This is an optimization exercise on Yosys and OpenROAD, whose aim is small area and a short achievable clock period, not a production implementation.
RTL that was checked went through simulation tests only; none was proved equivalent to the original.
The series may have gaps, and a smaller design here may also do less where the tests do not look.
The RTL of runs 1 to 12 was laid out without a check of its function.

<file path="flow/flow/run.sh">
#!/bin/bash
# The standard ORFS layout with extra make settings:
#   BUFFER_PORTS_ARGS="-buffer_cell sky130_fd_sc_hd__buf_2" ABC_LOAD_IN_FF=1 CTS_ARGS="-sink_clustering_enable -repair_clock_nets -dont_use_dummy_load"
# Each ORFS step keeps its full log under orfs/logs; make's own output goes to flow.log.
set -o pipefail
bash standard.sh BUFFER_PORTS_ARGS="-buffer_cell sky130_fd_sc_hd__buf_2" ABC_LOAD_IN_FF=1 CTS_ARGS="-sink_clustering_enable -repair_clock_nets -dont_use_dummy_load" finish > flow.log 2>&1
</file>
<file path="flow/standard.sh">
#!/bin/bash
# synth_recipe.tcl (not shown) runs the flow's synth.tcl, then flattens the netlist and writes it again
# the make line also repeats each setting of config.mk as NAME=value (left out here)
make -C /OpenROAD-flow-scripts/flow DESIGN_CONFIG=/design/flow/config.mk WORK_HOME=/design/flow/orfs CLKGATE_MAP_FILE= SYNTH_SCRIPT=/design/flow/synth_recipe.tcl "${@:-finish}"
</file>
<file path="flow/config.mk">
export PLATFORM = sky130hd
export DESIGN_NAME = iir
export DESIGN_NICKNAME = iir
export VERILOG_FILES = /design/flow/design.v
export SDC_FILE = /design/flow/constraint.sdc
export NUM_CORES = 4
export LEC_CHECK = 0
export CAP_MARGIN = 20
export CORE_MARGIN = 2
export CORE_UTILIZATION = 70
export SETUP_SLACK_MARGIN = 4
export SLEW_MARGIN = 20
export SYNTH_HIERARCHICAL = 1
</file>
<file path="flow/constraint.sdc">
create_clock -name core_clock -period 11.0 [get_ports {clk}]
set_input_delay 2.2000 -clock core_clock [delete_from_list [all_inputs] [get_ports {clk}]]
set_output_delay 2.2000 -clock core_clock [all_outputs]
set_load 0.01 [all_outputs]
</file>
<file path="flow/design.v">
module iir(
    input signed [31:0] x,
    input clk,
    input reset,
    output signed [31:0] y
    );
    reg [31:0] s1;
    reg [31:0] r2;
    wire [31:0] yv;
    wire [31:0] s1n;
    wire [31:0] r2n;
    wire ys_1;
    wire yc_2;
    wire ys_3;
    wire yc_4;
    wire ys_5;
    wire yc_6;
    wire ys_7;
    wire yc_8;
    wire ys_9;
    wire yc_10;
    wire ys_11;
    wire yc_12;
    wire ys_13;
    wire yc_14;
    wire ys_15;
    wire yc_16;
    wire ys_17;
    wire yc_18;
    wire ys_19;
    wire yc_20;
    wire ys_21;
    wire yc_22;
    wire ys_23;
    wire yc_24;
    wire ys_25;
    wire yc_26;
    wire ys_27;
    wire yc_28;
    wire ys_29;
    wire yc_30;
    wire ys_31;
    wire yc_32;
    wire ys_33;
    wire yc_34;
    wire ys_35;
    wire yc_36;
    wire ys_37;
    wire yc_38;
    wire ys_39;
    wire yc_40;
    wire ys_41;
    wire yc_42;
    wire ys_43;
    wire yc_44;
    wire ys_45;
    wire yc_46;
    wire ys_47;
    wire yc_48;
    wire ys_49;
    wire yc_50;
    wire ys_51;
    wire yc_52;
    wire ys_53;
    wire yc_54;
    wire ys_55;
    wire yc_56;
    wire ys_57;
    wire yc_58;
    wire ys_59;
    wire yc_60;
    wire yp_61;
    wire yg_62;
    wire yp_63;
    wire yg_64;
    wire yp_65;
    wire yg_66;
    wire yp_67;
    wire yg_68;
    wire yp_69;
    wire yg_70;
    wire yp_71;
    wire yg_72;
    wire yp_73;
    wire yg_74;
    wire yp_75;
    wire yg_76;
    wire yp_77;
    wire yg_78;
    wire yp_79;
    wire yg_80;
    wire yp_81;
    wire yg_82;
    wire yp_83;
    wire yg_84;
    wire yp_85;
    wire yg_86;
    wire yp_87;
    wire yg_88;
    wire yp_89;
    wire yg_90;
    wire yp_91;
    wire yg_92;
    wire yp_93;
    wire yg_94;
    wire yp_95;
    wire yg_96;
    wire yp_97;
    wire yg_98;
    wire yp_99;
    wire yg_100;
    wire yp_101;
    wire yg_102;
    wire yp_103;
    wire yg_104;
    wire yp_105;
    wire yg_106;
    wire yp_107;
    wire yg_108;
    wire yp_109;
    wire yg_110;
    wire yp_111;
    wire yg_112;
    wire yp_113;
    wire yg_114;
    wire yp_115;
    wire yg_116;
    wire yp_117;
    wire yg_118;
    wire yp_119;
    wire yg_120;
    wire ynand2_121;
    wire ynand2_122;
    wire yaoi21_123;
    wire ynand2_124;
    wire yaoi21_125;
    wire ynand2_126;
    wire yaoi21_127;
    wire ynand2_128;
    wire yaoi21_129;
    wire ynand2_130;
    wire yaoi21_131;
    wire ynand2_132;
    wire yaoi21_133;
    wire ynand2_134;
    wire yaoi21_135;
    wire ynand2_136;
    wire yaoi21_137;
    wire ynand2_138;
    wire yaoi21_139;
    wire ynand2_140;
    wire yaoi21_141;
    wire ynand2_142;
    wire yaoi21_143;
    wire ynand2_144;
    wire yaoi21_145;
    wire ynand2_146;
    wire yaoi21_147;
    wire ynand2_148;
    wire yaoi21_149;
    wire ynand2_150;
    wire yinv_151;
    wire yinv_152;
    wire yaoi21_153;
    wire ynand2_154;
    wire yinv_155;
    wire yoai21_156;
    wire ynor2_157;
    wire yoai21_158;
    wire ynor2_159;
    wire yoai21_160;
    wire ynor2_161;
    wire yoai21_162;
    wire ynor2_163;
    wire yoai21_164;
    wire ynor2_165;
    wire yoai21_166;
    wire ynor2_167;
    wire yoai21_168;
    wire ynor2_169;
    wire yoai21_170;
    wire ynor2_171;
    wire yoai21_172;
    wire ynor2_173;
    wire yoai21_174;
    wire ynor2_175;
    wire yoai21_176;
    wire ynor2_177;
    wire yoai21_178;
    wire ynor2_179;
    wire yoai21_180;
    wire ynor2_181;
    wire yoai21_182;
    wire ynor2_183;
    wire yaoi21_184;
    wire ynand2_185;
    wire yinv_186;
    wire yinv_187;
    wire yoai21_188;
    wire ynor2_189;
    wire yaoi21_190;
    wire ynand2_191;
    wire yaoi21_192;
    wire ynand2_193;
    wire yaoi21_194;
    wire ynand2_195;
    wire yaoi21_196;
    wire ynand2_197;
    wire yaoi21_198;
    wire ynand2_199;
    wire yaoi21_200;
    wire ynand2_201;
    wire yaoi21_202;
    wire ynand2_203;
    wire yaoi21_204;
    wire ynand2_205;
    wire yaoi21_206;
    wire ynand2_207;
    wire yaoi21_208;
    wire ynand2_209;
    wire yaoi21_210;
    wire ynand2_211;
    wire yaoi21_212;
    wire ynand2_213;
    wire yinv_214;
    wire yoai21_215;
    wire ynor2_216;
    wire yoai21_217;
    wire ynor2_218;
    wire yoai21_219;
    wire ynor2_220;
    wire yinv_221;
    wire yinv_222;
    wire yaoi21_223;
    wire ynand2_224;
    wire yoai21_225;
    wire ynor2_226;
    wire yoai21_227;
    wire ynor2_228;
    wire yoai21_229;
    wire ynor2_230;
    wire yoai21_231;
    wire ynor2_232;
    wire yoai21_233;
    wire ynor2_234;
    wire yoai21_235;
    wire ynor2_236;
    wire yoai21_237;
    wire ynor2_238;
    wire yoai21_239;
    wire ynor2_240;
    wire yaoi21_241;
    wire ynand2_242;
    wire yinv_243;
    wire yinv_244;
    wire yaoi21_245;
    wire ynand2_246;
    wire yinv_247;
    wire yinv_248;
    wire yaoi21_249;
    wire ynand2_250;
    wire yaoi21_251;
    wire ynand2_252;
    wire yaoi21_253;
    wire ynand2_254;
    wire yaoi21_255;
    wire ynand2_256;
    wire yaoi21_257;
    wire ynand2_258;
    wire yinv_259;
    wire yinv_260;
    wire yoai21_261;
    wire ynand2_262;
    wire yinv_263;
    wire yinv_264;
    wire yoai21_265;
    wire yinv_266;
    wire yinv_267;
    wire yoai21_268;
    wire yaoi21_269;
    wire yaoi21_270;
    wire yaoi21_271;
    wire yaoi21_272;
    wire yinv_273;
    wire yinv_274;
    wire yoai21_275;
    wire yinv_276;
    wire yinv_277;
    wire yoai21_278;
    wire yinv_279;
    wire yinv_280;
    wire yoai21_281;
    wire yinv_282;
    wire yinv_283;
    wire yoai21_284;
    wire yinv_285;
    wire yinv_286;
    wire yoai21_287;
    wire yinv_288;
    wire yinv_289;
    wire yoai21_290;
    wire yinv_291;
    wire yinv_292;
    wire yoai21_293;
    wire yinv_294;
    wire yinv_295;
    wire yoai21_296;
    wire rs_297;
    wire rc_298;
    wire rs_299;
    wire rc_300;
    wire rs_301;
    wire rc_302;
    wire rs_303;
    wire rc_304;
    wire rs_305;
    wire rc_306;
    wire rs_307;
    wire rc_308;
    wire rs_309;
    wire rc_310;
    wire rs_311;
    wire rc_312;
    wire rs_313;
    wire rc_314;
    wire rs_315;
    wire rc_316;
    wire rs_317;
    wire rc_318;
    wire rs_319;
    wire rc_320;
    wire rs_321;
    wire rc_322;
    wire rs_323;
    wire rc_324;
    wire rs_325;
    wire rc_326;
    wire rs_327;
    wire rc_328;
    wire rs_329;
    wire rc_330;
    wire rs_331;
    wire rc_332;
    wire rs_333;
    wire rc_334;
    wire rs_335;
    wire rc_336;
    wire rs_337;
    wire rc_338;
    wire rs_339;
    wire rc_340;
    wire rs_341;
    wire rc_342;
    wire rs_343;
    wire rc_344;
    wire rs_345;
    wire rc_346;
    wire rs_347;
    wire rc_348;
    wire rs_349;
    wire rc_350;
    wire rs_351;
    wire rc_352;
    wire rp_353;
    wire rg_354;
    wire rp_355;
    wire rg_356;
    wire rp_357;
    wire rg_358;
    wire rp_359;
    wire rg_360;
    wire rp_361;
    wire rg_362;
    wire rp_363;
    wire rg_364;
    wire rp_365;
    wire rg_366;
    wire rp_367;
    wire rg_368;
    wire rp_369;
    wire rg_370;
    wire rp_371;
    wire rg_372;
    wire rp_373;
    wire rg_374;
    wire rp_375;
    wire rg_376;
    wire rp_377;
    wire rg_378;
    wire rp_379;
    wire rg_380;
    wire rp_381;
    wire rg_382;
    wire rp_383;
    wire rg_384;
    wire rp_385;
    wire rg_386;
    wire rp_387;
    wire rg_388;
    wire rp_389;
    wire rg_390;
    wire rp_391;
    wire rg_392;
    wire rp_393;
    wire rg_394;
    wire rp_395;
    wire rg_396;
    wire rp_397;
    wire rg_398;
    wire rp_399;
    wire rg_400;
    wire rp_401;
    wire rg_402;
    wire rp_403;
    wire rg_404;
    wire rp_405;
    wire rg_406;
    wire rp_407;
    wire rg_408;
    wire rp_409;
    wire rg_410;
    wire rp_411;
    wire rg_412;
    wire rnand2_413;
    wire raoi21_414;
    wire rnand2_415;
    wire rnand2_416;
    wire raoi21_417;
    wire rnand2_418;
    wire raoi21_419;
    wire rnand2_420;
    wire raoi21_421;
    wire rnand2_422;
    wire raoi21_423;
    wire rnand2_424;
    wire raoi21_425;
    wire rnand2_426;
    wire raoi21_427;
    wire rnand2_428;
    wire raoi21_429;
    wire rnand2_430;
    wire raoi21_431;
    wire rnand2_432;
    wire raoi21_433;
    wire rnand2_434;
    wire raoi21_435;
    wire rnand2_436;
    wire raoi21_437;
    wire rnand2_438;
    wire raoi21_439;
    wire rnand2_440;
    wire raoi21_441;
    wire rnand2_442;
    wire rinv_443;
    wire roai21_444;
    wire rnor2_445;
    wire rinv_446;
    wire roai21_447;
    wire rnor2_448;
    wire roai21_449;
    wire rnor2_450;
    wire roai21_451;
    wire rnor2_452;
    wire roai21_453;
    wire rnor2_454;
    wire roai21_455;
    wire rnor2_456;
    wire roai21_457;
    wire rnor2_458;
    wire roai21_459;
    wire rnor2_460;
    wire raoi21_461;
    wire rnand2_462;
    wire raoi21_463;
    wire rnand2_464;
    wire raoi21_465;
    wire rnand2_466;
    wire raoi21_467;
    wire rnand2_468;
    wire roai21_469;
    wire rnor2_470;
    wire roai21_471;
    wire rnor2_472;
    wire raoi21_473;
    wire rinv_474;
    wire rinv_475;
    wire roai21_476;
    wire rnor2_477;
    wire rinv_478;
    wire rinv_479;
    wire raoi21_480;
    wire rnand2_481;
    wire raoi21_482;
    wire rnand2_483;
    wire raoi21_484;
    wire rnand2_485;
    wire rinv_486;
    wire raoi21_487;
    wire rnand2_488;
    wire roai21_489;
    wire rnor2_490;
    wire roai21_491;
    wire rnor2_492;
    wire roai21_493;
    wire rnor2_494;
    wire roai21_495;
    wire rnor2_496;
    wire rinv_497;
    wire rinv_498;
    wire roai21_499;
    wire rnor2_500;
    wire roai21_501;
    wire rnor2_502;
    wire raoi21_503;
    wire rnand2_504;
    wire rinv_505;
    wire raoi21_506;
    wire raoi21_507;
    wire raoi21_508;
    wire rinv_509;
    wire raoi21_510;
    wire raoi21_511;
    wire raoi21_512;
    wire raoi21_513;
    wire rinv_514;
    wire raoi21_515;
    wire raoi21_516;
    wire raoi21_517;
    wire raoi21_518;
    wire rinv_519;
    wire raoi21_520;
    wire raoi21_521;
    wire inv_522;
    wire ss_523;
    wire sc_524;
    wire inv_525;
    wire ss_526;
    wire sc_527;
    wire inv_528;
    wire ss_529;
    wire sc_530;
    wire inv_531;
    wire ss_532;
    wire sc_533;
    wire inv_534;
    wire ss_535;
    wire sc_536;
    wire inv_537;
    wire ss_538;
    wire sc_539;
    wire inv_540;
    wire ss_541;
    wire sc_542;
    wire inv_543;
    wire ss_544;
    wire sc_545;
    wire inv_546;
    wire ss_547;
    wire sc_548;
    wire inv_549;
    wire ss_550;
    wire sc_551;
    wire inv_552;
    wire ss_553;
    wire sc_554;
    wire inv_555;
    wire ss_556;
    wire sc_557;
    wire inv_558;
    wire ss_559;
    wire sc_560;
    wire inv_561;
    wire ss_562;
    wire sc_563;
    wire inv_564;
    wire ss_565;
    wire sc_566;
    wire inv_567;
    wire ss_568;
    wire sc_569;
    wire inv_570;
    wire ss_571;
    wire sc_572;
    wire inv_573;
    wire ss_574;
    wire sc_575;
    wire inv_576;
    wire ss_577;
    wire sc_578;
    wire inv_579;
    wire ss_580;
    wire sc_581;
    wire inv_582;
    wire ss_583;
    wire sc_584;
    wire inv_585;
    wire ss_586;
    wire sc_587;
    wire inv_588;
    wire ss_589;
    wire sc_590;
    wire inv_591;
    wire ss_592;
    wire sc_593;
    wire inv_594;
    wire ss_595;
    wire sc_596;
    wire inv_597;
    wire ss_598;
    wire sc_599;
    wire inv_600;
    wire ss_601;
    wire sc_602;
    wire inv_603;
    wire ss_604;
    wire sc_605;
    wire inv_606;
    wire ss_607;
    wire sc_608;
    wire inv_609;
    wire ss_610;
    wire sc_611;
    wire sg_612;
    wire sp_613;
    wire sg_614;
    wire sp_615;
    wire sp_616;
    wire sg_617;
    wire sp_618;
    wire sg_619;
    wire sp_620;
    wire sg_621;
    wire sp_622;
    wire sg_623;
    wire sp_624;
    wire sg_625;
    wire sp_626;
    wire sg_627;
    wire sp_628;
    wire sg_629;
    wire sp_630;
    wire sg_631;
    wire sp_632;
    wire sg_633;
    wire sp_634;
    wire sg_635;
    wire sp_636;
    wire sg_637;
    wire sp_638;
    wire sg_639;
    wire sp_640;
    wire sg_641;
    wire sp_642;
    wire sg_643;
    wire sp_644;
    wire sg_645;
    wire sp_646;
    wire sg_647;
    wire sp_648;
    wire sg_649;
    wire sp_650;
    wire sg_651;
    wire sp_652;
    wire sg_653;
    wire sp_654;
    wire sg_655;
    wire sp_656;
    wire sg_657;
    wire sp_658;
    wire sg_659;
    wire sp_660;
    wire sg_661;
    wire sp_662;
    wire sg_663;
    wire sp_664;
    wire sg_665;
    wire sp_666;
    wire sg_667;
    wire sp_668;
    wire sg_669;
    wire sp_670;
    wire sg_671;
    wire sp_672;
    wire sg_673;
    wire saoi21_674;
    wire snand2_675;
    wire snand2_676;
    wire saoi21_677;
    wire snand2_678;
    wire saoi21_679;
    wire snand2_680;
    wire saoi21_681;
    wire snand2_682;
    wire saoi21_683;
    wire snand2_684;
    wire saoi21_685;
    wire snand2_686;
    wire saoi21_687;
    wire snand2_688;
    wire saoi21_689;
    wire snand2_690;
    wire saoi21_691;
    wire snand2_692;
    wire saoi21_693;
    wire snand2_694;
    wire saoi21_695;
    wire snand2_696;
    wire saoi21_697;
    wire snand2_698;
    wire saoi21_699;
    wire snand2_700;
    wire saoi21_701;
    wire snand2_702;
    wire saoi21_703;
    wire snand2_704;
    wire sinv_705;
    wire sinv_706;
    wire sinv_707;
    wire saoi21_708;
    wire snand2_709;
    wire soai21_710;
    wire snor2_711;
    wire soai21_712;
    wire snor2_713;
    wire soai21_714;
    wire snor2_715;
    wire soai21_716;
    wire snor2_717;
    wire soai21_718;
    wire snor2_719;
    wire soai21_720;
    wire snor2_721;
    wire soai21_722;
    wire snor2_723;
    wire sinv_724;
    wire sinv_725;
    wire saoi21_726;
    wire snand2_727;
    wire saoi21_728;
    wire snand2_729;
    wire saoi21_730;
    wire snand2_731;
    wire saoi21_732;
    wire snand2_733;
    wire soai21_734;
    wire snor2_735;
    wire soai21_736;
    wire snor2_737;
    wire saoi21_738;
    wire sinv_739;
    wire sinv_740;
    wire soai21_741;
    wire snor2_742;
    wire sinv_743;
    wire sinv_744;
    wire saoi21_745;
    wire snand2_746;
    wire saoi21_747;
    wire snand2_748;
    wire saoi21_749;
    wire snand2_750;
    wire soai21_751;
    wire snor2_752;
    wire soai21_753;
    wire snor2_754;
    wire soai21_755;
    wire snor2_756;
    wire soai21_757;
    wire snor2_758;
    wire soai21_759;
    wire snor2_760;
    wire sinv_761;
    wire sinv_762;
    wire soai21_763;
    wire snor2_764;
    wire soai21_765;
    wire snor2_766;
    wire snand2_767;
    wire saoi21_768;
    wire saoi21_769;
    wire saoi21_770;
    wire saoi21_771;
    wire sinv_772;
    wire saoi21_773;
    wire saoi21_774;
    wire saoi21_775;
    wire saoi21_776;
    wire sinv_777;
    wire saoi21_778;
    wire saoi21_779;
    wire saoi21_780;
    wire saoi21_781;
    wire sinv_782;
    wire saoi21_783;
    wire saoi21_784;
    iir_fa yfa_2 (.a(s1[2]), .b(x[1]), .c(x[0]), .s(ys_1), .co(yc_2));
    iir_fa yfa_4 (.a(s1[3]), .b(x[2]), .c(x[1]), .s(ys_3), .co(yc_4));
    iir_fa yfa_6 (.a(s1[4]), .b(x[3]), .c(x[2]), .s(ys_5), .co(yc_6));
    iir_fa yfa_8 (.a(s1[5]), .b(x[4]), .c(x[3]), .s(ys_7), .co(yc_8));
    iir_fa yfa_10 (.a(s1[6]), .b(x[5]), .c(x[4]), .s(ys_9), .co(yc_10));
    iir_fa yfa_12 (.a(s1[7]), .b(x[6]), .c(x[5]), .s(ys_11), .co(yc_12));
    iir_fa yfa_14 (.a(s1[8]), .b(x[7]), .c(x[6]), .s(ys_13), .co(yc_14));
    iir_fa yfa_16 (.a(s1[9]), .b(x[8]), .c(x[7]), .s(ys_15), .co(yc_16));
    iir_fa yfa_18 (.a(s1[10]), .b(x[9]), .c(x[8]), .s(ys_17), .co(yc_18));
    iir_fa yfa_20 (.a(s1[11]), .b(x[10]), .c(x[9]), .s(ys_19), .co(yc_20));
    iir_fa yfa_22 (.a(s1[12]), .b(x[11]), .c(x[10]), .s(ys_21), .co(yc_22));
    iir_fa yfa_24 (.a(s1[13]), .b(x[12]), .c(x[11]), .s(ys_23), .co(yc_24));
    iir_fa yfa_26 (.a(s1[14]), .b(x[13]), .c(x[12]), .s(ys_25), .co(yc_26));
    iir_fa yfa_28 (.a(s1[15]), .b(x[14]), .c(x[13]), .s(ys_27), .co(yc_28));
    iir_fa yfa_30 (.a(s1[16]), .b(x[15]), .c(x[14]), .s(ys_29), .co(yc_30));
    iir_fa yfa_32 (.a(s1[17]), .b(x[16]), .c(x[15]), .s(ys_31), .co(yc_32));
    iir_fa yfa_34 (.a(s1[18]), .b(x[17]), .c(x[16]), .s(ys_33), .co(yc_34));
    iir_fa yfa_36 (.a(s1[19]), .b(x[18]), .c(x[17]), .s(ys_35), .co(yc_36));
    iir_fa yfa_38 (.a(s1[20]), .b(x[19]), .c(x[18]), .s(ys_37), .co(yc_38));
    iir_fa yfa_40 (.a(s1[21]), .b(x[20]), .c(x[19]), .s(ys_39), .co(yc_40));
    iir_fa yfa_42 (.a(s1[22]), .b(x[21]), .c(x[20]), .s(ys_41), .co(yc_42));
    iir_fa yfa_44 (.a(s1[23]), .b(x[22]), .c(x[21]), .s(ys_43), .co(yc_44));
    iir_fa yfa_46 (.a(s1[24]), .b(x[23]), .c(x[22]), .s(ys_45), .co(yc_46));
    iir_fa yfa_48 (.a(s1[25]), .b(x[24]), .c(x[23]), .s(ys_47), .co(yc_48));
    iir_fa yfa_50 (.a(s1[26]), .b(x[25]), .c(x[24]), .s(ys_49), .co(yc_50));
    iir_fa yfa_52 (.a(s1[27]), .b(x[26]), .c(x[25]), .s(ys_51), .co(yc_52));
    iir_fa yfa_54 (.a(s1[28]), .b(x[27]), .c(x[26]), .s(ys_53), .co(yc_54));
    iir_fa yfa_56 (.a(s1[29]), .b(x[28]), .c(x[27]), .s(ys_55), .co(yc_56));
    iir_fa yfa_58 (.a(s1[30]), .b(x[29]), .c(x[28]), .s(ys_57), .co(yc_58));
    iir_fa yfa_60 (.a(s1[31]), .b(x[30]), .c(x[29]), .s(ys_59), .co(yc_60));
    iir_ha ypg_62 (.a(s1[1]), .b(x[0]), .s(yp_61), .co(yg_62));
    iir_ha ypg_64 (.a(yc_2), .b(ys_3), .s(yp_63), .co(yg_64));
    iir_ha ypg_66 (.a(yc_4), .b(ys_5), .s(yp_65), .co(yg_66));
    iir_ha ypg_68 (.a(yc_6), .b(ys_7), .s(yp_67), .co(yg_68));
    iir_ha ypg_70 (.a(yc_8), .b(ys_9), .s(yp_69), .co(yg_70));
    iir_ha ypg_72 (.a(yc_10), .b(ys_11), .s(yp_71), .co(yg_72));
    iir_ha ypg_74 (.a(yc_12), .b(ys_13), .s(yp_73), .co(yg_74));
    iir_ha ypg_76 (.a(yc_14), .b(ys_15), .s(yp_75), .co(yg_76));
    iir_ha ypg_78 (.a(yc_16), .b(ys_17), .s(yp_77), .co(yg_78));
    iir_ha ypg_80 (.a(yc_18), .b(ys_19), .s(yp_79), .co(yg_80));
    iir_ha ypg_82 (.a(yc_20), .b(ys_21), .s(yp_81), .co(yg_82));
    iir_ha ypg_84 (.a(yc_22), .b(ys_23), .s(yp_83), .co(yg_84));
    iir_ha ypg_86 (.a(yc_24), .b(ys_25), .s(yp_85), .co(yg_86));
    iir_ha ypg_88 (.a(yc_26), .b(ys_27), .s(yp_87), .co(yg_88));
    iir_ha ypg_90 (.a(yc_28), .b(ys_29), .s(yp_89), .co(yg_90));
    iir_ha ypg_92 (.a(yc_30), .b(ys_31), .s(yp_91), .co(yg_92));
    iir_ha ypg_94 (.a(yc_32), .b(ys_33), .s(yp_93), .co(yg_94));
    iir_ha ypg_96 (.a(yc_34), .b(ys_35), .s(yp_95), .co(yg_96));
    iir_ha ypg_98 (.a(yc_36), .b(ys_37), .s(yp_97), .co(yg_98));
    iir_ha ypg_100 (.a(yc_38), .b(ys_39), .s(yp_99), .co(yg_100));
    iir_ha ypg_102 (.a(yc_40), .b(ys_41), .s(yp_101), .co(yg_102));
    iir_ha ypg_104 (.a(yc_42), .b(ys_43), .s(yp_103), .co(yg_104));
    iir_ha ypg_106 (.a(yc_44), .b(ys_45), .s(yp_105), .co(yg_106));
    iir_ha ypg_108 (.a(yc_46), .b(ys_47), .s(yp_107), .co(yg_108));
    iir_ha ypg_110 (.a(yc_48), .b(ys_49), .s(yp_109), .co(yg_110));
    iir_ha ypg_112 (.a(yc_50), .b(ys_51), .s(yp_111), .co(yg_112));
    iir_ha ypg_114 (.a(yc_52), .b(ys_53), .s(yp_113), .co(yg_114));
    iir_ha ypg_116 (.a(yc_54), .b(ys_55), .s(yp_115), .co(yg_116));
    iir_ha ypg_118 (.a(yc_56), .b(ys_57), .s(yp_117), .co(yg_118));
    iir_ha ypg_120 (.a(yc_58), .b(ys_59), .s(yp_119), .co(yg_120));
    iir_nand2 ynand2_121_i (.a(yp_61), .b(s1[0]), .y(ynand2_121));
    iir_nand2 ynand2_122_i (.a(yp_63), .b(ys_1), .y(ynand2_122));
    iir_aoi21 yaoi21_123_i (.a(yp_67), .b(yg_66), .c(yg_68), .y(yaoi21_123));
    iir_nand2 ynand2_124_i (.a(yp_67), .b(yp_65), .y(ynand2_124));
    iir_aoi21 yaoi21_125_i (.a(yp_71), .b(yg_70), .c(yg_72), .y(yaoi21_125));
    iir_nand2 ynand2_126_i (.a(yp_71), .b(yp_69), .y(ynand2_126));
    iir_aoi21 yaoi21_127_i (.a(yp_75), .b(yg_74), .c(yg_76), .y(yaoi21_127));
    iir_nand2 ynand2_128_i (.a(yp_75), .b(yp_73), .y(ynand2_128));
    iir_aoi21 yaoi21_129_i (.a(yp_79), .b(yg_78), .c(yg_80), .y(yaoi21_129));
    iir_nand2 ynand2_130_i (.a(yp_79), .b(yp_77), .y(ynand2_130));
    iir_aoi21 yaoi21_131_i (.a(yp_83), .b(yg_82), .c(yg_84), .y(yaoi21_131));
    iir_nand2 ynand2_132_i (.a(yp_83), .b(yp_81), .y(ynand2_132));
    iir_aoi21 yaoi21_133_i (.a(yp_87), .b(yg_86), .c(yg_88), .y(yaoi21_133));
    iir_nand2 ynand2_134_i (.a(yp_87), .b(yp_85), .y(ynand2_134));
    iir_aoi21 yaoi21_135_i (.a(yp_91), .b(yg_90), .c(yg_92), .y(yaoi21_135));
    iir_nand2 ynand2_136_i (.a(yp_91), .b(yp_89), .y(ynand2_136));
    iir_aoi21 yaoi21_137_i (.a(yp_95), .b(yg_94), .c(yg_96), .y(yaoi21_137));
    iir_nand2 ynand2_138_i (.a(yp_95), .b(yp_93), .y(ynand2_138));
    iir_aoi21 yaoi21_139_i (.a(yp_99), .b(yg_98), .c(yg_100), .y(yaoi21_139));
    iir_nand2 ynand2_140_i (.a(yp_99), .b(yp_97), .y(ynand2_140));
    iir_aoi21 yaoi21_141_i (.a(yp_103), .b(yg_102), .c(yg_104), .y(yaoi21_141));
    iir_nand2 ynand2_142_i (.a(yp_103), .b(yp_101), .y(ynand2_142));
    iir_aoi21 yaoi21_143_i (.a(yp_107), .b(yg_106), .c(yg_108), .y(yaoi21_143));
    iir_nand2 ynand2_144_i (.a(yp_107), .b(yp_105), .y(ynand2_144));
    iir_aoi21 yaoi21_145_i (.a(yp_111), .b(yg_110), .c(yg_112), .y(yaoi21_145));
    iir_nand2 ynand2_146_i (.a(yp_111), .b(yp_109), .y(ynand2_146));
    iir_aoi21 yaoi21_147_i (.a(yp_115), .b(yg_114), .c(yg_116), .y(yaoi21_147));
    iir_nand2 ynand2_148_i (.a(yp_115), .b(yp_113), .y(ynand2_148));
    iir_aoi21 yaoi21_149_i (.a(yp_119), .b(yg_118), .c(yg_120), .y(yaoi21_149));
    iir_nand2 ynand2_150_i (.a(yp_119), .b(yp_117), .y(ynand2_150));
    iir_inv yinv_151_i (.a(ynand2_122), .y(yinv_151));
    iir_inv yinv_152_i (.a(ynand2_121), .y(yinv_152));
    iir_aoi21 yaoi21_153_i (.a(yinv_151), .b(yg_62), .c(yg_64), .y(yaoi21_153));
    iir_nand2 ynand2_154_i (.a(yinv_151), .b(yinv_152), .y(ynand2_154));
    iir_inv yinv_155_i (.a(yg_64), .y(yinv_155));
    iir_oai21 yoai21_156_i (.a(ynand2_124), .b(yinv_155), .c(yaoi21_123), .y(yoai21_156));
    iir_nor2 ynor2_157_i (.a(ynand2_124), .b(ynand2_122), .y(ynor2_157));
    iir_oai21 yoai21_158_i (.a(ynand2_126), .b(yaoi21_123), .c(yaoi21_125), .y(yoai21_158));
    iir_nor2 ynor2_159_i (.a(ynand2_126), .b(ynand2_124), .y(ynor2_159));
    iir_oai21 yoai21_160_i (.a(ynand2_128), .b(yaoi21_125), .c(yaoi21_127), .y(yoai21_160));
    iir_nor2 ynor2_161_i (.a(ynand2_128), .b(ynand2_126), .y(ynor2_161));
    iir_oai21 yoai21_162_i (.a(ynand2_130), .b(yaoi21_127), .c(yaoi21_129), .y(yoai21_162));
    iir_nor2 ynor2_163_i (.a(ynand2_130), .b(ynand2_128), .y(ynor2_163));
    iir_oai21 yoai21_164_i (.a(ynand2_132), .b(yaoi21_129), .c(yaoi21_131), .y(yoai21_164));
    iir_nor2 ynor2_165_i (.a(ynand2_132), .b(ynand2_130), .y(ynor2_165));
    iir_oai21 yoai21_166_i (.a(ynand2_134), .b(yaoi21_131), .c(yaoi21_133), .y(yoai21_166));
    iir_nor2 ynor2_167_i (.a(ynand2_134), .b(ynand2_132), .y(ynor2_167));
    iir_oai21 yoai21_168_i (.a(ynand2_136), .b(yaoi21_133), .c(yaoi21_135), .y(yoai21_168));
    iir_nor2 ynor2_169_i (.a(ynand2_136), .b(ynand2_134), .y(ynor2_169));
    iir_oai21 yoai21_170_i (.a(ynand2_138), .b(yaoi21_135), .c(yaoi21_137), .y(yoai21_170));
    iir_nor2 ynor2_171_i (.a(ynand2_138), .b(ynand2_136), .y(ynor2_171));
    iir_oai21 yoai21_172_i (.a(ynand2_140), .b(yaoi21_137), .c(yaoi21_139), .y(yoai21_172));
    iir_nor2 ynor2_173_i (.a(ynand2_140), .b(ynand2_138), .y(ynor2_173));
    iir_oai21 yoai21_174_i (.a(ynand2_142), .b(yaoi21_139), .c(yaoi21_141), .y(yoai21_174));
    iir_nor2 ynor2_175_i (.a(ynand2_142), .b(ynand2_140), .y(ynor2_175));
    iir_oai21 yoai21_176_i (.a(ynand2_144), .b(yaoi21_141), .c(yaoi21_143), .y(yoai21_176));
    iir_nor2 ynor2_177_i (.a(ynand2_144), .b(ynand2_142), .y(ynor2_177));
    iir_oai21 yoai21_178_i (.a(ynand2_146), .b(yaoi21_143), .c(yaoi21_145), .y(yoai21_178));
    iir_nor2 ynor2_179_i (.a(ynand2_146), .b(ynand2_144), .y(ynor2_179));
    iir_oai21 yoai21_180_i (.a(ynand2_148), .b(yaoi21_145), .c(yaoi21_147), .y(yoai21_180));
    iir_nor2 ynor2_181_i (.a(ynand2_148), .b(ynand2_146), .y(ynor2_181));
    iir_oai21 yoai21_182_i (.a(ynand2_150), .b(yaoi21_147), .c(yaoi21_149), .y(yoai21_182));
    iir_nor2 ynor2_183_i (.a(ynand2_150), .b(ynand2_148), .y(ynor2_183));
    iir_aoi21 yaoi21_184_i (.a(ynor2_157), .b(yg_62), .c(yoai21_156), .y(yaoi21_184));
    iir_nand2 ynand2_185_i (.a(ynor2_157), .b(yinv_152), .y(ynand2_185));
    iir_inv yinv_186_i (.a(yoai21_158), .y(yinv_186));
    iir_inv yinv_187_i (.a(ynor2_159), .y(yinv_187));
    iir_oai21 yoai21_188_i (.a(yinv_187), .b(yaoi21_153), .c(yinv_186), .y(yoai21_188));
    iir_nor2 ynor2_189_i (.a(yinv_187), .b(ynand2_154), .y(ynor2_189));
    iir_aoi21 yaoi21_190_i (.a(ynor2_161), .b(yoai21_156), .c(yoai21_160), .y(yaoi21_190));
    iir_nand2 ynand2_191_i (.a(ynor2_161), .b(ynor2_157), .y(ynand2_191));
    iir_aoi21 yaoi21_192_i (.a(ynor2_163), .b(yoai21_158), .c(yoai21_162), .y(yaoi21_192));
    iir_nand2 ynand2_193_i (.a(ynor2_163), .b(ynor2_159), .y(ynand2_193));
    iir_aoi21 yaoi21_194_i (.a(ynor2_165), .b(yoai21_160), .c(yoai21_164), .y(yaoi21_194));
    iir_nand2 ynand2_195_i (.a(ynor2_165), .b(ynor2_161), .y(ynand2_195));
    iir_aoi21 yaoi21_196_i (.a(ynor2_167), .b(yoai21_162), .c(yoai21_166), .y(yaoi21_196));
    iir_nand2 ynand2_197_i (.a(ynor2_167), .b(ynor2_163), .y(ynand2_197));
    iir_aoi21 yaoi21_198_i (.a(ynor2_169), .b(yoai21_164), .c(yoai21_168), .y(yaoi21_198));
    iir_nand2 ynand2_199_i (.a(ynor2_169), .b(ynor2_165), .y(ynand2_199));
    iir_aoi21 yaoi21_200_i (.a(ynor2_171), .b(yoai21_166), .c(yoai21_170), .y(yaoi21_200));
    iir_nand2 ynand2_201_i (.a(ynor2_171), .b(ynor2_167), .y(ynand2_201));
    iir_aoi21 yaoi21_202_i (.a(ynor2_173), .b(yoai21_168), .c(yoai21_172), .y(yaoi21_202));
    iir_nand2 ynand2_203_i (.a(ynor2_173), .b(ynor2_169), .y(ynand2_203));
    iir_aoi21 yaoi21_204_i (.a(ynor2_175), .b(yoai21_170), .c(yoai21_174), .y(yaoi21_204));
    iir_nand2 ynand2_205_i (.a(ynor2_175), .b(ynor2_171), .y(ynand2_205));
    iir_aoi21 yaoi21_206_i (.a(ynor2_177), .b(yoai21_172), .c(yoai21_176), .y(yaoi21_206));
    iir_nand2 ynand2_207_i (.a(ynor2_177), .b(ynor2_173), .y(ynand2_207));
    iir_aoi21 yaoi21_208_i (.a(ynor2_179), .b(yoai21_174), .c(yoai21_178), .y(yaoi21_208));
    iir_nand2 ynand2_209_i (.a(ynor2_179), .b(ynor2_175), .y(ynand2_209));
    iir_aoi21 yaoi21_210_i (.a(ynor2_181), .b(yoai21_176), .c(yoai21_180), .y(yaoi21_210));
    iir_nand2 ynand2_211_i (.a(ynor2_181), .b(ynor2_177), .y(ynand2_211));
    iir_aoi21 yaoi21_212_i (.a(ynor2_183), .b(yoai21_178), .c(yoai21_182), .y(yaoi21_212));
    iir_nand2 ynand2_213_i (.a(ynor2_183), .b(ynor2_179), .y(ynand2_213));
    iir_inv yinv_214_i (.a(yg_62), .y(yinv_214));
    iir_oai21 yoai21_215_i (.a(ynand2_191), .b(yinv_214), .c(yaoi21_190), .y(yoai21_215));
    iir_nor2 ynor2_216_i (.a(ynand2_191), .b(ynand2_121), .y(ynor2_216));
    iir_oai21 yoai21_217_i (.a(ynand2_193), .b(yaoi21_153), .c(yaoi21_192), .y(yoai21_217));
    iir_nor2 ynor2_218_i (.a(ynand2_193), .b(ynand2_154), .y(ynor2_218));
    iir_oai21 yoai21_219_i (.a(ynand2_195), .b(yaoi21_184), .c(yaoi21_194), .y(yoai21_219));
    iir_nor2 ynor2_220_i (.a(ynand2_195), .b(ynand2_185), .y(ynor2_220));
    iir_inv yinv_221_i (.a(yaoi21_196), .y(yinv_221));
    iir_inv yinv_222_i (.a(ynand2_197), .y(yinv_222));
    iir_aoi21 yaoi21_223_i (.a(yinv_222), .b(yoai21_188), .c(yinv_221), .y(yaoi21_223));
    iir_nand2 ynand2_224_i (.a(yinv_222), .b(ynor2_189), .y(ynand2_224));
    iir_oai21 yoai21_225_i (.a(ynand2_199), .b(yaoi21_190), .c(yaoi21_198), .y(yoai21_225));
    iir_nor2 ynor2_226_i (.a(ynand2_199), .b(ynand2_191), .y(ynor2_226));
    iir_oai21 yoai21_227_i (.a(ynand2_201), .b(yaoi21_192), .c(yaoi21_200), .y(yoai21_227));
    iir_nor2 ynor2_228_i (.a(ynand2_201), .b(ynand2_193), .y(ynor2_228));
    iir_oai21 yoai21_229_i (.a(ynand2_203), .b(yaoi21_194), .c(yaoi21_202), .y(yoai21_229));
    iir_nor2 ynor2_230_i (.a(ynand2_203), .b(ynand2_195), .y(ynor2_230));
    iir_oai21 yoai21_231_i (.a(ynand2_205), .b(yaoi21_196), .c(yaoi21_204), .y(yoai21_231));
    iir_nor2 ynor2_232_i (.a(ynand2_205), .b(ynand2_197), .y(ynor2_232));
    iir_oai21 yoai21_233_i (.a(ynand2_207), .b(yaoi21_198), .c(yaoi21_206), .y(yoai21_233));
    iir_nor2 ynor2_234_i (.a(ynand2_207), .b(ynand2_199), .y(ynor2_234));
    iir_oai21 yoai21_235_i (.a(ynand2_209), .b(yaoi21_200), .c(yaoi21_208), .y(yoai21_235));
    iir_nor2 ynor2_236_i (.a(ynand2_209), .b(ynand2_201), .y(ynor2_236));
    iir_oai21 yoai21_237_i (.a(ynand2_211), .b(yaoi21_202), .c(yaoi21_210), .y(yoai21_237));
    iir_nor2 ynor2_238_i (.a(ynand2_211), .b(ynand2_203), .y(ynor2_238));
    iir_oai21 yoai21_239_i (.a(ynand2_213), .b(yaoi21_204), .c(yaoi21_212), .y(yoai21_239));
    iir_nor2 ynor2_240_i (.a(ynand2_213), .b(ynand2_205), .y(ynor2_240));
    iir_aoi21 yaoi21_241_i (.a(ynor2_226), .b(yg_62), .c(yoai21_225), .y(yaoi21_241));
    iir_nand2 ynand2_242_i (.a(ynor2_226), .b(yinv_152), .y(ynand2_242));
    iir_inv yinv_243_i (.a(yaoi21_153), .y(yinv_243));
    iir_inv yinv_244_i (.a(ynand2_154), .y(yinv_244));
    iir_aoi21 yaoi21_245_i (.a(ynor2_228), .b(yinv_243), .c(yoai21_227), .y(yaoi21_245));
    iir_nand2 ynand2_246_i (.a(ynor2_228), .b(yinv_244), .y(ynand2_246));
    iir_inv yinv_247_i (.a(yaoi21_184), .y(yinv_247));
    iir_inv yinv_248_i (.a(ynand2_185), .y(yinv_248));
    iir_aoi21 yaoi21_249_i (.a(ynor2_230), .b(yinv_247), .c(yoai21_229), .y(yaoi21_249));
    iir_nand2 ynand2_250_i (.a(ynor2_230), .b(yinv_248), .y(ynand2_250));
    iir_aoi21 yaoi21_251_i (.a(ynor2_232), .b(yoai21_188), .c(yoai21_231), .y(yaoi21_251));
    iir_nand2 ynand2_252_i (.a(ynor2_232), .b(ynor2_189), .y(ynand2_252));
    iir_aoi21 yaoi21_253_i (.a(ynor2_234), .b(yoai21_215), .c(yoai21_233), .y(yaoi21_253));
    iir_nand2 ynand2_254_i (.a(ynor2_234), .b(ynor2_216), .y(ynand2_254));
    iir_aoi21 yaoi21_255_i (.a(ynor2_236), .b(yoai21_217), .c(yoai21_235), .y(yaoi21_255));
    iir_nand2 ynand2_256_i (.a(ynor2_236), .b(ynor2_218), .y(ynand2_256));
    iir_aoi21 yaoi21_257_i (.a(ynor2_238), .b(yoai21_219), .c(yoai21_237), .y(yaoi21_257));
    iir_nand2 ynand2_258_i (.a(ynor2_238), .b(ynor2_220), .y(ynand2_258));
    iir_inv yinv_259_i (.a(yoai21_239), .y(yinv_259));
    iir_inv yinv_260_i (.a(ynor2_240), .y(yinv_260));
    iir_oai21 yoai21_261_i (.a(yinv_260), .b(yaoi21_223), .c(yinv_259), .y(yoai21_261));
    iir_nand2 ynand2_262_i (.a(ys_1), .b(yg_62), .y(ynand2_262));
    iir_inv yinv_263_i (.a(yg_66), .y(yinv_263));
    iir_inv yinv_264_i (.a(yp_65), .y(yinv_264));
    iir_oai21 yoai21_265_i (.a(yinv_264), .b(yaoi21_153), .c(yinv_263), .y(yoai21_265));
    iir_inv yinv_266_i (.a(yg_70), .y(yinv_266));
    iir_inv yinv_267_i (.a(yp_69), .y(yinv_267));
    iir_oai21 yoai21_268_i (.a(yinv_267), .b(yaoi21_184), .c(yinv_266), .y(yoai21_268));
    iir_aoi21 yaoi21_269_i (.a(yp_73), .b(yoai21_188), .c(yg_74), .y(yaoi21_269));
    iir_aoi21 yaoi21_270_i (.a(yp_77), .b(yoai21_215), .c(yg_78), .y(yaoi21_270));
    iir_aoi21 yaoi21_271_i (.a(yp_81), .b(yoai21_217), .c(yg_82), .y(yaoi21_271));
    iir_aoi21 yaoi21_272_i (.a(yp_85), .b(yoai21_219), .c(yg_86), .y(yaoi21_272));
    iir_inv yinv_273_i (.a(yg_90), .y(yinv_273));
    iir_inv yinv_274_i (.a(yp_89), .y(yinv_274));
    iir_oai21 yoai21_275_i (.a(yinv_274), .b(yaoi21_223), .c(yinv_273), .y(yoai21_275));
    iir_inv yinv_276_i (.a(yg_94), .y(yinv_276));
    iir_inv yinv_277_i (.a(yp_93), .y(yinv_277));
    iir_oai21 yoai21_278_i (.a(yinv_277), .b(yaoi21_241), .c(yinv_276), .y(yoai21_278));
    iir_inv yinv_279_i (.a(yg_98), .y(yinv_279));
    iir_inv yinv_280_i (.a(yp_97), .y(yinv_280));
    iir_oai21 yoai21_281_i (.a(yinv_280), .b(yaoi21_245), .c(yinv_279), .y(yoai21_281));
    iir_inv yinv_282_i (.a(yg_102), .y(yinv_282));
    iir_inv yinv_283_i (.a(yp_101), .y(yinv_283));
    iir_oai21 yoai21_284_i (.a(yinv_283), .b(yaoi21_249), .c(yinv_282), .y(yoai21_284));
    iir_inv yinv_285_i (.a(yg_106), .y(yinv_285));
    iir_inv yinv_286_i (.a(yp_105), .y(yinv_286));
    iir_oai21 yoai21_287_i (.a(yinv_286), .b(yaoi21_251), .c(yinv_285), .y(yoai21_287));
    iir_inv yinv_288_i (.a(yg_110), .y(yinv_288));
    iir_inv yinv_289_i (.a(yp_109), .y(yinv_289));
    iir_oai21 yoai21_290_i (.a(yinv_289), .b(yaoi21_253), .c(yinv_288), .y(yoai21_290));
    iir_inv yinv_291_i (.a(yg_114), .y(yinv_291));
    iir_inv yinv_292_i (.a(yp_113), .y(yinv_292));
    iir_oai21 yoai21_293_i (.a(yinv_292), .b(yaoi21_255), .c(yinv_291), .y(yoai21_293));
    iir_inv yinv_294_i (.a(yg_118), .y(yinv_294));
    iir_inv yinv_295_i (.a(yp_117), .y(yinv_295));
    iir_oai21 yoai21_296_i (.a(yinv_295), .b(yaoi21_257), .c(yinv_294), .y(yoai21_296));
    assign yv[0] = s1[0];
    assign yv[1] = yp_61;
    assign yv[2] = ys_1 ^ yg_62;
    assign yv[3] = ~(yp_63 ^ ynand2_262);
    assign yv[4] = ~(yp_65 ^ yaoi21_153);
    assign yv[5] = yp_67 ^ yoai21_265;
    assign yv[6] = ~(yp_69 ^ yaoi21_184);
    assign yv[7] = yp_71 ^ yoai21_268;
    assign yv[8] = yp_73 ^ yoai21_188;
    assign yv[9] = ~(yp_75 ^ yaoi21_269);
    assign yv[10] = yp_77 ^ yoai21_215;
    assign yv[11] = ~(yp_79 ^ yaoi21_270);
    assign yv[12] = yp_81 ^ yoai21_217;
    assign yv[13] = ~(yp_83 ^ yaoi21_271);
    assign yv[14] = yp_85 ^ yoai21_219;
    assign yv[15] = ~(yp_87 ^ yaoi21_272);
    assign yv[16] = ~(yp_89 ^ yaoi21_223);
    assign yv[17] = yp_91 ^ yoai21_275;
    assign yv[18] = ~(yp_93 ^ yaoi21_241);
    assign yv[19] = yp_95 ^ yoai21_278;
    assign yv[20] = ~(yp_97 ^ yaoi21_245);
    assign yv[21] = yp_99 ^ yoai21_281;
    assign yv[22] = ~(yp_101 ^ yaoi21_249);
    assign yv[23] = yp_103 ^ yoai21_284;
    assign yv[24] = ~(yp_105 ^ yaoi21_251);
    assign yv[25] = yp_107 ^ yoai21_287;
    assign yv[26] = ~(yp_109 ^ yaoi21_253);
    assign yv[27] = yp_111 ^ yoai21_290;
    assign yv[28] = ~(yp_113 ^ yaoi21_255);
    assign yv[29] = yp_115 ^ yoai21_293;
    assign yv[30] = ~(yp_117 ^ yaoi21_257);
    assign yv[31] = yp_119 ^ yoai21_296;
    iir_fa rfa_298 (.a(s1[3]), .b(s1[4]), .c(x[0]), .s(rs_297), .co(rc_298));
    iir_fa rfa_300 (.a(s1[4]), .b(s1[5]), .c(x[1]), .s(rs_299), .co(rc_300));
    iir_fa rfa_302 (.a(s1[5]), .b(s1[6]), .c(x[2]), .s(rs_301), .co(rc_302));
    iir_fa rfa_304 (.a(s1[6]), .b(s1[7]), .c(x[3]), .s(rs_303), .co(rc_304));
    iir_fa rfa_306 (.a(s1[7]), .b(s1[8]), .c(x[4]), .s(rs_305), .co(rc_306));
    iir_fa rfa_308 (.a(s1[8]), .b(s1[9]), .c(x[5]), .s(rs_307), .co(rc_308));
    iir_fa rfa_310 (.a(s1[9]), .b(s1[10]), .c(x[6]), .s(rs_309), .co(rc_310));
    iir_fa rfa_312 (.a(s1[10]), .b(s1[11]), .c(x[7]), .s(rs_311), .co(rc_312));
    iir_fa rfa_314 (.a(s1[11]), .b(s1[12]), .c(x[8]), .s(rs_313), .co(rc_314));
    iir_fa rfa_316 (.a(s1[12]), .b(s1[13]), .c(x[9]), .s(rs_315), .co(rc_316));
    iir_fa rfa_318 (.a(s1[13]), .b(s1[14]), .c(x[10]), .s(rs_317), .co(rc_318));
    iir_fa rfa_320 (.a(s1[14]), .b(s1[15]), .c(x[11]), .s(rs_319), .co(rc_320));
    iir_fa rfa_322 (.a(s1[15]), .b(s1[16]), .c(x[12]), .s(rs_321), .co(rc_322));
    iir_fa rfa_324 (.a(s1[16]), .b(s1[17]), .c(x[13]), .s(rs_323), .co(rc_324));
    iir_fa rfa_326 (.a(s1[17]), .b(s1[18]), .c(x[14]), .s(rs_325), .co(rc_326));
    iir_fa rfa_328 (.a(s1[18]), .b(s1[19]), .c(x[15]), .s(rs_327), .co(rc_328));
    iir_fa rfa_330 (.a(s1[19]), .b(s1[20]), .c(x[16]), .s(rs_329), .co(rc_330));
    iir_fa rfa_332 (.a(s1[20]), .b(s1[21]), .c(x[17]), .s(rs_331), .co(rc_332));
    iir_fa rfa_334 (.a(s1[21]), .b(s1[22]), .c(x[18]), .s(rs_333), .co(rc_334));
    iir_fa rfa_336 (.a(s1[22]), .b(s1[23]), .c(x[19]), .s(rs_335), .co(rc_336));
    iir_fa rfa_338 (.a(s1[23]), .b(s1[24]), .c(x[20]), .s(rs_337), .co(rc_338));
    iir_fa rfa_340 (.a(s1[24]), .b(s1[25]), .c(x[21]), .s(rs_339), .co(rc_340));
    iir_fa rfa_342 (.a(s1[25]), .b(s1[26]), .c(x[22]), .s(rs_341), .co(rc_342));
    iir_fa rfa_344 (.a(s1[26]), .b(s1[27]), .c(x[23]), .s(rs_343), .co(rc_344));
    iir_fa rfa_346 (.a(s1[27]), .b(s1[28]), .c(x[24]), .s(rs_345), .co(rc_346));
    iir_fa rfa_348 (.a(s1[28]), .b(s1[29]), .c(x[25]), .s(rs_347), .co(rc_348));
    iir_fa rfa_350 (.a(s1[29]), .b(s1[30]), .c(x[26]), .s(rs_349), .co(rc_350));
    iir_fa rfa_352 (.a(s1[30]), .b(s1[31]), .c(x[27]), .s(rs_351), .co(rc_352));
    iir_ha rpg_354 (.a(s1[0]), .b(s1[1]), .s(rp_353), .co(rg_354));
    iir_ha rpg_356 (.a(s1[1]), .b(s1[2]), .s(rp_355), .co(rg_356));
    iir_ha rpg_358 (.a(s1[2]), .b(s1[3]), .s(rp_357), .co(rg_358));
    iir_ha rpg_360 (.a(rc_298), .b(rs_299), .s(rp_359), .co(rg_360));
    iir_ha rpg_362 (.a(rc_300), .b(rs_301), .s(rp_361), .co(rg_362));
    iir_ha rpg_364 (.a(rc_302), .b(rs_303), .s(rp_363), .co(rg_364));
    iir_ha rpg_366 (.a(rc_304), .b(rs_305), .s(rp_365), .co(rg_366));
    iir_ha rpg_368 (.a(rc_306), .b(rs_307), .s(rp_367), .co(rg_368));
    iir_ha rpg_370 (.a(rc_308), .b(rs_309), .s(rp_369), .co(rg_370));
    iir_ha rpg_372 (.a(rc_310), .b(rs_311), .s(rp_371), .co(rg_372));
    iir_ha rpg_374 (.a(rc_312), .b(rs_313), .s(rp_373), .co(rg_374));
    iir_ha rpg_376 (.a(rc_314), .b(rs_315), .s(rp_375), .co(rg_376));
    iir_ha rpg_378 (.a(rc_316), .b(rs_317), .s(rp_377), .co(rg_378));
    iir_ha rpg_380 (.a(rc_318), .b(rs_319), .s(rp_379), .co(rg_380));
    iir_ha rpg_382 (.a(rc_320), .b(rs_321), .s(rp_381), .co(rg_382));
    iir_ha rpg_384 (.a(rc_322), .b(rs_323), .s(rp_383), .co(rg_384));
    iir_ha rpg_386 (.a(rc_324), .b(rs_325), .s(rp_385), .co(rg_386));
    iir_ha rpg_388 (.a(rc_326), .b(rs_327), .s(rp_387), .co(rg_388));
    iir_ha rpg_390 (.a(rc_328), .b(rs_329), .s(rp_389), .co(rg_390));
    iir_ha rpg_392 (.a(rc_330), .b(rs_331), .s(rp_391), .co(rg_392));
    iir_ha rpg_394 (.a(rc_332), .b(rs_333), .s(rp_393), .co(rg_394));
    iir_ha rpg_396 (.a(rc_334), .b(rs_335), .s(rp_395), .co(rg_396));
    iir_ha rpg_398 (.a(rc_336), .b(rs_337), .s(rp_397), .co(rg_398));
    iir_ha rpg_400 (.a(rc_338), .b(rs_339), .s(rp_399), .co(rg_400));
    iir_ha rpg_402 (.a(rc_340), .b(rs_341), .s(rp_401), .co(rg_402));
    iir_ha rpg_404 (.a(rc_342), .b(rs_343), .s(rp_403), .co(rg_404));
    iir_ha rpg_406 (.a(rc_344), .b(rs_345), .s(rp_405), .co(rg_406));
    iir_ha rpg_408 (.a(rc_346), .b(rs_347), .s(rp_407), .co(rg_408));
    iir_ha rpg_410 (.a(rc_348), .b(rs_349), .s(rp_409), .co(rg_410));
    iir_ha rpg_412 (.a(rc_350), .b(rs_351), .s(rp_411), .co(rg_412));
    iir_nand2 rnand2_413_i (.a(rp_353), .b(s1[0]), .y(rnand2_413));
    iir_aoi21 raoi21_414_i (.a(rp_357), .b(rg_356), .c(rg_358), .y(raoi21_414));
    iir_nand2 rnand2_415_i (.a(rp_357), .b(rp_355), .y(rnand2_415));
    iir_nand2 rnand2_416_i (.a(rp_359), .b(rs_297), .y(rnand2_416));
    iir_aoi21 raoi21_417_i (.a(rp_363), .b(rg_362), .c(rg_364), .y(raoi21_417));
    iir_nand2 rnand2_418_i (.a(rp_363), .b(rp_361), .y(rnand2_418));
    iir_aoi21 raoi21_419_i (.a(rp_367), .b(rg_366), .c(rg_368), .y(raoi21_419));
    iir_nand2 rnand2_420_i (.a(rp_367), .b(rp_365), .y(rnand2_420));
    iir_aoi21 raoi21_421_i (.a(rp_371), .b(rg_370), .c(rg_372), .y(raoi21_421));
    iir_nand2 rnand2_422_i (.a(rp_371), .b(rp_369), .y(rnand2_422));
    iir_aoi21 raoi21_423_i (.a(rp_375), .b(rg_374), .c(rg_376), .y(raoi21_423));
    iir_nand2 rnand2_424_i (.a(rp_375), .b(rp_373), .y(rnand2_424));
    iir_aoi21 raoi21_425_i (.a(rp_379), .b(rg_378), .c(rg_380), .y(raoi21_425));
    iir_nand2 rnand2_426_i (.a(rp_379), .b(rp_377), .y(rnand2_426));
    iir_aoi21 raoi21_427_i (.a(rp_383), .b(rg_382), .c(rg_384), .y(raoi21_427));
    iir_nand2 rnand2_428_i (.a(rp_383), .b(rp_381), .y(rnand2_428));
    iir_aoi21 raoi21_429_i (.a(rp_387), .b(rg_386), .c(rg_388), .y(raoi21_429));
    iir_nand2 rnand2_430_i (.a(rp_387), .b(rp_385), .y(rnand2_430));
    iir_aoi21 raoi21_431_i (.a(rp_391), .b(rg_390), .c(rg_392), .y(raoi21_431));
    iir_nand2 rnand2_432_i (.a(rp_391), .b(rp_389), .y(rnand2_432));
    iir_aoi21 raoi21_433_i (.a(rp_395), .b(rg_394), .c(rg_396), .y(raoi21_433));
    iir_nand2 rnand2_434_i (.a(rp_395), .b(rp_393), .y(rnand2_434));
    iir_aoi21 raoi21_435_i (.a(rp_399), .b(rg_398), .c(rg_400), .y(raoi21_435));
    iir_nand2 rnand2_436_i (.a(rp_399), .b(rp_397), .y(rnand2_436));
    iir_aoi21 raoi21_437_i (.a(rp_403), .b(rg_402), .c(rg_404), .y(raoi21_437));
    iir_nand2 rnand2_438_i (.a(rp_403), .b(rp_401), .y(rnand2_438));
    iir_aoi21 raoi21_439_i (.a(rp_407), .b(rg_406), .c(rg_408), .y(raoi21_439));
    iir_nand2 rnand2_440_i (.a(rp_407), .b(rp_405), .y(rnand2_440));
    iir_aoi21 raoi21_441_i (.a(rp_411), .b(rg_410), .c(rg_412), .y(raoi21_441));
    iir_nand2 rnand2_442_i (.a(rp_411), .b(rp_409), .y(rnand2_442));
    iir_inv rinv_443_i (.a(rg_354), .y(rinv_443));
    iir_oai21 roai21_444_i (.a(rnand2_415), .b(rinv_443), .c(raoi21_414), .y(roai21_444));
    iir_nor2 rnor2_445_i (.a(rnand2_415), .b(rnand2_413), .y(rnor2_445));
    iir_inv rinv_446_i (.a(rg_360), .y(rinv_446));
    iir_oai21 roai21_447_i (.a(rnand2_418), .b(rinv_446), .c(raoi21_417), .y(roai21_447));
    iir_nor2 rnor2_448_i (.a(rnand2_418), .b(rnand2_416), .y(rnor2_448));
    iir_oai21 roai21_449_i (.a(rnand2_422), .b(raoi21_419), .c(raoi21_421), .y(roai21_449));
    iir_nor2 rnor2_450_i (.a(rnand2_422), .b(rnand2_420), .y(rnor2_450));
    iir_oai21 roai21_451_i (.a(rnand2_426), .b(raoi21_423), .c(raoi21_425), .y(roai21_451));
    iir_nor2 rnor2_452_i (.a(rnand2_426), .b(rnand2_424), .y(rnor2_452));
    iir_oai21 roai21_453_i (.a(rnand2_430), .b(raoi21_427), .c(raoi21_429), .y(roai21_453));
    iir_nor2 rnor2_454_i (.a(rnand2_430), .b(rnand2_428), .y(rnor2_454));
    iir_oai21 roai21_455_i (.a(rnand2_434), .b(raoi21_431), .c(raoi21_433), .y(roai21_455));
    iir_nor2 rnor2_456_i (.a(rnand2_434), .b(rnand2_432), .y(rnor2_456));
    iir_oai21 roai21_457_i (.a(rnand2_438), .b(raoi21_435), .c(raoi21_437), .y(roai21_457));
    iir_nor2 rnor2_458_i (.a(rnand2_438), .b(rnand2_436), .y(rnor2_458));
    iir_oai21 roai21_459_i (.a(rnand2_442), .b(raoi21_439), .c(raoi21_441), .y(roai21_459));
    iir_nor2 rnor2_460_i (.a(rnand2_442), .b(rnand2_440), .y(rnor2_460));
    iir_aoi21 raoi21_461_i (.a(rnor2_448), .b(roai21_444), .c(roai21_447), .y(raoi21_461));
    iir_nand2 rnand2_462_i (.a(rnor2_448), .b(rnor2_445), .y(rnand2_462));
    iir_aoi21 raoi21_463_i (.a(rnor2_452), .b(roai21_449), .c(roai21_451), .y(raoi21_463));
    iir_nand2 rnand2_464_i (.a(rnor2_452), .b(rnor2_450), .y(rnand2_464));
    iir_aoi21 raoi21_465_i (.a(rnor2_456), .b(roai21_453), .c(roai21_455), .y(raoi21_465));
    iir_nand2 rnand2_466_i (.a(rnor2_456), .b(rnor2_454), .y(rnand2_466));
    iir_aoi21 raoi21_467_i (.a(rnor2_460), .b(roai21_457), .c(roai21_459), .y(raoi21_467));
    iir_nand2 rnand2_468_i (.a(rnor2_460), .b(rnor2_458), .y(rnand2_468));
    iir_oai21 roai21_469_i (.a(rnand2_464), .b(raoi21_461), .c(raoi21_463), .y(roai21_469));
    iir_nor2 rnor2_470_i (.a(rnand2_464), .b(rnand2_462), .y(rnor2_470));
    iir_oai21 roai21_471_i (.a(rnand2_468), .b(raoi21_465), .c(raoi21_467), .y(roai21_471));
    iir_nor2 rnor2_472_i (.a(rnand2_468), .b(rnand2_466), .y(rnor2_472));
    iir_aoi21 raoi21_473_i (.a(rnor2_472), .b(roai21_469), .c(roai21_471), .y(raoi21_473));
    iir_inv rinv_474_i (.a(roai21_469), .y(rinv_474));
    iir_inv rinv_475_i (.a(rnor2_470), .y(rinv_475));
    iir_oai21 roai21_476_i (.a(rnand2_466), .b(rinv_474), .c(raoi21_465), .y(roai21_476));
    iir_nor2 rnor2_477_i (.a(rnand2_466), .b(rinv_475), .y(rnor2_477));
    iir_inv rinv_478_i (.a(raoi21_461), .y(rinv_478));
    iir_inv rinv_479_i (.a(rnand2_462), .y(rinv_479));
    iir_aoi21 raoi21_480_i (.a(rnor2_450), .b(rinv_478), .c(roai21_449), .y(raoi21_480));
    iir_nand2 rnand2_481_i (.a(rnor2_450), .b(rinv_479), .y(rnand2_481));
    iir_aoi21 raoi21_482_i (.a(rnor2_454), .b(roai21_469), .c(roai21_453), .y(raoi21_482));
    iir_nand2 rnand2_483_i (.a(rnor2_454), .b(rnor2_470), .y(rnand2_483));
    iir_aoi21 raoi21_484_i (.a(rnor2_458), .b(roai21_476), .c(roai21_457), .y(raoi21_484));
    iir_nand2 rnand2_485_i (.a(rnor2_458), .b(rnor2_477), .y(rnand2_485));
    iir_inv rinv_486_i (.a(rnand2_416), .y(rinv_486));
    iir_aoi21 raoi21_487_i (.a(rinv_486), .b(roai21_444), .c(rg_360), .y(raoi21_487));
    iir_nand2 rnand2_488_i (.a(rinv_486), .b(rnor2_445), .y(rnand2_488));
    iir_oai21 roai21_489_i (.a(rnand2_420), .b(raoi21_461), .c(raoi21_419), .y(roai21_489));
    iir_nor2 rnor2_490_i (.a(rnand2_420), .b(rnand2_462), .y(rnor2_490));
    iir_oai21 roai21_491_i (.a(rnand2_424), .b(raoi21_480), .c(raoi21_423), .y(roai21_491));
    iir_nor2 rnor2_492_i (.a(rnand2_424), .b(rnand2_481), .y(rnor2_492));
    iir_oai21 roai21_493_i (.a(rnand2_428), .b(rinv_474), .c(raoi21_427), .y(roai21_493));
    iir_nor2 rnor2_494_i (.a(rnand2_428), .b(rinv_475), .y(rnor2_494));
    iir_oai21 roai21_495_i (.a(rnand2_432), .b(raoi21_482), .c(raoi21_431), .y(roai21_495));
    iir_nor2 rnor2_496_i (.a(rnand2_432), .b(rnand2_483), .y(rnor2_496));
    iir_inv rinv_497_i (.a(roai21_476), .y(rinv_497));
    iir_inv rinv_498_i (.a(rnor2_477), .y(rinv_498));
    iir_oai21 roai21_499_i (.a(rnand2_436), .b(rinv_497), .c(raoi21_435), .y(roai21_499));
    iir_nor2 rnor2_500_i (.a(rnand2_436), .b(rinv_498), .y(rnor2_500));
    iir_oai21 roai21_501_i (.a(rnand2_440), .b(raoi21_484), .c(raoi21_439), .y(roai21_501));
    iir_nor2 rnor2_502_i (.a(rnand2_440), .b(rnand2_485), .y(rnor2_502));
    iir_aoi21 raoi21_503_i (.a(rp_355), .b(rg_354), .c(rg_356), .y(raoi21_503));
    iir_nand2 rnand2_504_i (.a(rs_297), .b(roai21_444), .y(rnand2_504));
    iir_inv rinv_505_i (.a(raoi21_487), .y(rinv_505));
    iir_aoi21 raoi21_506_i (.a(rp_361), .b(rinv_505), .c(rg_362), .y(raoi21_506));
    iir_aoi21 raoi21_507_i (.a(rp_365), .b(rinv_478), .c(rg_366), .y(raoi21_507));
    iir_aoi21 raoi21_508_i (.a(rp_369), .b(roai21_489), .c(rg_370), .y(raoi21_508));
    iir_inv rinv_509_i (.a(raoi21_480), .y(rinv_509));
    iir_aoi21 raoi21_510_i (.a(rp_373), .b(rinv_509), .c(rg_374), .y(raoi21_510));
    iir_aoi21 raoi21_511_i (.a(rp_377), .b(roai21_491), .c(rg_378), .y(raoi21_511));
    iir_aoi21 raoi21_512_i (.a(rp_381), .b(roai21_469), .c(rg_382), .y(raoi21_512));
    iir_aoi21 raoi21_513_i (.a(rp_385), .b(roai21_493), .c(rg_386), .y(raoi21_513));
    iir_inv rinv_514_i (.a(raoi21_482), .y(rinv_514));
    iir_aoi21 raoi21_515_i (.a(rp_389), .b(rinv_514), .c(rg_390), .y(raoi21_515));
    iir_aoi21 raoi21_516_i (.a(rp_393), .b(roai21_495), .c(rg_394), .y(raoi21_516));
    iir_aoi21 raoi21_517_i (.a(rp_397), .b(roai21_476), .c(rg_398), .y(raoi21_517));
    iir_aoi21 raoi21_518_i (.a(rp_401), .b(roai21_499), .c(rg_402), .y(raoi21_518));
    iir_inv rinv_519_i (.a(raoi21_484), .y(rinv_519));
    iir_aoi21 raoi21_520_i (.a(rp_405), .b(rinv_519), .c(rg_406), .y(raoi21_520));
    iir_aoi21 raoi21_521_i (.a(rp_409), .b(roai21_501), .c(rg_410), .y(raoi21_521));
    assign r2n[0] = s1[0];
    assign r2n[1] = rp_353;
    assign r2n[2] = rp_355 ^ rg_354;
    assign r2n[3] = ~(rp_357 ^ raoi21_503);
    assign r2n[4] = rs_297 ^ roai21_444;
    assign r2n[5] = ~(rp_359 ^ rnand2_504);
    assign r2n[6] = ~(rp_361 ^ raoi21_487);
    assign r2n[7] = ~(rp_363 ^ raoi21_506);
    assign r2n[8] = ~(rp_365 ^ raoi21_461);
    assign r2n[9] = ~(rp_367 ^ raoi21_507);
    assign r2n[10] = rp_369 ^ roai21_489;
    assign r2n[11] = ~(rp_371 ^ raoi21_508);
    assign r2n[12] = ~(rp_373 ^ raoi21_480);
    assign r2n[13] = ~(rp_375 ^ raoi21_510);
    assign r2n[14] = rp_377 ^ roai21_491;
    assign r2n[15] = ~(rp_379 ^ raoi21_511);
    assign r2n[16] = rp_381 ^ roai21_469;
    assign r2n[17] = ~(rp_383 ^ raoi21_512);
    assign r2n[18] = rp_385 ^ roai21_493;
    assign r2n[19] = ~(rp_387 ^ raoi21_513);
    assign r2n[20] = ~(rp_389 ^ raoi21_482);
    assign r2n[21] = ~(rp_391 ^ raoi21_515);
    assign r2n[22] = rp_393 ^ roai21_495;
    assign r2n[23] = ~(rp_395 ^ raoi21_516);
    assign r2n[24] = rp_397 ^ roai21_476;
    assign r2n[25] = ~(rp_399 ^ raoi21_517);
    assign r2n[26] = rp_401 ^ roai21_499;
    assign r2n[27] = ~(rp_403 ^ raoi21_518);
    assign r2n[28] = ~(rp_405 ^ raoi21_484);
    assign r2n[29] = ~(rp_407 ^ raoi21_520);
    assign r2n[30] = rp_409 ^ roai21_501;
    assign r2n[31] = ~(rp_411 ^ raoi21_521);
    assign inv_522 = ~x[2];
    iir_fa sfa_524 (.a(inv_522), .b(r2[2]), .c(yv[0]), .s(ss_523), .co(sc_524));
    assign inv_525 = ~x[3];
    iir_fa sfa_527 (.a(inv_525), .b(r2[3]), .c(yv[1]), .s(ss_526), .co(sc_527));
    assign inv_528 = ~x[4];
    iir_fa sfa_530 (.a(inv_528), .b(r2[4]), .c(yv[2]), .s(ss_529), .co(sc_530));
    assign inv_531 = ~x[5];
    iir_fa sfa_533 (.a(inv_531), .b(r2[5]), .c(yv[3]), .s(ss_532), .co(sc_533));
    assign inv_534 = ~x[6];
    iir_fa sfa_536 (.a(inv_534), .b(r2[6]), .c(yv[4]), .s(ss_535), .co(sc_536));
    assign inv_537 = ~x[7];
    iir_fa sfa_539 (.a(inv_537), .b(r2[7]), .c(yv[5]), .s(ss_538), .co(sc_539));
    assign inv_540 = ~x[8];
    iir_fa sfa_542 (.a(inv_540), .b(r2[8]), .c(yv[6]), .s(ss_541), .co(sc_542));
    assign inv_543 = ~x[9];
    iir_fa sfa_545 (.a(inv_543), .b(r2[9]), .c(yv[7]), .s(ss_544), .co(sc_545));
    assign inv_546 = ~x[10];
    iir_fa sfa_548 (.a(inv_546), .b(r2[10]), .c(yv[8]), .s(ss_547), .co(sc_548));
    assign inv_549 = ~x[11];
    iir_fa sfa_551 (.a(inv_549), .b(r2[11]), .c(yv[9]), .s(ss_550), .co(sc_551));
    assign inv_552 = ~x[12];
    iir_fa sfa_554 (.a(inv_552), .b(r2[12]), .c(yv[10]), .s(ss_553), .co(sc_554));
    assign inv_555 = ~x[13];
    iir_fa sfa_557 (.a(inv_555), .b(r2[13]), .c(yv[11]), .s(ss_556), .co(sc_557));
    assign inv_558 = ~x[14];
    iir_fa sfa_560 (.a(inv_558), .b(r2[14]), .c(yv[12]), .s(ss_559), .co(sc_560));
    assign inv_561 = ~x[15];
    iir_fa sfa_563 (.a(inv_561), .b(r2[15]), .c(yv[13]), .s(ss_562), .co(sc_563));
    assign inv_564 = ~x[16];
    iir_fa sfa_566 (.a(inv_564), .b(r2[16]), .c(yv[14]), .s(ss_565), .co(sc_566));
    assign inv_567 = ~x[17];
    iir_fa sfa_569 (.a(inv_567), .b(r2[17]), .c(yv[15]), .s(ss_568), .co(sc_569));
    assign inv_570 = ~x[18];
    iir_fa sfa_572 (.a(inv_570), .b(r2[18]), .c(yv[16]), .s(ss_571), .co(sc_572));
    assign inv_573 = ~x[19];
    iir_fa sfa_575 (.a(inv_573), .b(r2[19]), .c(yv[17]), .s(ss_574), .co(sc_575));
    assign inv_576 = ~x[20];
    iir_fa sfa_578 (.a(inv_576), .b(r2[20]), .c(yv[18]), .s(ss_577), .co(sc_578));
    assign inv_579 = ~x[21];
    iir_fa sfa_581 (.a(inv_579), .b(r2[21]), .c(yv[19]), .s(ss_580), .co(sc_581));
    assign inv_582 = ~x[22];
    iir_fa sfa_584 (.a(inv_582), .b(r2[22]), .c(yv[20]), .s(ss_583), .co(sc_584));
    assign inv_585 = ~x[23];
    iir_fa sfa_587 (.a(inv_585), .b(r2[23]), .c(yv[21]), .s(ss_586), .co(sc_587));
    assign inv_588 = ~x[24];
    iir_fa sfa_590 (.a(inv_588), .b(r2[24]), .c(yv[22]), .s(ss_589), .co(sc_590));
    assign inv_591 = ~x[25];
    iir_fa sfa_593 (.a(inv_591), .b(r2[25]), .c(yv[23]), .s(ss_592), .co(sc_593));
    assign inv_594 = ~x[26];
    iir_fa sfa_596 (.a(inv_594), .b(r2[26]), .c(yv[24]), .s(ss_595), .co(sc_596));
    assign inv_597 = ~x[27];
    iir_fa sfa_599 (.a(inv_597), .b(r2[27]), .c(yv[25]), .s(ss_598), .co(sc_599));
    assign inv_600 = ~x[28];
    iir_fa sfa_602 (.a(inv_600), .b(r2[28]), .c(yv[26]), .s(ss_601), .co(sc_602));
    assign inv_603 = ~x[29];
    iir_fa sfa_605 (.a(inv_603), .b(r2[29]), .c(yv[27]), .s(ss_604), .co(sc_605));
    assign inv_606 = ~x[30];
    iir_fa sfa_608 (.a(inv_606), .b(r2[30]), .c(yv[28]), .s(ss_607), .co(sc_608));
    assign inv_609 = ~x[31];
    iir_fa sfa_611 (.a(inv_609), .b(r2[31]), .c(yv[29]), .s(ss_610), .co(sc_611));
    assign sg_612 = ~x[0] & r2[0];
    assign sp_613 = ~x[0] ^ r2[0];
    assign sg_614 = ~x[1] & r2[1];
    assign sp_615 = ~x[1] ^ r2[1];
    iir_ha spg_617 (.a(sc_524), .b(ss_526), .s(sp_616), .co(sg_617));
    iir_ha spg_619 (.a(sc_527), .b(ss_529), .s(sp_618), .co(sg_619));
    iir_ha spg_621 (.a(sc_530), .b(ss_532), .s(sp_620), .co(sg_621));
    iir_ha spg_623 (.a(sc_533), .b(ss_535), .s(sp_622), .co(sg_623));
    iir_ha spg_625 (.a(sc_536), .b(ss_538), .s(sp_624), .co(sg_625));
    iir_ha spg_627 (.a(sc_539), .b(ss_541), .s(sp_626), .co(sg_627));
    iir_ha spg_629 (.a(sc_542), .b(ss_544), .s(sp_628), .co(sg_629));
    iir_ha spg_631 (.a(sc_545), .b(ss_547), .s(sp_630), .co(sg_631));
    iir_ha spg_633 (.a(sc_548), .b(ss_550), .s(sp_632), .co(sg_633));
    iir_ha spg_635 (.a(sc_551), .b(ss_553), .s(sp_634), .co(sg_635));
    iir_ha spg_637 (.a(sc_554), .b(ss_556), .s(sp_636), .co(sg_637));
    iir_ha spg_639 (.a(sc_557), .b(ss_559), .s(sp_638), .co(sg_639));
    iir_ha spg_641 (.a(sc_560), .b(ss_562), .s(sp_640), .co(sg_641));
    iir_ha spg_643 (.a(sc_563), .b(ss_565), .s(sp_642), .co(sg_643));
    iir_ha spg_645 (.a(sc_566), .b(ss_568), .s(sp_644), .co(sg_645));
    iir_ha spg_647 (.a(sc_569), .b(ss_571), .s(sp_646), .co(sg_647));
    iir_ha spg_649 (.a(sc_572), .b(ss_574), .s(sp_648), .co(sg_649));
    iir_ha spg_651 (.a(sc_575), .b(ss_577), .s(sp_650), .co(sg_651));
    iir_ha spg_653 (.a(sc_578), .b(ss_580), .s(sp_652), .co(sg_653));
    iir_ha spg_655 (.a(sc_581), .b(ss_583), .s(sp_654), .co(sg_655));
    iir_ha spg_657 (.a(sc_584), .b(ss_586), .s(sp_656), .co(sg_657));
    iir_ha spg_659 (.a(sc_587), .b(ss_589), .s(sp_658), .co(sg_659));
    iir_ha spg_661 (.a(sc_590), .b(ss_592), .s(sp_660), .co(sg_661));
    iir_ha spg_663 (.a(sc_593), .b(ss_595), .s(sp_662), .co(sg_663));
    iir_ha spg_665 (.a(sc_596), .b(ss_598), .s(sp_664), .co(sg_665));
    iir_ha spg_667 (.a(sc_599), .b(ss_601), .s(sp_666), .co(sg_667));
    iir_ha spg_669 (.a(sc_602), .b(ss_604), .s(sp_668), .co(sg_669));
    iir_ha spg_671 (.a(sc_605), .b(ss_607), .s(sp_670), .co(sg_671));
    iir_ha spg_673 (.a(sc_608), .b(ss_610), .s(sp_672), .co(sg_673));
    iir_aoi21 saoi21_674_i (.a(sp_615), .b(sg_612), .c(sg_614), .y(saoi21_674));
    iir_nand2 snand2_675_i (.a(sp_615), .b(sp_613), .y(snand2_675));
    iir_nand2 snand2_676_i (.a(sp_616), .b(ss_523), .y(snand2_676));
    iir_aoi21 saoi21_677_i (.a(sp_620), .b(sg_619), .c(sg_621), .y(saoi21_677));
    iir_nand2 snand2_678_i (.a(sp_620), .b(sp_618), .y(snand2_678));
    iir_aoi21 saoi21_679_i (.a(sp_624), .b(sg_623), .c(sg_625), .y(saoi21_679));
    iir_nand2 snand2_680_i (.a(sp_624), .b(sp_622), .y(snand2_680));
    iir_aoi21 saoi21_681_i (.a(sp_628), .b(sg_627), .c(sg_629), .y(saoi21_681));
    iir_nand2 snand2_682_i (.a(sp_628), .b(sp_626), .y(snand2_682));
    iir_aoi21 saoi21_683_i (.a(sp_632), .b(sg_631), .c(sg_633), .y(saoi21_683));
    iir_nand2 snand2_684_i (.a(sp_632), .b(sp_630), .y(snand2_684));
    iir_aoi21 saoi21_685_i (.a(sp_636), .b(sg_635), .c(sg_637), .y(saoi21_685));
    iir_nand2 snand2_686_i (.a(sp_636), .b(sp_634), .y(snand2_686));
    iir_aoi21 saoi21_687_i (.a(sp_640), .b(sg_639), .c(sg_641), .y(saoi21_687));
    iir_nand2 snand2_688_i (.a(sp_640), .b(sp_638), .y(snand2_688));
    iir_aoi21 saoi21_689_i (.a(sp_644), .b(sg_643), .c(sg_645), .y(saoi21_689));
    iir_nand2 snand2_690_i (.a(sp_644), .b(sp_642), .y(snand2_690));
    iir_aoi21 saoi21_691_i (.a(sp_648), .b(sg_647), .c(sg_649), .y(saoi21_691));
    iir_nand2 snand2_692_i (.a(sp_648), .b(sp_646), .y(snand2_692));
    iir_aoi21 saoi21_693_i (.a(sp_652), .b(sg_651), .c(sg_653), .y(saoi21_693));
    iir_nand2 snand2_694_i (.a(sp_652), .b(sp_650), .y(snand2_694));
    iir_aoi21 saoi21_695_i (.a(sp_656), .b(sg_655), .c(sg_657), .y(saoi21_695));
    iir_nand2 snand2_696_i (.a(sp_656), .b(sp_654), .y(snand2_696));
    iir_aoi21 saoi21_697_i (.a(sp_660), .b(sg_659), .c(sg_661), .y(saoi21_697));
    iir_nand2 snand2_698_i (.a(sp_660), .b(sp_658), .y(snand2_698));
    iir_aoi21 saoi21_699_i (.a(sp_664), .b(sg_663), .c(sg_665), .y(saoi21_699));
    iir_nand2 snand2_700_i (.a(sp_664), .b(sp_662), .y(snand2_700));
    iir_aoi21 saoi21_701_i (.a(sp_668), .b(sg_667), .c(sg_669), .y(saoi21_701));
    iir_nand2 snand2_702_i (.a(sp_668), .b(sp_666), .y(snand2_702));
    iir_aoi21 saoi21_703_i (.a(sp_672), .b(sg_671), .c(sg_673), .y(saoi21_703));
    iir_nand2 snand2_704_i (.a(sp_672), .b(sp_670), .y(snand2_704));
    iir_inv sinv_705_i (.a(snand2_676), .y(sinv_705));
    iir_inv sinv_706_i (.a(saoi21_674), .y(sinv_706));
    iir_inv sinv_707_i (.a(snand2_675), .y(sinv_707));
    iir_aoi21 saoi21_708_i (.a(sinv_705), .b(sinv_706), .c(sg_617), .y(saoi21_708));
    iir_nand2 snand2_709_i (.a(sinv_705), .b(sinv_707), .y(snand2_709));
    iir_oai21 soai21_710_i (.a(snand2_680), .b(saoi21_677), .c(saoi21_679), .y(soai21_710));
    iir_nor2 snor2_711_i (.a(snand2_680), .b(snand2_678), .y(snor2_711));
    iir_oai21 soai21_712_i (.a(snand2_684), .b(saoi21_681), .c(saoi21_683), .y(soai21_712));
    iir_nor2 snor2_713_i (.a(snand2_684), .b(snand2_682), .y(snor2_713));
    iir_oai21 soai21_714_i (.a(snand2_688), .b(saoi21_685), .c(saoi21_687), .y(soai21_714));
    iir_nor2 snor2_715_i (.a(snand2_688), .b(snand2_686), .y(snor2_715));
    iir_oai21 soai21_716_i (.a(snand2_692), .b(saoi21_689), .c(saoi21_691), .y(soai21_716));
    iir_nor2 snor2_717_i (.a(snand2_692), .b(snand2_690), .y(snor2_717));
    iir_oai21 soai21_718_i (.a(snand2_696), .b(saoi21_693), .c(saoi21_695), .y(soai21_718));
    iir_nor2 snor2_719_i (.a(snand2_696), .b(snand2_694), .y(snor2_719));
    iir_oai21 soai21_720_i (.a(snand2_700), .b(saoi21_697), .c(saoi21_699), .y(soai21_720));
    iir_nor2 snor2_721_i (.a(snand2_700), .b(snand2_698), .y(snor2_721));
    iir_oai21 soai21_722_i (.a(snand2_704), .b(saoi21_701), .c(saoi21_703), .y(soai21_722));
    iir_nor2 snor2_723_i (.a(snand2_704), .b(snand2_702), .y(snor2_723));
    iir_inv sinv_724_i (.a(saoi21_708), .y(sinv_724));
    iir_inv sinv_725_i (.a(snand2_709), .y(sinv_725));
    iir_aoi21 saoi21_726_i (.a(snor2_711), .b(sinv_724), .c(soai21_710), .y(saoi21_726));
    iir_nand2 snand2_727_i (.a(snor2_711), .b(sinv_725), .y(snand2_727));
    iir_aoi21 saoi21_728_i (.a(snor2_715), .b(soai21_712), .c(soai21_714), .y(saoi21_728));
    iir_nand2 snand2_729_i (.a(snor2_715), .b(snor2_713), .y(snand2_729));
    iir_aoi21 saoi21_730_i (.a(snor2_719), .b(soai21_716), .c(soai21_718), .y(saoi21_730));
    iir_nand2 snand2_731_i (.a(snor2_719), .b(snor2_717), .y(snand2_731));
    iir_aoi21 saoi21_732_i (.a(snor2_723), .b(soai21_720), .c(soai21_722), .y(saoi21_732));
    iir_nand2 snand2_733_i (.a(snor2_723), .b(snor2_721), .y(snand2_733));
    iir_oai21 soai21_734_i (.a(snand2_729), .b(saoi21_726), .c(saoi21_728), .y(soai21_734));
    iir_nor2 snor2_735_i (.a(snand2_729), .b(snand2_727), .y(snor2_735));
    iir_oai21 soai21_736_i (.a(snand2_733), .b(saoi21_730), .c(saoi21_732), .y(soai21_736));
    iir_nor2 snor2_737_i (.a(snand2_733), .b(snand2_731), .y(snor2_737));
    iir_aoi21 saoi21_738_i (.a(snor2_737), .b(soai21_734), .c(soai21_736), .y(saoi21_738));
    iir_inv sinv_739_i (.a(soai21_734), .y(sinv_739));
    iir_inv sinv_740_i (.a(snor2_735), .y(sinv_740));
    iir_oai21 soai21_741_i (.a(snand2_731), .b(sinv_739), .c(saoi21_730), .y(soai21_741));
    iir_nor2 snor2_742_i (.a(snand2_731), .b(sinv_740), .y(snor2_742));
    iir_inv sinv_743_i (.a(saoi21_726), .y(sinv_743));
    iir_inv sinv_744_i (.a(snand2_727), .y(sinv_744));
    iir_aoi21 saoi21_745_i (.a(snor2_713), .b(sinv_743), .c(soai21_712), .y(saoi21_745));
    iir_nand2 snand2_746_i (.a(snor2_713), .b(sinv_744), .y(snand2_746));
    iir_aoi21 saoi21_747_i (.a(snor2_717), .b(soai21_734), .c(soai21_716), .y(saoi21_747));
    iir_nand2 snand2_748_i (.a(snor2_717), .b(snor2_735), .y(snand2_748));
    iir_aoi21 saoi21_749_i (.a(snor2_721), .b(soai21_741), .c(soai21_720), .y(saoi21_749));
    iir_nand2 snand2_750_i (.a(snor2_721), .b(snor2_742), .y(snand2_750));
    iir_oai21 soai21_751_i (.a(snand2_678), .b(saoi21_708), .c(saoi21_677), .y(soai21_751));
    iir_nor2 snor2_752_i (.a(snand2_678), .b(snand2_709), .y(snor2_752));
    iir_oai21 soai21_753_i (.a(snand2_682), .b(saoi21_726), .c(saoi21_681), .y(soai21_753));
    iir_nor2 snor2_754_i (.a(snand2_682), .b(snand2_727), .y(snor2_754));
    iir_oai21 soai21_755_i (.a(snand2_686), .b(saoi21_745), .c(saoi21_685), .y(soai21_755));
    iir_nor2 snor2_756_i (.a(snand2_686), .b(snand2_746), .y(snor2_756));
    iir_oai21 soai21_757_i (.a(snand2_690), .b(sinv_739), .c(saoi21_689), .y(soai21_757));
    iir_nor2 snor2_758_i (.a(snand2_690), .b(sinv_740), .y(snor2_758));
    iir_oai21 soai21_759_i (.a(snand2_694), .b(saoi21_747), .c(saoi21_693), .y(soai21_759));
    iir_nor2 snor2_760_i (.a(snand2_694), .b(snand2_748), .y(snor2_760));
    iir_inv sinv_761_i (.a(soai21_741), .y(sinv_761));
    iir_inv sinv_762_i (.a(snor2_742), .y(sinv_762));
    iir_oai21 soai21_763_i (.a(snand2_698), .b(sinv_761), .c(saoi21_697), .y(soai21_763));
    iir_nor2 snor2_764_i (.a(snand2_698), .b(sinv_762), .y(snor2_764));
    iir_oai21 soai21_765_i (.a(snand2_702), .b(saoi21_749), .c(saoi21_701), .y(soai21_765));
    iir_nor2 snor2_766_i (.a(snand2_702), .b(snand2_750), .y(snor2_766));
    iir_nand2 snand2_767_i (.a(ss_523), .b(sinv_706), .y(snand2_767));
    iir_aoi21 saoi21_768_i (.a(sp_618), .b(sinv_724), .c(sg_619), .y(saoi21_768));
    iir_aoi21 saoi21_769_i (.a(sp_622), .b(soai21_751), .c(sg_623), .y(saoi21_769));
    iir_aoi21 saoi21_770_i (.a(sp_626), .b(sinv_743), .c(sg_627), .y(saoi21_770));
    iir_aoi21 saoi21_771_i (.a(sp_630), .b(soai21_753), .c(sg_631), .y(saoi21_771));
    iir_inv sinv_772_i (.a(saoi21_745), .y(sinv_772));
    iir_aoi21 saoi21_773_i (.a(sp_634), .b(sinv_772), .c(sg_635), .y(saoi21_773));
    iir_aoi21 saoi21_774_i (.a(sp_638), .b(soai21_755), .c(sg_639), .y(saoi21_774));
    iir_aoi21 saoi21_775_i (.a(sp_642), .b(soai21_734), .c(sg_643), .y(saoi21_775));
    iir_aoi21 saoi21_776_i (.a(sp_646), .b(soai21_757), .c(sg_647), .y(saoi21_776));
    iir_inv sinv_777_i (.a(saoi21_747), .y(sinv_777));
    iir_aoi21 saoi21_778_i (.a(sp_650), .b(sinv_777), .c(sg_651), .y(saoi21_778));
    iir_aoi21 saoi21_779_i (.a(sp_654), .b(soai21_759), .c(sg_655), .y(saoi21_779));
    iir_aoi21 saoi21_780_i (.a(sp_658), .b(soai21_741), .c(sg_659), .y(saoi21_780));
    iir_aoi21 saoi21_781_i (.a(sp_662), .b(soai21_763), .c(sg_663), .y(saoi21_781));
    iir_inv sinv_782_i (.a(saoi21_749), .y(sinv_782));
    iir_aoi21 saoi21_783_i (.a(sp_666), .b(sinv_782), .c(sg_667), .y(saoi21_783));
    iir_aoi21 saoi21_784_i (.a(sp_670), .b(soai21_765), .c(sg_671), .y(saoi21_784));
    assign s1n[0] = ~sp_613;
    assign s1n[1] = ~(sp_615 ^ sg_612);
    assign s1n[2] = ss_523 ^ saoi21_674;
    assign s1n[3] = sp_616 ^ snand2_767;
    assign s1n[4] = sp_618 ^ saoi21_708;
    assign s1n[5] = sp_620 ^ saoi21_768;
    assign s1n[6] = ~(sp_622 ^ soai21_751);
    assign s1n[7] = sp_624 ^ saoi21_769;
    assign s1n[8] = sp_626 ^ saoi21_726;
    assign s1n[9] = sp_628 ^ saoi21_770;
    assign s1n[10] = ~(sp_630 ^ soai21_753);
    assign s1n[11] = sp_632 ^ saoi21_771;
    assign s1n[12] = sp_634 ^ saoi21_745;
    assign s1n[13] = sp_636 ^ saoi21_773;
    assign s1n[14] = ~(sp_638 ^ soai21_755);
    assign s1n[15] = sp_640 ^ saoi21_774;
    assign s1n[16] = ~(sp_642 ^ soai21_734);
    assign s1n[17] = sp_644 ^ saoi21_775;
    assign s1n[18] = ~(sp_646 ^ soai21_757);
    assign s1n[19] = sp_648 ^ saoi21_776;
    assign s1n[20] = sp_650 ^ saoi21_747;
    assign s1n[21] = sp_652 ^ saoi21_778;
    assign s1n[22] = ~(sp_654 ^ soai21_759);
    assign s1n[23] = sp_656 ^ saoi21_779;
    assign s1n[24] = ~(sp_658 ^ soai21_741);
    assign s1n[25] = sp_660 ^ saoi21_780;
    assign s1n[26] = ~(sp_662 ^ soai21_763);
    assign s1n[27] = sp_664 ^ saoi21_781;
    assign s1n[28] = sp_666 ^ saoi21_749;
    assign s1n[29] = sp_668 ^ saoi21_783;
    assign s1n[30] = ~(sp_670 ^ soai21_765);
    assign s1n[31] = sp_672 ^ saoi21_784;
    assign y = yv;
    always @(posedge clk or posedge reset)
        if (reset) begin
            s1 <= 32'd0;
            r2 <= 32'd0;
        end else begin
            s1 <= s1n;
            r2 <= r2n;
        end
endmodule
module iir_fa(input a, input b, input c, output s, output co);
    assign s = a ^ b ^ c;
    assign co = (a & b) | (a & c) | (b & c);
endmodule
module iir_ha(input a, input b, output s, output co);
    assign s = a ^ b;
    assign co = a & b;
endmodule
module iir_aoi21(input a, input b, input c, output y);
    assign y = ~((a & b) | c);
endmodule
module iir_oai21(input a, input b, input c, output y);
    assign y = ~((a | b) & c);
endmodule
module iir_nand2(input a, input b, output y);
    assign y = ~(a & b);
endmodule
module iir_nor2(input a, input b, output y);
    assign y = ~(a | b);
endmodule
module iir_inv(input a, output y);
    assign y = ~a;
endmodule
</file>
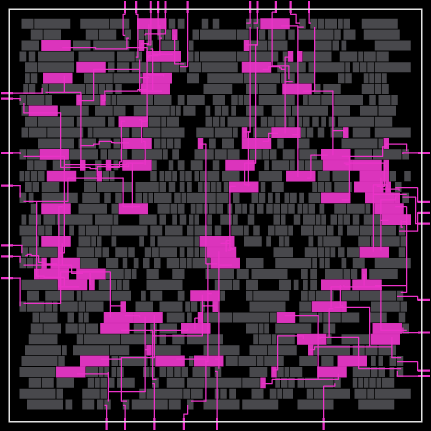
(run_1/io_fan.png)
Drawn at 4 px/micron.
x: shown in magenta, bits 32, direction input, edge 11 north, 8 east, 7 west, 6 south, end cells 91, buffers 32, wire 1590 microns.
boundary pin count: 66
number of I/O port buffers: 65

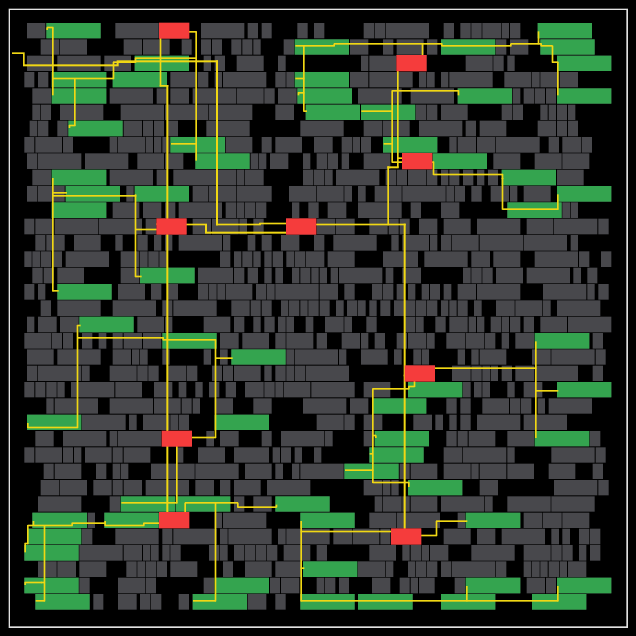
(run_1/clk_routes.png)
Drawn at 6 px/micron.
clock wires: shown in yellow, length 917 microns. clock drivers: shown in red, count 9. flip-flops: shown in green, count 64.
There are 10 routed clock nets. Position of the flops: widely spread.
Fin Clk Skew: 0.0129 ns
clock latency on the worst-skew pair: 0.35 ns

==> results.sh, run 1 <==
export IMPL_worst_endpoint_arrival_ns=4.79
export IMPL_die_height_microns=103
export IMPL_crit_path_end="y[21]"
export IMPL_critPathMostFrequentCell="o21ai_1"
export IMPL_compound_gate_fraction_of_synth_area_pct=12.5
export IMPL_aggregate_negative_setup_slack_ns=0
export IMPL_grt_overall_usage_pct=32.5
export IMPL_post_synth_top_area_fraction_pct=25.8
export IMPL_top_post_synthesis_cells_by_area="fa_1, dfrtp_1, ha_1, a21oi_1, xor2_1"
export IMPL_hold_path_startpoint="s1[0]"
export IMPL_global_route_usage_met2_pct=56.5
export IMPL_grt_busiest_layer="met2"
export IMPL_worst_path_max_delay_cell="fa_1"
export IMPL_hold_path_class="reg2reg"
export IMPL_detailroute_wirelength_met3_microns=656
export IMPL_crit_path_cell_trace="buf_2 -> fa_1 -> ha_1 -> a21oi_1 -> o21ai_1 -> a21oi_1 -> o21ai_1 -> a21oi_2 -> o21ai_1 -> xor2_1 -> buf_2"
export IMPL_proportion_of_synthesized_area_in_mux_cells_pct=0
export IMPL_layout_commonest_cell="a21oi_1"
export IMPL_cp_required_ns=8.80
export IMPL_status="timing/DRC/antenna clean"
export IMPL_dieWidth_microns=103
export IMPL_stdcell_area_sq_um=7510
export IMPL_cp_start_kind="input pin"
export IMPL_dpl_cell_area_sq_um=7310
export IMPL_synthesized_cell_area_sq_um=6820
export IMPL_post_cts_repair_setup_buffers=0
export IMPL_cts_made_buffers=9
export IMPL_layout_drive_gt1_share_pct=12.1
export IMPL_ys_ff_latch=64
export IMPL_dp_hpwl_microns=13100
export IMPL_timing_final_crit_period_ns=6.99
export IMPL_antenna_diode_count=0
export IMPL_achievable_frequency_mhz=143
export IMPL_ys_dominant_reg_cell="dfrtp_1"
export IMPL_most_common_layout_cells="a21oi_1, ha_1, fa_1"
export IMPL_postCtsResizedCells=1
export IMPL_use_met3_pct=4.34
export IMPL_timing_rr_start="s1[11]"
export IMPL_worst_r2r_endpoint="s1[31]"
export IMPL_grt_met1_usage_pct=40.7
export IMPL_synthAdderAreaFrac_pct=42.5
export IMPL_hold_path_end="r2[0]"
export IMPL_gp_routability_congestion=1.11
export IMPL_antenna_violating_nets_post_route=0
export IMPL_max_slew_margin_rel_pct=42.5
export IMPL_rsz0062_at_grt="true"
export IMPL_critPathMaxFanout=4
export IMPL_path_buf_inv=2
export IMPL_post_synth_top_area_cell="fa_1"
export IMPL_yosysSeqAreaShare_pct=23.5
export IMPL_ctsHtreeMaxLevel=3
export IMPL_timing_final_setup_violations=0
export IMPL_placed_cells=878
export IMPL_numClockSinks=64
export IMPL_post_synth_num_cell_types=11
export IMPL_wire_length_of_the_first_global_routing_pass_microns=25700
export IMPL_synth_edff_count=0
export IMPL_hold_path_cell_count=0
export IMPL_synth_nets=894
export IMPL_critical_path_max_stage_delay_ns=0.46
export IMPL_post_synth_and_or_nand_nor_area_fraction_pct=5.06
export IMPL_area_growth_syn_to_layout_pct=10.0
export IMPL_detail_route_iter0_violations=287
export IMPL_detail_route_vias_per_cell=5.70
export IMPL_met2WireLength_microns=8080
export IMPL_highest_layer="met4"
export IMPL_clk_path_buf_depth=2
export IMPL_crit_start="x[12]"
export IMPL_cts_tree="built"
export IMPL_r2r_worst_path_cells=20
export IMPL_drt_drc_violations_left=0
export IMPL_synth_avg_cell_area_sq_um=10.0
export IMPL_worst_setup_ep_type="primary output"
export IMPL_yosys_warnings=7
export IMPL_clk_pin_slew_ns=0.07
export IMPL_timing_final_max_slew_violations=0
export IMPL_total_routed_length_microns=15600
export IMPL_finalHoldViolCount=0
export IMPL_finalNonFillerCells=888
export IMPL_antenna_violations_before_repair=0
export IMPL_setup_worst_path_class="in2out"
export IMPL_critical_path_top_delay_family="compound AO/OA/AOI/OAI gates"
export IMPL_r2r_slack_ns=5.90
export IMPL_globalRouteOverflowTotal=0
export IMPL_synth_top_family_by_area="adder cells"
export IMPL_post_synthesis_instance_total=681
export IMPL_cp_depth=11
export IMPL_post_drt_wl_per_cell_microns=17.5
export IMPL_grt_pass1_vias=5397
export IMPL_post_cts_hold_buffer_count=0
export IMPL_yosys_cell_count_top_type="a21oi_1"
export IMPL_wl_met1_microns=6270
export IMPL_clk_root_buffer_cell="clkbuf_8"
export IMPL_via_count=5063
export IMPL_max_slew_worst_pin_slew_ns=0.863
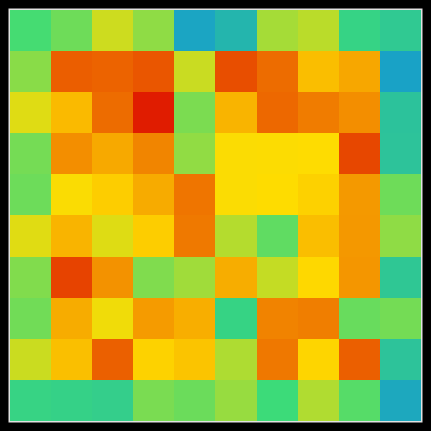
(run_1/cell_density.png)
Drawn at 4 px/micron. The die is cut into 10 by 10 equal tiles; dark blue is low, red is high, 0 to 100% covered.
The fullest tile reaches 97%. The mean over all tiles is 70%. 45% of the tiles are over 75% full.
core area: 9590 sq um
effective utilization at floorplan: 71.1%
core occupancy in the finished layout: 78.2%

-- run 1: stage by stage --
stage,hold WS [ns],util (%),setup WS [ns]
final,0.471,78.2,4.01
after global routing,0.492,78.2,3.88
after CTS,0.473,77.5,4.01
after detailed placement,0.457,76.2,3.84
after global placement,0.456,76.2,3.97
after floorplan,0.418,-,4.62
-- run 1: modules after synthesis, one instance, submodules excluded --
module / cell area (sq um) / flip-flops and latches / cells
iir_nand2: 3.75 / 0 / 1
iir_oai21: 5.00 / 0 / 1
iir_nor2: 3.75 / 0 / 1
iir_aoi21: 5.00 / 0 / 1
iir_fa: 20.0 / 0 / 1
iir_ha: 12.5 / 0 / 1
iir: 2570 / 64 / 193
iir_inv: 3.75 / 0 / 1
-- run 1: layout make-up --
cell class                      instances  area, sq um
Fill cell                             656         2090
Multi-Input combinational cell        533         4970
Tap cell                              133          166
Timing Repair Buffer                   67          340
Clock buffer                            9          124
Inverter                               82          308
Sequential cell                        64         1600
-- run 1: flip-flops by register name, indices dropped and copies added (netlist names) --
register and cells:
s1 32, r2 32
==> run_1/placement_by_type.png <==
Drawn at 6 px/micron.
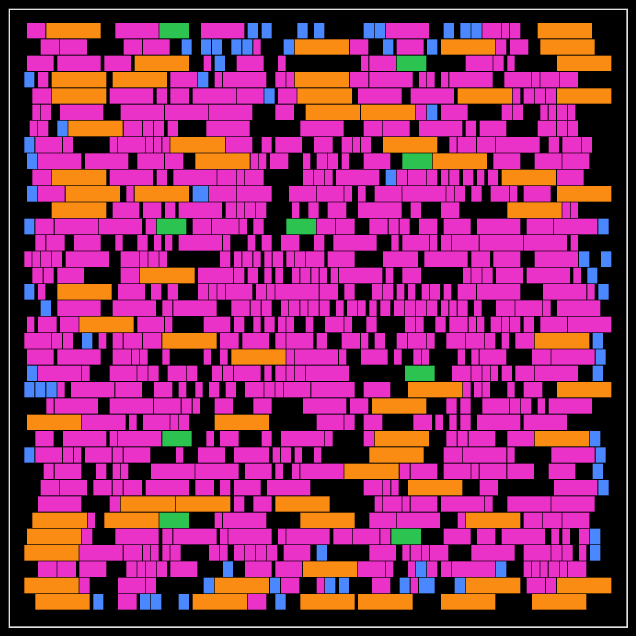

==> run 2: changes to the inputs <==
==> flow/flow/run.sh (replaced) <==
#!/bin/bash
# The standard ORFS layout with extra make settings:
#   BUFFER_PORTS_ARGS="-buffer_cell sky130_fd_sc_hd__buf_2" ABC_LOAD_IN_FF=1 CTS_ARGS="-sink_clustering_enable -repair_clock_nets -dont_use_dummy_load -buf_list sky130_fd_sc_hd__clkbuf_4"
# Each ORFS step keeps its full log under orfs/logs; make's own output goes to flow.log.
set -o pipefail
bash standard.sh BUFFER_PORTS_ARGS="-buffer_cell sky130_fd_sc_hd__buf_2" ABC_LOAD_IN_FF=1 CTS_ARGS="-sink_clustering_enable -repair_clock_nets -dont_use_dummy_load -buf_list sky130_fd_sc_hd__clkbuf_4" finish > flow.log 2>&1
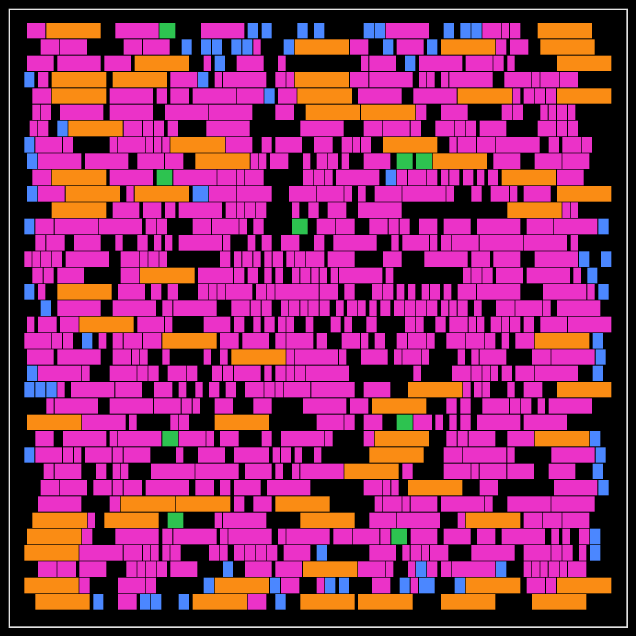
(run_2/placement_by_type.png)
Drawn at 6 px/micron.
sequential cells: shown in orange, cells 64. remaining buffers and delay cells: shown in blue, cells 67. combinational and other logic: shown in magenta, cells 615. clock drivers: shown in green, cells 9.
Cell Rows: 36
share of the final layout cell area in sequential cells: 21.5%
Post-Layout Inst Area: 7440 sq um
core occupancy in the finished layout: 77.5%

==> run 2 against run 1 <==
Maximum frequency increased by 0.33%. Global-route usage decreased by 0.39 points. Clock skew increased by 0.0095 ns. Non-clock buffer count unchanged. Worst hold slack improved by 0.011 ns. Critical path type unchanged. Largest cell class unchanged.
==> results.sh, run 2 <==
export IMPL_aggregate_negative_setup_slack_ns=0
export IMPL_worst_clock_skew_ns=0.0224
export IMPL_antenna_diode_count=0
export IMPL_hold_path_class="reg2reg"
export IMPL_regs_by_ff_count="r2: 32 flops, s1: 32 flops"
export IMPL_top_post_synthesis_cells_by_area="fa_1, dfrtp_1, ha_1, a21oi_1, xor2_1"
export IMPL_crit_path_end="y[23]"
export IMPL_max_slew_margin_rel_pct=42.7
export IMPL_area_growth_syn_to_layout_pct=9.02
export IMPL_crit_start="x[15]"
export IMPL_worst_setup_ep_type="primary output"
export IMPL_synth_nets=894
export IMPL_io_pin_count=66
export IMPL_dpl_worst_slack_ns=3.84
export IMPL_detail_route_vias_per_cell=5.70
export IMPL_placement_io_buffers=65
export IMPL_synthAdderAreaFrac_pct=42.5
export IMPL_proportion_of_synthesized_area_in_mux_cells_pct=0
export IMPL_r2r_worst_path_cells=20
export IMPL_clk_insertion_delay_late_ns=0.42
export IMPL_critical_path_max_stage_delay_ns=0.46
export IMPL_synth_edff_count=0
export IMPL_compound_gate_fraction_of_synth_area_pct=12.5
export IMPL_ys_ff_latch=64
export IMPL_clk_pin_slew_ns=0.10
export IMPL_dpl_cell_area_sq_um=7310
export IMPL_drt_drc_violations_left=0
export IMPL_finalWorstSetupSlack_ns=4.04
export IMPL_timing_final_max_slew_violations=0
export IMPL_r2r_slack_ns=5.87
export IMPL_dr_pass1_iters=5
export IMPL_die_height_microns=103
export IMPL_cp_required_ns=8.80
export IMPL_cts_tree="built"
export IMPL_worst_path_max_delay_cell="fa_1"
export IMPL_yosys_warnings=7
export IMPL_nFillCells=665
export IMPL_status="timing/DRC/antenna clean"
export IMPL_fin_worst_hold_slack_ns=0.482
export IMPL_cp_start_kind="input pin"
export IMPL_hold_path_cell_count=0
export IMPL_antenna_violating_nets_post_route=0
export IMPL_via_count=5058
export IMPL_grt_overall_usage_pct=32.1
export IMPL_post_synth_top_area_fraction_pct=25.8
export IMPL_finalHoldViolCount=0
export IMPL_ctsHtreeMaxLevel=3
export IMPL_timing_final_setup_violations=0
export IMPL_worst_endpoint_arrival_ns=4.76
export IMPL_dieWidth_microns=103
export IMPL_total_routed_length_microns=15400
export IMPL_effective_utilization_at_floorplan_pct=71.1
export IMPL_yosysSeqAreaShare_pct=23.5
export IMPL_antenna_violations_before_repair=0
export IMPL_clk_root_buffer_cell="clkbuf_4"
export IMPL_post_synth_top_area_cell="fa_1"
export IMPL_timing_final_crit_period_ns=6.96
export IMPL_synth_top_family_by_area="adder cells"
export IMPL_wire_length_of_the_first_global_routing_pass_microns=25400
export IMPL_finalNonFillerCells=888
export IMPL_most_common_layout_cells="a21oi_1, ha_1, fa_1"
export IMPL_rsz0062_at_grt="true"
export IMPL_globalRouteOverflowTotal=0
export IMPL_post_synth_num_cell_types=11
export IMPL_max_slew_worst_pin_slew_ns=0.860
export IMPL_crit_path_cell_trace="buf_2 -> fa_1 -> ha_1 -> a21oi_1 -> o21ai_1 -> a21oi_1 -> o21ai_1 -> a21oi_1 -> o21ai_1 -> xor2_1 -> buf_2"
export IMPL_post_synth_and_or_nand_nor_area_fraction_pct=5.06
export IMPL_critPathMaxFanout=4
export IMPL_achievable_frequency_mhz=144
export IMPL_dp_hpwl_microns=13100
export IMPL_detail_route_iter0_violations=278
export IMPL_timing_rr_start="s1[10]"
export IMPL_synthesized_cell_area_sq_um=6820
export IMPL_gp_routability_congestion=1.11
export IMPL_grt_pass1_vias=5343
export IMPL_setup_worst_path_class="in2out"
export IMPL_post_drt_wl_per_cell_microns=17.3
export IMPL_layout_drive_gt1_share_pct=11.8
export IMPL_synth_avg_cell_area_sq_um=10.0
export IMPL_clk_path_buf_depth=2
export IMPL_final_min_period_over_clock_period_pct=63.3
export IMPL_hold_path_end="r2[0]"
export IMPL_placed_cells=878
export IMPL_numClockSinks=64
export IMPL_ys_dominant_reg_cell="dfrtp_1"
export IMPL_post_synthesis_instance_total=681
export IMPL_worst_r2r_endpoint="s1[31]"
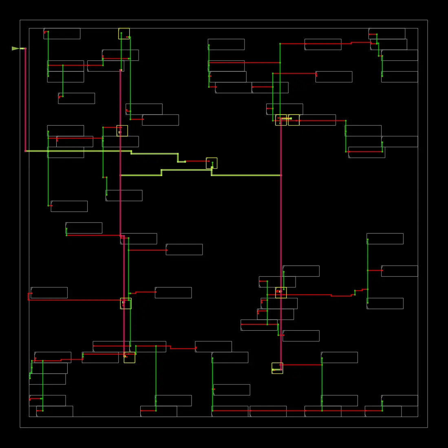
(run_2/clocks.png)
count of sequential standard cells: 64
number of buffers inserted during clock tree synthesis: 9

run 2: cell count changes in the layout (fill, tap and decap cells not counted):
cell / change
clkbuf_8: -9
xnor2_1: +1
xnor2_2: -1
a21oi_1: +1
clkbuf_4: +9
a21oi_2: -1
run 2: worst max-delay path: cells and delay by family:
kind / cells / cell delay (ns)
buf+inv: 2 / 0.36
xor+xnor: 1 / 0.29
fa+ha+maj: 2 / 0.80
compound gates: 6 / 1.11
run 2: layer usage:
layer,global-route usage [%],vias to the layer above,wire [microns]
met4,13.6,0,548
li1,-,2395,-
met5,0,-,0
met2,55.7,155,7920
met3,4.07,37,631
met1,40.7,2471,6260
run 2: timing repair:
item                       4_1_cts  5_1_grt
setup endpoints to repair        1       11
hold buffers                     0        0
buffers inserted                 0        1
pin swaps                        0        6
resized for setup                1       11
run 2: final cells by class:
| class | instances | area (sq um) | share of cell area, % |
|---|---|---|---|
| multi-input combinational | 533 | 4950 | 66.6 |
| sequential | 64 | 1600 | 21.5 |
| timing repair buffer | 67 | 340 | 4.58 |
| inverter | 82 | 308 | 4.14 |
| tap | 133 | 166 | 2.24 |
| clock buffer | 9 | 67.6 | 0.908 |
==> run_2/io_fan.png <==
Drawn at 4 px/micron.
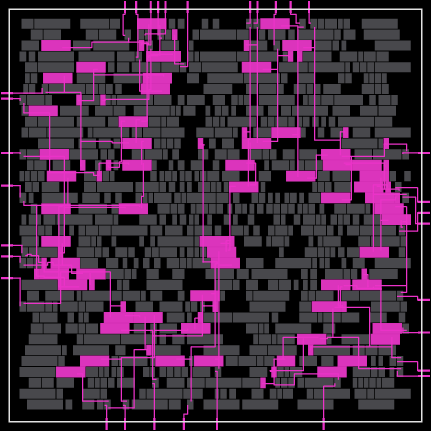

==> run 3: changes to the inputs <==
--- a/flow/design.v
+++ b/flow/design.v
@@ -628,58 +628,58 @@
     wire sg_617;
-    wire sp_618;
-    wire sg_619;
-    wire sp_620;
-    wire sg_621;
-    wire sp_622;
-    wire sg_623;
-    wire sp_624;
-    wire sg_625;
-    wire sp_626;
-    wire sg_627;
-    wire sp_628;
-    wire sg_629;
-    wire sp_630;
-    wire sg_631;
-    wire sp_632;
-    wire sg_633;
-    wire sp_634;
-    wire sg_635;
-    wire sp_636;
-    wire sg_637;
-    wire sp_638;
-    wire sg_639;
-    wire sp_640;
-    wire sg_641;
-    wire sp_642;
-    wire sg_643;
-    wire sp_644;
-    wire sg_645;
-    wire sp_646;
-    wire sg_647;
-    wire sp_648;
-    wire sg_649;
-    wire sp_650;
-    wire sg_651;
-    wire sp_652;
-    wire sg_653;
-    wire sp_654;
-    wire sg_655;
-    wire sp_656;
-    wire sg_657;
-    wire sp_658;
-    wire sg_659;
-    wire sp_660;
-    wire sg_661;
-    wire sp_662;
-    wire sg_663;
-    wire sp_664;
-    wire sg_665;
-    wire sp_666;
-    wire sg_667;
-    wire sp_668;
-    wire sg_669;
-    wire sp_670;
-    wire sg_671;
-    wire sp_672;
-    wire sg_673;
+    wire sgn_618;
+    wire spn_619;
+    wire sgn_620;
+    wire spn_621;
+    wire sgn_622;
+    wire spn_623;
+    wire sgn_624;
+    wire spn_625;
+    wire sgn_626;
+    wire spn_627;
+    wire sgn_628;
+    wire spn_629;
+    wire sgn_630;
+    wire spn_631;
+    wire sgn_632;
+    wire spn_633;
+    wire sgn_634;
+    wire spn_635;
+    wire sgn_636;
+    wire spn_637;
+    wire sgn_638;
+    wire spn_639;
+    wire sgn_640;
+    wire spn_641;
+    wire sgn_642;
+    wire spn_643;
+    wire sgn_644;
+    wire spn_645;
+    wire sgn_646;
+    wire spn_647;
+    wire sgn_648;
+    wire spn_649;
+    wire sgn_650;
+    wire spn_651;
+    wire sgn_652;
+    wire spn_653;
+    wire sgn_654;
+    wire spn_655;
+    wire sgn_656;
+    wire spn_657;
+    wire sgn_658;
+    wire spn_659;
+    wire sgn_660;
+    wire spn_661;
+    wire sgn_662;
+    wire spn_663;
+    wire sgn_664;
+    wire spn_665;
+    wire sgn_666;
+    wire spn_667;
+    wire sgn_668;
+    wire spn_669;
+    wire sgn_670;
+    wire spn_671;
+    wire sgn_672;
+    wire spn_673;
     wire saoi21_674;
@@ -687,30 +687,30 @@
     wire snand2_676;
-    wire saoi21_677;
-    wire snand2_678;
-    wire saoi21_679;
-    wire snand2_680;
-    wire saoi21_681;
-    wire snand2_682;
-    wire saoi21_683;
-    wire snand2_684;
-    wire saoi21_685;
-    wire snand2_686;
-    wire saoi21_687;
-    wire snand2_688;
-    wire saoi21_689;
-    wire snand2_690;
-    wire saoi21_691;
-    wire snand2_692;
-    wire saoi21_693;
-    wire snand2_694;
-    wire saoi21_695;
-    wire snand2_696;
-    wire saoi21_697;
-    wire snand2_698;
-    wire saoi21_699;
-    wire snand2_700;
-    wire saoi21_701;
-    wire snand2_702;
-    wire saoi21_703;
-    wire snand2_704;
+    wire soai21_677;
+    wire snor2_678;
+    wire soai21_679;
+    wire snor2_680;
+    wire soai21_681;
+    wire snor2_682;
+    wire soai21_683;
+    wire snor2_684;
+    wire soai21_685;
+    wire snor2_686;
+    wire soai21_687;
+    wire snor2_688;
+    wire soai21_689;
+    wire snor2_690;
+    wire soai21_691;
+    wire snor2_692;
+    wire soai21_693;
+    wire snor2_694;
+    wire soai21_695;
+    wire snor2_696;
+    wire soai21_697;
+    wire snor2_698;
+    wire soai21_699;
+    wire snor2_700;
+    wire soai21_701;
+    wire snor2_702;
+    wire soai21_703;
+    wire snor2_704;
     wire sinv_705;
@@ -720,77 +720,77 @@
     wire snand2_709;
-    wire soai21_710;
-    wire snor2_711;
-    wire soai21_712;
-    wire snor2_713;
-    wire soai21_714;
-    wire snor2_715;
-    wire soai21_716;
-    wire snor2_717;
-    wire soai21_718;
-    wire snor2_719;
-    wire soai21_720;
-    wire snor2_721;
-    wire soai21_722;
-    wire snor2_723;
-    wire sinv_724;
-    wire sinv_725;
-    wire saoi21_726;
-    wire snand2_727;
-    wire saoi21_728;
-    wire snand2_729;
-    wire saoi21_730;
-    wire snand2_731;
+    wire saoi21_710;
+    wire snand2_711;
+    wire saoi21_712;
+    wire snand2_713;
+    wire saoi21_714;
+    wire snand2_715;
+    wire saoi21_716;
+    wire snand2_717;
+    wire saoi21_718;
+    wire snand2_719;
+    wire saoi21_720;
+    wire snand2_721;
+    wire saoi21_722;
+    wire snand2_723;
+    wire soai21_724;
+    wire snor2_725;
+    wire soai21_726;
+    wire snor2_727;
+    wire soai21_728;
+    wire snor2_729;
+    wire soai21_730;
+    wire snor2_731;
     wire saoi21_732;
     wire snand2_733;
-    wire soai21_734;
-    wire snor2_735;
+    wire saoi21_734;
+    wire snand2_735;
     wire soai21_736;
-    wire snor2_737;
-    wire saoi21_738;
-    wire sinv_739;
-    wire sinv_740;
-    wire soai21_741;
-    wire snor2_742;
-    wire sinv_743;
-    wire sinv_744;
-    wire saoi21_745;
-    wire snand2_746;
-    wire saoi21_747;
-    wire snand2_748;
-    wire saoi21_749;
-    wire snand2_750;
-    wire soai21_751;
-    wire snor2_752;
-    wire soai21_753;
-    wire snor2_754;
-    wire soai21_755;
-    wire snor2_756;
-    wire soai21_757;
-    wire snor2_758;
-    wire soai21_759;
-    wire snor2_760;
+    wire sinv_737;
+    wire sinv_738;
+    wire saoi21_739;
+    wire snand2_740;
+    wire sinv_741;
+    wire sinv_742;
+    wire soai21_743;
+    wire snor2_744;
+    wire soai21_745;
+    wire snor2_746;
+    wire soai21_747;
+    wire snor2_748;
+    wire sinv_749;
+    wire sinv_750;
+    wire saoi21_751;
+    wire snand2_752;
+    wire saoi21_753;
+    wire snand2_754;
+    wire saoi21_755;
+    wire snand2_756;
+    wire saoi21_757;
+    wire snand2_758;
+    wire saoi21_759;
+    wire snand2_760;
     wire sinv_761;
     wire sinv_762;
-    wire soai21_763;
-    wire snor2_764;
-    wire soai21_765;
-    wire snor2_766;
+    wire saoi21_763;
+    wire snand2_764;
+    wire saoi21_765;
+    wire snand2_766;
     wire snand2_767;
-    wire saoi21_768;
-    wire saoi21_769;
-    wire saoi21_770;
-    wire saoi21_771;
+    wire soai21_768;
+    wire soai21_769;
+    wire soai21_770;
+    wire soai21_771;
     wire sinv_772;
-    wire saoi21_773;
-    wire saoi21_774;
-    wire saoi21_775;
-    wire saoi21_776;
+    wire soai21_773;
+    wire soai21_774;
+    wire soai21_775;
+    wire soai21_776;
     wire sinv_777;
-    wire saoi21_778;
-    wire saoi21_779;
-    wire saoi21_780;
-    wire saoi21_781;
+    wire soai21_778;
+    wire soai21_779;
+    wire soai21_780;
+    wire soai21_781;
     wire sinv_782;
-    wire saoi21_783;
-    wire saoi21_784;
+    wire soai21_783;
+    wire soai21_784;
     iir_fa yfa_2 (.a(s1[2]), .b(x[1]), .c(x[0]), .s(ys_1), .co(yc_2));
@@ -1327,30 +1327,58 @@
     iir_ha spg_617 (.a(sc_524), .b(ss_526), .s(sp_616), .co(sg_617));
-    iir_ha spg_619 (.a(sc_527), .b(ss_529), .s(sp_618), .co(sg_619));
-    iir_ha spg_621 (.a(sc_530), .b(ss_532), .s(sp_620), .co(sg_621));
-    iir_ha spg_623 (.a(sc_533), .b(ss_535), .s(sp_622), .co(sg_623));
-    iir_ha spg_625 (.a(sc_536), .b(ss_538), .s(sp_624), .co(sg_625));
-    iir_ha spg_627 (.a(sc_539), .b(ss_541), .s(sp_626), .co(sg_627));
-    iir_ha spg_629 (.a(sc_542), .b(ss_544), .s(sp_628), .co(sg_629));
-    iir_ha spg_631 (.a(sc_545), .b(ss_547), .s(sp_630), .co(sg_631));
-    iir_ha spg_633 (.a(sc_548), .b(ss_550), .s(sp_632), .co(sg_633));
-    iir_ha spg_635 (.a(sc_551), .b(ss_553), .s(sp_634), .co(sg_635));
-    iir_ha spg_637 (.a(sc_554), .b(ss_556), .s(sp_636), .co(sg_637));
-    iir_ha spg_639 (.a(sc_557), .b(ss_559), .s(sp_638), .co(sg_639));
-    iir_ha spg_641 (.a(sc_560), .b(ss_562), .s(sp_640), .co(sg_641));
-    iir_ha spg_643 (.a(sc_563), .b(ss_565), .s(sp_642), .co(sg_643));
-    iir_ha spg_645 (.a(sc_566), .b(ss_568), .s(sp_644), .co(sg_645));
-    iir_ha spg_647 (.a(sc_569), .b(ss_571), .s(sp_646), .co(sg_647));
-    iir_ha spg_649 (.a(sc_572), .b(ss_574), .s(sp_648), .co(sg_649));
-    iir_ha spg_651 (.a(sc_575), .b(ss_577), .s(sp_650), .co(sg_651));
-    iir_ha spg_653 (.a(sc_578), .b(ss_580), .s(sp_652), .co(sg_653));
-    iir_ha spg_655 (.a(sc_581), .b(ss_583), .s(sp_654), .co(sg_655));
-    iir_ha spg_657 (.a(sc_584), .b(ss_586), .s(sp_656), .co(sg_657));
-    iir_ha spg_659 (.a(sc_587), .b(ss_589), .s(sp_658), .co(sg_659));
-    iir_ha spg_661 (.a(sc_590), .b(ss_592), .s(sp_660), .co(sg_661));
-    iir_ha spg_663 (.a(sc_593), .b(ss_595), .s(sp_662), .co(sg_663));
-    iir_ha spg_665 (.a(sc_596), .b(ss_598), .s(sp_664), .co(sg_665));
-    iir_ha spg_667 (.a(sc_599), .b(ss_601), .s(sp_666), .co(sg_667));
-    iir_ha spg_669 (.a(sc_602), .b(ss_604), .s(sp_668), .co(sg_669));
-    iir_ha spg_671 (.a(sc_605), .b(ss_607), .s(sp_670), .co(sg_671));
-    iir_ha spg_673 (.a(sc_608), .b(ss_610), .s(sp_672), .co(sg_673));
+    iir_nand2 sgn_618_i (.a(sc_527), .b(ss_529), .y(sgn_618));
+    iir_xnor2 spn_619_i (.a(sc_527), .b(ss_529), .y(spn_619));
+    iir_nand2 sgn_620_i (.a(sc_530), .b(ss_532), .y(sgn_620));
+    iir_xnor2 spn_621_i (.a(sc_530), .b(ss_532), .y(spn_621));
+    iir_nand2 sgn_622_i (.a(sc_533), .b(ss_535), .y(sgn_622));
+    iir_xnor2 spn_623_i (.a(sc_533), .b(ss_535), .y(spn_623));
+    iir_nand2 sgn_624_i (.a(sc_536), .b(ss_538), .y(sgn_624));
+    iir_xnor2 spn_625_i (.a(sc_536), .b(ss_538), .y(spn_625));
+    iir_nand2 sgn_626_i (.a(sc_539), .b(ss_541), .y(sgn_626));
+    iir_xnor2 spn_627_i (.a(sc_539), .b(ss_541), .y(spn_627));
+    iir_nand2 sgn_628_i (.a(sc_542), .b(ss_544), .y(sgn_628));
+    iir_xnor2 spn_629_i (.a(sc_542), .b(ss_544), .y(spn_629));
+    iir_nand2 sgn_630_i (.a(sc_545), .b(ss_547), .y(sgn_630));
+    iir_xnor2 spn_631_i (.a(sc_545), .b(ss_547), .y(spn_631));
+    iir_nand2 sgn_632_i (.a(sc_548), .b(ss_550), .y(sgn_632));
+    iir_xnor2 spn_633_i (.a(sc_548), .b(ss_550), .y(spn_633));
+    iir_nand2 sgn_634_i (.a(sc_551), .b(ss_553), .y(sgn_634));
+    iir_xnor2 spn_635_i (.a(sc_551), .b(ss_553), .y(spn_635));
+    iir_nand2 sgn_636_i (.a(sc_554), .b(ss_556), .y(sgn_636));
+    iir_xnor2 spn_637_i (.a(sc_554), .b(ss_556), .y(spn_637));
+    iir_nand2 sgn_638_i (.a(sc_557), .b(ss_559), .y(sgn_638));
+    iir_xnor2 spn_639_i (.a(sc_557), .b(ss_559), .y(spn_639));
+    iir_nand2 sgn_640_i (.a(sc_560), .b(ss_562), .y(sgn_640));
+    iir_xnor2 spn_641_i (.a(sc_560), .b(ss_562), .y(spn_641));
+    iir_nand2 sgn_642_i (.a(sc_563), .b(ss_565), .y(sgn_642));
+    iir_xnor2 spn_643_i (.a(sc_563), .b(ss_565), .y(spn_643));
+    iir_nand2 sgn_644_i (.a(sc_566), .b(ss_568), .y(sgn_644));
+    iir_xnor2 spn_645_i (.a(sc_566), .b(ss_568), .y(spn_645));
+    iir_nand2 sgn_646_i (.a(sc_569), .b(ss_571), .y(sgn_646));
+    iir_xnor2 spn_647_i (.a(sc_569), .b(ss_571), .y(spn_647));
+    iir_nand2 sgn_648_i (.a(sc_572), .b(ss_574), .y(sgn_648));
+    iir_xnor2 spn_649_i (.a(sc_572), .b(ss_574), .y(spn_649));
+    iir_nand2 sgn_650_i (.a(sc_575), .b(ss_577), .y(sgn_650));
+    iir_xnor2 spn_651_i (.a(sc_575), .b(ss_577), .y(spn_651));
+    iir_nand2 sgn_652_i (.a(sc_578), .b(ss_580), .y(sgn_652));
+    iir_xnor2 spn_653_i (.a(sc_578), .b(ss_580), .y(spn_653));
+    iir_nand2 sgn_654_i (.a(sc_581), .b(ss_583), .y(sgn_654));
+    iir_xnor2 spn_655_i (.a(sc_581), .b(ss_583), .y(spn_655));
+    iir_nand2 sgn_656_i (.a(sc_584), .b(ss_586), .y(sgn_656));
+    iir_xnor2 spn_657_i (.a(sc_584), .b(ss_586), .y(spn_657));
+    iir_nand2 sgn_658_i (.a(sc_587), .b(ss_589), .y(sgn_658));
+    iir_xnor2 spn_659_i (.a(sc_587), .b(ss_589), .y(spn_659));
+    iir_nand2 sgn_660_i (.a(sc_590), .b(ss_592), .y(sgn_660));
+    iir_xnor2 spn_661_i (.a(sc_590), .b(ss_592), .y(spn_661));
+    iir_nand2 sgn_662_i (.a(sc_593), .b(ss_595), .y(sgn_662));
+    iir_xnor2 spn_663_i (.a(sc_593), .b(ss_595), .y(spn_663));
+    iir_nand2 sgn_664_i (.a(sc_596), .b(ss_598), .y(sgn_664));
+    iir_xnor2 spn_665_i (.a(sc_596), .b(ss_598), .y(spn_665));
+    iir_nand2 sgn_666_i (.a(sc_599), .b(ss_601), .y(sgn_666));
+    iir_xnor2 spn_667_i (.a(sc_599), .b(ss_601), .y(spn_667));
+    iir_nand2 sgn_668_i (.a(sc_602), .b(ss_604), .y(sgn_668));
+    iir_xnor2 spn_669_i (.a(sc_602), .b(ss_604), .y(spn_669));
+    iir_nand2 sgn_670_i (.a(sc_605), .b(ss_607), .y(sgn_670));
+    iir_xnor2 spn_671_i (.a(sc_605), .b(ss_607), .y(spn_671));
+    iir_nand2 sgn_672_i (.a(sc_608), .b(ss_610), .y(sgn_672));
+    iir_xnor2 spn_673_i (.a(sc_608), .b(ss_610), .y(spn_673));
     iir_aoi21 saoi21_674_i (.a(sp_615), .b(sg_612), .c(sg_614), .y(saoi21_674));
@@ -1358,30 +1386,30 @@
     iir_nand2 snand2_676_i (.a(sp_616), .b(ss_523), .y(snand2_676));
-    iir_aoi21 saoi21_677_i (.a(sp_620), .b(sg_619), .c(sg_621), .y(saoi21_677));
-    iir_nand2 snand2_678_i (.a(sp_620), .b(sp_618), .y(snand2_678));
-    iir_aoi21 saoi21_679_i (.a(sp_624), .b(sg_623), .c(sg_625), .y(saoi21_679));
-    iir_nand2 snand2_680_i (.a(sp_624), .b(sp_622), .y(snand2_680));
-    iir_aoi21 saoi21_681_i (.a(sp_628), .b(sg_627), .c(sg_629), .y(saoi21_681));
-    iir_nand2 snand2_682_i (.a(sp_628), .b(sp_626), .y(snand2_682));
-    iir_aoi21 saoi21_683_i (.a(sp_632), .b(sg_631), .c(sg_633), .y(saoi21_683));
-    iir_nand2 snand2_684_i (.a(sp_632), .b(sp_630), .y(snand2_684));
-    iir_aoi21 saoi21_685_i (.a(sp_636), .b(sg_635), .c(sg_637), .y(saoi21_685));
-    iir_nand2 snand2_686_i (.a(sp_636), .b(sp_634), .y(snand2_686));
-    iir_aoi21 saoi21_687_i (.a(sp_640), .b(sg_639), .c(sg_641), .y(saoi21_687));
-    iir_nand2 snand2_688_i (.a(sp_640), .b(sp_638), .y(snand2_688));
-    iir_aoi21 saoi21_689_i (.a(sp_644), .b(sg_643), .c(sg_645), .y(saoi21_689));
-    iir_nand2 snand2_690_i (.a(sp_644), .b(sp_642), .y(snand2_690));
-    iir_aoi21 saoi21_691_i (.a(sp_648), .b(sg_647), .c(sg_649), .y(saoi21_691));
-    iir_nand2 snand2_692_i (.a(sp_648), .b(sp_646), .y(snand2_692));
-    iir_aoi21 saoi21_693_i (.a(sp_652), .b(sg_651), .c(sg_653), .y(saoi21_693));
-    iir_nand2 snand2_694_i (.a(sp_652), .b(sp_650), .y(snand2_694));
-    iir_aoi21 saoi21_695_i (.a(sp_656), .b(sg_655), .c(sg_657), .y(saoi21_695));
-    iir_nand2 snand2_696_i (.a(sp_656), .b(sp_654), .y(snand2_696));
-    iir_aoi21 saoi21_697_i (.a(sp_660), .b(sg_659), .c(sg_661), .y(saoi21_697));
-    iir_nand2 snand2_698_i (.a(sp_660), .b(sp_658), .y(snand2_698));
-    iir_aoi21 saoi21_699_i (.a(sp_664), .b(sg_663), .c(sg_665), .y(saoi21_699));
-    iir_nand2 snand2_700_i (.a(sp_664), .b(sp_662), .y(snand2_700));
-    iir_aoi21 saoi21_701_i (.a(sp_668), .b(sg_667), .c(sg_669), .y(saoi21_701));
-    iir_nand2 snand2_702_i (.a(sp_668), .b(sp_666), .y(snand2_702));
-    iir_aoi21 saoi21_703_i (.a(sp_672), .b(sg_671), .c(sg_673), .y(saoi21_703));
-    iir_nand2 snand2_704_i (.a(sp_672), .b(sp_670), .y(snand2_704));
+    iir_oai21 soai21_677_i (.a(spn_621), .b(sgn_618), .c(sgn_620), .y(soai21_677));
+    iir_nor2 snor2_678_i (.a(spn_621), .b(spn_619), .y(snor2_678));
+    iir_oai21 soai21_679_i (.a(spn_625), .b(sgn_622), .c(sgn_624), .y(soai21_679));
+    iir_nor2 snor2_680_i (.a(spn_625), .b(spn_623), .y(snor2_680));
+    iir_oai21 soai21_681_i (.a(spn_629), .b(sgn_626), .c(sgn_628), .y(soai21_681));
+    iir_nor2 snor2_682_i (.a(spn_629), .b(spn_627), .y(snor2_682));
+    iir_oai21 soai21_683_i (.a(spn_633), .b(sgn_630), .c(sgn_632), .y(soai21_683));
+    iir_nor2 snor2_684_i (.a(spn_633), .b(spn_631), .y(snor2_684));
+    iir_oai21 soai21_685_i (.a(spn_637), .b(sgn_634), .c(sgn_636), .y(soai21_685));
+    iir_nor2 snor2_686_i (.a(spn_637), .b(spn_635), .y(snor2_686));
+    iir_oai21 soai21_687_i (.a(spn_641), .b(sgn_638), .c(sgn_640), .y(soai21_687));
+    iir_nor2 snor2_688_i (.a(spn_641), .b(spn_639), .y(snor2_688));
+    iir_oai21 soai21_689_i (.a(spn_645), .b(sgn_642), .c(sgn_644), .y(soai21_689));
+    iir_nor2 snor2_690_i (.a(spn_645), .b(spn_643), .y(snor2_690));
+    iir_oai21 soai21_691_i (.a(spn_649), .b(sgn_646), .c(sgn_648), .y(soai21_691));
+    iir_nor2 snor2_692_i (.a(spn_649), .b(spn_647), .y(snor2_692));
+    iir_oai21 soai21_693_i (.a(spn_653), .b(sgn_650), .c(sgn_652), .y(soai21_693));
+    iir_nor2 snor2_694_i (.a(spn_653), .b(spn_651), .y(snor2_694));
+    iir_oai21 soai21_695_i (.a(spn_657), .b(sgn_654), .c(sgn_656), .y(soai21_695));
+    iir_nor2 snor2_696_i (.a(spn_657), .b(spn_655), .y(snor2_696));
+    iir_oai21 soai21_697_i (.a(spn_661), .b(sgn_658), .c(sgn_660), .y(soai21_697));
+    iir_nor2 snor2_698_i (.a(spn_661), .b(spn_659), .y(snor2_698));
+    iir_oai21 soai21_699_i (.a(spn_665), .b(sgn_662), .c(sgn_664), .y(soai21_699));
+    iir_nor2 snor2_700_i (.a(spn_665), .b(spn_663), .y(snor2_700));
+    iir_oai21 soai21_701_i (.a(spn_669), .b(sgn_666), .c(sgn_668), .y(soai21_701));
+    iir_nor2 snor2_702_i (.a(spn_669), .b(spn_667), .y(snor2_702));
+    iir_oai21 soai21_703_i (.a(spn_673), .b(sgn_670), .c(sgn_672), .y(soai21_703));
+    iir_nor2 snor2_704_i (.a(spn_673), .b(spn_671), .y(snor2_704));
     iir_inv sinv_705_i (.a(snand2_676), .y(sinv_705));
@@ -1391,77 +1419,77 @@
     iir_nand2 snand2_709_i (.a(sinv_705), .b(sinv_707), .y(snand2_709));
-    iir_oai21 soai21_710_i (.a(snand2_680), .b(saoi21_677), .c(saoi21_679), .y(soai21_710));
-    iir_nor2 snor2_711_i (.a(snand2_680), .b(snand2_678), .y(snor2_711));
-    iir_oai21 soai21_712_i (.a(snand2_684), .b(saoi21_681), .c(saoi21_683), .y(soai21_712));
-    iir_nor2 snor2_713_i (.a(snand2_684), .b(snand2_682), .y(snor2_713));
-    iir_oai21 soai21_714_i (.a(snand2_688), .b(saoi21_685), .c(saoi21_687), .y(soai21_714));
-    iir_nor2 snor2_715_i (.a(snand2_688), .b(snand2_686), .y(snor2_715));
-    iir_oai21 soai21_716_i (.a(snand2_692), .b(saoi21_689), .c(saoi21_691), .y(soai21_716));
-    iir_nor2 snor2_717_i (.a(snand2_692), .b(snand2_690), .y(snor2_717));
-    iir_oai21 soai21_718_i (.a(snand2_696), .b(saoi21_693), .c(saoi21_695), .y(soai21_718));
-    iir_nor2 snor2_719_i (.a(snand2_696), .b(snand2_694), .y(snor2_719));
-    iir_oai21 soai21_720_i (.a(snand2_700), .b(saoi21_697), .c(saoi21_699), .y(soai21_720));
-    iir_nor2 snor2_721_i (.a(snand2_700), .b(snand2_698), .y(snor2_721));
-    iir_oai21 soai21_722_i (.a(snand2_704), .b(saoi21_701), .c(saoi21_703), .y(soai21_722));
-    iir_nor2 snor2_723_i (.a(snand2_704), .b(snand2_702), .y(snor2_723));
-    iir_inv sinv_724_i (.a(saoi21_708), .y(sinv_724));
-    iir_inv sinv_725_i (.a(snand2_709), .y(sinv_725));
-    iir_aoi21 saoi21_726_i (.a(snor2_711), .b(sinv_724), .c(soai21_710), .y(saoi21_726));
-    iir_nand2 snand2_727_i (.a(snor2_711), .b(sinv_725), .y(snand2_727));
-    iir_aoi21 saoi21_728_i (.a(snor2_715), .b(soai21_712), .c(soai21_714), .y(saoi21_728));
-    iir_nand2 snand2_729_i (.a(snor2_715), .b(snor2_713), .y(snand2_729));
-    iir_aoi21 saoi21_730_i (.a(snor2_719), .b(soai21_716), .c(soai21_718), .y(saoi21_730));
-    iir_nand2 snand2_731_i (.a(snor2_719), .b(snor2_717), .y(snand2_731));
-    iir_aoi21 saoi21_732_i (.a(snor2_723), .b(soai21_720), .c(soai21_722), .y(saoi21_732));
-    iir_nand2 snand2_733_i (.a(snor2_723), .b(snor2_721), .y(snand2_733));
-    iir_oai21 soai21_734_i (.a(snand2_729), .b(saoi21_726), .c(saoi21_728), .y(soai21_734));
-    iir_nor2 snor2_735_i (.a(snand2_729), .b(snand2_727), .y(snor2_735));
-    iir_oai21 soai21_736_i (.a(snand2_733), .b(saoi21_730), .c(saoi21_732), .y(soai21_736));
-    iir_nor2 snor2_737_i (.a(snand2_733), .b(snand2_731), .y(snor2_737));
-    iir_aoi21 saoi21_738_i (.a(snor2_737), .b(soai21_734), .c(soai21_736), .y(saoi21_738));
-    iir_inv sinv_739_i (.a(soai21_734), .y(sinv_739));
-    iir_inv sinv_740_i (.a(snor2_735), .y(sinv_740));
-    iir_oai21 soai21_741_i (.a(snand2_731), .b(sinv_739), .c(saoi21_730), .y(soai21_741));
-    iir_nor2 snor2_742_i (.a(snand2_731), .b(sinv_740), .y(snor2_742));
-    iir_inv sinv_743_i (.a(saoi21_726), .y(sinv_743));
-    iir_inv sinv_744_i (.a(snand2_727), .y(sinv_744));
-    iir_aoi21 saoi21_745_i (.a(snor2_713), .b(sinv_743), .c(soai21_712), .y(saoi21_745));
-    iir_nand2 snand2_746_i (.a(snor2_713), .b(sinv_744), .y(snand2_746));
-    iir_aoi21 saoi21_747_i (.a(snor2_717), .b(soai21_734), .c(soai21_716), .y(saoi21_747));
-    iir_nand2 snand2_748_i (.a(snor2_717), .b(snor2_735), .y(snand2_748));
-    iir_aoi21 saoi21_749_i (.a(snor2_721), .b(soai21_741), .c(soai21_720), .y(saoi21_749));
-    iir_nand2 snand2_750_i (.a(snor2_721), .b(snor2_742), .y(snand2_750));
-    iir_oai21 soai21_751_i (.a(snand2_678), .b(saoi21_708), .c(saoi21_677), .y(soai21_751));
-    iir_nor2 snor2_752_i (.a(snand2_678), .b(snand2_709), .y(snor2_752));
-    iir_oai21 soai21_753_i (.a(snand2_682), .b(saoi21_726), .c(saoi21_681), .y(soai21_753));
-    iir_nor2 snor2_754_i (.a(snand2_682), .b(snand2_727), .y(snor2_754));
-    iir_oai21 soai21_755_i (.a(snand2_686), .b(saoi21_745), .c(saoi21_685), .y(soai21_755));
-    iir_nor2 snor2_756_i (.a(snand2_686), .b(snand2_746), .y(snor2_756));
-    iir_oai21 soai21_757_i (.a(snand2_690), .b(sinv_739), .c(saoi21_689), .y(soai21_757));
-    iir_nor2 snor2_758_i (.a(snand2_690), .b(sinv_740), .y(snor2_758));
-    iir_oai21 soai21_759_i (.a(snand2_694), .b(saoi21_747), .c(saoi21_693), .y(soai21_759));
-    iir_nor2 snor2_760_i (.a(snand2_694), .b(snand2_748), .y(snor2_760));
-    iir_inv sinv_761_i (.a(soai21_741), .y(sinv_761));
-    iir_inv sinv_762_i (.a(snor2_742), .y(sinv_762));
-    iir_oai21 soai21_763_i (.a(snand2_698), .b(sinv_761), .c(saoi21_697), .y(soai21_763));
-    iir_nor2 snor2_764_i (.a(snand2_698), .b(sinv_762), .y(snor2_764));
-    iir_oai21 soai21_765_i (.a(snand2_702), .b(saoi21_749), .c(saoi21_701), .y(soai21_765));
-    iir_nor2 snor2_766_i (.a(snand2_702), .b(snand2_750), .y(snor2_766));
+    iir_aoi21 saoi21_710_i (.a(snor2_680), .b(soai21_677), .c(soai21_679), .y(saoi21_710));
+    iir_nand2 snand2_711_i (.a(snor2_680), .b(snor2_678), .y(snand2_711));
+    iir_aoi21 saoi21_712_i (.a(snor2_684), .b(soai21_681), .c(soai21_683), .y(saoi21_712));
+    iir_nand2 snand2_713_i (.a(snor2_684), .b(snor2_682), .y(snand2_713));
+    iir_aoi21 saoi21_714_i (.a(snor2_688), .b(soai21_685), .c(soai21_687), .y(saoi21_714));
+    iir_nand2 snand2_715_i (.a(snor2_688), .b(snor2_686), .y(snand2_715));
+    iir_aoi21 saoi21_716_i (.a(snor2_692), .b(soai21_689), .c(soai21_691), .y(saoi21_716));
+    iir_nand2 snand2_717_i (.a(snor2_692), .b(snor2_690), .y(snand2_717));
+    iir_aoi21 saoi21_718_i (.a(snor2_696), .b(soai21_693), .c(soai21_695), .y(saoi21_718));
+    iir_nand2 snand2_719_i (.a(snor2_696), .b(snor2_694), .y(snand2_719));
+    iir_aoi21 saoi21_720_i (.a(snor2_700), .b(soai21_697), .c(soai21_699), .y(saoi21_720));
+    iir_nand2 snand2_721_i (.a(snor2_700), .b(snor2_698), .y(snand2_721));
+    iir_aoi21 saoi21_722_i (.a(snor2_704), .b(soai21_701), .c(soai21_703), .y(saoi21_722));
+    iir_nand2 snand2_723_i (.a(snor2_704), .b(snor2_702), .y(snand2_723));
+    iir_oai21 soai21_724_i (.a(snand2_711), .b(saoi21_708), .c(saoi21_710), .y(soai21_724));
+    iir_nor2 snor2_725_i (.a(snand2_711), .b(snand2_709), .y(snor2_725));
+    iir_oai21 soai21_726_i (.a(snand2_715), .b(saoi21_712), .c(saoi21_714), .y(soai21_726));
+    iir_nor2 snor2_727_i (.a(snand2_715), .b(snand2_713), .y(snor2_727));
+    iir_oai21 soai21_728_i (.a(snand2_719), .b(saoi21_716), .c(saoi21_718), .y(soai21_728));
+    iir_nor2 snor2_729_i (.a(snand2_719), .b(snand2_717), .y(snor2_729));
+    iir_oai21 soai21_730_i (.a(snand2_723), .b(saoi21_720), .c(saoi21_722), .y(soai21_730));
+    iir_nor2 snor2_731_i (.a(snand2_723), .b(snand2_721), .y(snor2_731));
+    iir_aoi21 saoi21_732_i (.a(snor2_727), .b(soai21_724), .c(soai21_726), .y(saoi21_732));
+    iir_nand2 snand2_733_i (.a(snor2_727), .b(snor2_725), .y(snand2_733));
+    iir_aoi21 saoi21_734_i (.a(snor2_731), .b(soai21_728), .c(soai21_730), .y(saoi21_734));
+    iir_nand2 snand2_735_i (.a(snor2_731), .b(snor2_729), .y(snand2_735));
+    iir_oai21 soai21_736_i (.a(snand2_735), .b(saoi21_732), .c(saoi21_734), .y(soai21_736));
+    iir_inv sinv_737_i (.a(saoi21_732), .y(sinv_737));
+    iir_inv sinv_738_i (.a(snand2_733), .y(sinv_738));
+    iir_aoi21 saoi21_739_i (.a(snor2_729), .b(sinv_737), .c(soai21_728), .y(saoi21_739));
+    iir_nand2 snand2_740_i (.a(snor2_729), .b(sinv_738), .y(snand2_740));
+    iir_inv sinv_741_i (.a(soai21_724), .y(sinv_741));
+    iir_inv sinv_742_i (.a(snor2_725), .y(sinv_742));
+    iir_oai21 soai21_743_i (.a(snand2_713), .b(sinv_741), .c(saoi21_712), .y(soai21_743));
+    iir_nor2 snor2_744_i (.a(snand2_713), .b(sinv_742), .y(snor2_744));
+    iir_oai21 soai21_745_i (.a(snand2_717), .b(saoi21_732), .c(saoi21_716), .y(soai21_745));
+    iir_nor2 snor2_746_i (.a(snand2_717), .b(snand2_733), .y(snor2_746));
+    iir_oai21 soai21_747_i (.a(snand2_721), .b(saoi21_739), .c(saoi21_720), .y(soai21_747));
+    iir_nor2 snor2_748_i (.a(snand2_721), .b(snand2_740), .y(snor2_748));
+    iir_inv sinv_749_i (.a(saoi21_708), .y(sinv_749));
+    iir_inv sinv_750_i (.a(snand2_709), .y(sinv_750));
+    iir_aoi21 saoi21_751_i (.a(snor2_678), .b(sinv_749), .c(soai21_677), .y(saoi21_751));
+    iir_nand2 snand2_752_i (.a(snor2_678), .b(sinv_750), .y(snand2_752));
+    iir_aoi21 saoi21_753_i (.a(snor2_682), .b(soai21_724), .c(soai21_681), .y(saoi21_753));
+    iir_nand2 snand2_754_i (.a(snor2_682), .b(snor2_725), .y(snand2_754));
+    iir_aoi21 saoi21_755_i (.a(snor2_686), .b(soai21_743), .c(soai21_685), .y(saoi21_755));
+    iir_nand2 snand2_756_i (.a(snor2_686), .b(snor2_744), .y(snand2_756));
+    iir_aoi21 saoi21_757_i (.a(snor2_690), .b(sinv_737), .c(soai21_689), .y(saoi21_757));
+    iir_nand2 snand2_758_i (.a(snor2_690), .b(sinv_738), .y(snand2_758));
+    iir_aoi21 saoi21_759_i (.a(snor2_694), .b(soai21_745), .c(soai21_693), .y(saoi21_759));
+    iir_nand2 snand2_760_i (.a(snor2_694), .b(snor2_746), .y(snand2_760));
+    iir_inv sinv_761_i (.a(saoi21_739), .y(sinv_761));
+    iir_inv sinv_762_i (.a(snand2_740), .y(sinv_762));
+    iir_aoi21 saoi21_763_i (.a(snor2_698), .b(sinv_761), .c(soai21_697), .y(saoi21_763));
+    iir_nand2 snand2_764_i (.a(snor2_698), .b(sinv_762), .y(snand2_764));
+    iir_aoi21 saoi21_765_i (.a(snor2_702), .b(soai21_747), .c(soai21_701), .y(saoi21_765));
+    iir_nand2 snand2_766_i (.a(snor2_702), .b(snor2_748), .y(snand2_766));
     iir_nand2 snand2_767_i (.a(ss_523), .b(sinv_706), .y(snand2_767));
-    iir_aoi21 saoi21_768_i (.a(sp_618), .b(sinv_724), .c(sg_619), .y(saoi21_768));
-    iir_aoi21 saoi21_769_i (.a(sp_622), .b(soai21_751), .c(sg_623), .y(saoi21_769));
-    iir_aoi21 saoi21_770_i (.a(sp_626), .b(sinv_743), .c(sg_627), .y(saoi21_770));
-    iir_aoi21 saoi21_771_i (.a(sp_630), .b(soai21_753), .c(sg_631), .y(saoi21_771));
-    iir_inv sinv_772_i (.a(saoi21_745), .y(sinv_772));
-    iir_aoi21 saoi21_773_i (.a(sp_634), .b(sinv_772), .c(sg_635), .y(saoi21_773));
-    iir_aoi21 saoi21_774_i (.a(sp_638), .b(soai21_755), .c(sg_639), .y(saoi21_774));
-    iir_aoi21 saoi21_775_i (.a(sp_642), .b(soai21_734), .c(sg_643), .y(saoi21_775));
-    iir_aoi21 saoi21_776_i (.a(sp_646), .b(soai21_757), .c(sg_647), .y(saoi21_776));
-    iir_inv sinv_777_i (.a(saoi21_747), .y(sinv_777));
-    iir_aoi21 saoi21_778_i (.a(sp_650), .b(sinv_777), .c(sg_651), .y(saoi21_778));
-    iir_aoi21 saoi21_779_i (.a(sp_654), .b(soai21_759), .c(sg_655), .y(saoi21_779));
-    iir_aoi21 saoi21_780_i (.a(sp_658), .b(soai21_741), .c(sg_659), .y(saoi21_780));
-    iir_aoi21 saoi21_781_i (.a(sp_662), .b(soai21_763), .c(sg_663), .y(saoi21_781));
-    iir_inv sinv_782_i (.a(saoi21_749), .y(sinv_782));
-    iir_aoi21 saoi21_783_i (.a(sp_666), .b(sinv_782), .c(sg_667), .y(saoi21_783));
-    iir_aoi21 saoi21_784_i (.a(sp_670), .b(soai21_765), .c(sg_671), .y(saoi21_784));
+    iir_oai21 soai21_768_i (.a(spn_619), .b(saoi21_708), .c(sgn_618), .y(soai21_768));
+    iir_oai21 soai21_769_i (.a(spn_623), .b(saoi21_751), .c(sgn_622), .y(soai21_769));
+    iir_oai21 soai21_770_i (.a(spn_627), .b(sinv_741), .c(sgn_626), .y(soai21_770));
+    iir_oai21 soai21_771_i (.a(spn_631), .b(saoi21_753), .c(sgn_630), .y(soai21_771));
+    iir_inv sinv_772_i (.a(soai21_743), .y(sinv_772));
+    iir_oai21 soai21_773_i (.a(spn_635), .b(sinv_772), .c(sgn_634), .y(soai21_773));
+    iir_oai21 soai21_774_i (.a(spn_639), .b(saoi21_755), .c(sgn_638), .y(soai21_774));
+    iir_oai21 soai21_775_i (.a(spn_643), .b(saoi21_732), .c(sgn_642), .y(soai21_775));
+    iir_oai21 soai21_776_i (.a(spn_647), .b(saoi21_757), .c(sgn_646), .y(soai21_776));
+    iir_inv sinv_777_i (.a(soai21_745), .y(sinv_777));
+    iir_oai21 soai21_778_i (.a(spn_651), .b(sinv_777), .c(sgn_650), .y(soai21_778));
+    iir_oai21 soai21_779_i (.a(spn_655), .b(saoi21_759), .c(sgn_654), .y(soai21_779));
+    iir_oai21 soai21_780_i (.a(spn_659), .b(saoi21_739), .c(sgn_658), .y(soai21_780));
+    iir_oai21 soai21_781_i (.a(spn_663), .b(saoi21_763), .c(sgn_662), .y(soai21_781));
+    iir_inv sinv_782_i (.a(soai21_747), .y(sinv_782));
+    iir_oai21 soai21_783_i (.a(spn_667), .b(sinv_782), .c(sgn_666), .y(soai21_783));
+    iir_oai21 soai21_784_i (.a(spn_671), .b(saoi21_765), .c(sgn_670), .y(soai21_784));
     assign s1n[0] = ~sp_613;
@@ -1470,30 +1498,30 @@
     assign s1n[3] = sp_616 ^ snand2_767;
-    assign s1n[4] = sp_618 ^ saoi21_708;
-    assign s1n[5] = sp_620 ^ saoi21_768;
-    assign s1n[6] = ~(sp_622 ^ soai21_751);
-    assign s1n[7] = sp_624 ^ saoi21_769;
-    assign s1n[8] = sp_626 ^ saoi21_726;
-    assign s1n[9] = sp_628 ^ saoi21_770;
-    assign s1n[10] = ~(sp_630 ^ soai21_753);
-    assign s1n[11] = sp_632 ^ saoi21_771;
-    assign s1n[12] = sp_634 ^ saoi21_745;
-    assign s1n[13] = sp_636 ^ saoi21_773;
-    assign s1n[14] = ~(sp_638 ^ soai21_755);
-    assign s1n[15] = sp_640 ^ saoi21_774;
-    assign s1n[16] = ~(sp_642 ^ soai21_734);
-    assign s1n[17] = sp_644 ^ saoi21_775;
-    assign s1n[18] = ~(sp_646 ^ soai21_757);
-    assign s1n[19] = sp_648 ^ saoi21_776;
-    assign s1n[20] = sp_650 ^ saoi21_747;
-    assign s1n[21] = sp_652 ^ saoi21_778;
-    assign s1n[22] = ~(sp_654 ^ soai21_759);
-    assign s1n[23] = sp_656 ^ saoi21_779;
-    assign s1n[24] = ~(sp_658 ^ soai21_741);
-    assign s1n[25] = sp_660 ^ saoi21_780;
-    assign s1n[26] = ~(sp_662 ^ soai21_763);
-    assign s1n[27] = sp_664 ^ saoi21_781;
-    assign s1n[28] = sp_666 ^ saoi21_749;
-    assign s1n[29] = sp_668 ^ saoi21_783;
-    assign s1n[30] = ~(sp_670 ^ soai21_765);
-    assign s1n[31] = sp_672 ^ saoi21_784;
+    assign s1n[4] = ~(spn_619 ^ saoi21_708);
+    assign s1n[5] = spn_621 ^ soai21_768;
+    assign s1n[6] = ~(spn_623 ^ saoi21_751);
+    assign s1n[7] = spn_625 ^ soai21_769;
+    assign s1n[8] = spn_627 ^ soai21_724;
+    assign s1n[9] = spn_629 ^ soai21_770;
+    assign s1n[10] = ~(spn_631 ^ saoi21_753);
+    assign s1n[11] = spn_633 ^ soai21_771;
+    assign s1n[12] = spn_635 ^ soai21_743;
+    assign s1n[13] = spn_637 ^ soai21_773;
+    assign s1n[14] = ~(spn_639 ^ saoi21_755);
+    assign s1n[15] = spn_641 ^ soai21_774;
+    assign s1n[16] = ~(spn_643 ^ saoi21_732);
+    assign s1n[17] = spn_645 ^ soai21_775;
+    assign s1n[18] = ~(spn_647 ^ saoi21_757);
+    assign s1n[19] = spn_649 ^ soai21_776;
+    assign s1n[20] = spn_651 ^ soai21_745;
+    assign s1n[21] = spn_653 ^ soai21_778;
+    assign s1n[22] = ~(spn_655 ^ saoi21_759);
+    assign s1n[23] = spn_657 ^ soai21_779;
+    assign s1n[24] = ~(spn_659 ^ saoi21_739);
+    assign s1n[25] = spn_661 ^ soai21_780;
+    assign s1n[26] = ~(spn_663 ^ saoi21_763);
+    assign s1n[27] = spn_665 ^ soai21_781;
+    assign s1n[28] = spn_667 ^ soai21_747;
+    assign s1n[29] = spn_669 ^ soai21_783;
+    assign s1n[30] = ~(spn_671 ^ saoi21_765);
+    assign s1n[31] = spn_673 ^ soai21_784;
     assign y = yv;
@@ -1531 +1559,4 @@
 endmodule
+module iir_xnor2(input a, input b, output y);
+    assign y = ~(a ^ b);
+endmodule
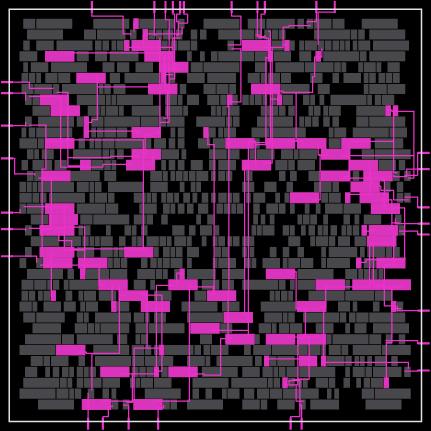
(run_3/io_fan.png)
Drawn at 4 px/micron.
x: shown in magenta, bits 32, direction input, edge 11 north, 8 east, 7 west, 6 south, end cells 91, buffers 32, wire 1800 microns.

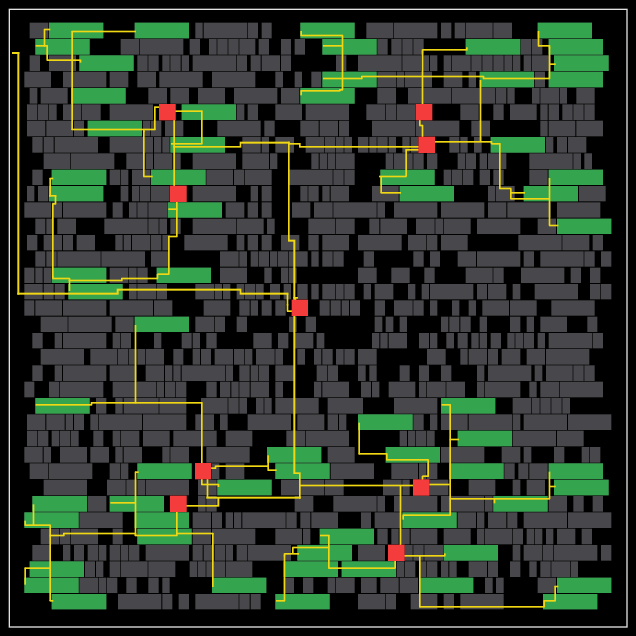
(run_3/clk_routes.png)
Drawn at 6 px/micron.
flip-flops: shown in green, count 64. clock wires: shown in yellow, length 903 microns. clock drivers: shown in red, count 9.
There are 10 routed clock nets.
clock latency on the worst-skew pair: 0.41 ns
Fin Clk Skew: 0.0241 ns

==> run 3 against run 2 <==
Clock-buffer cell count unchanged. Setup slack better by 0.065 ns. Design area up 0.13%. Maximum frequency up 0.94%. First-iteration DRC count down 7.6%. Final cell count up 3.0%. Critical path depth unchanged. Worst hold slack better by 0.010 ns. Clock skew up 0.0017 ns. Sequential share of layout area about the same. Critical path type unchanged.
==> results.sh, run 3 <==
export IMPL_numClockSinks=64
export IMPL_r2r_worst_path_cells=20
export IMPL_status="timing/DRC/antenna clean"
export IMPL_placed_cells=905
export IMPL_dp_hpwl_microns=13600
export IMPL_detail_route_iter0_violations=257
export IMPL_rsz0062_at_grt="true"
export IMPL_total_routed_length_microns=16000
export IMPL_ys_dominant_reg_cell="dfrtp_1"
export IMPL_grt_busiest_layer="met2"
export IMPL_cp_depth=11
export IMPL_timing_final_crit_period_ns=6.90
export IMPL_worst_endpoint_arrival_ns=4.70
export IMPL_global_route_usage_met2_pct=58.0
export IMPL_crit_path_cell_trace="buf_2 -> fa_1 -> ha_1 -> a21oi_1 -> o21ai_1 -> a21oi_1 -> o21ai_1 -> a21oi_2 -> o21ai_1 -> xor2_1 -> buf_2"
export IMPL_regs_by_ff_count="r2: 32 flops, s1: 32 flops"
export IMPL_synth_nets=893
export IMPL_proportion_of_synthesized_area_in_mux_cells_pct=0
export IMPL_cp_required_ns=8.80
export IMPL_layout_commonest_cell="fa_1"
export IMPL_via_count=5173
export IMPL_wire_length_of_the_first_global_routing_pass_microns=25900
export IMPL_finalNonFillerCells=915
export IMPL_post_synth_top_area_fraction_pct=25.8
export IMPL_die_height_microns=103
export IMPL_max_slew_worst_pin_slew_ns=0.853
export IMPL_grt_pass1_vias=5473
export IMPL_antenna_violations_before_repair=0
export IMPL_cts_made_buffers=9
export IMPL_timing_final_setup_violations=0
export IMPL_fin_worst_hold_slack_ns=0.493
export IMPL_post_drt_wl_per_cell_microns=17.5
export IMPL_cp_start_kind="input pin"
export IMPL_most_common_layout_cells="fa_1, inv_1, o21ai_1"
export IMPL_dieWidth_microns=103
export IMPL_worst_setup_ep_type="primary output"
export IMPL_area_occupied_by_multi_input_gates_sq_um=4960
export IMPL_detail_route_vias_per_cell=5.65
export IMPL_synth_top_family_by_area="adder cells"
export IMPL_use_met3_pct=4.68
export IMPL_worst_r2r_endpoint="s1[31]"
export IMPL_timing_final_max_slew_violations=0
export IMPL_regArea_sq_um=1600
export IMPL_worst_path_max_delay_cell="fa_1"
export IMPL_antenna_diode_count=0
export IMPL_drt_drc_violations_left=0
export IMPL_finalWorstSetupSlack_ns=4.10
export IMPL_cts_tree="built"
export IMPL_rows=36
export IMPL_clk_pin_slew_ns=0.10
export IMPL_effective_utilization_at_floorplan_pct=71.1
export IMPL_post_synth_and_or_nand_nor_area_fraction_pct=6.55
export IMPL_critPathMaxFanout=4
export IMPL_clk_root_buffer_cell="clkbuf_4"
export IMPL_aggregate_negative_setup_slack_ns=0
export IMPL_compound_gate_fraction_of_synth_area_pct=12.6
export IMPL_crit_start="x[14]"
export IMPL_final_min_period_over_clock_period_pct=62.7
export IMPL_antenna_violating_nets_post_route=0
export IMPL_clk_path_buf_depth=2
export IMPL_layout_drive_gt1_share_pct=11.8
export IMPL_synthesized_cell_area_sq_um=6820
run 3: layout make-up:
cell class              count  share of cell area (%)
multi-input cells         560                    66.7
well taps                 133                    2.23
inverters                  82                    4.13
flip-flops and latches     64                    21.5
repair buffers             67                    4.57
clock buffers               9                   0.907
run 3: how the worst min path moves through the flow:
stage	startpoint	to	depth (start not counted)	slack [ns]
after floorplan	s1[0]	r2[0]	0	0.42
after global placement	s1[0]	r2[0]	0	0.46
after detailed placement	s1[0]	r2[0]	0	0.49
after CTS	s1[0]	r2[0]	0	0.50
after global routing	s1[0]	r2[0]	0	0.51
final	s1[0]	r2[0]	0	0.49
run 3: timing repair:
action,CTS,global route
setup buffers,0,1
resized for setup,2,14
endpoints found under the setup margin,4,11
pin swaps,0,6
run 3: per-layer routing:
layer  wire (microns)  vias to the layer above
met5                0                        -
met4              546                        0
met3              677                       34
met2             8210                      140
met1             6540                     2546
li1                 -                     2453
==> run_3/clocks.png <==
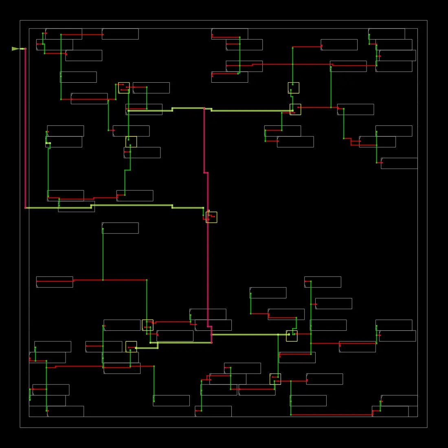

==> run 4: changes to the inputs <==
--- a/flow/config.mk
+++ b/flow/config.mk
@@ -10,4 +10,5 @@
 export CORE_UTILIZATION = 70
-export SETUP_SLACK_MARGIN = 4
+export SETUP_SLACK_MARGIN = 4.1
 export SLEW_MARGIN = 20
 export SYNTH_HIERARCHICAL = 1
+export TNS_END_PERCENT = 0
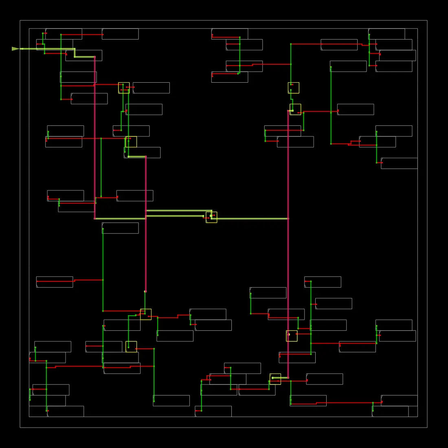
(run_4/clocks.png)
clock latency on the worst-skew pair: 0.42 ns
Clock Buffer Count: 9
Fin Clk Skew: 0.0257 ns
clk sinks: 64

==> run 4 against run 3 <==
Critical path depth unchanged. Via count down 0.19%. Sequential share of layout area decreased by 0.061 points. Design area grew 0.29%. Global-route usage barely moved. Register-to-register slack barely moved. Wire length grew 0.34%. Setup slack better by 0.0099 ns. Final cell count up 0.33%. Core utilization rose by 0.22 points.
==> results.sh, run 4 <==
export IMPL_wire_length_of_the_first_global_routing_pass_microns=26000
export IMPL_setup_worst_path_class="in2out"
export IMPL_regArea_sq_um=1600
export IMPL_antenna_violations_before_repair=0
export IMPL_layout_commonest_cell="fa_1"
export IMPL_via_count=5163
export IMPL_finalWorstSetupSlack_ns=4.11
export IMPL_clk_share_pct=0.905
export IMPL_post_cts_hold_buffer_count=0
export IMPL_dp_hpwl_microns=13600
export IMPL_dr_pass1_iters=5
export IMPL_yosys_cell_count_top_type="a21oi_1"
export IMPL_top_post_synthesis_cells_by_area="fa_1, dfrtp_1, ha_1, xnor2_1, a21oi_1"
export IMPL_compound_gate_fraction_of_synth_area_pct=12.6
export IMPL_finalHoldViolCount=0
export IMPL_cp_start_kind="input pin"
export IMPL_nNonClkInverters=82
export IMPL_worst_endpoint_arrival_ns=4.69
export IMPL_finalNonFillerCells=918
export IMPL_die_height_microns=103
export IMPL_worst_path_max_delay_cell="fa_1"
export IMPL_detail_route_iter0_violations=217
export IMPL_hold_path_class="reg2reg"
export IMPL_aggregate_negative_setup_slack_ns=0
export IMPL_multi_input_area_share_pct=66.4
export IMPL_layout_area_top_class="multi-input gates"
export IMPL_ys_ff_latch=64
export IMPL_io_pin_count=66
export IMPL_dpl_worst_slack_ns=3.67
export IMPL_clk_path_buf_depth=2
export IMPL_post_drt_wl_per_cell_microns=17.5
export IMPL_rsz0062_at_grt="true"
export IMPL_drt_drc_violations_left=0
export IMPL_achievable_frequency_mhz=145
export IMPL_taps=133
export IMPL_globalRouteOverflowTotal=0
export IMPL_antenna_violating_nets_post_route=0
export IMPL_timing_final_max_slew_violations=0
export IMPL_numSequentialCells=64
export IMPL_hold_path_end="r2[0]"
export IMPL_layout_drive_gt1_share_pct=12.4
export IMPL_antenna_diode_count=0
export IMPL_final_min_period_over_clock_period_pct=62.6
export IMPL_area_occupied_by_multi_input_gates_sq_um=4960
export IMPL_timing_final_setup_violations=0
export IMPL_post_synth_num_cell_types=11
export IMPL_clk_root_buffer_cell="clkbuf_4"
export IMPL_max_slew_margin_rel_pct=43.7
export IMPL_r2r_worst_path_cells=20
export IMPL_detail_route_vias_per_cell=5.62
export IMPL_status="timing/DRC/antenna clean"
export IMPL_synth_top_family_by_area="adder cells"
export IMPL_synthAdderAreaFrac_pct=37.4
export IMPL_layout_nonclk_buf_share_pct=4.86
export IMPL_critical_path_top_delay_family="compound AO/OA/AOI/OAI gates"
export IMPL_effective_utilization_at_floorplan_pct=71.1
export IMPL_yosysSeqAreaShare_pct=23.5
export IMPL_total_routed_length_microns=16000
export IMPL_stdcell_area_sq_um=7470
export IMPL_post_synth_and_or_nand_nor_area_fraction_pct=6.55
export IMPL_cts_made_buffers=9
export IMPL_timing_final_crit_period_ns=6.89
export IMPL_cp_depth=11
export IMPL_crit_path_end="y[31]"
export IMPL_fin_worst_hold_slack_ns=0.493
export IMPL_critical_path_max_stage_delay_ns=0.47
export IMPL_worst_setup_ep_type="primary output"
export IMPL_cts_tree="built"
export IMPL_synthesized_cell_area_sq_um=6820
export IMPL_dieWidth_microns=103
export IMPL_core_area_sq_um=9590
export IMPL_yosys_warnings=7
export IMPL_crit_path_cell_trace="buf_2 -> fa_1 -> ha_1 -> a21oi_1 -> o21ai_1 -> a21oi_2 -> o21ai_1 -> a21oi_1 -> o21ai_1 -> xor2_1 -> buf_2"
export IMPL_area_growth_syn_to_layout_pct=9.54
export IMPL_r2r_slack_ns=5.68
export IMPL_timing_rr_start="s1[4]"
export IMPL_seqAreaFraction_pct=21.4
export IMPL_worst_r2r_endpoint="s1[31]"
export IMPL_final_signal_buffer_count=70
export IMPL_placement_io_buffers=65
export IMPL_synth_avg_cell_area_sq_um=9.63
export IMPL_regs_by_ff_count="r2: 32 flops, s1: 32 flops"
export IMPL_ctsHtreeMaxLevel=3
export IMPL_dpl_cell_area_sq_um=7300
export IMPL_synth_nets=893
export IMPL_clk_pin_slew_ns=0.10
export IMPL_placed_cells=905
export IMPL_ys_dominant_reg_cell="dfrtp_1"
export IMPL_proportion_of_synthesized_area_in_mux_cells_pct=0
export IMPL_list_of_most_frequent_post_synthesis_cells="a21oi_1, fa_1, inv_1, o21ai_1, nand2_1"
export IMPL_post_synth_top_area_cell="fa_1"
export IMPL_critPathMostFrequentCell="o21ai_1"
export IMPL_rows=36
export IMPL_cp_required_ns=8.80
export IMPL_most_common_layout_cells="fa_1, inv_1, o21ai_1"
export IMPL_grt_overall_usage_pct=33.1
export IMPL_multi_input_comb_cells=560
export IMPL_post_synthesis_instance_total=708
export IMPL_nFillCells=708
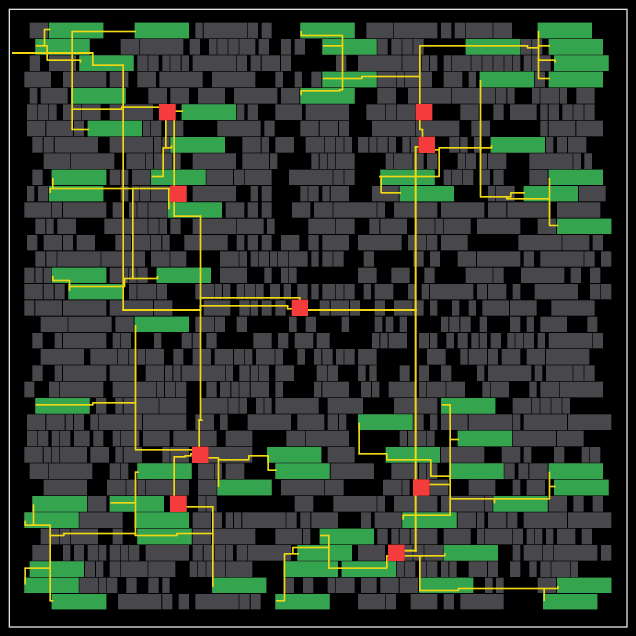
(run_4/clk_routes.png)
Drawn at 6 px/micron.
clock wires: shown in yellow, length 905 microns. flip-flops: shown in green, count 64. clock drivers: shown in red, count 9.
Position of the flops: widely spread. There are 10 routed clock nets.

-- run 4: cell counts after synthesis --
Identical to the previous run, type by type.
-- run 4: modules after synthesis (local to each module, per instance) --
module	cells inside	flops+latches	copies in the design
iir_oai21	1	0	82
iir_nor2	1	0	41
iir_inv	1	0	48
iir_aoi21	1	0	89
iir_fa	1	0	88
iir_nand2	1	0	78
iir_ha	1	0	61
iir	193	64	1
iir_xnor2	1	0	28
-- run 4: metal layers --
layer / vias up / GRT usage (%) / wire, microns
met5: - / 0 / 0
li1: 2460 / - / -
met3: 39 / 4.68 / 632
met4: 0 / 14.7 / 601
met1: 2517 / 41.0 / 6580
met2: 147 / 58.0 / 8220
-- run 4: timing repair --
item,4_1_cts,5_1_grt
pin swaps,1,5
buffers inserted,0,4
endpoints found under the setup margin,9,19
gates resized for setup,3,14
-- run 4: through the flow --
step | util (%)
global placement | 76.1
CTS | 76.9
finish | 77.9
detailed placement | 76.1
global route | 77.9
floorplan | -
==> run_4/placement_by_type.png <==
Drawn at 6 px/micron.
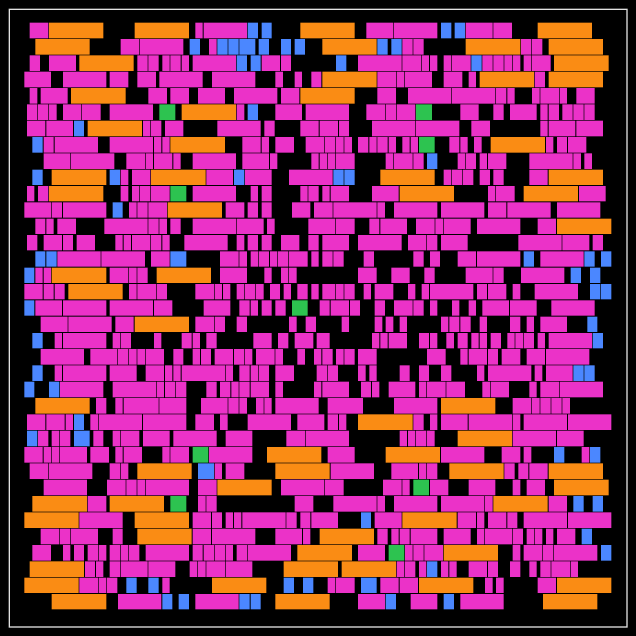

==> run 5: changes to the inputs <==
--- a/flow/config.mk
+++ b/flow/config.mk
@@ -10,3 +10,3 @@
 export CORE_UTILIZATION = 70
-export SETUP_SLACK_MARGIN = 4.1
+export SETUP_SLACK_MARGIN = 4.0
 export SLEW_MARGIN = 20
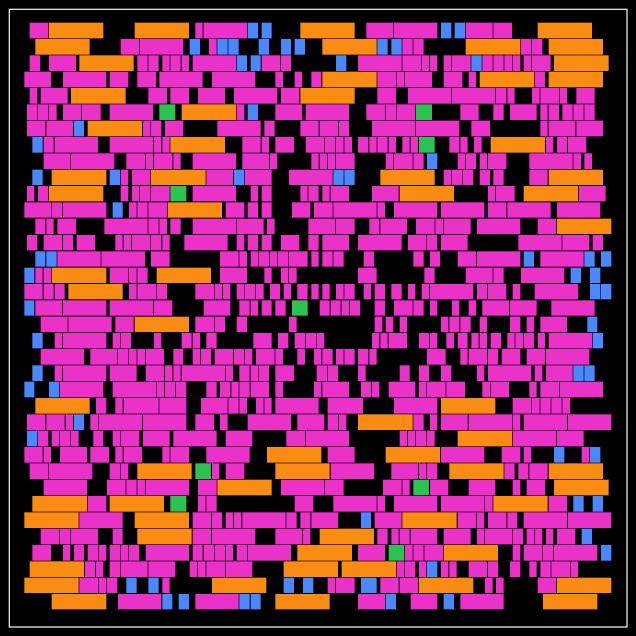
(run_5/placement_by_type.png)
Drawn at 6 px/micron.
clock drivers: shown in green, cells 9. sequential cells: shown in orange, cells 64. combinational and other logic: shown in magenta, cells 642. remaining buffers and delay cells: shown in blue, cells 66.
Post-Layout Inst Area: 7420 sq um
core occupancy in the finished layout: 77.3%

==> run 5 against run 4 <==
Worst hold slack better by 0.0049 ns. Setup slack worse by 0.046 ns. Wire length down 0.49%. Register-to-register slack better by 0.02 ns. Design area down 0.72%. Still clean. Sequential cell count unchanged. Via count about the same.
==> results.sh, run 5 <==
export IMPL_worst_path_max_delay_cell="fa_1"
export IMPL_hold_path_startpoint="s1[0]"
export IMPL_max_slew_worst_pin_slew_ns=0.854
export IMPL_timing_final_max_slew_violations=0
export IMPL_cts_made_buffers=9
export IMPL_timing_final_setup_violations=0
export IMPL_grt_overall_usage_pct=33.1
export IMPL_total_routed_length_microns=16000
export IMPL_drt_drc_violations_left=0
export IMPL_antenna_violations_before_repair=0
export IMPL_r2r_slack_ns=5.70
export IMPL_ys_dominant_reg_cell="dfrtp_1"
export IMPL_global_route_usage_met2_pct=57.8
export IMPL_synth_top_family_by_area="adder cells"
export IMPL_antenna_violating_nets_post_route=0
export IMPL_layout_commonest_cell="fa_1"
export IMPL_timing_final_crit_period_ns=6.93
export IMPL_globalRouteOverflowTotal=0
export IMPL_cp_required_ns=8.80
export IMPL_clk_path_buf_depth=2
export IMPL_gp_routability_congestion=0.963
export IMPL_effective_utilization_at_floorplan_pct=71.1
export IMPL_dieWidth_microns=103
export IMPL_hold_path_class="reg2reg"
export IMPL_detail_route_vias_per_cell=5.65
export IMPL_rows=36
export IMPL_ctsHtreeMaxLevel=3
export IMPL_post_synth_top_area_cell="fa_1"
export IMPL_dpl_worst_slack_ns=3.67
export IMPL_post_synthesis_instance_total=708
export IMPL_rsz0062_at_grt="true"
export IMPL_post_cts_hold_buffer_count=0
export IMPL_critPathMaxFanout=4
export IMPL_r2r_worst_path_cells=20
export IMPL_placement_io_buffers=65
export IMPL_status="timing/DRC/antenna clean"
export IMPL_yosys_cell_count_top_type="a21oi_1"
export IMPL_cp_start_kind="input pin"
export IMPL_via_count=5161
export IMPL_dp_hpwl_microns=13600
export IMPL_placed_cells=905
export IMPL_core_area_sq_um=9590
export IMPL_most_common_layout_cells="fa_1, a21oi_1, inv_1, o21ai_1, nand2_1"
export IMPL_grt_met1_usage_pct=41.0
export IMPL_post_synth_and_or_nand_nor_area_fraction_pct=6.55
export IMPL_area_growth_syn_to_layout_pct=8.75
export IMPL_achievable_frequency_mhz=144
export IMPL_post_drt_wl_per_cell_microns=17.5
export IMPL_dpl_cell_area_sq_um=7300
export IMPL_grt_busiest_layer="met2"
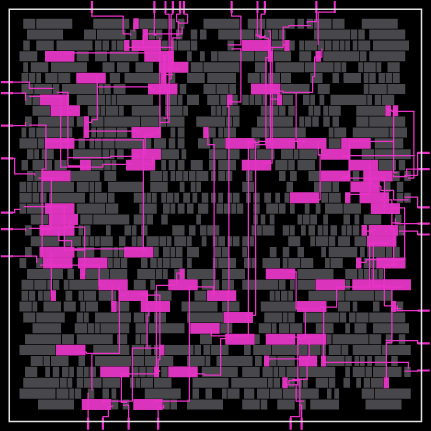
(run_5/io_fan.png)
Drawn at 4 px/micron.
x: shown in magenta, bits 32, direction input, edge 11 north, 8 east, 7 west, 6 south, end cells 91, buffers 32, wire 1800 microns.

## run 5: final cells by class
class / count / area (sq um)
Timing Repair Buffer: 66 / 333
Sequential cell: 64 / 1600
Fill cell: 713 / 2180
Clock buffer: 9 / 67.6
Multi-Input combinational cell: 560 / 4940
Inverter: 82 / 308
Tap cell: 133 / 166
## run 5: worst max-delay path by stage
stage	start	endpoint	cells after the start	slack [ns]
floorplan	x[4]	y[31]	9	4.62
detailed placement	x[2]	s1[31]	21	3.67
CTS	x[4]	y[23]	11	3.97
global placement	x[2]	s1[31]	21	3.73
finish	x[22]	y[25]	11	4.07
global route	x[14]	y[25]	11	3.91
## run 5: per-layer routing
metal	vias up	wire (microns)
li1	2447	-
met1	2541	6530
met2	137	8190
met3	36	674
met4	0	554
met5	-	0
## run 5: timing repair
| item | 4_1_cts | 5_1_grt |
|---|---|---|
| pin swaps | 0 | 2 |
| setup buffers | 0 | 0 |
| gates resized for setup | 1 | 9 |
| endpoints found under the hold margin | 0 | 0 |
| setup endpoints to repair | 4 | 14 |
==> run_5/clk_routes.png <==
Drawn at 6 px/micron.
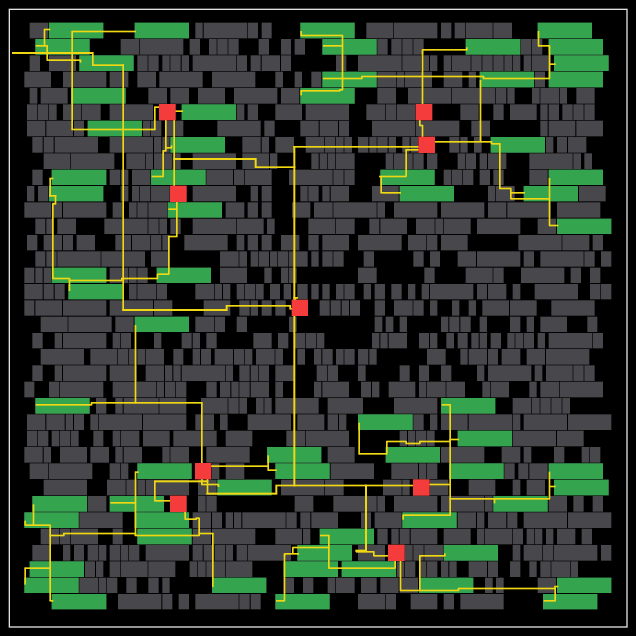

==> run 6: changes to the inputs <==
==> flow/flow/run.sh (replaced) <==
#!/bin/bash
# The standard ORFS layout with extra make settings:
#   BUFFER_PORTS_ARGS="-buffer_cell sky130_fd_sc_hd__buf_2" ABC_LOAD_IN_FF=1 SETUP_MOVE_SEQUENCE=sizeup,swap CTS_ARGS="-sink_clustering_enable -repair_clock_nets -dont_use_dummy_load -buf_list sky130_fd_sc_hd__clkbuf_4"
# Each ORFS step keeps its full log under orfs/logs; make's own output goes to flow.log.
set -o pipefail
bash standard.sh BUFFER_PORTS_ARGS="-buffer_cell sky130_fd_sc_hd__buf_2" ABC_LOAD_IN_FF=1 SETUP_MOVE_SEQUENCE=sizeup,swap CTS_ARGS="-sink_clustering_enable -repair_clock_nets -dont_use_dummy_load -buf_list sky130_fd_sc_hd__clkbuf_4" finish > flow.log 2>&1
--- a/flow/config.mk
+++ b/flow/config.mk
@@ -13,2 +13 @@
 export SYNTH_HIERARCHICAL = 1
-export TNS_END_PERCENT = 0
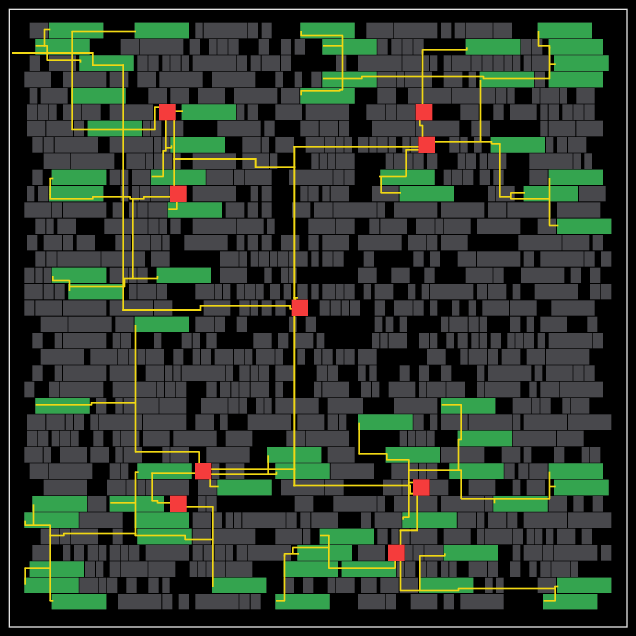
(run_6/clk_routes.png)
Drawn at 6 px/micron.
clock drivers: shown in red, count 9. clock wires: shown in yellow, length 908 microns. flip-flops: shown in green, count 64.
There are 10 routed clock nets. Position of the flops: widely spread.
Fin Clk Skew: 0.0261 ns
clock latency on the worst-skew pair: 0.41 ns

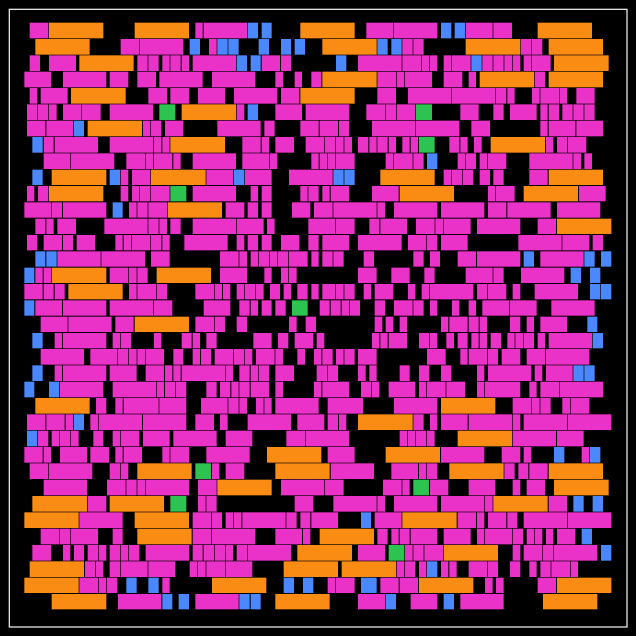
(run_6/placement_by_type.png)
Drawn at 6 px/micron.
remaining buffers and delay cells: shown in blue, cells 66. sequential cells: shown in orange, cells 64. combinational and other logic: shown in magenta, cells 642. clock drivers: shown in green, cells 9.
share of the final layout cell area in sequential cells: 21.5%
core occupancy in the finished layout: 77.6%
Post-Layout Inst Area: 7450 sq um

==> run 6 against run 5 <==
Global-route usage is essentially flat. Synthesized area unchanged. Clock skew increased by 0.0024 ns. Critical path depth unchanged. Clock-buffer cell count stayed put. First-iteration DRC count is 16% lower. Die area unchanged. Worst hold slack is essentially flat. Still clean on timing, DRC and antenna.
==> results.sh, run 6 <==
export IMPL_status="timing/DRC/antenna clean"
export IMPL_die_height_microns=103
export IMPL_timing_final_setup_violations=0
export IMPL_worst_setup_ep_type="primary output"
export IMPL_post_synthesis_instance_total=708
export IMPL_grt_overall_usage_pct=33.1
export IMPL_clk_root_buffer_cell="clkbuf_4"
export IMPL_cts_tree="built"
export IMPL_area_growth_syn_to_layout_pct=9.23
export IMPL_clk_path_buf_depth=2
export IMPL_antenna_diode_count=0
export IMPL_global_route_usage_met2_pct=58.0
export IMPL_gp_routability_congestion=0.963
export IMPL_post_synth_num_cell_types=11
export IMPL_list_of_most_frequent_post_synthesis_cells="a21oi_1, fa_1, inv_1, o21ai_1, nand2_1"
export IMPL_critPathMostFrequentCell="o21ai_1"
export IMPL_cp_required_ns=8.80
export IMPL_max_slew_worst_pin_slew_ns=0.839
export IMPL_ys_ff_latch=64
export IMPL_post_synth_and_or_nand_nor_area_fraction_pct=6.55
export IMPL_rsz0062_at_grt="true"
export IMPL_timing_rr_start="s1[4]"
export IMPL_yosys_cell_count_top_type="a21oi_1"
export IMPL_dr_pass1_iters=5
export IMPL_effective_utilization_at_floorplan_pct=71.1
export IMPL_ys_dominant_reg_cell="dfrtp_1"
export IMPL_synth_nets=893
export IMPL_post_cts_repair_setup_buffers=0
export IMPL_aggregate_negative_setup_slack_ns=0
export IMPL_crit_start="x[14]"
export IMPL_cp_start_kind="input pin"
export IMPL_dpl_worst_slack_ns=3.67
export IMPL_antenna_violations_before_repair=0
export IMPL_post_synth_top_area_fraction_pct=25.8
export IMPL_post_drt_wl_per_cell_microns=17.5
export IMPL_timing_final_max_slew_violations=0
export IMPL_grt_met1_usage_pct=41.0
export IMPL_critical_path_max_stage_delay_ns=0.53
export IMPL_placed_cells=905
export IMPL_antenna_violating_nets_post_route=0
export IMPL_synthesized_cell_area_sq_um=6820
export IMPL_synth_avg_cell_area_sq_um=9.63
export IMPL_wire_length_of_the_first_global_routing_pass_microns=25900
export IMPL_synth_top_family_by_area="adder cells"
export IMPL_regs_by_ff_count="r2: 32 flops, s1: 32 flops"
export IMPL_compound_gate_fraction_of_synth_area_pct=12.6
export IMPL_crit_path_end="y[19]"
export IMPL_drt_drc_violations_left=0
export IMPL_layout_drive_gt1_share_pct=11.9
export IMPL_placement_io_buffers=65
export IMPL_timing_final_crit_period_ns=6.91
export IMPL_r2r_worst_path_cells=20
export IMPL_total_routed_length_microns=16000
export IMPL_setup_worst_path_class="in2out"
export IMPL_worst_endpoint_arrival_ns=4.71
export IMPL_yosysSeqAreaShare_pct=23.5
-- run 6: cell types whose count changed in the layout (fill, tap and decap cells not counted) --
cell,delta
a21oi_2,+3
a21oi_1,-4
o21ai_2,+2
o21ai_1,-2
nor2_2,+1
a21oi_4,+1
nor2_1,-1
-- run 6: final cells by class --
type | count | area, sq um
multi-input combinational | 560 | 4970
tap | 133 | 166
timing repair buffer | 66 | 333
clock buffer | 9 | 67.6
sequential | 64 | 1600
fill | 712 | 2150
inverter | 82 | 308
-- run 6: routing by layer --
| layer | vias to the layer above | share of wire (%) | wire length [microns] |
|---|---|---|---|
| li1 | 2452 | - | - |
| met1 | 2511 | 40 | 6400 |
| met2 | 149 | 52 | 8230 |
| met3 | 35 | 4.9 | 784 |
| met4 | 0 | 3.4 | 544 |
| met5 | - | 0 | 0 |
-- run 6: repair_timing --
action | 4_1_cts | 5_1_grt
resized for setup | 2 | 16
hold buffers | 0 | 0
pin swaps | 0 | 7
endpoints found under the setup margin | 4 | 11
-- run 6: worst max-delay path: cells and delay by family --
family                   cells  cell delay, ns
AO/OA/AOI/OAI                6            1.02
adder cells (fa/ha/maj)      2            0.88
buffers and inverters        2            0.35
XOR/XNOR                     1            0.27
==> run_6/cell_density.png <==
Drawn at 4 px/micron. The die is cut into 10 by 10 equal tiles; dark blue is low, red is high, 0 to 100% covered.
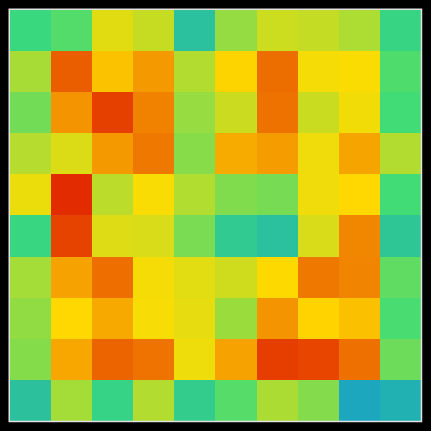

==> run 7: changes to the inputs <==
--- a/flow/config.mk
+++ b/flow/config.mk
@@ -10,3 +10,3 @@
 export CORE_UTILIZATION = 70
-export SETUP_SLACK_MARGIN = 4.0
+export SETUP_SLACK_MARGIN = 4.2
 export SLEW_MARGIN = 20
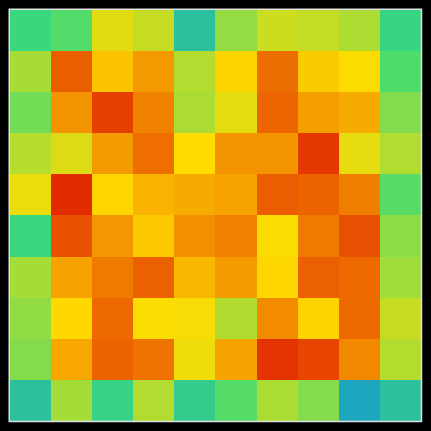
(run_7/cell_density.png)
Drawn at 4 px/micron. The die is cut into 10 by 10 equal tiles; dark blue is low, red is high, 0 to 100% covered.
53% of the tiles are over 75% full. The fullest tile reaches 95%. The mean over all tiles is 73%.
core occupancy in the finished layout: 82.5%
effective utilization at floorplan: 71.1%

==> run 7 against run 6 <==
Setup slack better by 0.054 ns. First-iteration DRC count grew 32%. Synthesized cell count did not move. Non-clock buffer count did not move. Wire length rose by 7.9%. Still clean. Via count is 2.9% higher. Critical endpoint is now y[25]. Design area rose by 6.2%. Synthesized area is the same.
==> results.sh, run 7 <==
export IMPL_multi_input_comb_cells=560
export IMPL_dp_hpwl_microns=13600
export IMPL_worst_clock_skew_ns=0.0250
export IMPL_total_routed_length_microns=17200
export IMPL_rows=36
export IMPL_nFillCells=627
export IMPL_status="timing/DRC/antenna clean"
export IMPL_setup_worst_path_class="in2out"
export IMPL_clk_pin_slew_ns=0.10
export IMPL_finalNonFillerCells=914
export IMPL_worst_endpoint_arrival_ns=4.66
export IMPL_clk_insertion_delay_late_ns=0.42
export IMPL_clk_path_buf_depth=2
export IMPL_post_cts_repair_setup_buffers=0
export IMPL_layout_commonest_cell="fa_1"
export IMPL_timing_final_crit_period_ns=6.86
export IMPL_detail_route_iter0_violations=243
export IMPL_yosysSeqAreaShare_pct=23.5
export IMPL_fin_worst_hold_slack_ns=0.497
export IMPL_final_signal_buffer_count=66
export IMPL_critPathMaxFanout=4
export IMPL_worst_path_max_delay_cell="fa_1"
export IMPL_grt_overall_usage_pct=33.4
export IMPL_critical_path_top_delay_family="adder cells"
export IMPL_list_of_most_frequent_post_synthesis_cells="a21oi_1, fa_1, inv_1, o21ai_1, nand2_1"
export IMPL_clk_root_buffer_cell="clkbuf_4"
export IMPL_layout_drive_gt1_share_pct=21.4
export IMPL_post_cts_hold_buffer_count=0
export IMPL_rsz0062_at_grt="true"
export IMPL_most_common_layout_cells="fa_1, inv_1, xnor2_1"
export IMPL_timing_final_setup_violations=0
export IMPL_achievable_frequency_mhz=146
export IMPL_synth_nets=893
export IMPL_worst_setup_ep_type="primary output"
export IMPL_globalRouteOverflowTotal=0
export IMPL_nNonClkInverters=82
export IMPL_crit_path_cell_trace="buf_2 -> fa_1 -> ha_1 -> nand2_2 -> o21ai_2 -> a21oi_2 -> o21ai_1 -> a21oi_4 -> o21ai_1 -> xor2_1 -> buf_2"
export IMPL_yosys_warnings=7
export IMPL_yosys_cell_count_top_type="a21oi_1"
export IMPL_post_synthesis_instance_total=708
export IMPL_r2r_worst_path_cells=20
export IMPL_grt_pass1_vias=5544
export IMPL_synth_edff_count=0
export IMPL_dr_pass1_iters=5
export IMPL_dieWidth_microns=103
export IMPL_synthesized_cell_area_sq_um=6820
export IMPL_hold_path_class="reg2reg"
export IMPL_finalWorstSetupSlack_ns=4.14
export IMPL_clk_share_pct=0.854
export IMPL_io_pin_count=66
export IMPL_layout_area_top_class="multi-input gates"
export IMPL_taps=133
export IMPL_regs_by_ff_count="r2: 32 flops, s1: 32 flops"
export IMPL_clkbuf_count=9
export IMPL_regArea_sq_um=1600
export IMPL_timing_final_max_slew_violations=0
export IMPL_antenna_violating_nets_post_route=0
export IMPL_cp_required_ns=8.80
export IMPL_timing_rr_start="s1[4]"
export IMPL_post_synth_num_cell_types=11
export IMPL_worst_r2r_endpoint="s1[31]"
export IMPL_cts_tree="built"
export IMPL_cts_made_buffers=9
export IMPL_ctsHtreeMaxLevel=3
export IMPL_final_min_period_over_clock_period_pct=62.3
export IMPL_ys_ff_latch=64
export IMPL_cp_depth=11
export IMPL_numSequentialCells=64
export IMPL_detail_route_vias_per_cell=5.80
export IMPL_numClockSinks=64
export IMPL_ys_dominant_reg_cell="dfrtp_1"
export IMPL_area_occupied_by_multi_input_gates_sq_um=5440
export IMPL_finalHoldViolCount=0
export IMPL_gp_routability_congestion=0.963
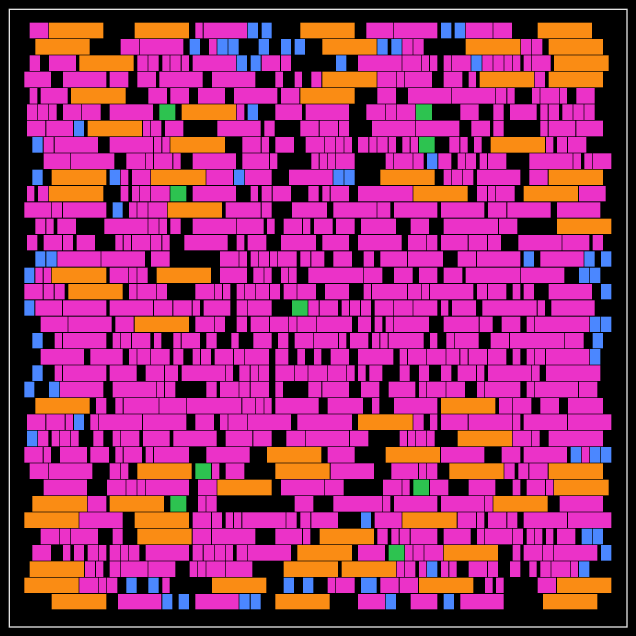
(run_7/placement_by_type.png)
Drawn at 6 px/micron.
sequential cells: shown in orange, cells 64. combinational and other logic: shown in magenta, cells 642. remaining buffers and delay cells: shown in blue, cells 66. clock drivers: shown in green, cells 9.
Post-Layout Inst Area: 7910 sq um
share of the final layout cell area in sequential cells: 20.2%

[run 7: cell counts after synthesis]
No cell type changed its count.
[run 7: per-layer routing]
metal	track usage, %	up-vias	wire (microns)
met5	0	-	0
li1	-	2451	-
met2	57.9	160	8920
met3	4.88	52	702
met4	16.5	0	813
met1	41.1	2634	6780
[run 7: how the worst min path moves through the flow]
stage,startpoint,end,cells past startpoint
after detailed placement,s1[0],r2[0],0
final,s1[0],r2[0],0
after global routing,s1[0],r2[0],0
after floorplan,s1[0],r2[0],0
after global placement,s1[0],r2[0],0
after CTS,s1[0],r2[0],0
[run 7: cells by family (layout without fill, tap and decap cells)]
logic type | Yosys count | in the layout | share of synthesized area [%]
flip-flops | 64 | 64 | 23.5
adder cells (fa/ha/maj) | 151 | 151 | 37.4
AO/OA/AOI/OAI | 171 | 171 | 12.6
buffers and inverters | 84 | 157 | 4.73
XOR/XNOR | 119 | 119 | 15.3
AND/OR/NAND/NOR | 119 | 119 | 6.55
==> run_7/clocks.png <==
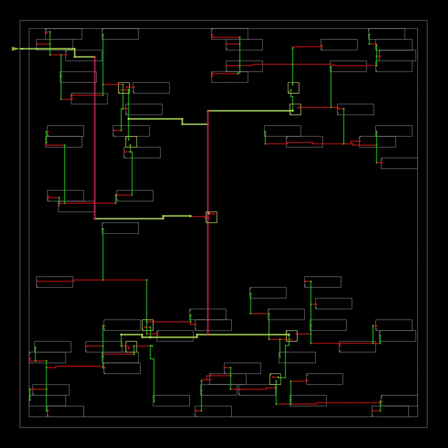

--- run 8: outline of the changes from run 7 ---
flow/design.v: 1562 -> 1651 lines; modules unchanged: 8
  iir: edited, 1536 -> 1625 lines
==> flow/flow/run.sh (replaced) <==
#!/bin/bash
# The standard ORFS layout with extra make settings:
#   BUFFER_PORTS_ARGS="-buffer_cell sky130_fd_sc_hd__buf_2" ABC_LOAD_IN_FF=1 CTS_ARGS="-sink_clustering_enable -repair_clock_nets -dont_use_dummy_load -buf_list sky130_fd_sc_hd__clkbuf_4"
# Each ORFS step keeps its full log under orfs/logs; make's own output goes to flow.log.
set -o pipefail
bash standard.sh BUFFER_PORTS_ARGS="-buffer_cell sky130_fd_sc_hd__buf_2" ABC_LOAD_IN_FF=1 CTS_ARGS="-sink_clustering_enable -repair_clock_nets -dont_use_dummy_load -buf_list sky130_fd_sc_hd__clkbuf_4" finish > flow.log 2>&1
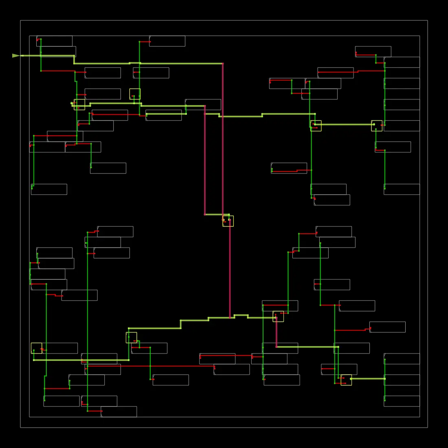
(run_8/clocks.png)
Fin Clk Skew: 0.0346 ns
clock latency on the worst-skew pair: 0.46 ns

==> run 8 against run 7 <==
Register-to-register slack better by 0.08 ns. Global-route usage is 1.3 points higher. Synthesized area is 3.9% higher. Clock skew is 0.0096 ns higher. Die area is 3.7% higher. Clock-buffer cell count stayed put. Sequential cell count stayed put. First-iteration DRC count is 54% higher. Largest cell class unchanged.
==> results.sh, run 8 <==
export IMPL_worst_endpoint_arrival_ns=4.61
export IMPL_antenna_violating_nets_post_route=0
export IMPL_drt_drc_violations_left=0
export IMPL_post_synthesis_instance_total=744
export IMPL_top_post_synthesis_cells_by_area="fa_1, dfrtp_1, ha_1, a21oi_1, xnor2_1"
export IMPL_post_synth_num_cell_types=11
export IMPL_ctsHtreeMaxLevel=3
export IMPL_rows=36
export IMPL_yosys_warnings=7
export IMPL_r2r_worst_path_cells=18
export IMPL_hold_path_startpoint="s1[0]"
export IMPL_dieWidth_microns=105
export IMPL_cts_tree="built"
export IMPL_dr_pass1_iters=5
export IMPL_timing_final_max_slew_violations=0
export IMPL_grt_start_max_net_pins=65
export IMPL_yosysSeqAreaShare_pct=22.6
export IMPL_grt_overall_usage_pct=34.7
export IMPL_numClockSinks=64
export IMPL_setup_worst_path_class="in2out"
export IMPL_hold_path_class="reg2reg"
export IMPL_crit_path_end="y[27]"
export IMPL_max_slew_margin_rel_pct=44.2
export IMPL_status="timing/DRC/antenna clean"
export IMPL_hold_path_cell_count=0
export IMPL_yosys_cell_count_top_type="a21oi_1"
export IMPL_post_cts_repair_setup_buffers=2
export IMPL_dpl_cell_area_sq_um=7570
export IMPL_timing_rr_start="s1[4]"
export IMPL_fin_worst_hold_slack_ns=0.467
export IMPL_clk_pin_slew_ns=0.08
export IMPL_worst_path_max_delay_cell="fa_1"
export IMPL_gp_routability_congestion=0.991
export IMPL_timing_final_setup_violations=0
export IMPL_clk_path_buf_depth=2
export IMPL_achievable_frequency_mhz=147
export IMPL_wire_length_of_the_first_global_routing_pass_microns=29300
export IMPL_timing_final_crit_period_ns=6.81
export IMPL_list_of_most_frequent_post_synthesis_cells="a21oi_1, inv_1, ha_1, fa_1, o21ai_1"
export IMPL_synth_nets=956
export IMPL_detailroute_wirelength_met3_microns=1190
export IMPL_synth_edff_count=0
export IMPL_stdcell_area_sq_um=8080
export IMPL_hold_path_end="r2[0]"
export IMPL_antenna_violations_before_repair=0
export IMPL_detail_route_vias_per_cell=6.01
export IMPL_globalRouteOverflowTotal=0
export IMPL_critPathMaxFanout=4
export IMPL_regs_by_ff_count="r2: 32 flops, s1: 32 flops"
export IMPL_grt_pass1_vias=6125
export IMPL_most_common_layout_cells="inv_1, a21oi_1, fa_1"
export IMPL_aggregate_negative_setup_slack_ns=0
export IMPL_r2r_slack_ns=5.90
export IMPL_synthAdderAreaFrac_pct=40.8
export IMPL_cts_made_buffers=9
export IMPL_ys_ff_latch=64
export IMPL_post_synth_and_or_nand_nor_area_fraction_pct=6.15
export IMPL_ys_dominant_reg_cell="dfrtp_1"
export IMPL_post_synth_top_area_fraction_pct=24.9
export IMPL_dp_hpwl_microns=14800
export IMPL_finalNonFillerCells=959
export IMPL_proportion_of_synthesized_area_in_mux_cells_pct=0
export IMPL_compound_gate_fraction_of_synth_area_pct=13.7
export IMPL_clk_root_buffer_cell="clkbuf_4"
export IMPL_worst_setup_ep_type="primary output"
export IMPL_synth_xor_area_share_pct=11.4
export IMPL_synth_top_family_by_area="adder cells"
export IMPL_detail_route_iter0_violations=375
export IMPL_rsz0062_at_grt="true"
export IMPL_synth_avg_cell_area_sq_um=9.52
export IMPL_antenna_diode_count=0
export IMPL_post_drt_wl_per_cell_microns=19.1
export IMPL_max_slew_worst_pin_slew_ns=0.837
export IMPL_total_routed_length_microns=18300
export IMPL_crit_start="x[6]"
export IMPL_layout_commonest_cell="inv_1"
export IMPL_post_cts_hold_buffer_count=0
export IMPL_placed_cells=941
export IMPL_critical_path_max_stage_delay_ns=0.58
export IMPL_io_pin_count=66
export IMPL_cp_start_kind="input pin"
export IMPL_highest_layer="met4"
export IMPL_finalWorstSetupSlack_ns=4.19
export IMPL_wl_met1_microns=7530
export IMPL_synthesized_cell_area_sq_um=7080
export IMPL_die_height_microns=105
export IMPL_via_count=5764
export IMPL_layout_drive_gt1_share_pct=18.0
export IMPL_area_growth_syn_to_layout_pct=14.0
export IMPL_finalHoldViolCount=0
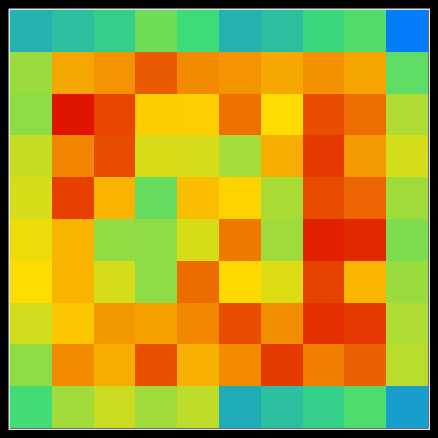
(run_8/cell_density.png)
Drawn at 4 px/micron. The die is cut into 10 by 10 equal tiles; dark blue is low, red is high, 0 to 100% covered.
The fullest tile reaches 98%. The mean over all tiles is 72%. 51% of the tiles are over 75% full.
core occupancy in the finished layout: 82.2%
core area: 9820 sq um
effective utilization at floorplan: 72.1%

## run 8: critical path, delay by kind of cell
family	cells	cell delay [ns]
xor+xnor	1	0.26
compound gates	6	0.98
fa+ha+maj	2	0.81
buf+inv	2	0.33
## run 8: modules after synthesis (local to each module, per instance)
| module | copies in the design | cells | area [sq um] | flops+latches |
|---|---|---|---|---|
| iir | 1 | 193 | 2570 | 64 |
| iir_fa | 88 | 1 | 20.0 | 0 |
| iir_ha | 88 | 1 | 12.5 | 0 |
| iir_xnor2 | 1 | 1 | 8.76 | 0 |
| iir_aoi21 | 111 | 1 | 5.00 | 0 |
| iir_oai21 | 83 | 1 | 5.00 | 0 |
| iir_inv | 64 | 1 | 3.75 | 0 |
| iir_nand2 | 69 | 1 | 3.75 | 0 |
| iir_nor2 | 47 | 1 | 3.75 | 0 |
## run 8: metal layers
metal	track usage, %	vias to the layer above
li1	-	2620
met5	0	-
met4	10.2	0
met1	45.1	2845
met3	7.30	52
met2	59.0	247
## run 8: cell type report
type / count / area, sq um
Tap cell: 133 / 166
Multi-Input combinational cell: 580 / 5470
Clock buffer: 9 / 67.6
Inverter: 98 / 368
Timing Repair Buffer: 75 / 400
Fill cell: 638 / 1740
Sequential cell: 64 / 1600
==> run_8/clk_routes.png <==
Drawn at 6 px/micron.
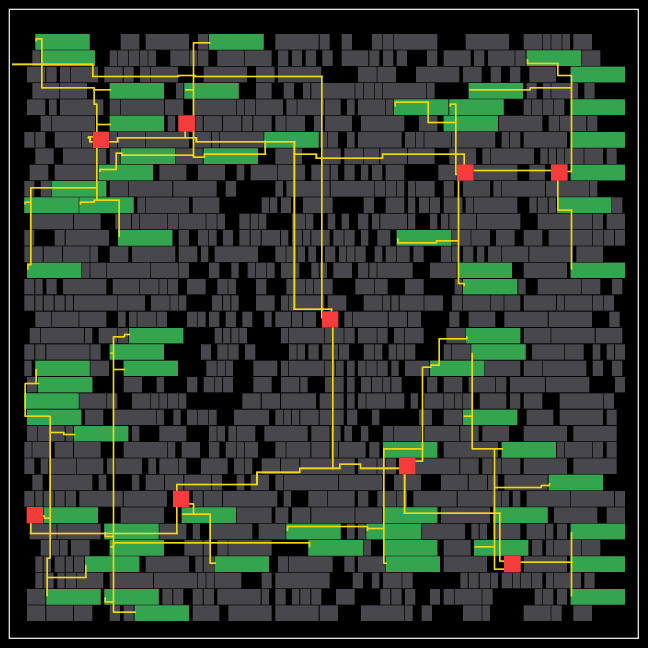

--- run 9: outline of the changes from run 8 ---
flow/design.v: 1651 -> 1534 lines; modules unchanged: 8
  iir: edited, 1625 -> 1508 lines
--- a/flow/config.mk
+++ b/flow/config.mk
@@ -9,5 +9,5 @@
 export CORE_MARGIN = 2
 export CORE_UTILIZATION = 70
-export SETUP_SLACK_MARGIN = 4.2
+export SETUP_SLACK_MARGIN = 4
 export SLEW_MARGIN = 20
 export SYNTH_HIERARCHICAL = 1
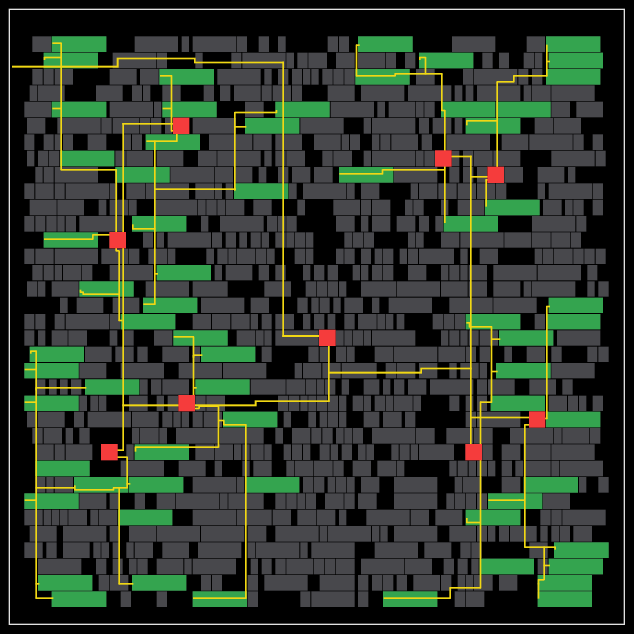
(run_9/clk_routes.png)
Drawn at 6 px/micron.
clock drivers: shown in red, count 9. clock wires: shown in yellow, length 916 microns. flip-flops: shown in green, count 64.
There are 10 routed clock nets. Position of the flops: widely spread.
clock latency on the worst-skew pair: 0.44 ns
Fin Clk Skew: 0.0395 ns

==> run 9 against run 8 <==
Via count fell by 9.7%. Core utilization fell by 2.3 points. Final cell count fell by 6.2%. Sequential cell count did not move. Setup slack got worse by 0.14 ns. Critical endpoint is now y[19]. Global-route usage fell by 1.0 points. Wire length fell by 12%. Worst hold slack improved by 0.031 ns. Register-to-register slack got worse by 0.22 ns.
==> results.sh, run 9 <==
export IMPL_wire_length_of_the_first_global_routing_pass_microns=26200
export IMPL_final_core_utilization_pct=80.0
export IMPL_finalHoldViolCount=0
export IMPL_cts_made_buffers=9
export IMPL_synth_xor_area_share_pct=15.7
export IMPL_compound_gate_fraction_of_synth_area_pct=12.7
export IMPL_r2r_slack_ns=5.68
export IMPL_timing_final_max_slew_violations=0
export IMPL_synth_avg_cell_area_sq_um=9.73
export IMPL_cp_start_kind="input pin"
export IMPL_grt_pass1_vias=5396
export IMPL_die_height_microns=102
export IMPL_stdcell_area_sq_um=7420
export IMPL_dp_hpwl_microns=13300
export IMPL_post_synth_top_area_cell="fa_1"
export IMPL_core_area_sq_um=9280
export IMPL_r2r_worst_path_cells=20
export IMPL_ys_ff_latch=64
export IMPL_status="timing/DRC/antenna clean"
export IMPL_synth_top_family_by_area="adder cells"
export IMPL_hold_path_class="reg2reg"
export IMPL_detailroute_wirelength_met3_microns=1130
export IMPL_grt_start_max_net_pins=65
export IMPL_fin_worst_hold_slack_ns=0.498
export IMPL_top_post_synthesis_cells_by_area="fa_1, dfrtp_1, ha_1, xnor2_1, a21oi_1"
export IMPL_detail_route_vias_per_cell=5.79
export IMPL_hold_path_startpoint="s1[0]"
export IMPL_effective_utilization_at_floorplan_pct=72.8
export IMPL_highest_layer="met4"
export IMPL_antenna_violations_before_repair=0
export IMPL_via_count=5207
export IMPL_layout_commonest_cell="a21oi_1"
export IMPL_grt_met1_usage_pct=46.3
export IMPL_numClockSinks=64
export IMPL_wl_met1_microns=6910
export IMPL_hold_path_cell_count=0
export IMPL_most_common_layout_cells="a21oi_1, fa_1, nand2_1"
export IMPL_critPathMaxFanout=4
export IMPL_io_pin_count=66
export IMPL_grt_overall_usage_pct=33.6
export IMPL_detail_route_iter0_violations=434
export IMPL_post_synth_num_cell_types=11
export IMPL_dieWidth_microns=102
export IMPL_nFillCells=650
export IMPL_final_min_period_over_clock_period_pct=63.2
export IMPL_post_synth_top_area_fraction_pct=26.1
export IMPL_hold_path_end="r2[0]"
export IMPL_post_synthesis_instance_total=695
export IMPL_dpl_cell_area_sq_um=7250
export IMPL_antenna_diode_count=0
export IMPL_timing_final_crit_period_ns=6.95
export IMPL_total_routed_length_microns=16100
export IMPL_proportion_of_synthesized_area_in_mux_cells_pct=0
export IMPL_clk_pin_slew_ns=0.12
export IMPL_list_of_most_frequent_post_synthesis_cells="a21oi_1, fa_1, xnor2_1, nand2_1, o21ai_1"
export IMPL_post_synth_and_or_nand_nor_area_fraction_pct=6.72
export IMPL_setup_worst_path_class="in2out"
export IMPL_area_growth_syn_to_layout_pct=9.85
export IMPL_max_slew_worst_pin_slew_ns=0.849
export IMPL_max_slew_margin_rel_pct=43.4
export IMPL_cts_tree="built"
export IMPL_ctsHtreeMaxLevel=3
export IMPL_drt_drc_violations_left=0
export IMPL_post_drt_wl_per_cell_microns=17.9
export IMPL_yosys_cell_count_top_type="a21oi_1"
export IMPL_worst_r2r_endpoint="s1[31]"
export IMPL_dr_pass1_iters=7
export IMPL_clk_path_buf_depth=2
export IMPL_clk_root_buffer_cell="clkbuf_4"
export IMPL_yosys_warnings=7
export IMPL_worst_path_max_delay_cell="fa_1"
export IMPL_global_route_usage_met2_pct=54.6
export IMPL_critical_path_top_delay_family="compound AO/OA/AOI/OAI gates"
export IMPL_ys_dominant_reg_cell="dfrtp_1"
export IMPL_path_buf_inv=3
export IMPL_use_met3_pct=7.52
export IMPL_grt_busiest_layer="met2"
export IMPL_critical_path_max_stage_delay_ns=0.47
export IMPL_crit_start="x[15]"
export IMPL_worst_endpoint_arrival_ns=4.75
export IMPL_synth_nets=878
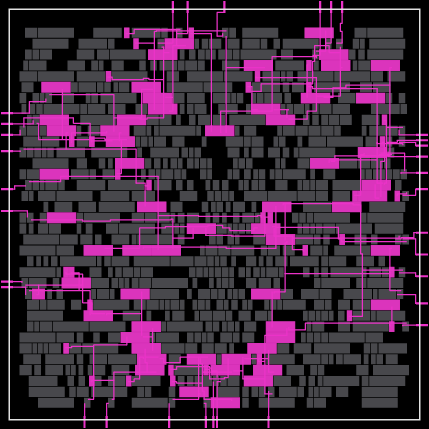
(run_9/io_fan.png)
Drawn at 4 px/micron.
x: shown in magenta, bits 32, direction input, edge 11 east, 8 west, 7 south, 6 north, end cells 92, buffers 32, wire 1740 microns.

## run 9: worst max-delay path by stage
stage,endpoint,slack [ns],cells past startpoint
detailed placement,s1[31],3.82,23
finish,y[19],4.05,12
global placement,s1[31],3.92,23
CTS,y[25],4.01,14
floorplan,y[25],4.62,12
global route,y[25],3.97,14
## run 9: kinds of logic after synthesis
logic type,Yosys count
XOR/XNOR,121
AND/OR/NAND/NOR,121
AO/OA/AOI/OAI,171
flip-flops,64
buffers and inverters,69
adder cells (fa/ha/maj),149
## run 9: cell type report
type                            count  area share (%)
Timing Repair Buffer               68            4.68
Tap cell                          129            2.17
Inverter                           68            3.44
Sequential cell                    64            21.6
Clock buffer                        9           0.910
Multi-Input combinational cell    562            67.2
## run 9: repair_timing
action | CTS | global route
resized for setup | 1 | 16
hold buffers | 0 | 0
endpoints found under the setup margin | 1 | 14
pin swaps | 0 | 1
setup buffers | 0 | 2
## run 9: through the flow
stage               cells  setup slack, ns
global placement      889             3.92
floorplan             695             4.62
detailed placement    889             3.82
CTS                   898             4.01
finish                900             4.05
global route          900             3.97
==> run_9/placement_by_type.png <==
Drawn at 6 px/micron.
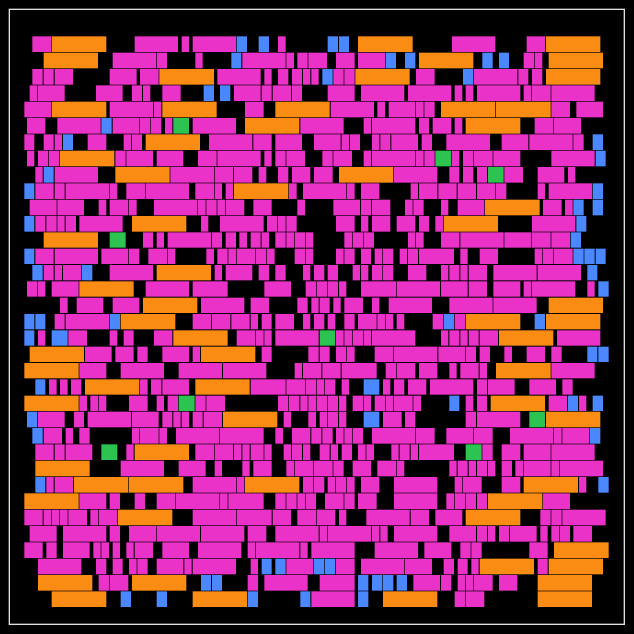

## Run 10: large edit since run 9, in outline
flow/design.v: 1534 -> 1742 lines; modules unchanged: 8
  iir: edited, 1508 -> 1716 lines
--- a/flow/config.mk
+++ b/flow/config.mk
@@ -9,5 +9,5 @@
 export CORE_MARGIN = 2
 export CORE_UTILIZATION = 70
-export SETUP_SLACK_MARGIN = 4
+export SETUP_SLACK_MARGIN = 4.2
 export SLEW_MARGIN = 20
 export SYNTH_HIERARCHICAL = 1
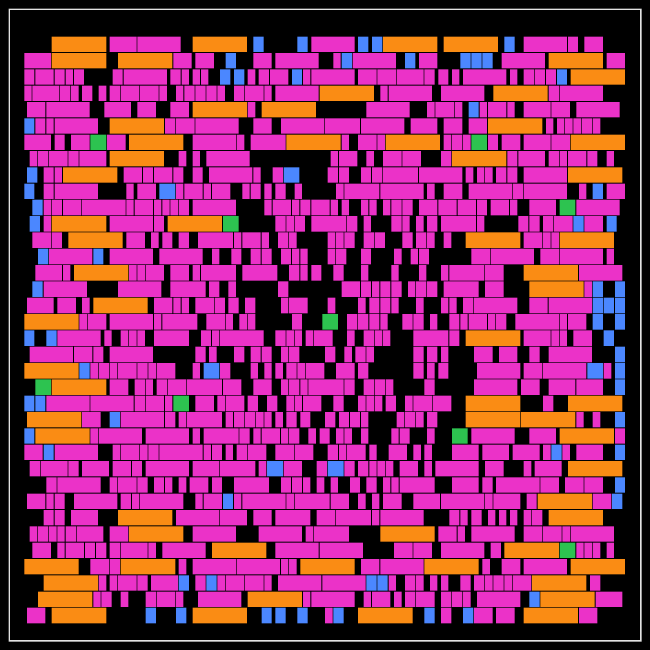
(run_10/placement_by_type.png)
Drawn at 6 px/micron.
combinational and other logic: shown in magenta, cells 741. sequential cells: shown in orange, cells 64. clock drivers: shown in green, cells 9. remaining buffers and delay cells: shown in blue, cells 71.
core occupancy in the finished layout: 81.4%
Post-Layout Inst Area: 7990 sq um
share of the final layout cell area in sequential cells: 20.0%

==> run 10 against run 9 <==
Still clean on timing, DRC and antenna. Clock skew decreased by 0.018 ns. Design area is 7.6% higher. Register-to-register slack gained 0.24 ns.
==> results.sh, run 10 <==
export IMPL_cts_tree="built"
export IMPL_worst_r2r_endpoint="s1[31]"
export IMPL_globalRouteOverflowTotal=0
export IMPL_post_synth_top_area_fraction_pct=24.7
export IMPL_status="timing/DRC/antenna clean"
export IMPL_setup_worst_path_class="in2out"
export IMPL_timing_rr_start="s1[8]"
export IMPL_aggregate_negative_setup_slack_ns=0
export IMPL_detail_route_iter0_violations=561
export IMPL_rsz0062_at_grt="false"
export IMPL_antenna_diode_count=0
export IMPL_total_routed_length_microns=18800
export IMPL_achievable_frequency_mhz=148
export IMPL_cp_depth=9
export IMPL_gp_routability_congestion=1.05
export IMPL_synth_edff_count=0
export IMPL_ys_dominant_reg_cell="dfrtp_1"
export IMPL_drt_drc_violations_left=0
export IMPL_path_buf_inv=2
export IMPL_yosysSeqAreaShare_pct=22.4
export IMPL_hold_path_startpoint="s1[0]"
export IMPL_max_slew_worst_pin_slew_ns=0.857
export IMPL_grt_overall_usage_pct=36.0
export IMPL_critical_path_top_delay_family="compound AO/OA/AOI/OAI gates"
export IMPL_wl_met1_microns=7960
export IMPL_grt_met1_usage_pct=47.1
export IMPL_global_route_usage_met2_pct=58.9
export IMPL_yosys_cell_count_top_type="nand2_1"
export IMPL_final_min_period_over_clock_period_pct=61.5
export IMPL_synth_avg_cell_area_sq_um=8.85
export IMPL_wire_length_of_the_first_global_routing_pass_microns=31100
export IMPL_area_growth_syn_to_layout_pct=11.9
export IMPL_hold_path_class="reg2reg"
export IMPL_r2r_slack_ns=5.92
export IMPL_numClockSinks=64
export IMPL_synth_top_family_by_area="adder cells"
export IMPL_post_synthesis_instance_total=807
export IMPL_max_slew_margin_rel_pct=42.9
export IMPL_met2WireLength_microns=9220
export IMPL_grt_pass1_vias=6469
export IMPL_most_common_layout_cells="nand2_1, o21ai_1, a21oi_1"
export IMPL_antenna_violating_nets_post_route=0
export IMPL_critPathMaxFanout=4
export IMPL_timing_final_crit_period_ns=6.76
export IMPL_compound_gate_fraction_of_synth_area_pct=15.1
export IMPL_cp_required_ns=8.80
export IMPL_core_area_sq_um=9820
export IMPL_die_height_microns=105
export IMPL_post_synth_and_or_nand_nor_area_fraction_pct=10.0
export IMPL_use_met3_pct=7.74
export IMPL_worst_setup_ep_type="primary output"
export IMPL_top_post_synthesis_cells_by_area="fa_1, dfrtp_1, xnor2_1, o21ai_1, a21oi_1"
export IMPL_timing_final_setup_violations=0
export IMPL_finalHoldViolCount=0
export IMPL_placement_io_buffers=65
export IMPL_timing_final_max_slew_violations=0
export IMPL_highest_layer="met4"
export IMPL_post_cts_hold_buffer_count=0
export IMPL_list_of_most_frequent_post_synthesis_cells="nand2_1, o21ai_1, xnor2_1, a21oi_1, fa_1"
export IMPL_synthAdderAreaFrac_pct=30.8
export IMPL_synth_nets=964
export IMPL_dieWidth_microns=105
export IMPL_hold_path_end="r2[0]"
export IMPL_hold_path_cell_count=0
export IMPL_detail_route_vias_per_cell=6.04
export IMPL_effective_utilization_at_floorplan_pct=72.7
export IMPL_dpl_cell_area_sq_um=7630
export IMPL_rows=36
export IMPL_dr_pass1_iters=5
export IMPL_critical_path_max_stage_delay_ns=0.52
export IMPL_post_synth_top_area_cell="fa_1"
export IMPL_clk_path_buf_depth=2
export IMPL_postCtsResizedCells=7
export IMPL_grt_busiest_layer="met2"
export IMPL_worst_endpoint_arrival_ns=4.56
export IMPL_post_cts_repair_setup_buffers=1
export IMPL_io_pin_count=66
export IMPL_via_count=6151
export IMPL_r2r_worst_path_cells=19
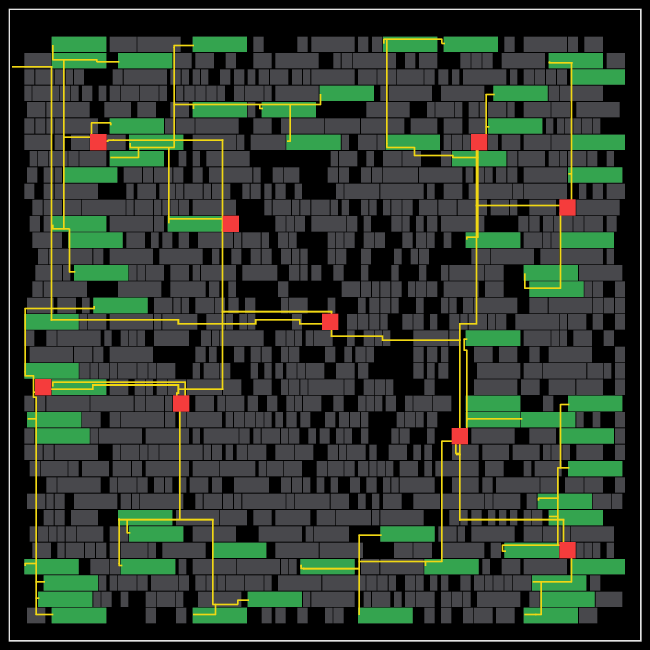
(run_10/clk_routes.png)
Drawn at 6 px/micron.
clock wires: shown in yellow, length 952 microns. clock drivers: shown in red, count 9. flip-flops: shown in green, count 64.
There are 10 routed clock nets. Position of the flops: widely spread.
clock latency on the worst-skew pair: 0.45 ns
Fin Clk Skew: 0.0216 ns

[run 10: how the worst max path moves through the flow]
stage | startpoint | to | slack [ns]
after floorplan | x[2] | s1[31] | 4.71
after CTS | x[6] | y[29] | 4.18
final | x[7] | y[15] | 4.24
after global routing | x[7] | y[15] | 4.18
after global placement | x[3] | s1[31] | 3.86
after detailed placement | x[3] | s1[31] | 3.72
[run 10: final cells by class]
| class | count | area, sq um | share of cell area (%) |
|---|---|---|---|
| clock buffers | 9 | 67.6 | 0.846 |
| well taps | 133 | 166 | 2.08 |
| repair buffers | 71 | 370 | 4.64 |
| multi-input cells | 677 | 5540 | 69.4 |
| flip-flops and latches | 64 | 1600 | 20.0 |
| inverters | 64 | 240 | 3.01 |
[run 10: through the flow]
step	instances	setup WS (ns)	hold WS (ns)
6_report	1018	4.24	0.489
5_1_grt	1018	4.18	0.501
4_1_cts	1014	4.18	0.489
3_5_place_dp	1004	3.72	0.462
3_3_place_gp	1004	3.86	0.452
2_1_floorplan	807	4.71	0.418
==> run_10/clocks.png <==
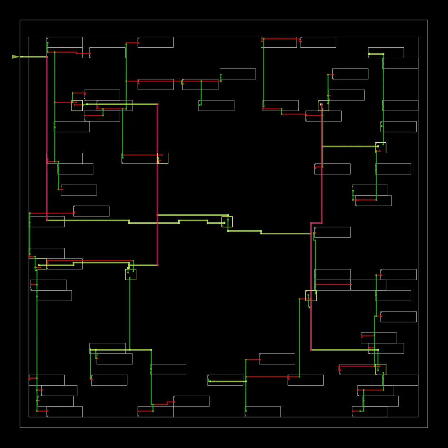

==> run 11: too many edits to list; what changed since run 10 <==
flow/design.v: 1742 -> 1547 lines; modules unchanged: 2
  iir: edited, 1716 -> 807 lines
  iir_pfx_y: new, 266 lines
  iir_pfx_r: new, 197 lines
  iir_pfx_s: new, 269 lines
  removed: iir_aoi21, iir_oai21, iir_nand2, iir_nor2, iir_inv, iir_xnor2
==> module iir_pfx_r as of run 11 <==
module iir_pfx_r(input i0, input i1, input i2, input i3, input i4, input i5, input i6, input i7, input i8, input i9, input i10, input i11, input i12, input i13, input i14, input i15, input i16, input i17, input i18, input i19, input i20, input i21, input i22, input i23, input i24, input i25, input i26, input i27, input i28, input i29, input i30, input i31, input i32, input i33, input i34, input i35, input i36, input i37, input i38, input i39, input i40, input i41, input i42, input i43, input i44, input i45, input i46, input i47, input i48, input i49, input i50, input i51, input i52, input i53, input i54, input i55, input i56, input i57, input i58, input i59, input i60, input i61, output o0, output o1, output o2, output o3, output o4, output o5, output o6, output o7, output o8, output o9, output o10, output o11, output o12, output o13, output o14, output o15, output o16, output o17, output o18, output o19, output o20, output o21, output o22, output o23, output o24, output o25, output o26, output o27, output o28);
    wire n1 = i31 & i30;
    wire n2 = i33 & i1;
    wire n3 = i2 | n2;
    wire n4 = i33 & i32;
    wire n5 = i35 & i34;
    wire n6 = i37 & i4;
    wire n7 = i5 | n6;
    wire n8 = i37 & i36;
    wire n9 = i39 & i6;
    wire n10 = i7 | n9;
    wire n11 = i39 & i38;
    wire n12 = i41 & i8;
    wire n13 = i9 | n12;
    wire n14 = i41 & i40;
    wire n15 = i43 & i10;
    wire n16 = i11 | n15;
    wire n17 = i43 & i42;
    wire n18 = i45 & i12;
    wire n19 = i13 | n18;
    wire n20 = i45 & i44;
    wire n21 = i47 & i14;
    wire n22 = i15 | n21;
    wire n23 = i47 & i46;
    wire n24 = i49 & i16;
    wire n25 = i17 | n24;
    wire n26 = i49 & i48;
    wire n27 = i51 & i18;
    wire n28 = i19 | n27;
    wire n29 = i51 & i50;
    wire n30 = i53 & i20;
    wire n31 = i21 | n30;
    wire n32 = i53 & i52;
    wire n33 = i55 & i22;
    wire n34 = i23 | n33;
    wire n35 = i55 & i54;
    wire n36 = i57 & i24;
    wire n37 = i25 | n36;
    wire n38 = i57 & i56;
    wire n39 = i59 & i26;
    wire n40 = i27 | n39;
    wire n41 = i59 & i58;
    wire n42 = i61 & i28;
    wire n43 = i29 | n42;
    wire n44 = i61 & i60;
    wire n45 = n4 & i0;
    wire n46 = n3 | n45;
    wire n47 = n4 & n1;
    wire n48 = n8 & i3;
    wire n49 = n7 | n48;
    wire n50 = n8 & n5;
    wire n51 = n14 & n10;
    wire n52 = n13 | n51;
    wire n53 = n14 & n11;
    wire n54 = n20 & n16;
    wire n55 = n19 | n54;
    wire n56 = n20 & n17;
    wire n57 = n26 & n22;
    wire n58 = n25 | n57;
    wire n59 = n26 & n23;
    wire n60 = n32 & n28;
    wire n61 = n31 | n60;
    wire n62 = n32 & n29;
    wire n63 = n38 & n34;
    wire n64 = n37 | n63;
    wire n65 = n38 & n35;
    wire n66 = n44 & n40;
    wire n67 = n43 | n66;
    wire n68 = n44 & n41;
    wire n69 = n50 & n46;
    wire n70 = n49 | n69;
    wire n71 = n50 & n47;
    wire n72 = n56 & n52;
    wire n73 = n55 | n72;
    wire n74 = n56 & n53;
    wire n75 = n62 & n58;
    wire n76 = n61 | n75;
    wire n77 = n62 & n59;
    wire n78 = n68 & n64;
    wire n79 = n67 | n78;
    wire n80 = n68 & n65;
    wire n81 = n74 & n70;
    wire n82 = n73 | n81;
    wire n83 = n74 & n71;
    wire n84 = n80 & n76;
    wire n85 = n79 | n84;
    wire n86 = n80 & n77;
    wire n87 = n86 & n82;
    wire n88 = n85 | n87;
    wire n89 = n86 & n83;
    wire n90 = n77 & n82;
    wire n91 = n76 | n90;
    wire n92 = n77 & n83;
    wire n93 = n53 & n70;
    wire n94 = n52 | n93;
    wire n95 = n53 & n71;
    wire n96 = n59 & n82;
    wire n97 = n58 | n96;
    wire n98 = n59 & n83;
    wire n99 = n65 & n91;
    wire n100 = n64 | n99;
    wire n101 = n65 & n92;
    wire n102 = n5 & n46;
    wire n103 = i3 | n102;
    wire n104 = n5 & n47;
    wire n105 = n11 & n70;
    wire n106 = n10 | n105;
    wire n107 = n11 & n71;
    wire n108 = n17 & n94;
    wire n109 = n16 | n108;
    wire n110 = n17 & n95;
    wire n111 = n23 & n82;
    wire n112 = n22 | n111;
    wire n113 = n23 & n83;
    wire n114 = n29 & n97;
    wire n115 = n28 | n114;
    wire n116 = n29 & n98;
    wire n117 = n35 & n91;
    wire n118 = n34 | n117;
    wire n119 = n35 & n92;
    wire n120 = n41 & n100;
    wire n121 = n40 | n120;
    wire n122 = n41 & n101;
    wire n123 = i32 & i0;
    wire n124 = i1 | n123;
    wire n125 = i32 & n1;
    wire n126 = i34 & n46;
    wire n127 = i34 & n47;
    wire n128 = i36 & n103;
    wire n129 = i4 | n128;
    wire n130 = i36 & n104;
    wire n131 = i38 & n70;
    wire n132 = i6 | n131;
    wire n133 = i38 & n71;
    wire n134 = i40 & n106;
    wire n135 = i8 | n134;
    wire n136 = i40 & n107;
    wire n137 = i42 & n94;
    wire n138 = i10 | n137;
    wire n139 = i42 & n95;
    wire n140 = i44 & n109;
    wire n141 = i12 | n140;
    wire n142 = i44 & n110;
    wire n143 = i46 & n82;
    wire n144 = i14 | n143;
    wire n145 = i46 & n83;
    wire n146 = i48 & n112;
    wire n147 = i16 | n146;
    wire n148 = i48 & n113;
    wire n149 = i50 & n97;
    wire n150 = i18 | n149;
    wire n151 = i50 & n98;
    wire n152 = i52 & n115;
    wire n153 = i20 | n152;
    wire n154 = i52 & n116;
    wire n155 = i54 & n91;
    wire n156 = i22 | n155;
    wire n157 = i54 & n92;
    wire n158 = i56 & n118;
    wire n159 = i24 | n158;
    wire n160 = i56 & n119;
    wire n161 = i58 & n100;
    wire n162 = i26 | n161;
    wire n163 = i58 & n101;
    wire n164 = i60 & n121;
    wire n165 = i28 | n164;
    wire n166 = i60 & n122;
    assign o0 = n124;
    assign o1 = n46;
    assign o2 = n126;
    assign o3 = n103;
    assign o4 = n129;
    assign o5 = n70;
    assign o6 = n132;
    assign o7 = n106;
    assign o8 = n135;
    assign o9 = n94;
    assign o10 = n138;
    assign o11 = n109;
    assign o12 = n141;
    assign o13 = n82;
    assign o14 = n144;
    assign o15 = n112;
    assign o16 = n147;
    assign o17 = n97;
    assign o18 = n150;
    assign o19 = n115;
    assign o20 = n153;
    assign o21 = n91;
    assign o22 = n156;
    assign o23 = n118;
    assign o24 = n159;
    assign o25 = n100;
    assign o26 = n162;
    assign o27 = n121;
    assign o28 = n165;
endmodule
==> flow/flow/run.sh (replaced) <==
#!/bin/bash
# The standard ORFS layout with extra make settings:
#   BUFFER_PORTS_ARGS="-buffer_cell sky130_fd_sc_hd__buf_2"
# Each ORFS step keeps its full log under orfs/logs; make's own output goes to flow.log.
set -o pipefail
bash standard.sh BUFFER_PORTS_ARGS="-buffer_cell sky130_fd_sc_hd__buf_2" finish > flow.log 2>&1
--- a/flow/config.mk
+++ b/flow/config.mk
@@ -8,6 +8,6 @@
 export CAP_MARGIN = 20
 export CORE_MARGIN = 2
-export CORE_UTILIZATION = 70
-export SETUP_SLACK_MARGIN = 4.2
+export CORE_UTILIZATION = 40
+export SETUP_SLACK_MARGIN = 3
 export SLEW_MARGIN = 20
 export SYNTH_HIERARCHICAL = 1
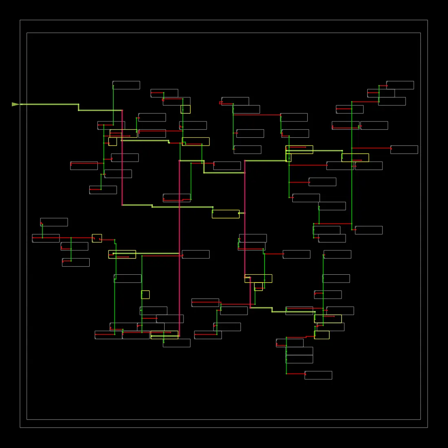
(run_11/clocks.png)
clock latency on the worst-skew pair: 0.34 ns
Clock Buffer Count: 10
Fin Clk Skew: 0.00472 ns

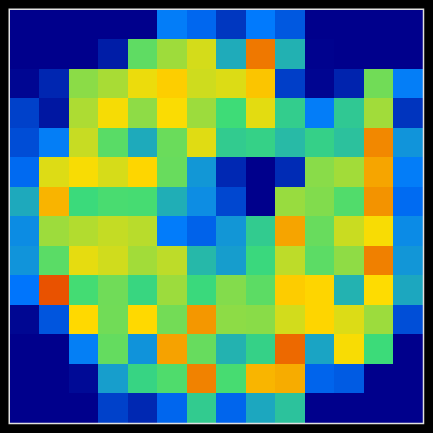
(run_11/cell_density.png)
Drawn at 3 px/micron. The die is cut into 14 by 14 equal tiles; dark blue is low, red is high, 0 to 100% covered.
The emptiest ninth of the die: north-east. The fullest tile reaches 91%. 18% of the tiles are nearly empty.
core occupancy in the finished layout: 46.2%
core area: 17400 sq um
effective utilization at floorplan: 41.1%

==> run 11 against run 10 <==
Still clean. Wire length down 13%. Sequential share of layout area shrank 0.084 points. Setup slack worse by 0.64 ns. Final cell count fell by 7.4%. Clock-buffer cell count rose by 1. Non-clock buffer count is 5 lower. Clock skew is 0.017 ns lower. Design area grew 0.42%. Maximum frequency shrank 8.7%. Core utilization fell by 35 points. Highest routed layer unchanged.
==> results.sh, run 11 <==
export IMPL_status="timing/DRC/antenna clean"
export IMPL_globalRouteOverflowTotal=0
export IMPL_hold_path_startpoint="s1[0]"
export IMPL_max_slew_margin_rel_pct=42.3
export IMPL_r2r_slack_ns=5.62
export IMPL_cp_required_ns=8.80
export IMPL_global_route_usage_met2_pct=31.7
export IMPL_finalHoldViolCount=0
export IMPL_area_growth_syn_to_layout_pct=12.4
export IMPL_hold_path_end="r2[0]"
export IMPL_clk_root_buffer_cell="clkbuf_16"
export IMPL_taps=225
export IMPL_drt_drc_violations_left=0
export IMPL_io_pin_count=66
export IMPL_die_height_microns=138
export IMPL_post_synth_top_area_fraction_pct=24.7
export IMPL_rows=48
export IMPL_post_drt_wl_per_cell_microns=17.3
export IMPL_aggregate_negative_setup_slack_ns=0
export IMPL_detail_route_vias_per_cell=5.36
export IMPL_timing_final_max_slew_violations=0
export IMPL_rsz0062_at_grt="false"
export IMPL_seqAreaFraction_pct=20.0
export IMPL_crit_path_end="y[28]"
export IMPL_most_common_layout_cells="ha_1, fa_1, buf_2"
export IMPL_achievable_frequency_mhz=135
export IMPL_cp_start_kind="input pin"
export IMPL_clk_path_buf_depth=2
export IMPL_total_routed_length_microns=16400
export IMPL_use_met3_pct=3.46
export IMPL_detail_route_iter0_violations=205
export IMPL_r2r_worst_path_cells=17
export IMPL_stdcell_area_sq_um=8020
export IMPL_wire_length_of_the_first_global_routing_pass_microns=27000
export IMPL_yosysSeqAreaShare_pct=22.4
export IMPL_antenna_diode_count=0
export IMPL_critPathMostFrequentCell="buf_2"
export IMPL_hold_path_cell_count=0
export IMPL_grt_busiest_layer="met2"
export IMPL_worst_path_max_delay_cell="a211oi_1"
export IMPL_timing_rr_start="s1[9]"
export IMPL_yosys_warnings=7
export IMPL_finalNonFillerCells=943
export IMPL_fin_worst_hold_slack_ns=0.469
export IMPL_layout_nonclk_buf_share_pct=4.15
export IMPL_worst_setup_ep_type="primary output"
export IMPL_gp_routability_congestion=0.867
export IMPL_crit_start="x[12]"
export IMPL_layout_area_top_class="multi-input gates"
export IMPL_crit_path_cell_trace="buf_2 -> fa_1 -> ha_1 -> and4_1 -> nand4_1 -> o21bai_2 -> a211oi_1 -> o2111ai_1 -> a21oi_1 -> xor2_1 -> buf_2"
export IMPL_critical_path_max_stage_delay_ns=0.56
export IMPL_synth_nets=851
export IMPL_final_min_period_over_clock_period_pct=67.3
export IMPL_top_post_synthesis_cells_by_area="fa_1, dfrtp_1, ha_1, xor2_1, a21o_1"
export IMPL_dp_hpwl_microns=13800
export IMPL_timing_final_crit_period_ns=7.40
export IMPL_cts_made_buffers=9
export IMPL_placed_cells=927
export IMPL_postCtsResizedCells=0
export IMPL_multi_input_comb_cells=522
export IMPL_setup_worst_path_class="in2out"
export IMPL_post_cts_hold_buffer_count=0
export IMPL_grt_start_max_net_pins=65
export IMPL_clk_share_pct=3.54
export IMPL_dr_pass1_iters=4
export IMPL_synth_avg_cell_area_sq_um=11.2
export IMPL_numSequentialCells=64
export IMPL_dieWidth_microns=138
export IMPL_dpl_cell_area_sq_um=7740
export IMPL_post_synthesis_instance_total=638
export IMPL_yosys_cell_count_top_type="ha_1"
export IMPL_antenna_violating_nets_post_route=0
export IMPL_ctsHtreeMaxLevel=3
export IMPL_final_signal_buffer_count=66
export IMPL_finalWorstSetupSlack_ns=3.60
export IMPL_synthesized_cell_area_sq_um=7140
export IMPL_ys_dominant_reg_cell="dfrtp_1"
export IMPL_layout_commonest_cell="ha_1"
export IMPL_post_synth_num_cell_types=58
export IMPL_nNonClkInverters=50
export IMPL_regArea_sq_um=1600
export IMPL_post_cts_repair_setup_buffers=0
export IMPL_grt_pass1_vias=5415
export IMPL_layout_drive_gt1_share_pct=15.2
[run 11: logic make-up (layout without fill, tap and decap cells)]
family	Yosys count	count (layout)	share of synthesized area, %
adder cells (fa/ha/maj)	179	179	40.6
AO/OA/AOI/OAI	145	145	14.8
AND/OR/NAND/NOR	107	107	8.15
XOR/XNOR	91	91	11.2
flip-flops	64	64	22.4
buffers and inverters	52	132	2.84
[run 11: worst max-delay path: cells and delay by family]
family	cells	cell delay, ns
AO/OA/AOI/OAI	4	1.21
adder cells (fa/ha/maj)	2	0.85
AND/OR/NAND/NOR	2	0.39
buffers and inverters	2	0.32
XOR/XNOR	1	0.24
[run 11: routing by layer]
| layer | share of wire, % | vias up |
|---|---|---|
| li1 | - | 2397 |
| met1 | 46 | 2553 |
| met2 | 49 | 85 |
| met3 | 3.2 | 23 |
| met4 | 1.8 | 0 |
| met5 | 0 | - |
==> run 12: changes to the inputs <==
--- a/flow/config.mk
+++ b/flow/config.mk
@@ -10,3 +10,3 @@
 export CORE_UTILIZATION = 40
-export SETUP_SLACK_MARGIN = 3
+export SETUP_SLACK_MARGIN = 2
 export SLEW_MARGIN = 20
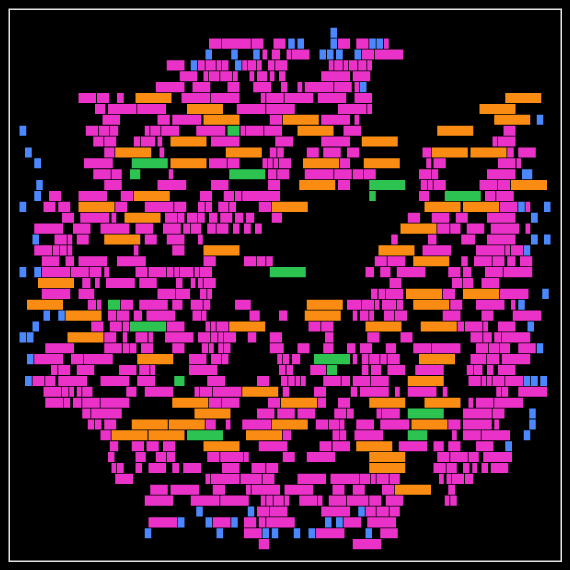
(run_12/placement_by_type.png)
Drawn at 4 px/micron.
remaining buffers and delay cells: shown in blue, cells 66. clock drivers and dummy loads: shown in green, cells 16. combinational and other logic: shown in magenta, cells 572. sequential cells: shown in orange, cells 64.
Post-Layout Inst Area: 8020 sq um
Cell Rows: 48

==> run 12 against run 11 <==
Register-to-register slack about the same. Clock skew unchanged. Via count unchanged. Maximum frequency unchanged. Largest cell class unchanged. Design area unchanged. Critical path depth unchanged.
==> results.sh, run 12 <==
export IMPL_grt_met1_usage_pct=24.4
export IMPL_global_route_usage_met2_pct=31.7
export IMPL_dr_pass1_iters=4
export IMPL_setup_worst_path_class="in2out"
export IMPL_post_drt_wl_per_cell_microns=17.3
export IMPL_dp_hpwl_microns=13800
export IMPL_max_slew_margin_rel_pct=42.3
export IMPL_synth_nets=851
export IMPL_core_area_sq_um=17400
export IMPL_highest_layer="met4"
export IMPL_grt_busiest_layer="met2"
export IMPL_most_common_layout_cells="ha_1, fa_1, buf_2"
export IMPL_cp_required_ns=8.80
export IMPL_top_post_synthesis_cells_by_area="fa_1, dfrtp_1, ha_1, xor2_1, a21o_1"
export IMPL_die_height_microns=138
export IMPL_antenna_diode_count=0
export IMPL_multi_input_area_share_pct=66.5
export IMPL_yosys_warnings=7
export IMPL_drt_drc_violations_left=0
export IMPL_dpl_worst_slack_ns=3.58
export IMPL_clkbuf_count=10
export IMPL_effective_utilization_at_floorplan_pct=41.1
export IMPL_regs_by_ff_count="r2: 32 flops, s1: 32 flops"
export IMPL_area_growth_syn_to_layout_pct=12.4
export IMPL_total_routed_length_microns=16400
export IMPL_path_buf_inv=2
export IMPL_seqAreaFraction_pct=20.0
export IMPL_antenna_violations_before_repair=0
export IMPL_hold_path_startpoint="s1[0]"
export IMPL_aggregate_negative_setup_slack_ns=0
export IMPL_synth_edff_count=0
export IMPL_antenna_violating_nets_post_route=0
export IMPL_regArea_sq_um=1600
export IMPL_cts_tree="built"
export IMPL_multi_input_comb_cells=522
export IMPL_clk_root_buffer_cell="clkbuf_16"
export IMPL_crit_start="x[12]"
export IMPL_layout_nonclk_buf_share_pct=4.15
export IMPL_met2WireLength_microns=7990
export IMPL_final_core_utilization_pct=46.2
export IMPL_via_count=5058
export IMPL_fin_worst_hold_slack_ns=0.469
export IMPL_post_synth_top_area_cell="fa_1"
export IMPL_ys_ff_latch=64
export IMPL_grt_overall_usage_pct=18.7
export IMPL_final_min_period_over_clock_period_pct=67.3
export IMPL_finalNonFillerCells=943
export IMPL_clk_pin_slew_ns=0.06
export IMPL_status="timing/DRC/antenna clean"
export IMPL_clk_insertion_delay_late_ns=0.34
export IMPL_synthesized_cell_area_sq_um=7140
export IMPL_worst_clock_skew_ns=0.00472
export IMPL_achievable_frequency_mhz=135
export IMPL_nFillCells=1627
export IMPL_post_cts_repair_setup_buffers=0
export IMPL_grt_start_max_net_pins=65
export IMPL_yosys_cell_count_top_type="ha_1"
export IMPL_area_occupied_by_multi_input_gates_sq_um=5340
export IMPL_timing_final_setup_violations=0
export IMPL_yosysSeqAreaShare_pct=22.4
export IMPL_cp_start_kind="input pin"
export IMPL_numClockSinks=64
export IMPL_finalWorstSetupSlack_ns=3.60
export IMPL_final_signal_buffer_count=66
export IMPL_crit_path_cell_trace="buf_2 -> fa_1 -> ha_1 -> and4_1 -> nand4_1 -> o21bai_2 -> a211oi_1 -> o2111ai_1 -> a21oi_1 -> xor2_1 -> buf_2"
export IMPL_timing_rr_start="s1[9]"
export IMPL_gp_routability_congestion=0.867
export IMPL_post_synth_num_cell_types=58
export IMPL_wire_length_of_the_first_global_routing_pass_microns=27000
export IMPL_grt_pass1_vias=5415
export IMPL_layout_drive_gt1_share_pct=15.2
export IMPL_finalHoldViolCount=0
export IMPL_placed_cells=927
export IMPL_layout_commonest_cell="ha_1"
export IMPL_worst_setup_ep_type="primary output"
export IMPL_post_synthesis_instance_total=638
export IMPL_critical_path_top_delay_family="compound AO/OA/AOI/OAI gates"
export IMPL_rsz0062_at_grt="false"
export IMPL_timing_final_crit_period_ns=7.40
export IMPL_io_pin_count=66
export IMPL_use_met3_pct=3.46
export IMPL_synth_avg_cell_area_sq_um=11.2
export IMPL_ys_dominant_reg_cell="dfrtp_1"
export IMPL_postCtsResizedCells=0
export IMPL_critPathMaxFanout=5
export IMPL_detail_route_vias_per_cell=5.36
export IMPL_clk_path_buf_depth=2
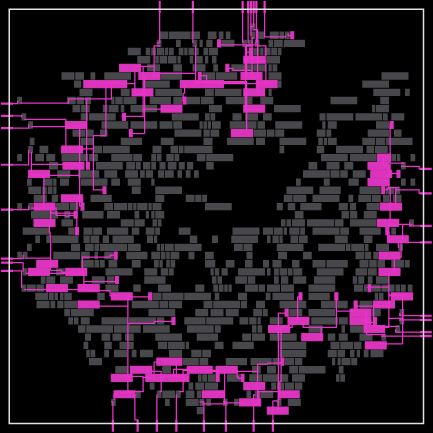
(run_12/io_fan.png)
Drawn at 3 px/micron.
x: shown in magenta, bits 32, direction input, edge 8 east, 8 south, 8 west, 8 north, end cells 91, buffers 32, wire 1550 microns.

-- run 12: cell counts after synthesis --
Identical to the previous run, type by type.
-- run 12: worst paths after layout --
kind	slack (ns)	to	cells after the start
hold / removal	0.47	r2[0]	0
setup reg to reg	5.62	s1[31]	17
max in group asynchronous	8.32	r2[18]	3
hold reg to reg	0.47	r2[0]	0
setup / recovery	3.60	y[28]	11
min in group asynchronous	2.12	r2[2]	3
-- run 12: per-stage QoR --
stage | instance area [sq um]
global placement | 7740
finish | 8020
global route | 8020
floorplan | 7140
detailed placement | 7740
CTS | 8020
-- run 12: logic make-up after synthesis --
family                     share of synthesized area, %
buffers and inverters                              2.84
DFF                                                22.4
xor gates and xnor gates                           11.2
and+or+nand+nor                                    8.15
adders and majority gates                          40.6
AOI/OAI and AO/OA                                  14.8
-- run 12: modules after synthesis (local to each module, per instance) --
module	flops+latches	times used
iir	64	1
iir_pfx_s	0	1
iir_pfx_y	0	1
iir_pfx_r	0	1
iir_fa	0	88
iir_ha	0	89
==> run_12/clk_routes.png <==
Drawn at 4 px/micron.
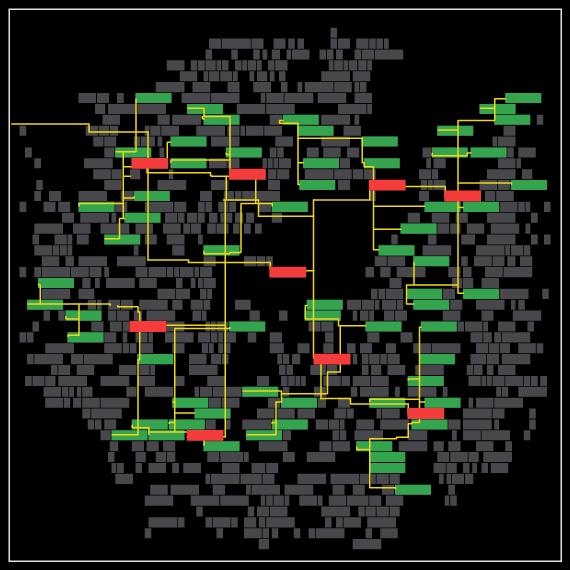

==> run 13: changes to the inputs <==
--- a/flow/design.v
+++ b/flow/design.v
@@ -1325,223 +1325,154 @@
     wire n46 = i62 & i61;
-    wire n47 = i33 & n2;
-    wire n48 = i33 & n3;
-    wire n49 = n4 & n2;
-    wire n50 = i2 | n49;
-    wire n51 = n4 & n3;
-    wire n52 = i37 & n6;
-    wire n53 = i5 | n52;
-    wire n54 = i37 & n7;
-    wire n55 = n10 & n6;
-    wire n56 = n9 | n55;
-    wire n57 = n10 & n7;
-    wire n58 = i41 & n12;
-    wire n59 = i9 | n58;
-    wire n60 = i41 & n13;
-    wire n61 = n16 & n12;
-    wire n62 = n15 | n61;
-    wire n63 = n16 & n13;
-    wire n64 = i45 & n18;
-    wire n65 = i13 | n64;
-    wire n66 = i45 & n19;
-    wire n67 = n22 & n18;
-    wire n68 = n21 | n67;
-    wire n69 = n22 & n19;
-    wire n70 = i49 & n24;
-    wire n71 = i17 | n70;
-    wire n72 = i49 & n25;
-    wire n73 = n28 & n24;
-    wire n74 = n27 | n73;
-    wire n75 = n28 & n25;
-    wire n76 = i53 & n30;
-    wire n77 = i21 | n76;
-    wire n78 = i53 & n31;
-    wire n79 = n34 & n30;
-    wire n80 = n33 | n79;
-    wire n81 = n34 & n31;
-    wire n82 = i57 & n36;
-    wire n83 = i25 | n82;
-    wire n84 = i57 & n37;
-    wire n85 = n40 & n36;
-    wire n86 = n39 | n85;
-    wire n87 = n40 & n37;
-    wire n88 = i61 & n42;
-    wire n89 = i29 | n88;
-    wire n90 = i61 & n43;
-    wire n91 = n46 & n42;
-    wire n92 = n45 | n91;
-    wire n93 = n46 & n43;
-    wire n94 = i35 & n50;
-    wire n95 = i3 | n94;
-    wire n96 = i35 & n51;
-    wire n97 = n7 & n50;
-    wire n98 = n6 | n97;
-    wire n99 = n7 & n51;
-    wire n100 = n54 & n50;
-    wire n101 = n53 | n100;
-    wire n102 = n54 & n51;
-    wire n103 = n57 & n50;
-    wire n104 = n56 | n103;
-    wire n105 = n57 & n51;
-    wire n106 = i43 & n62;
-    wire n107 = i11 | n106;
-    wire n108 = i43 & n63;
-    wire n109 = n19 & n62;
-    wire n110 = n18 | n109;
-    wire n111 = n19 & n63;
-    wire n112 = n66 & n62;
-    wire n113 = n65 | n112;
-    wire n114 = n66 & n63;
-    wire n115 = n69 & n62;
-    wire n116 = n68 | n115;
-    wire n117 = n69 & n63;
-    wire n118 = i51 & n74;
-    wire n119 = i19 | n118;
-    wire n120 = i51 & n75;
-    wire n121 = n31 & n74;
-    wire n122 = n30 | n121;
-    wire n123 = n31 & n75;
-    wire n124 = n78 & n74;
-    wire n125 = n77 | n124;
-    wire n126 = n78 & n75;
-    wire n127 = n81 & n74;
-    wire n128 = n80 | n127;
-    wire n129 = n81 & n75;
-    wire n130 = i59 & n86;
-    wire n131 = i27 | n130;
-    wire n132 = i59 & n87;
-    wire n133 = n43 & n86;
-    wire n134 = n42 | n133;
-    wire n135 = n43 & n87;
-    wire n136 = n90 & n86;
-    wire n137 = n89 | n136;
-    wire n138 = n90 & n87;
-    wire n139 = n93 & n86;
-    wire n140 = n92 | n139;
-    wire n141 = n93 & n87;
-    wire n142 = i39 & n104;
-    wire n143 = i7 | n142;
-    wire n144 = i39 & n105;
-    wire n145 = n13 & n104;
-    wire n146 = n12 | n145;
-    wire n147 = n13 & n105;
-    wire n148 = n60 & n104;
-    wire n149 = n59 | n148;
-    wire n150 = n60 & n105;
-    wire n151 = n63 & n104;
-    wire n152 = n62 | n151;
-    wire n153 = n63 & n105;
-    wire n154 = n108 & n104;
-    wire n155 = n107 | n154;
-    wire n156 = n108 & n105;
-    wire n157 = n111 & n104;
-    wire n158 = n110 | n157;
-    wire n159 = n111 & n105;
-    wire n160 = n114 & n104;
-    wire n161 = n113 | n160;
-    wire n162 = n114 & n105;
-    wire n163 = n117 & n104;
-    wire n164 = n116 | n163;
-    wire n165 = n117 & n105;
-    wire n166 = i55 & n128;
-    wire n167 = i23 | n166;
-    wire n168 = i55 & n129;
-    wire n169 = n37 & n128;
-    wire n170 = n36 | n169;
-    wire n171 = n37 & n129;
-    wire n172 = n84 & n128;
-    wire n173 = n83 | n172;
-    wire n174 = n84 & n129;
-    wire n175 = n87 & n128;
-    wire n176 = n86 | n175;
-    wire n177 = n87 & n129;
-    wire n178 = n132 & n128;
-    wire n179 = n131 | n178;
-    wire n180 = n132 & n129;
-    wire n181 = n135 & n128;
-    wire n182 = n134 | n181;
-    wire n183 = n135 & n129;
-    wire n184 = n138 & n128;
-    wire n185 = n137 | n184;
-    wire n186 = n138 & n129;
-    wire n187 = n141 & n128;
-    wire n188 = n140 | n187;
-    wire n189 = n141 & n129;
-    wire n190 = i47 & n164;
-    wire n191 = i15 | n190;
-    wire n192 = i47 & n165;
-    wire n193 = n25 & n164;
-    wire n194 = n24 | n193;
-    wire n195 = n25 & n165;
-    wire n196 = n72 & n164;
-    wire n197 = n71 | n196;
-    wire n198 = n72 & n165;
-    wire n199 = n75 & n164;
-    wire n200 = n74 | n199;
-    wire n201 = n75 & n165;
-    wire n202 = n120 & n164;
-    wire n203 = n119 | n202;
-    wire n204 = n120 & n165;
-    wire n205 = n123 & n164;
-    wire n206 = n122 | n205;
-    wire n207 = n123 & n165;
-    wire n208 = n126 & n164;
-    wire n209 = n125 | n208;
-    wire n210 = n126 & n165;
-    wire n211 = n129 & n164;
-    wire n212 = n128 | n211;
-    wire n213 = n129 & n165;
-    wire n214 = n168 & n164;
-    wire n215 = n167 | n214;
-    wire n216 = n168 & n165;
-    wire n217 = n171 & n164;
-    wire n218 = n170 | n217;
-    wire n219 = n171 & n165;
-    wire n220 = n174 & n164;
-    wire n221 = n173 | n220;
-    wire n222 = n174 & n165;
-    wire n223 = n177 & n164;
-    wire n224 = n176 | n223;
-    wire n225 = n177 & n165;
-    wire n226 = n180 & n164;
-    wire n227 = n179 | n226;
-    wire n228 = n180 & n165;
-    wire n229 = n183 & n164;
-    wire n230 = n182 | n229;
-    wire n231 = n183 & n165;
-    wire n232 = n186 & n164;
-    wire n233 = n185 | n232;
-    wire n234 = n186 & n165;
-    wire n235 = n189 & n164;
-    wire n236 = n188 | n235;
-    wire n237 = n189 & n165;
+    wire n47 = n4 & n2;
+    wire n48 = i2 | n47;
+    wire n49 = n4 & n3;
+    wire n50 = n10 & n6;
+    wire n51 = n9 | n50;
+    wire n52 = n10 & n7;
+    wire n53 = n16 & n12;
+    wire n54 = n15 | n53;
+    wire n55 = n16 & n13;
+    wire n56 = n22 & n18;
+    wire n57 = n21 | n56;
+    wire n58 = n22 & n19;
+    wire n59 = n28 & n24;
+    wire n60 = n27 | n59;
+    wire n61 = n28 & n25;
+    wire n62 = n34 & n30;
+    wire n63 = n33 | n62;
+    wire n64 = n34 & n31;
+    wire n65 = n40 & n36;
+    wire n66 = n39 | n65;
+    wire n67 = n40 & n37;
+    wire n68 = n46 & n42;
+    wire n69 = n45 | n68;
+    wire n70 = n46 & n43;
+    wire n71 = n52 & n48;
+    wire n72 = n51 | n71;
+    wire n73 = n52 & n49;
+    wire n74 = n58 & n54;
+    wire n75 = n57 | n74;
+    wire n76 = n58 & n55;
+    wire n77 = n64 & n60;
+    wire n78 = n63 | n77;
+    wire n79 = n64 & n61;
+    wire n80 = n70 & n66;
+    wire n81 = n69 | n80;
+    wire n82 = n70 & n67;
+    wire n83 = n76 & n72;
+    wire n84 = n75 | n83;
+    wire n85 = n76 & n73;
+    wire n86 = n82 & n78;
+    wire n87 = n81 | n86;
+    wire n88 = n82 & n79;
+    wire n89 = n88 & n84;
+    wire n90 = n87 | n89;
+    wire n91 = n88 & n85;
+    wire n92 = n79 & n84;
+    wire n93 = n78 | n92;
+    wire n94 = n79 & n85;
+    wire n95 = n55 & n72;
+    wire n96 = n54 | n95;
+    wire n97 = n55 & n73;
+    wire n98 = n61 & n84;
+    wire n99 = n60 | n98;
+    wire n100 = n61 & n85;
+    wire n101 = n67 & n93;
+    wire n102 = n66 | n101;
+    wire n103 = n67 & n94;
+    wire n104 = n7 & n48;
+    wire n105 = n6 | n104;
+    wire n106 = n7 & n49;
+    wire n107 = n13 & n72;
+    wire n108 = n12 | n107;
+    wire n109 = n13 & n73;
+    wire n110 = n19 & n96;
+    wire n111 = n18 | n110;
+    wire n112 = n19 & n97;
+    wire n113 = n25 & n84;
+    wire n114 = n24 | n113;
+    wire n115 = n25 & n85;
+    wire n116 = n31 & n99;
+    wire n117 = n30 | n116;
+    wire n118 = n31 & n100;
+    wire n119 = n37 & n93;
+    wire n120 = n36 | n119;
+    wire n121 = n37 & n94;
+    wire n122 = n43 & n102;
+    wire n123 = n42 | n122;
+    wire n124 = n43 & n103;
+    wire n125 = i33 & n2;
+    wire n126 = i33 & n3;
+    wire n127 = i35 & n48;
+    wire n128 = i3 | n127;
+    wire n129 = i35 & n49;
+    wire n130 = i37 & n105;
+    wire n131 = i5 | n130;
+    wire n132 = i37 & n106;
+    wire n133 = i39 & n72;
+    wire n134 = i7 | n133;
+    wire n135 = i39 & n73;
+    wire n136 = i41 & n108;
+    wire n137 = i9 | n136;
+    wire n138 = i41 & n109;
+    wire n139 = i43 & n96;
+    wire n140 = i11 | n139;
+    wire n141 = i43 & n97;
+    wire n142 = i45 & n111;
+    wire n143 = i13 | n142;
+    wire n144 = i45 & n112;
+    wire n145 = i47 & n84;
+    wire n146 = i15 | n145;
+    wire n147 = i47 & n85;
+    wire n148 = i49 & n114;
+    wire n149 = i17 | n148;
+    wire n150 = i49 & n115;
+    wire n151 = i51 & n99;
+    wire n152 = i19 | n151;
+    wire n153 = i51 & n100;
+    wire n154 = i53 & n117;
+    wire n155 = i21 | n154;
+    wire n156 = i53 & n118;
+    wire n157 = i55 & n93;
+    wire n158 = i23 | n157;
+    wire n159 = i55 & n94;
+    wire n160 = i57 & n120;
+    wire n161 = i25 | n160;
+    wire n162 = i57 & n121;
+    wire n163 = i59 & n102;
+    wire n164 = i27 | n163;
+    wire n165 = i59 & n103;
+    wire n166 = i61 & n123;
+    wire n167 = i29 | n166;
+    wire n168 = i61 & n124;
     assign o0 = n2;
-    assign o1 = n47;
-    assign o2 = n50;
-    assign o3 = n95;
-    assign o4 = n98;
-    assign o5 = n101;
-    assign o6 = n104;
-    assign o7 = n143;
-    assign o8 = n146;
-    assign o9 = n149;
-    assign o10 = n152;
-    assign o11 = n155;
-    assign o12 = n158;
-    assign o13 = n161;
-    assign o14 = n164;
-    assign o15 = n191;
-    assign o16 = n194;
-    assign o17 = n197;
-    assign o18 = n200;
-    assign o19 = n203;
-    assign o20 = n206;
-    assign o21 = n209;
-    assign o22 = n212;
-    assign o23 = n215;
-    assign o24 = n218;
-    assign o25 = n221;
-    assign o26 = n224;
-    assign o27 = n227;
-    assign o28 = n230;
-    assign o29 = n233;
+    assign o1 = n125;
+    assign o2 = n48;
+    assign o3 = n128;
+    assign o4 = n105;
+    assign o5 = n131;
+    assign o6 = n72;
+    assign o7 = n134;
+    assign o8 = n108;
+    assign o9 = n137;
+    assign o10 = n96;
+    assign o11 = n140;
+    assign o12 = n111;
+    assign o13 = n143;
+    assign o14 = n84;
+    assign o15 = n146;
+    assign o16 = n114;
+    assign o17 = n149;
+    assign o18 = n99;
+    assign o19 = n152;
+    assign o20 = n117;
+    assign o21 = n155;
+    assign o22 = n93;
+    assign o23 = n158;
+    assign o24 = n120;
+    assign o25 = n161;
+    assign o26 = n102;
+    assign o27 = n164;
+    assign o28 = n123;
+    assign o29 = n167;
 endmodule
--- a/flow/config.mk
+++ b/flow/config.mk
@@ -10,3 +10,3 @@
 export CORE_UTILIZATION = 40
-export SETUP_SLACK_MARGIN = 2
+export SETUP_SLACK_MARGIN = 4
 export SLEW_MARGIN = 20
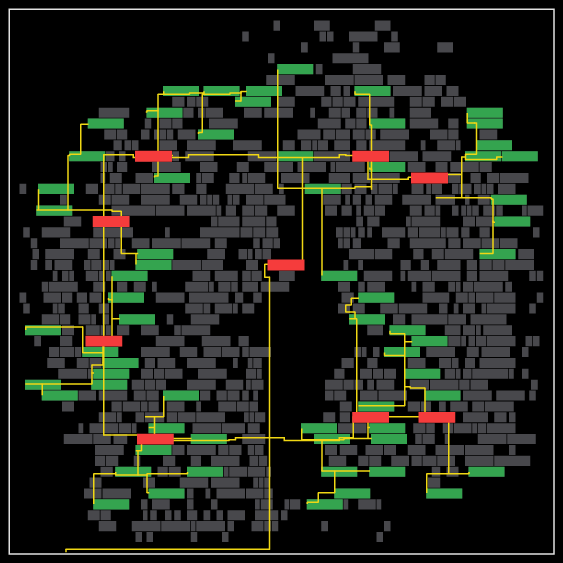
(run_13/clk_routes.png)
Drawn at 4 px/micron.
flip-flops: shown in green, count 64. clock wires: shown in yellow, length 1070 microns. clock drivers: shown in red, count 9.
There are 10 routed clock nets. Position of the flops: widely spread.

==> run 13 against run 12 <==
Synthesized cell count decreased by 5.0%. Sequential share of layout area fell by 0.98 points. Worst hold slack lost 0.012 ns. Final cell count shrank 0.85%. Non-clock buffer count is 25 higher. Die area down 2.6%. Largest cell class unchanged.
==> results.sh, run 13 <==
export IMPL_timing_final_max_slew_violations=0
export IMPL_post_synth_top_area_fraction_pct=25.3
export IMPL_final_core_utilization_pct=49.3
export IMPL_detail_route_vias_per_cell=5.20
export IMPL_global_route_usage_met2_pct=32.7
export IMPL_yosysSeqAreaShare_pct=23.0
export IMPL_post_cts_repair_setup_buffers=11
export IMPL_hold_path_cell_count=0
export IMPL_yosys_warnings=7
export IMPL_clk_pin_slew_ns=0.05
export IMPL_synth_avg_cell_area_sq_um=11.5
export IMPL_path_buf_inv=2
export IMPL_dpl_worst_slack_ns=3.58
export IMPL_grt_pass1_vias=5354
export IMPL_critPathMostFrequentCell="buf_2"
export IMPL_regs_by_ff_count="r2: 32 flops, s1: 32 flops"
export IMPL_ys_dominant_reg_cell="dfrtp_1"
export IMPL_fin_worst_hold_slack_ns=0.457
export IMPL_effective_utilization_at_floorplan_pct=40.6
export IMPL_core_area_sq_um=17100
export IMPL_ys_ff_latch=64
export IMPL_timing_final_setup_violations=0
export IMPL_post_synth_top_area_cell="fa_1"
export IMPL_dp_hpwl_microns=13400
export IMPL_use_met3_pct=3.88
export IMPL_via_count=4866
export IMPL_wl_met1_microns=7410
export IMPL_highest_layer="met4"
export IMPL_antenna_violations_before_repair=0
export IMPL_finalHoldViolCount=0
export IMPL_cts_tree="built"
export IMPL_final_min_period_over_clock_period_pct=64.4
export IMPL_clk_insertion_delay_late_ns=0.34
export IMPL_synth_nets=819
export IMPL_detail_route_iter0_violations=159
export IMPL_dieWidth_microns=136
export IMPL_crit_path_cell_trace="buf_2 -> fa_1 -> ha_4 -> a21oi_1 -> o22ai_2 -> o21bai_4 -> nand2_4 -> a221o_2 -> a31o_1 -> xor2_2 -> buf_2"
export IMPL_post_synthesis_instance_total=606
export IMPL_placed_cells=895
export IMPL_io_pin_count=66
export IMPL_post_drt_wl_per_cell_microns=17.5
export IMPL_critical_path_max_stage_delay_ns=0.57
export IMPL_max_slew_margin_rel_pct=41.1
export IMPL_antenna_violating_nets_post_route=0
export IMPL_synthesized_cell_area_sq_um=6950
export IMPL_detailroute_wirelength_met3_microns=519
export IMPL_rsz0062_at_grt="true"
export IMPL_post_cts_hold_buffer_count=0
export IMPL_hold_path_class="reg2reg"
export IMPL_grt_met1_usage_pct=25.0
export IMPL_grt_busiest_layer="met2"
export IMPL_status="timing/DRC/antenna clean"
export IMPL_synth_edff_count=0
export IMPL_r2r_worst_path_cells=21
export IMPL_globalRouteOverflowTotal=0
export IMPL_area_growth_syn_to_layout_pct=21.4
export IMPL_list_of_most_frequent_post_synthesis_cells="ha_1, fa_1, dfrtp_1, xor2_1, a21o_1"
export IMPL_finalWorstSetupSlack_ns=3.92
export IMPL_wire_length_of_the_first_global_routing_pass_microns=27200
export IMPL_worst_path_max_delay_cell="fa_1"
export IMPL_die_height_microns=136
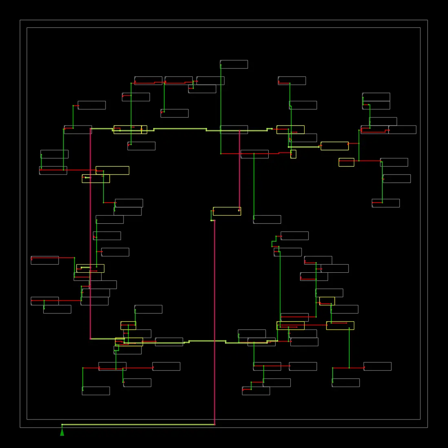
(run_13/clocks.png)
Clock Buffer Count: 12
Fin Clk Skew: 0.00624 ns

## run 13: kinds of logic (layout without fill, tap and decap cells)
family	count (synthesis)	count (layout)	share of synthesized area (%)
AO/OA/AOI/OAI	140	140	14.7
XOR/XNOR	91	91	11.5
adder cells (fa/ha/maj)	179	179	41.7
buffers and inverters	49	153	2.75
flip-flops	64	64	23.0
AND/OR/NAND/NOR	83	83	6.28
## run 13: path summary, 6_finish.rpt
kind | end | slack, ns | from
max | y[23] | 3.92 | x[3]
min | r2[0] | 0.46 | s1[0]
max reg2reg | s1[31] | 5.63 | s1[9]
min reg2reg | r2[0] | 0.46 | s1[0]
max in group asynchronous | r2[10] | 8.30 | reset
min in group asynchronous | s1[0] | 2.10 | reset
## run 13: cell type report
class                   instances  area [sq um]
fillers                      1560          8680
clock buffers                  12           267
clock inverters                 3          40.0
inverters                      47           176
multi-input cells             493          5490
well taps                     225           282
flip-flops and latches         64          1600
repair buffers                 91           586
## run 13: Yosys stat by module, one instance, submodules excluded
module,cell area [sq um],cells inside,flip-flops and latches,copies in the design
iir_pfx_s,490,79,0,1
iir_fa,20.0,1,0,88
iir_pfx_y,538,86,0,1
iir_pfx_r,482,71,0,1
iir_ha,12.5,1,0,89
iir,2570,193,64,1

==> screenshots <==
Nets reached from selected ports.
shot_01.png
Drawn at 4 px/micron.
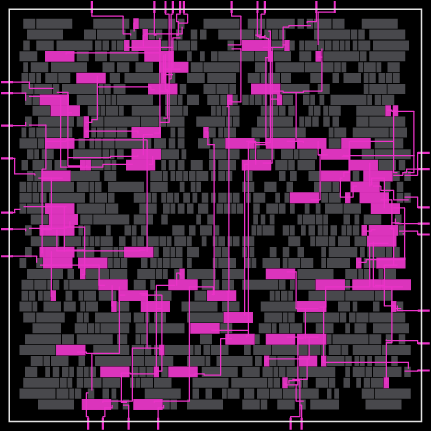
shot_02.png
Drawn at 3 px/micron.
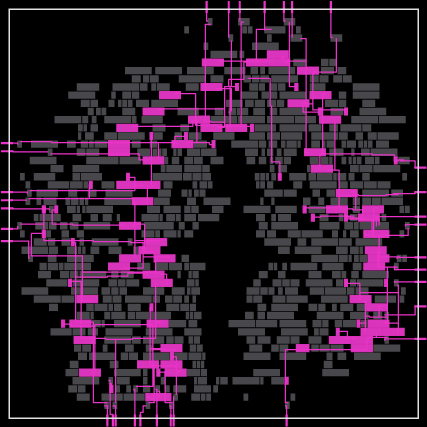
shot_03.png
Drawn at 4 px/micron.
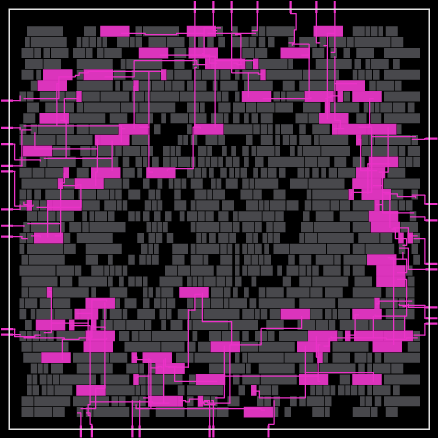
shot_04.png
Drawn at 4 px/micron.
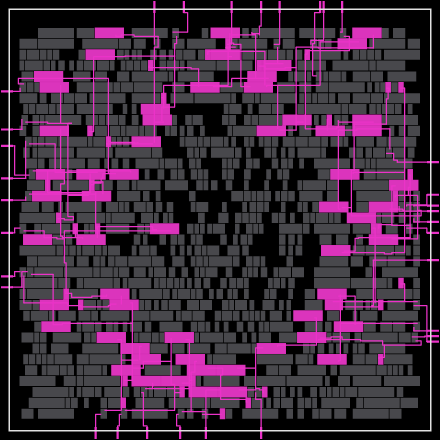
- run 10 = shot_04.png
- run 6 = shot_01.png
- run 13 = shot_02.png
- run 8 = shot_03.png

Key to shot_02.png:
x: shown in magenta, bits 32, direction input, edge 9 south, 9 east, 7 north, 7 west, end cells 91, buffers 36, wire 1900 microns.


==> screenshots <==
Local utilization.
image #1
Drawn at 4 px/micron. The die is cut into 10 by 10 equal tiles; dark blue is low, red is high, 0 to 100% covered.
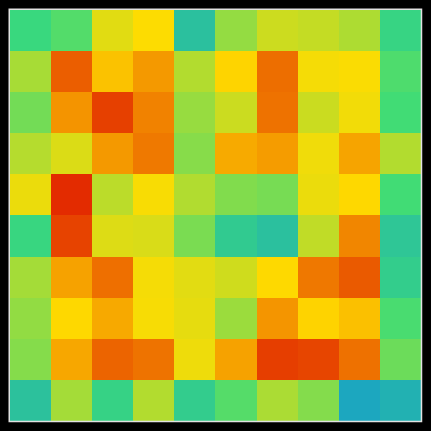
image #2
Drawn at 4 px/micron. The die is cut into 10 by 10 equal tiles; dark blue is low, red is high, 0 to 100% covered.
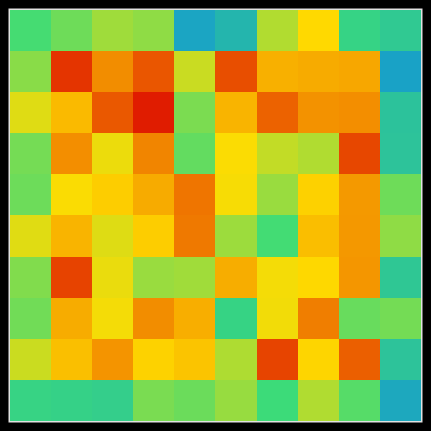
image #3
Drawn at 4 px/micron. The die is cut into 11 by 11 equal tiles; dark blue is low, red is high, 0 to 100% covered.
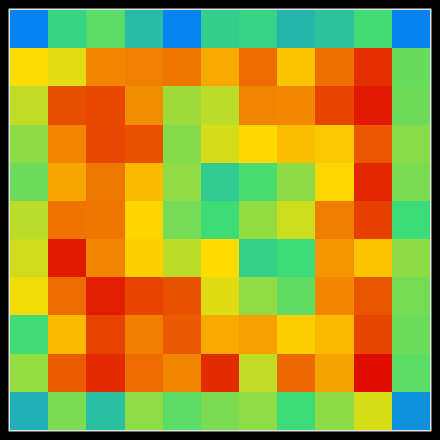
image #4
Drawn at 3 px/micron. The die is cut into 14 by 14 equal tiles; dark blue is low, red is high, 0 to 100% covered.
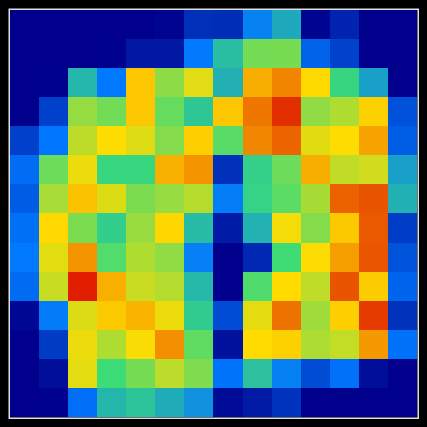
image #5
Drawn at 4 px/micron. The die is cut into 10 by 10 equal tiles; dark blue is low, red is high, 0 to 100% covered.
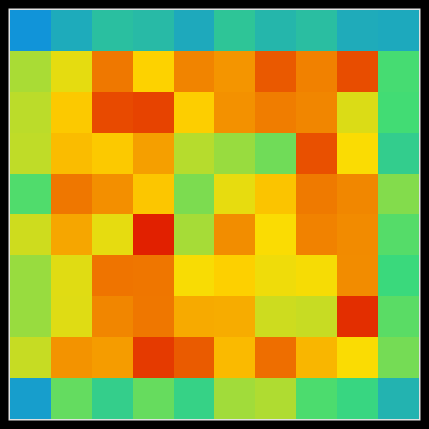
| from | picture |
|---|---|
| run 9 | image #5 |
| run 2 | image #2 |
| run 13 | image #4 |
| run 3 | image #1 |
| run 10 | image #3 |

afterwards: timing with drivers on the ports:
The flow's constraints put no driver on any port. The routed layouts listed below were extracted and timed again, unchanged, in two steps.
Step 1 sets driving cells, clkbuf_16 on the clock port and buf_2 on the other inputs (assumed; they add their load-dependent delay and slew).
Step 2 moves the port delays by t, midway between the first and last clock arrival at a register: inputs arrive t later, outputs are due t later. That takes back most of the time a late clock gives input paths.
a / b / c = no drivers / after step 1 / after step 2; a / b = the first two.
run | t (ns) | slack for setup (ns) | worst setup path at the end | slew at the worst register clock pin (ns)
run 1 | 0.376 | 4.015 / 3.996 / 3.996 | input to output | 0.07 / 0.07
run 2 | 0.438 | 4.038 / 4.017 / 3.997 | input to register | 0.11 / 0.11
run 3 | 0.429 | 4.103 / 4.078 / 3.889 | input to register | 0.11 / 0.11
run 4 | 0.441 | 4.113 / 4.091 / 3.871 | input to register | 0.11 / 0.11
run 5 | 0.436 | 4.066 / 4.044 / 3.893 | input to register | 0.11 / 0.11
run 6 | 0.432 | 4.089 / 4.064 / 3.891 | input to register | 0.11 / 0.11
run 7 | 0.436 | 4.143 / 4.121 / 3.988 | input to register | 0.11 / 0.11
run 8 | 0.479 | 4.191 / 4.169 / 4.049 | input to register | 0.12 / 0.12
run 9 | 0.458 | 4.051 / 4.030 / 3.849 | input to register | 0.12 / 0.12
run 10 | 0.478 | 4.239 / 4.220 / 4.064 | input to register | 0.11 / 0.11
run 11 | 0.381 | 3.596 / 3.576 / 3.576 | input to output | 0.06 / 0.06
run 12 | 0.381 | 3.596 / 3.576 / 3.576 | input to output | 0.06 / 0.06
run 13 | 0.381 | 3.917 / 3.897 / 3.815 | input to register | 0.05 / 0.05
After both steps every run listed still meets setup and hold. For run 4, which loses most, drivers alone change the setup slack by -0.022 ns; drivers and shift together by -0.242 ns.
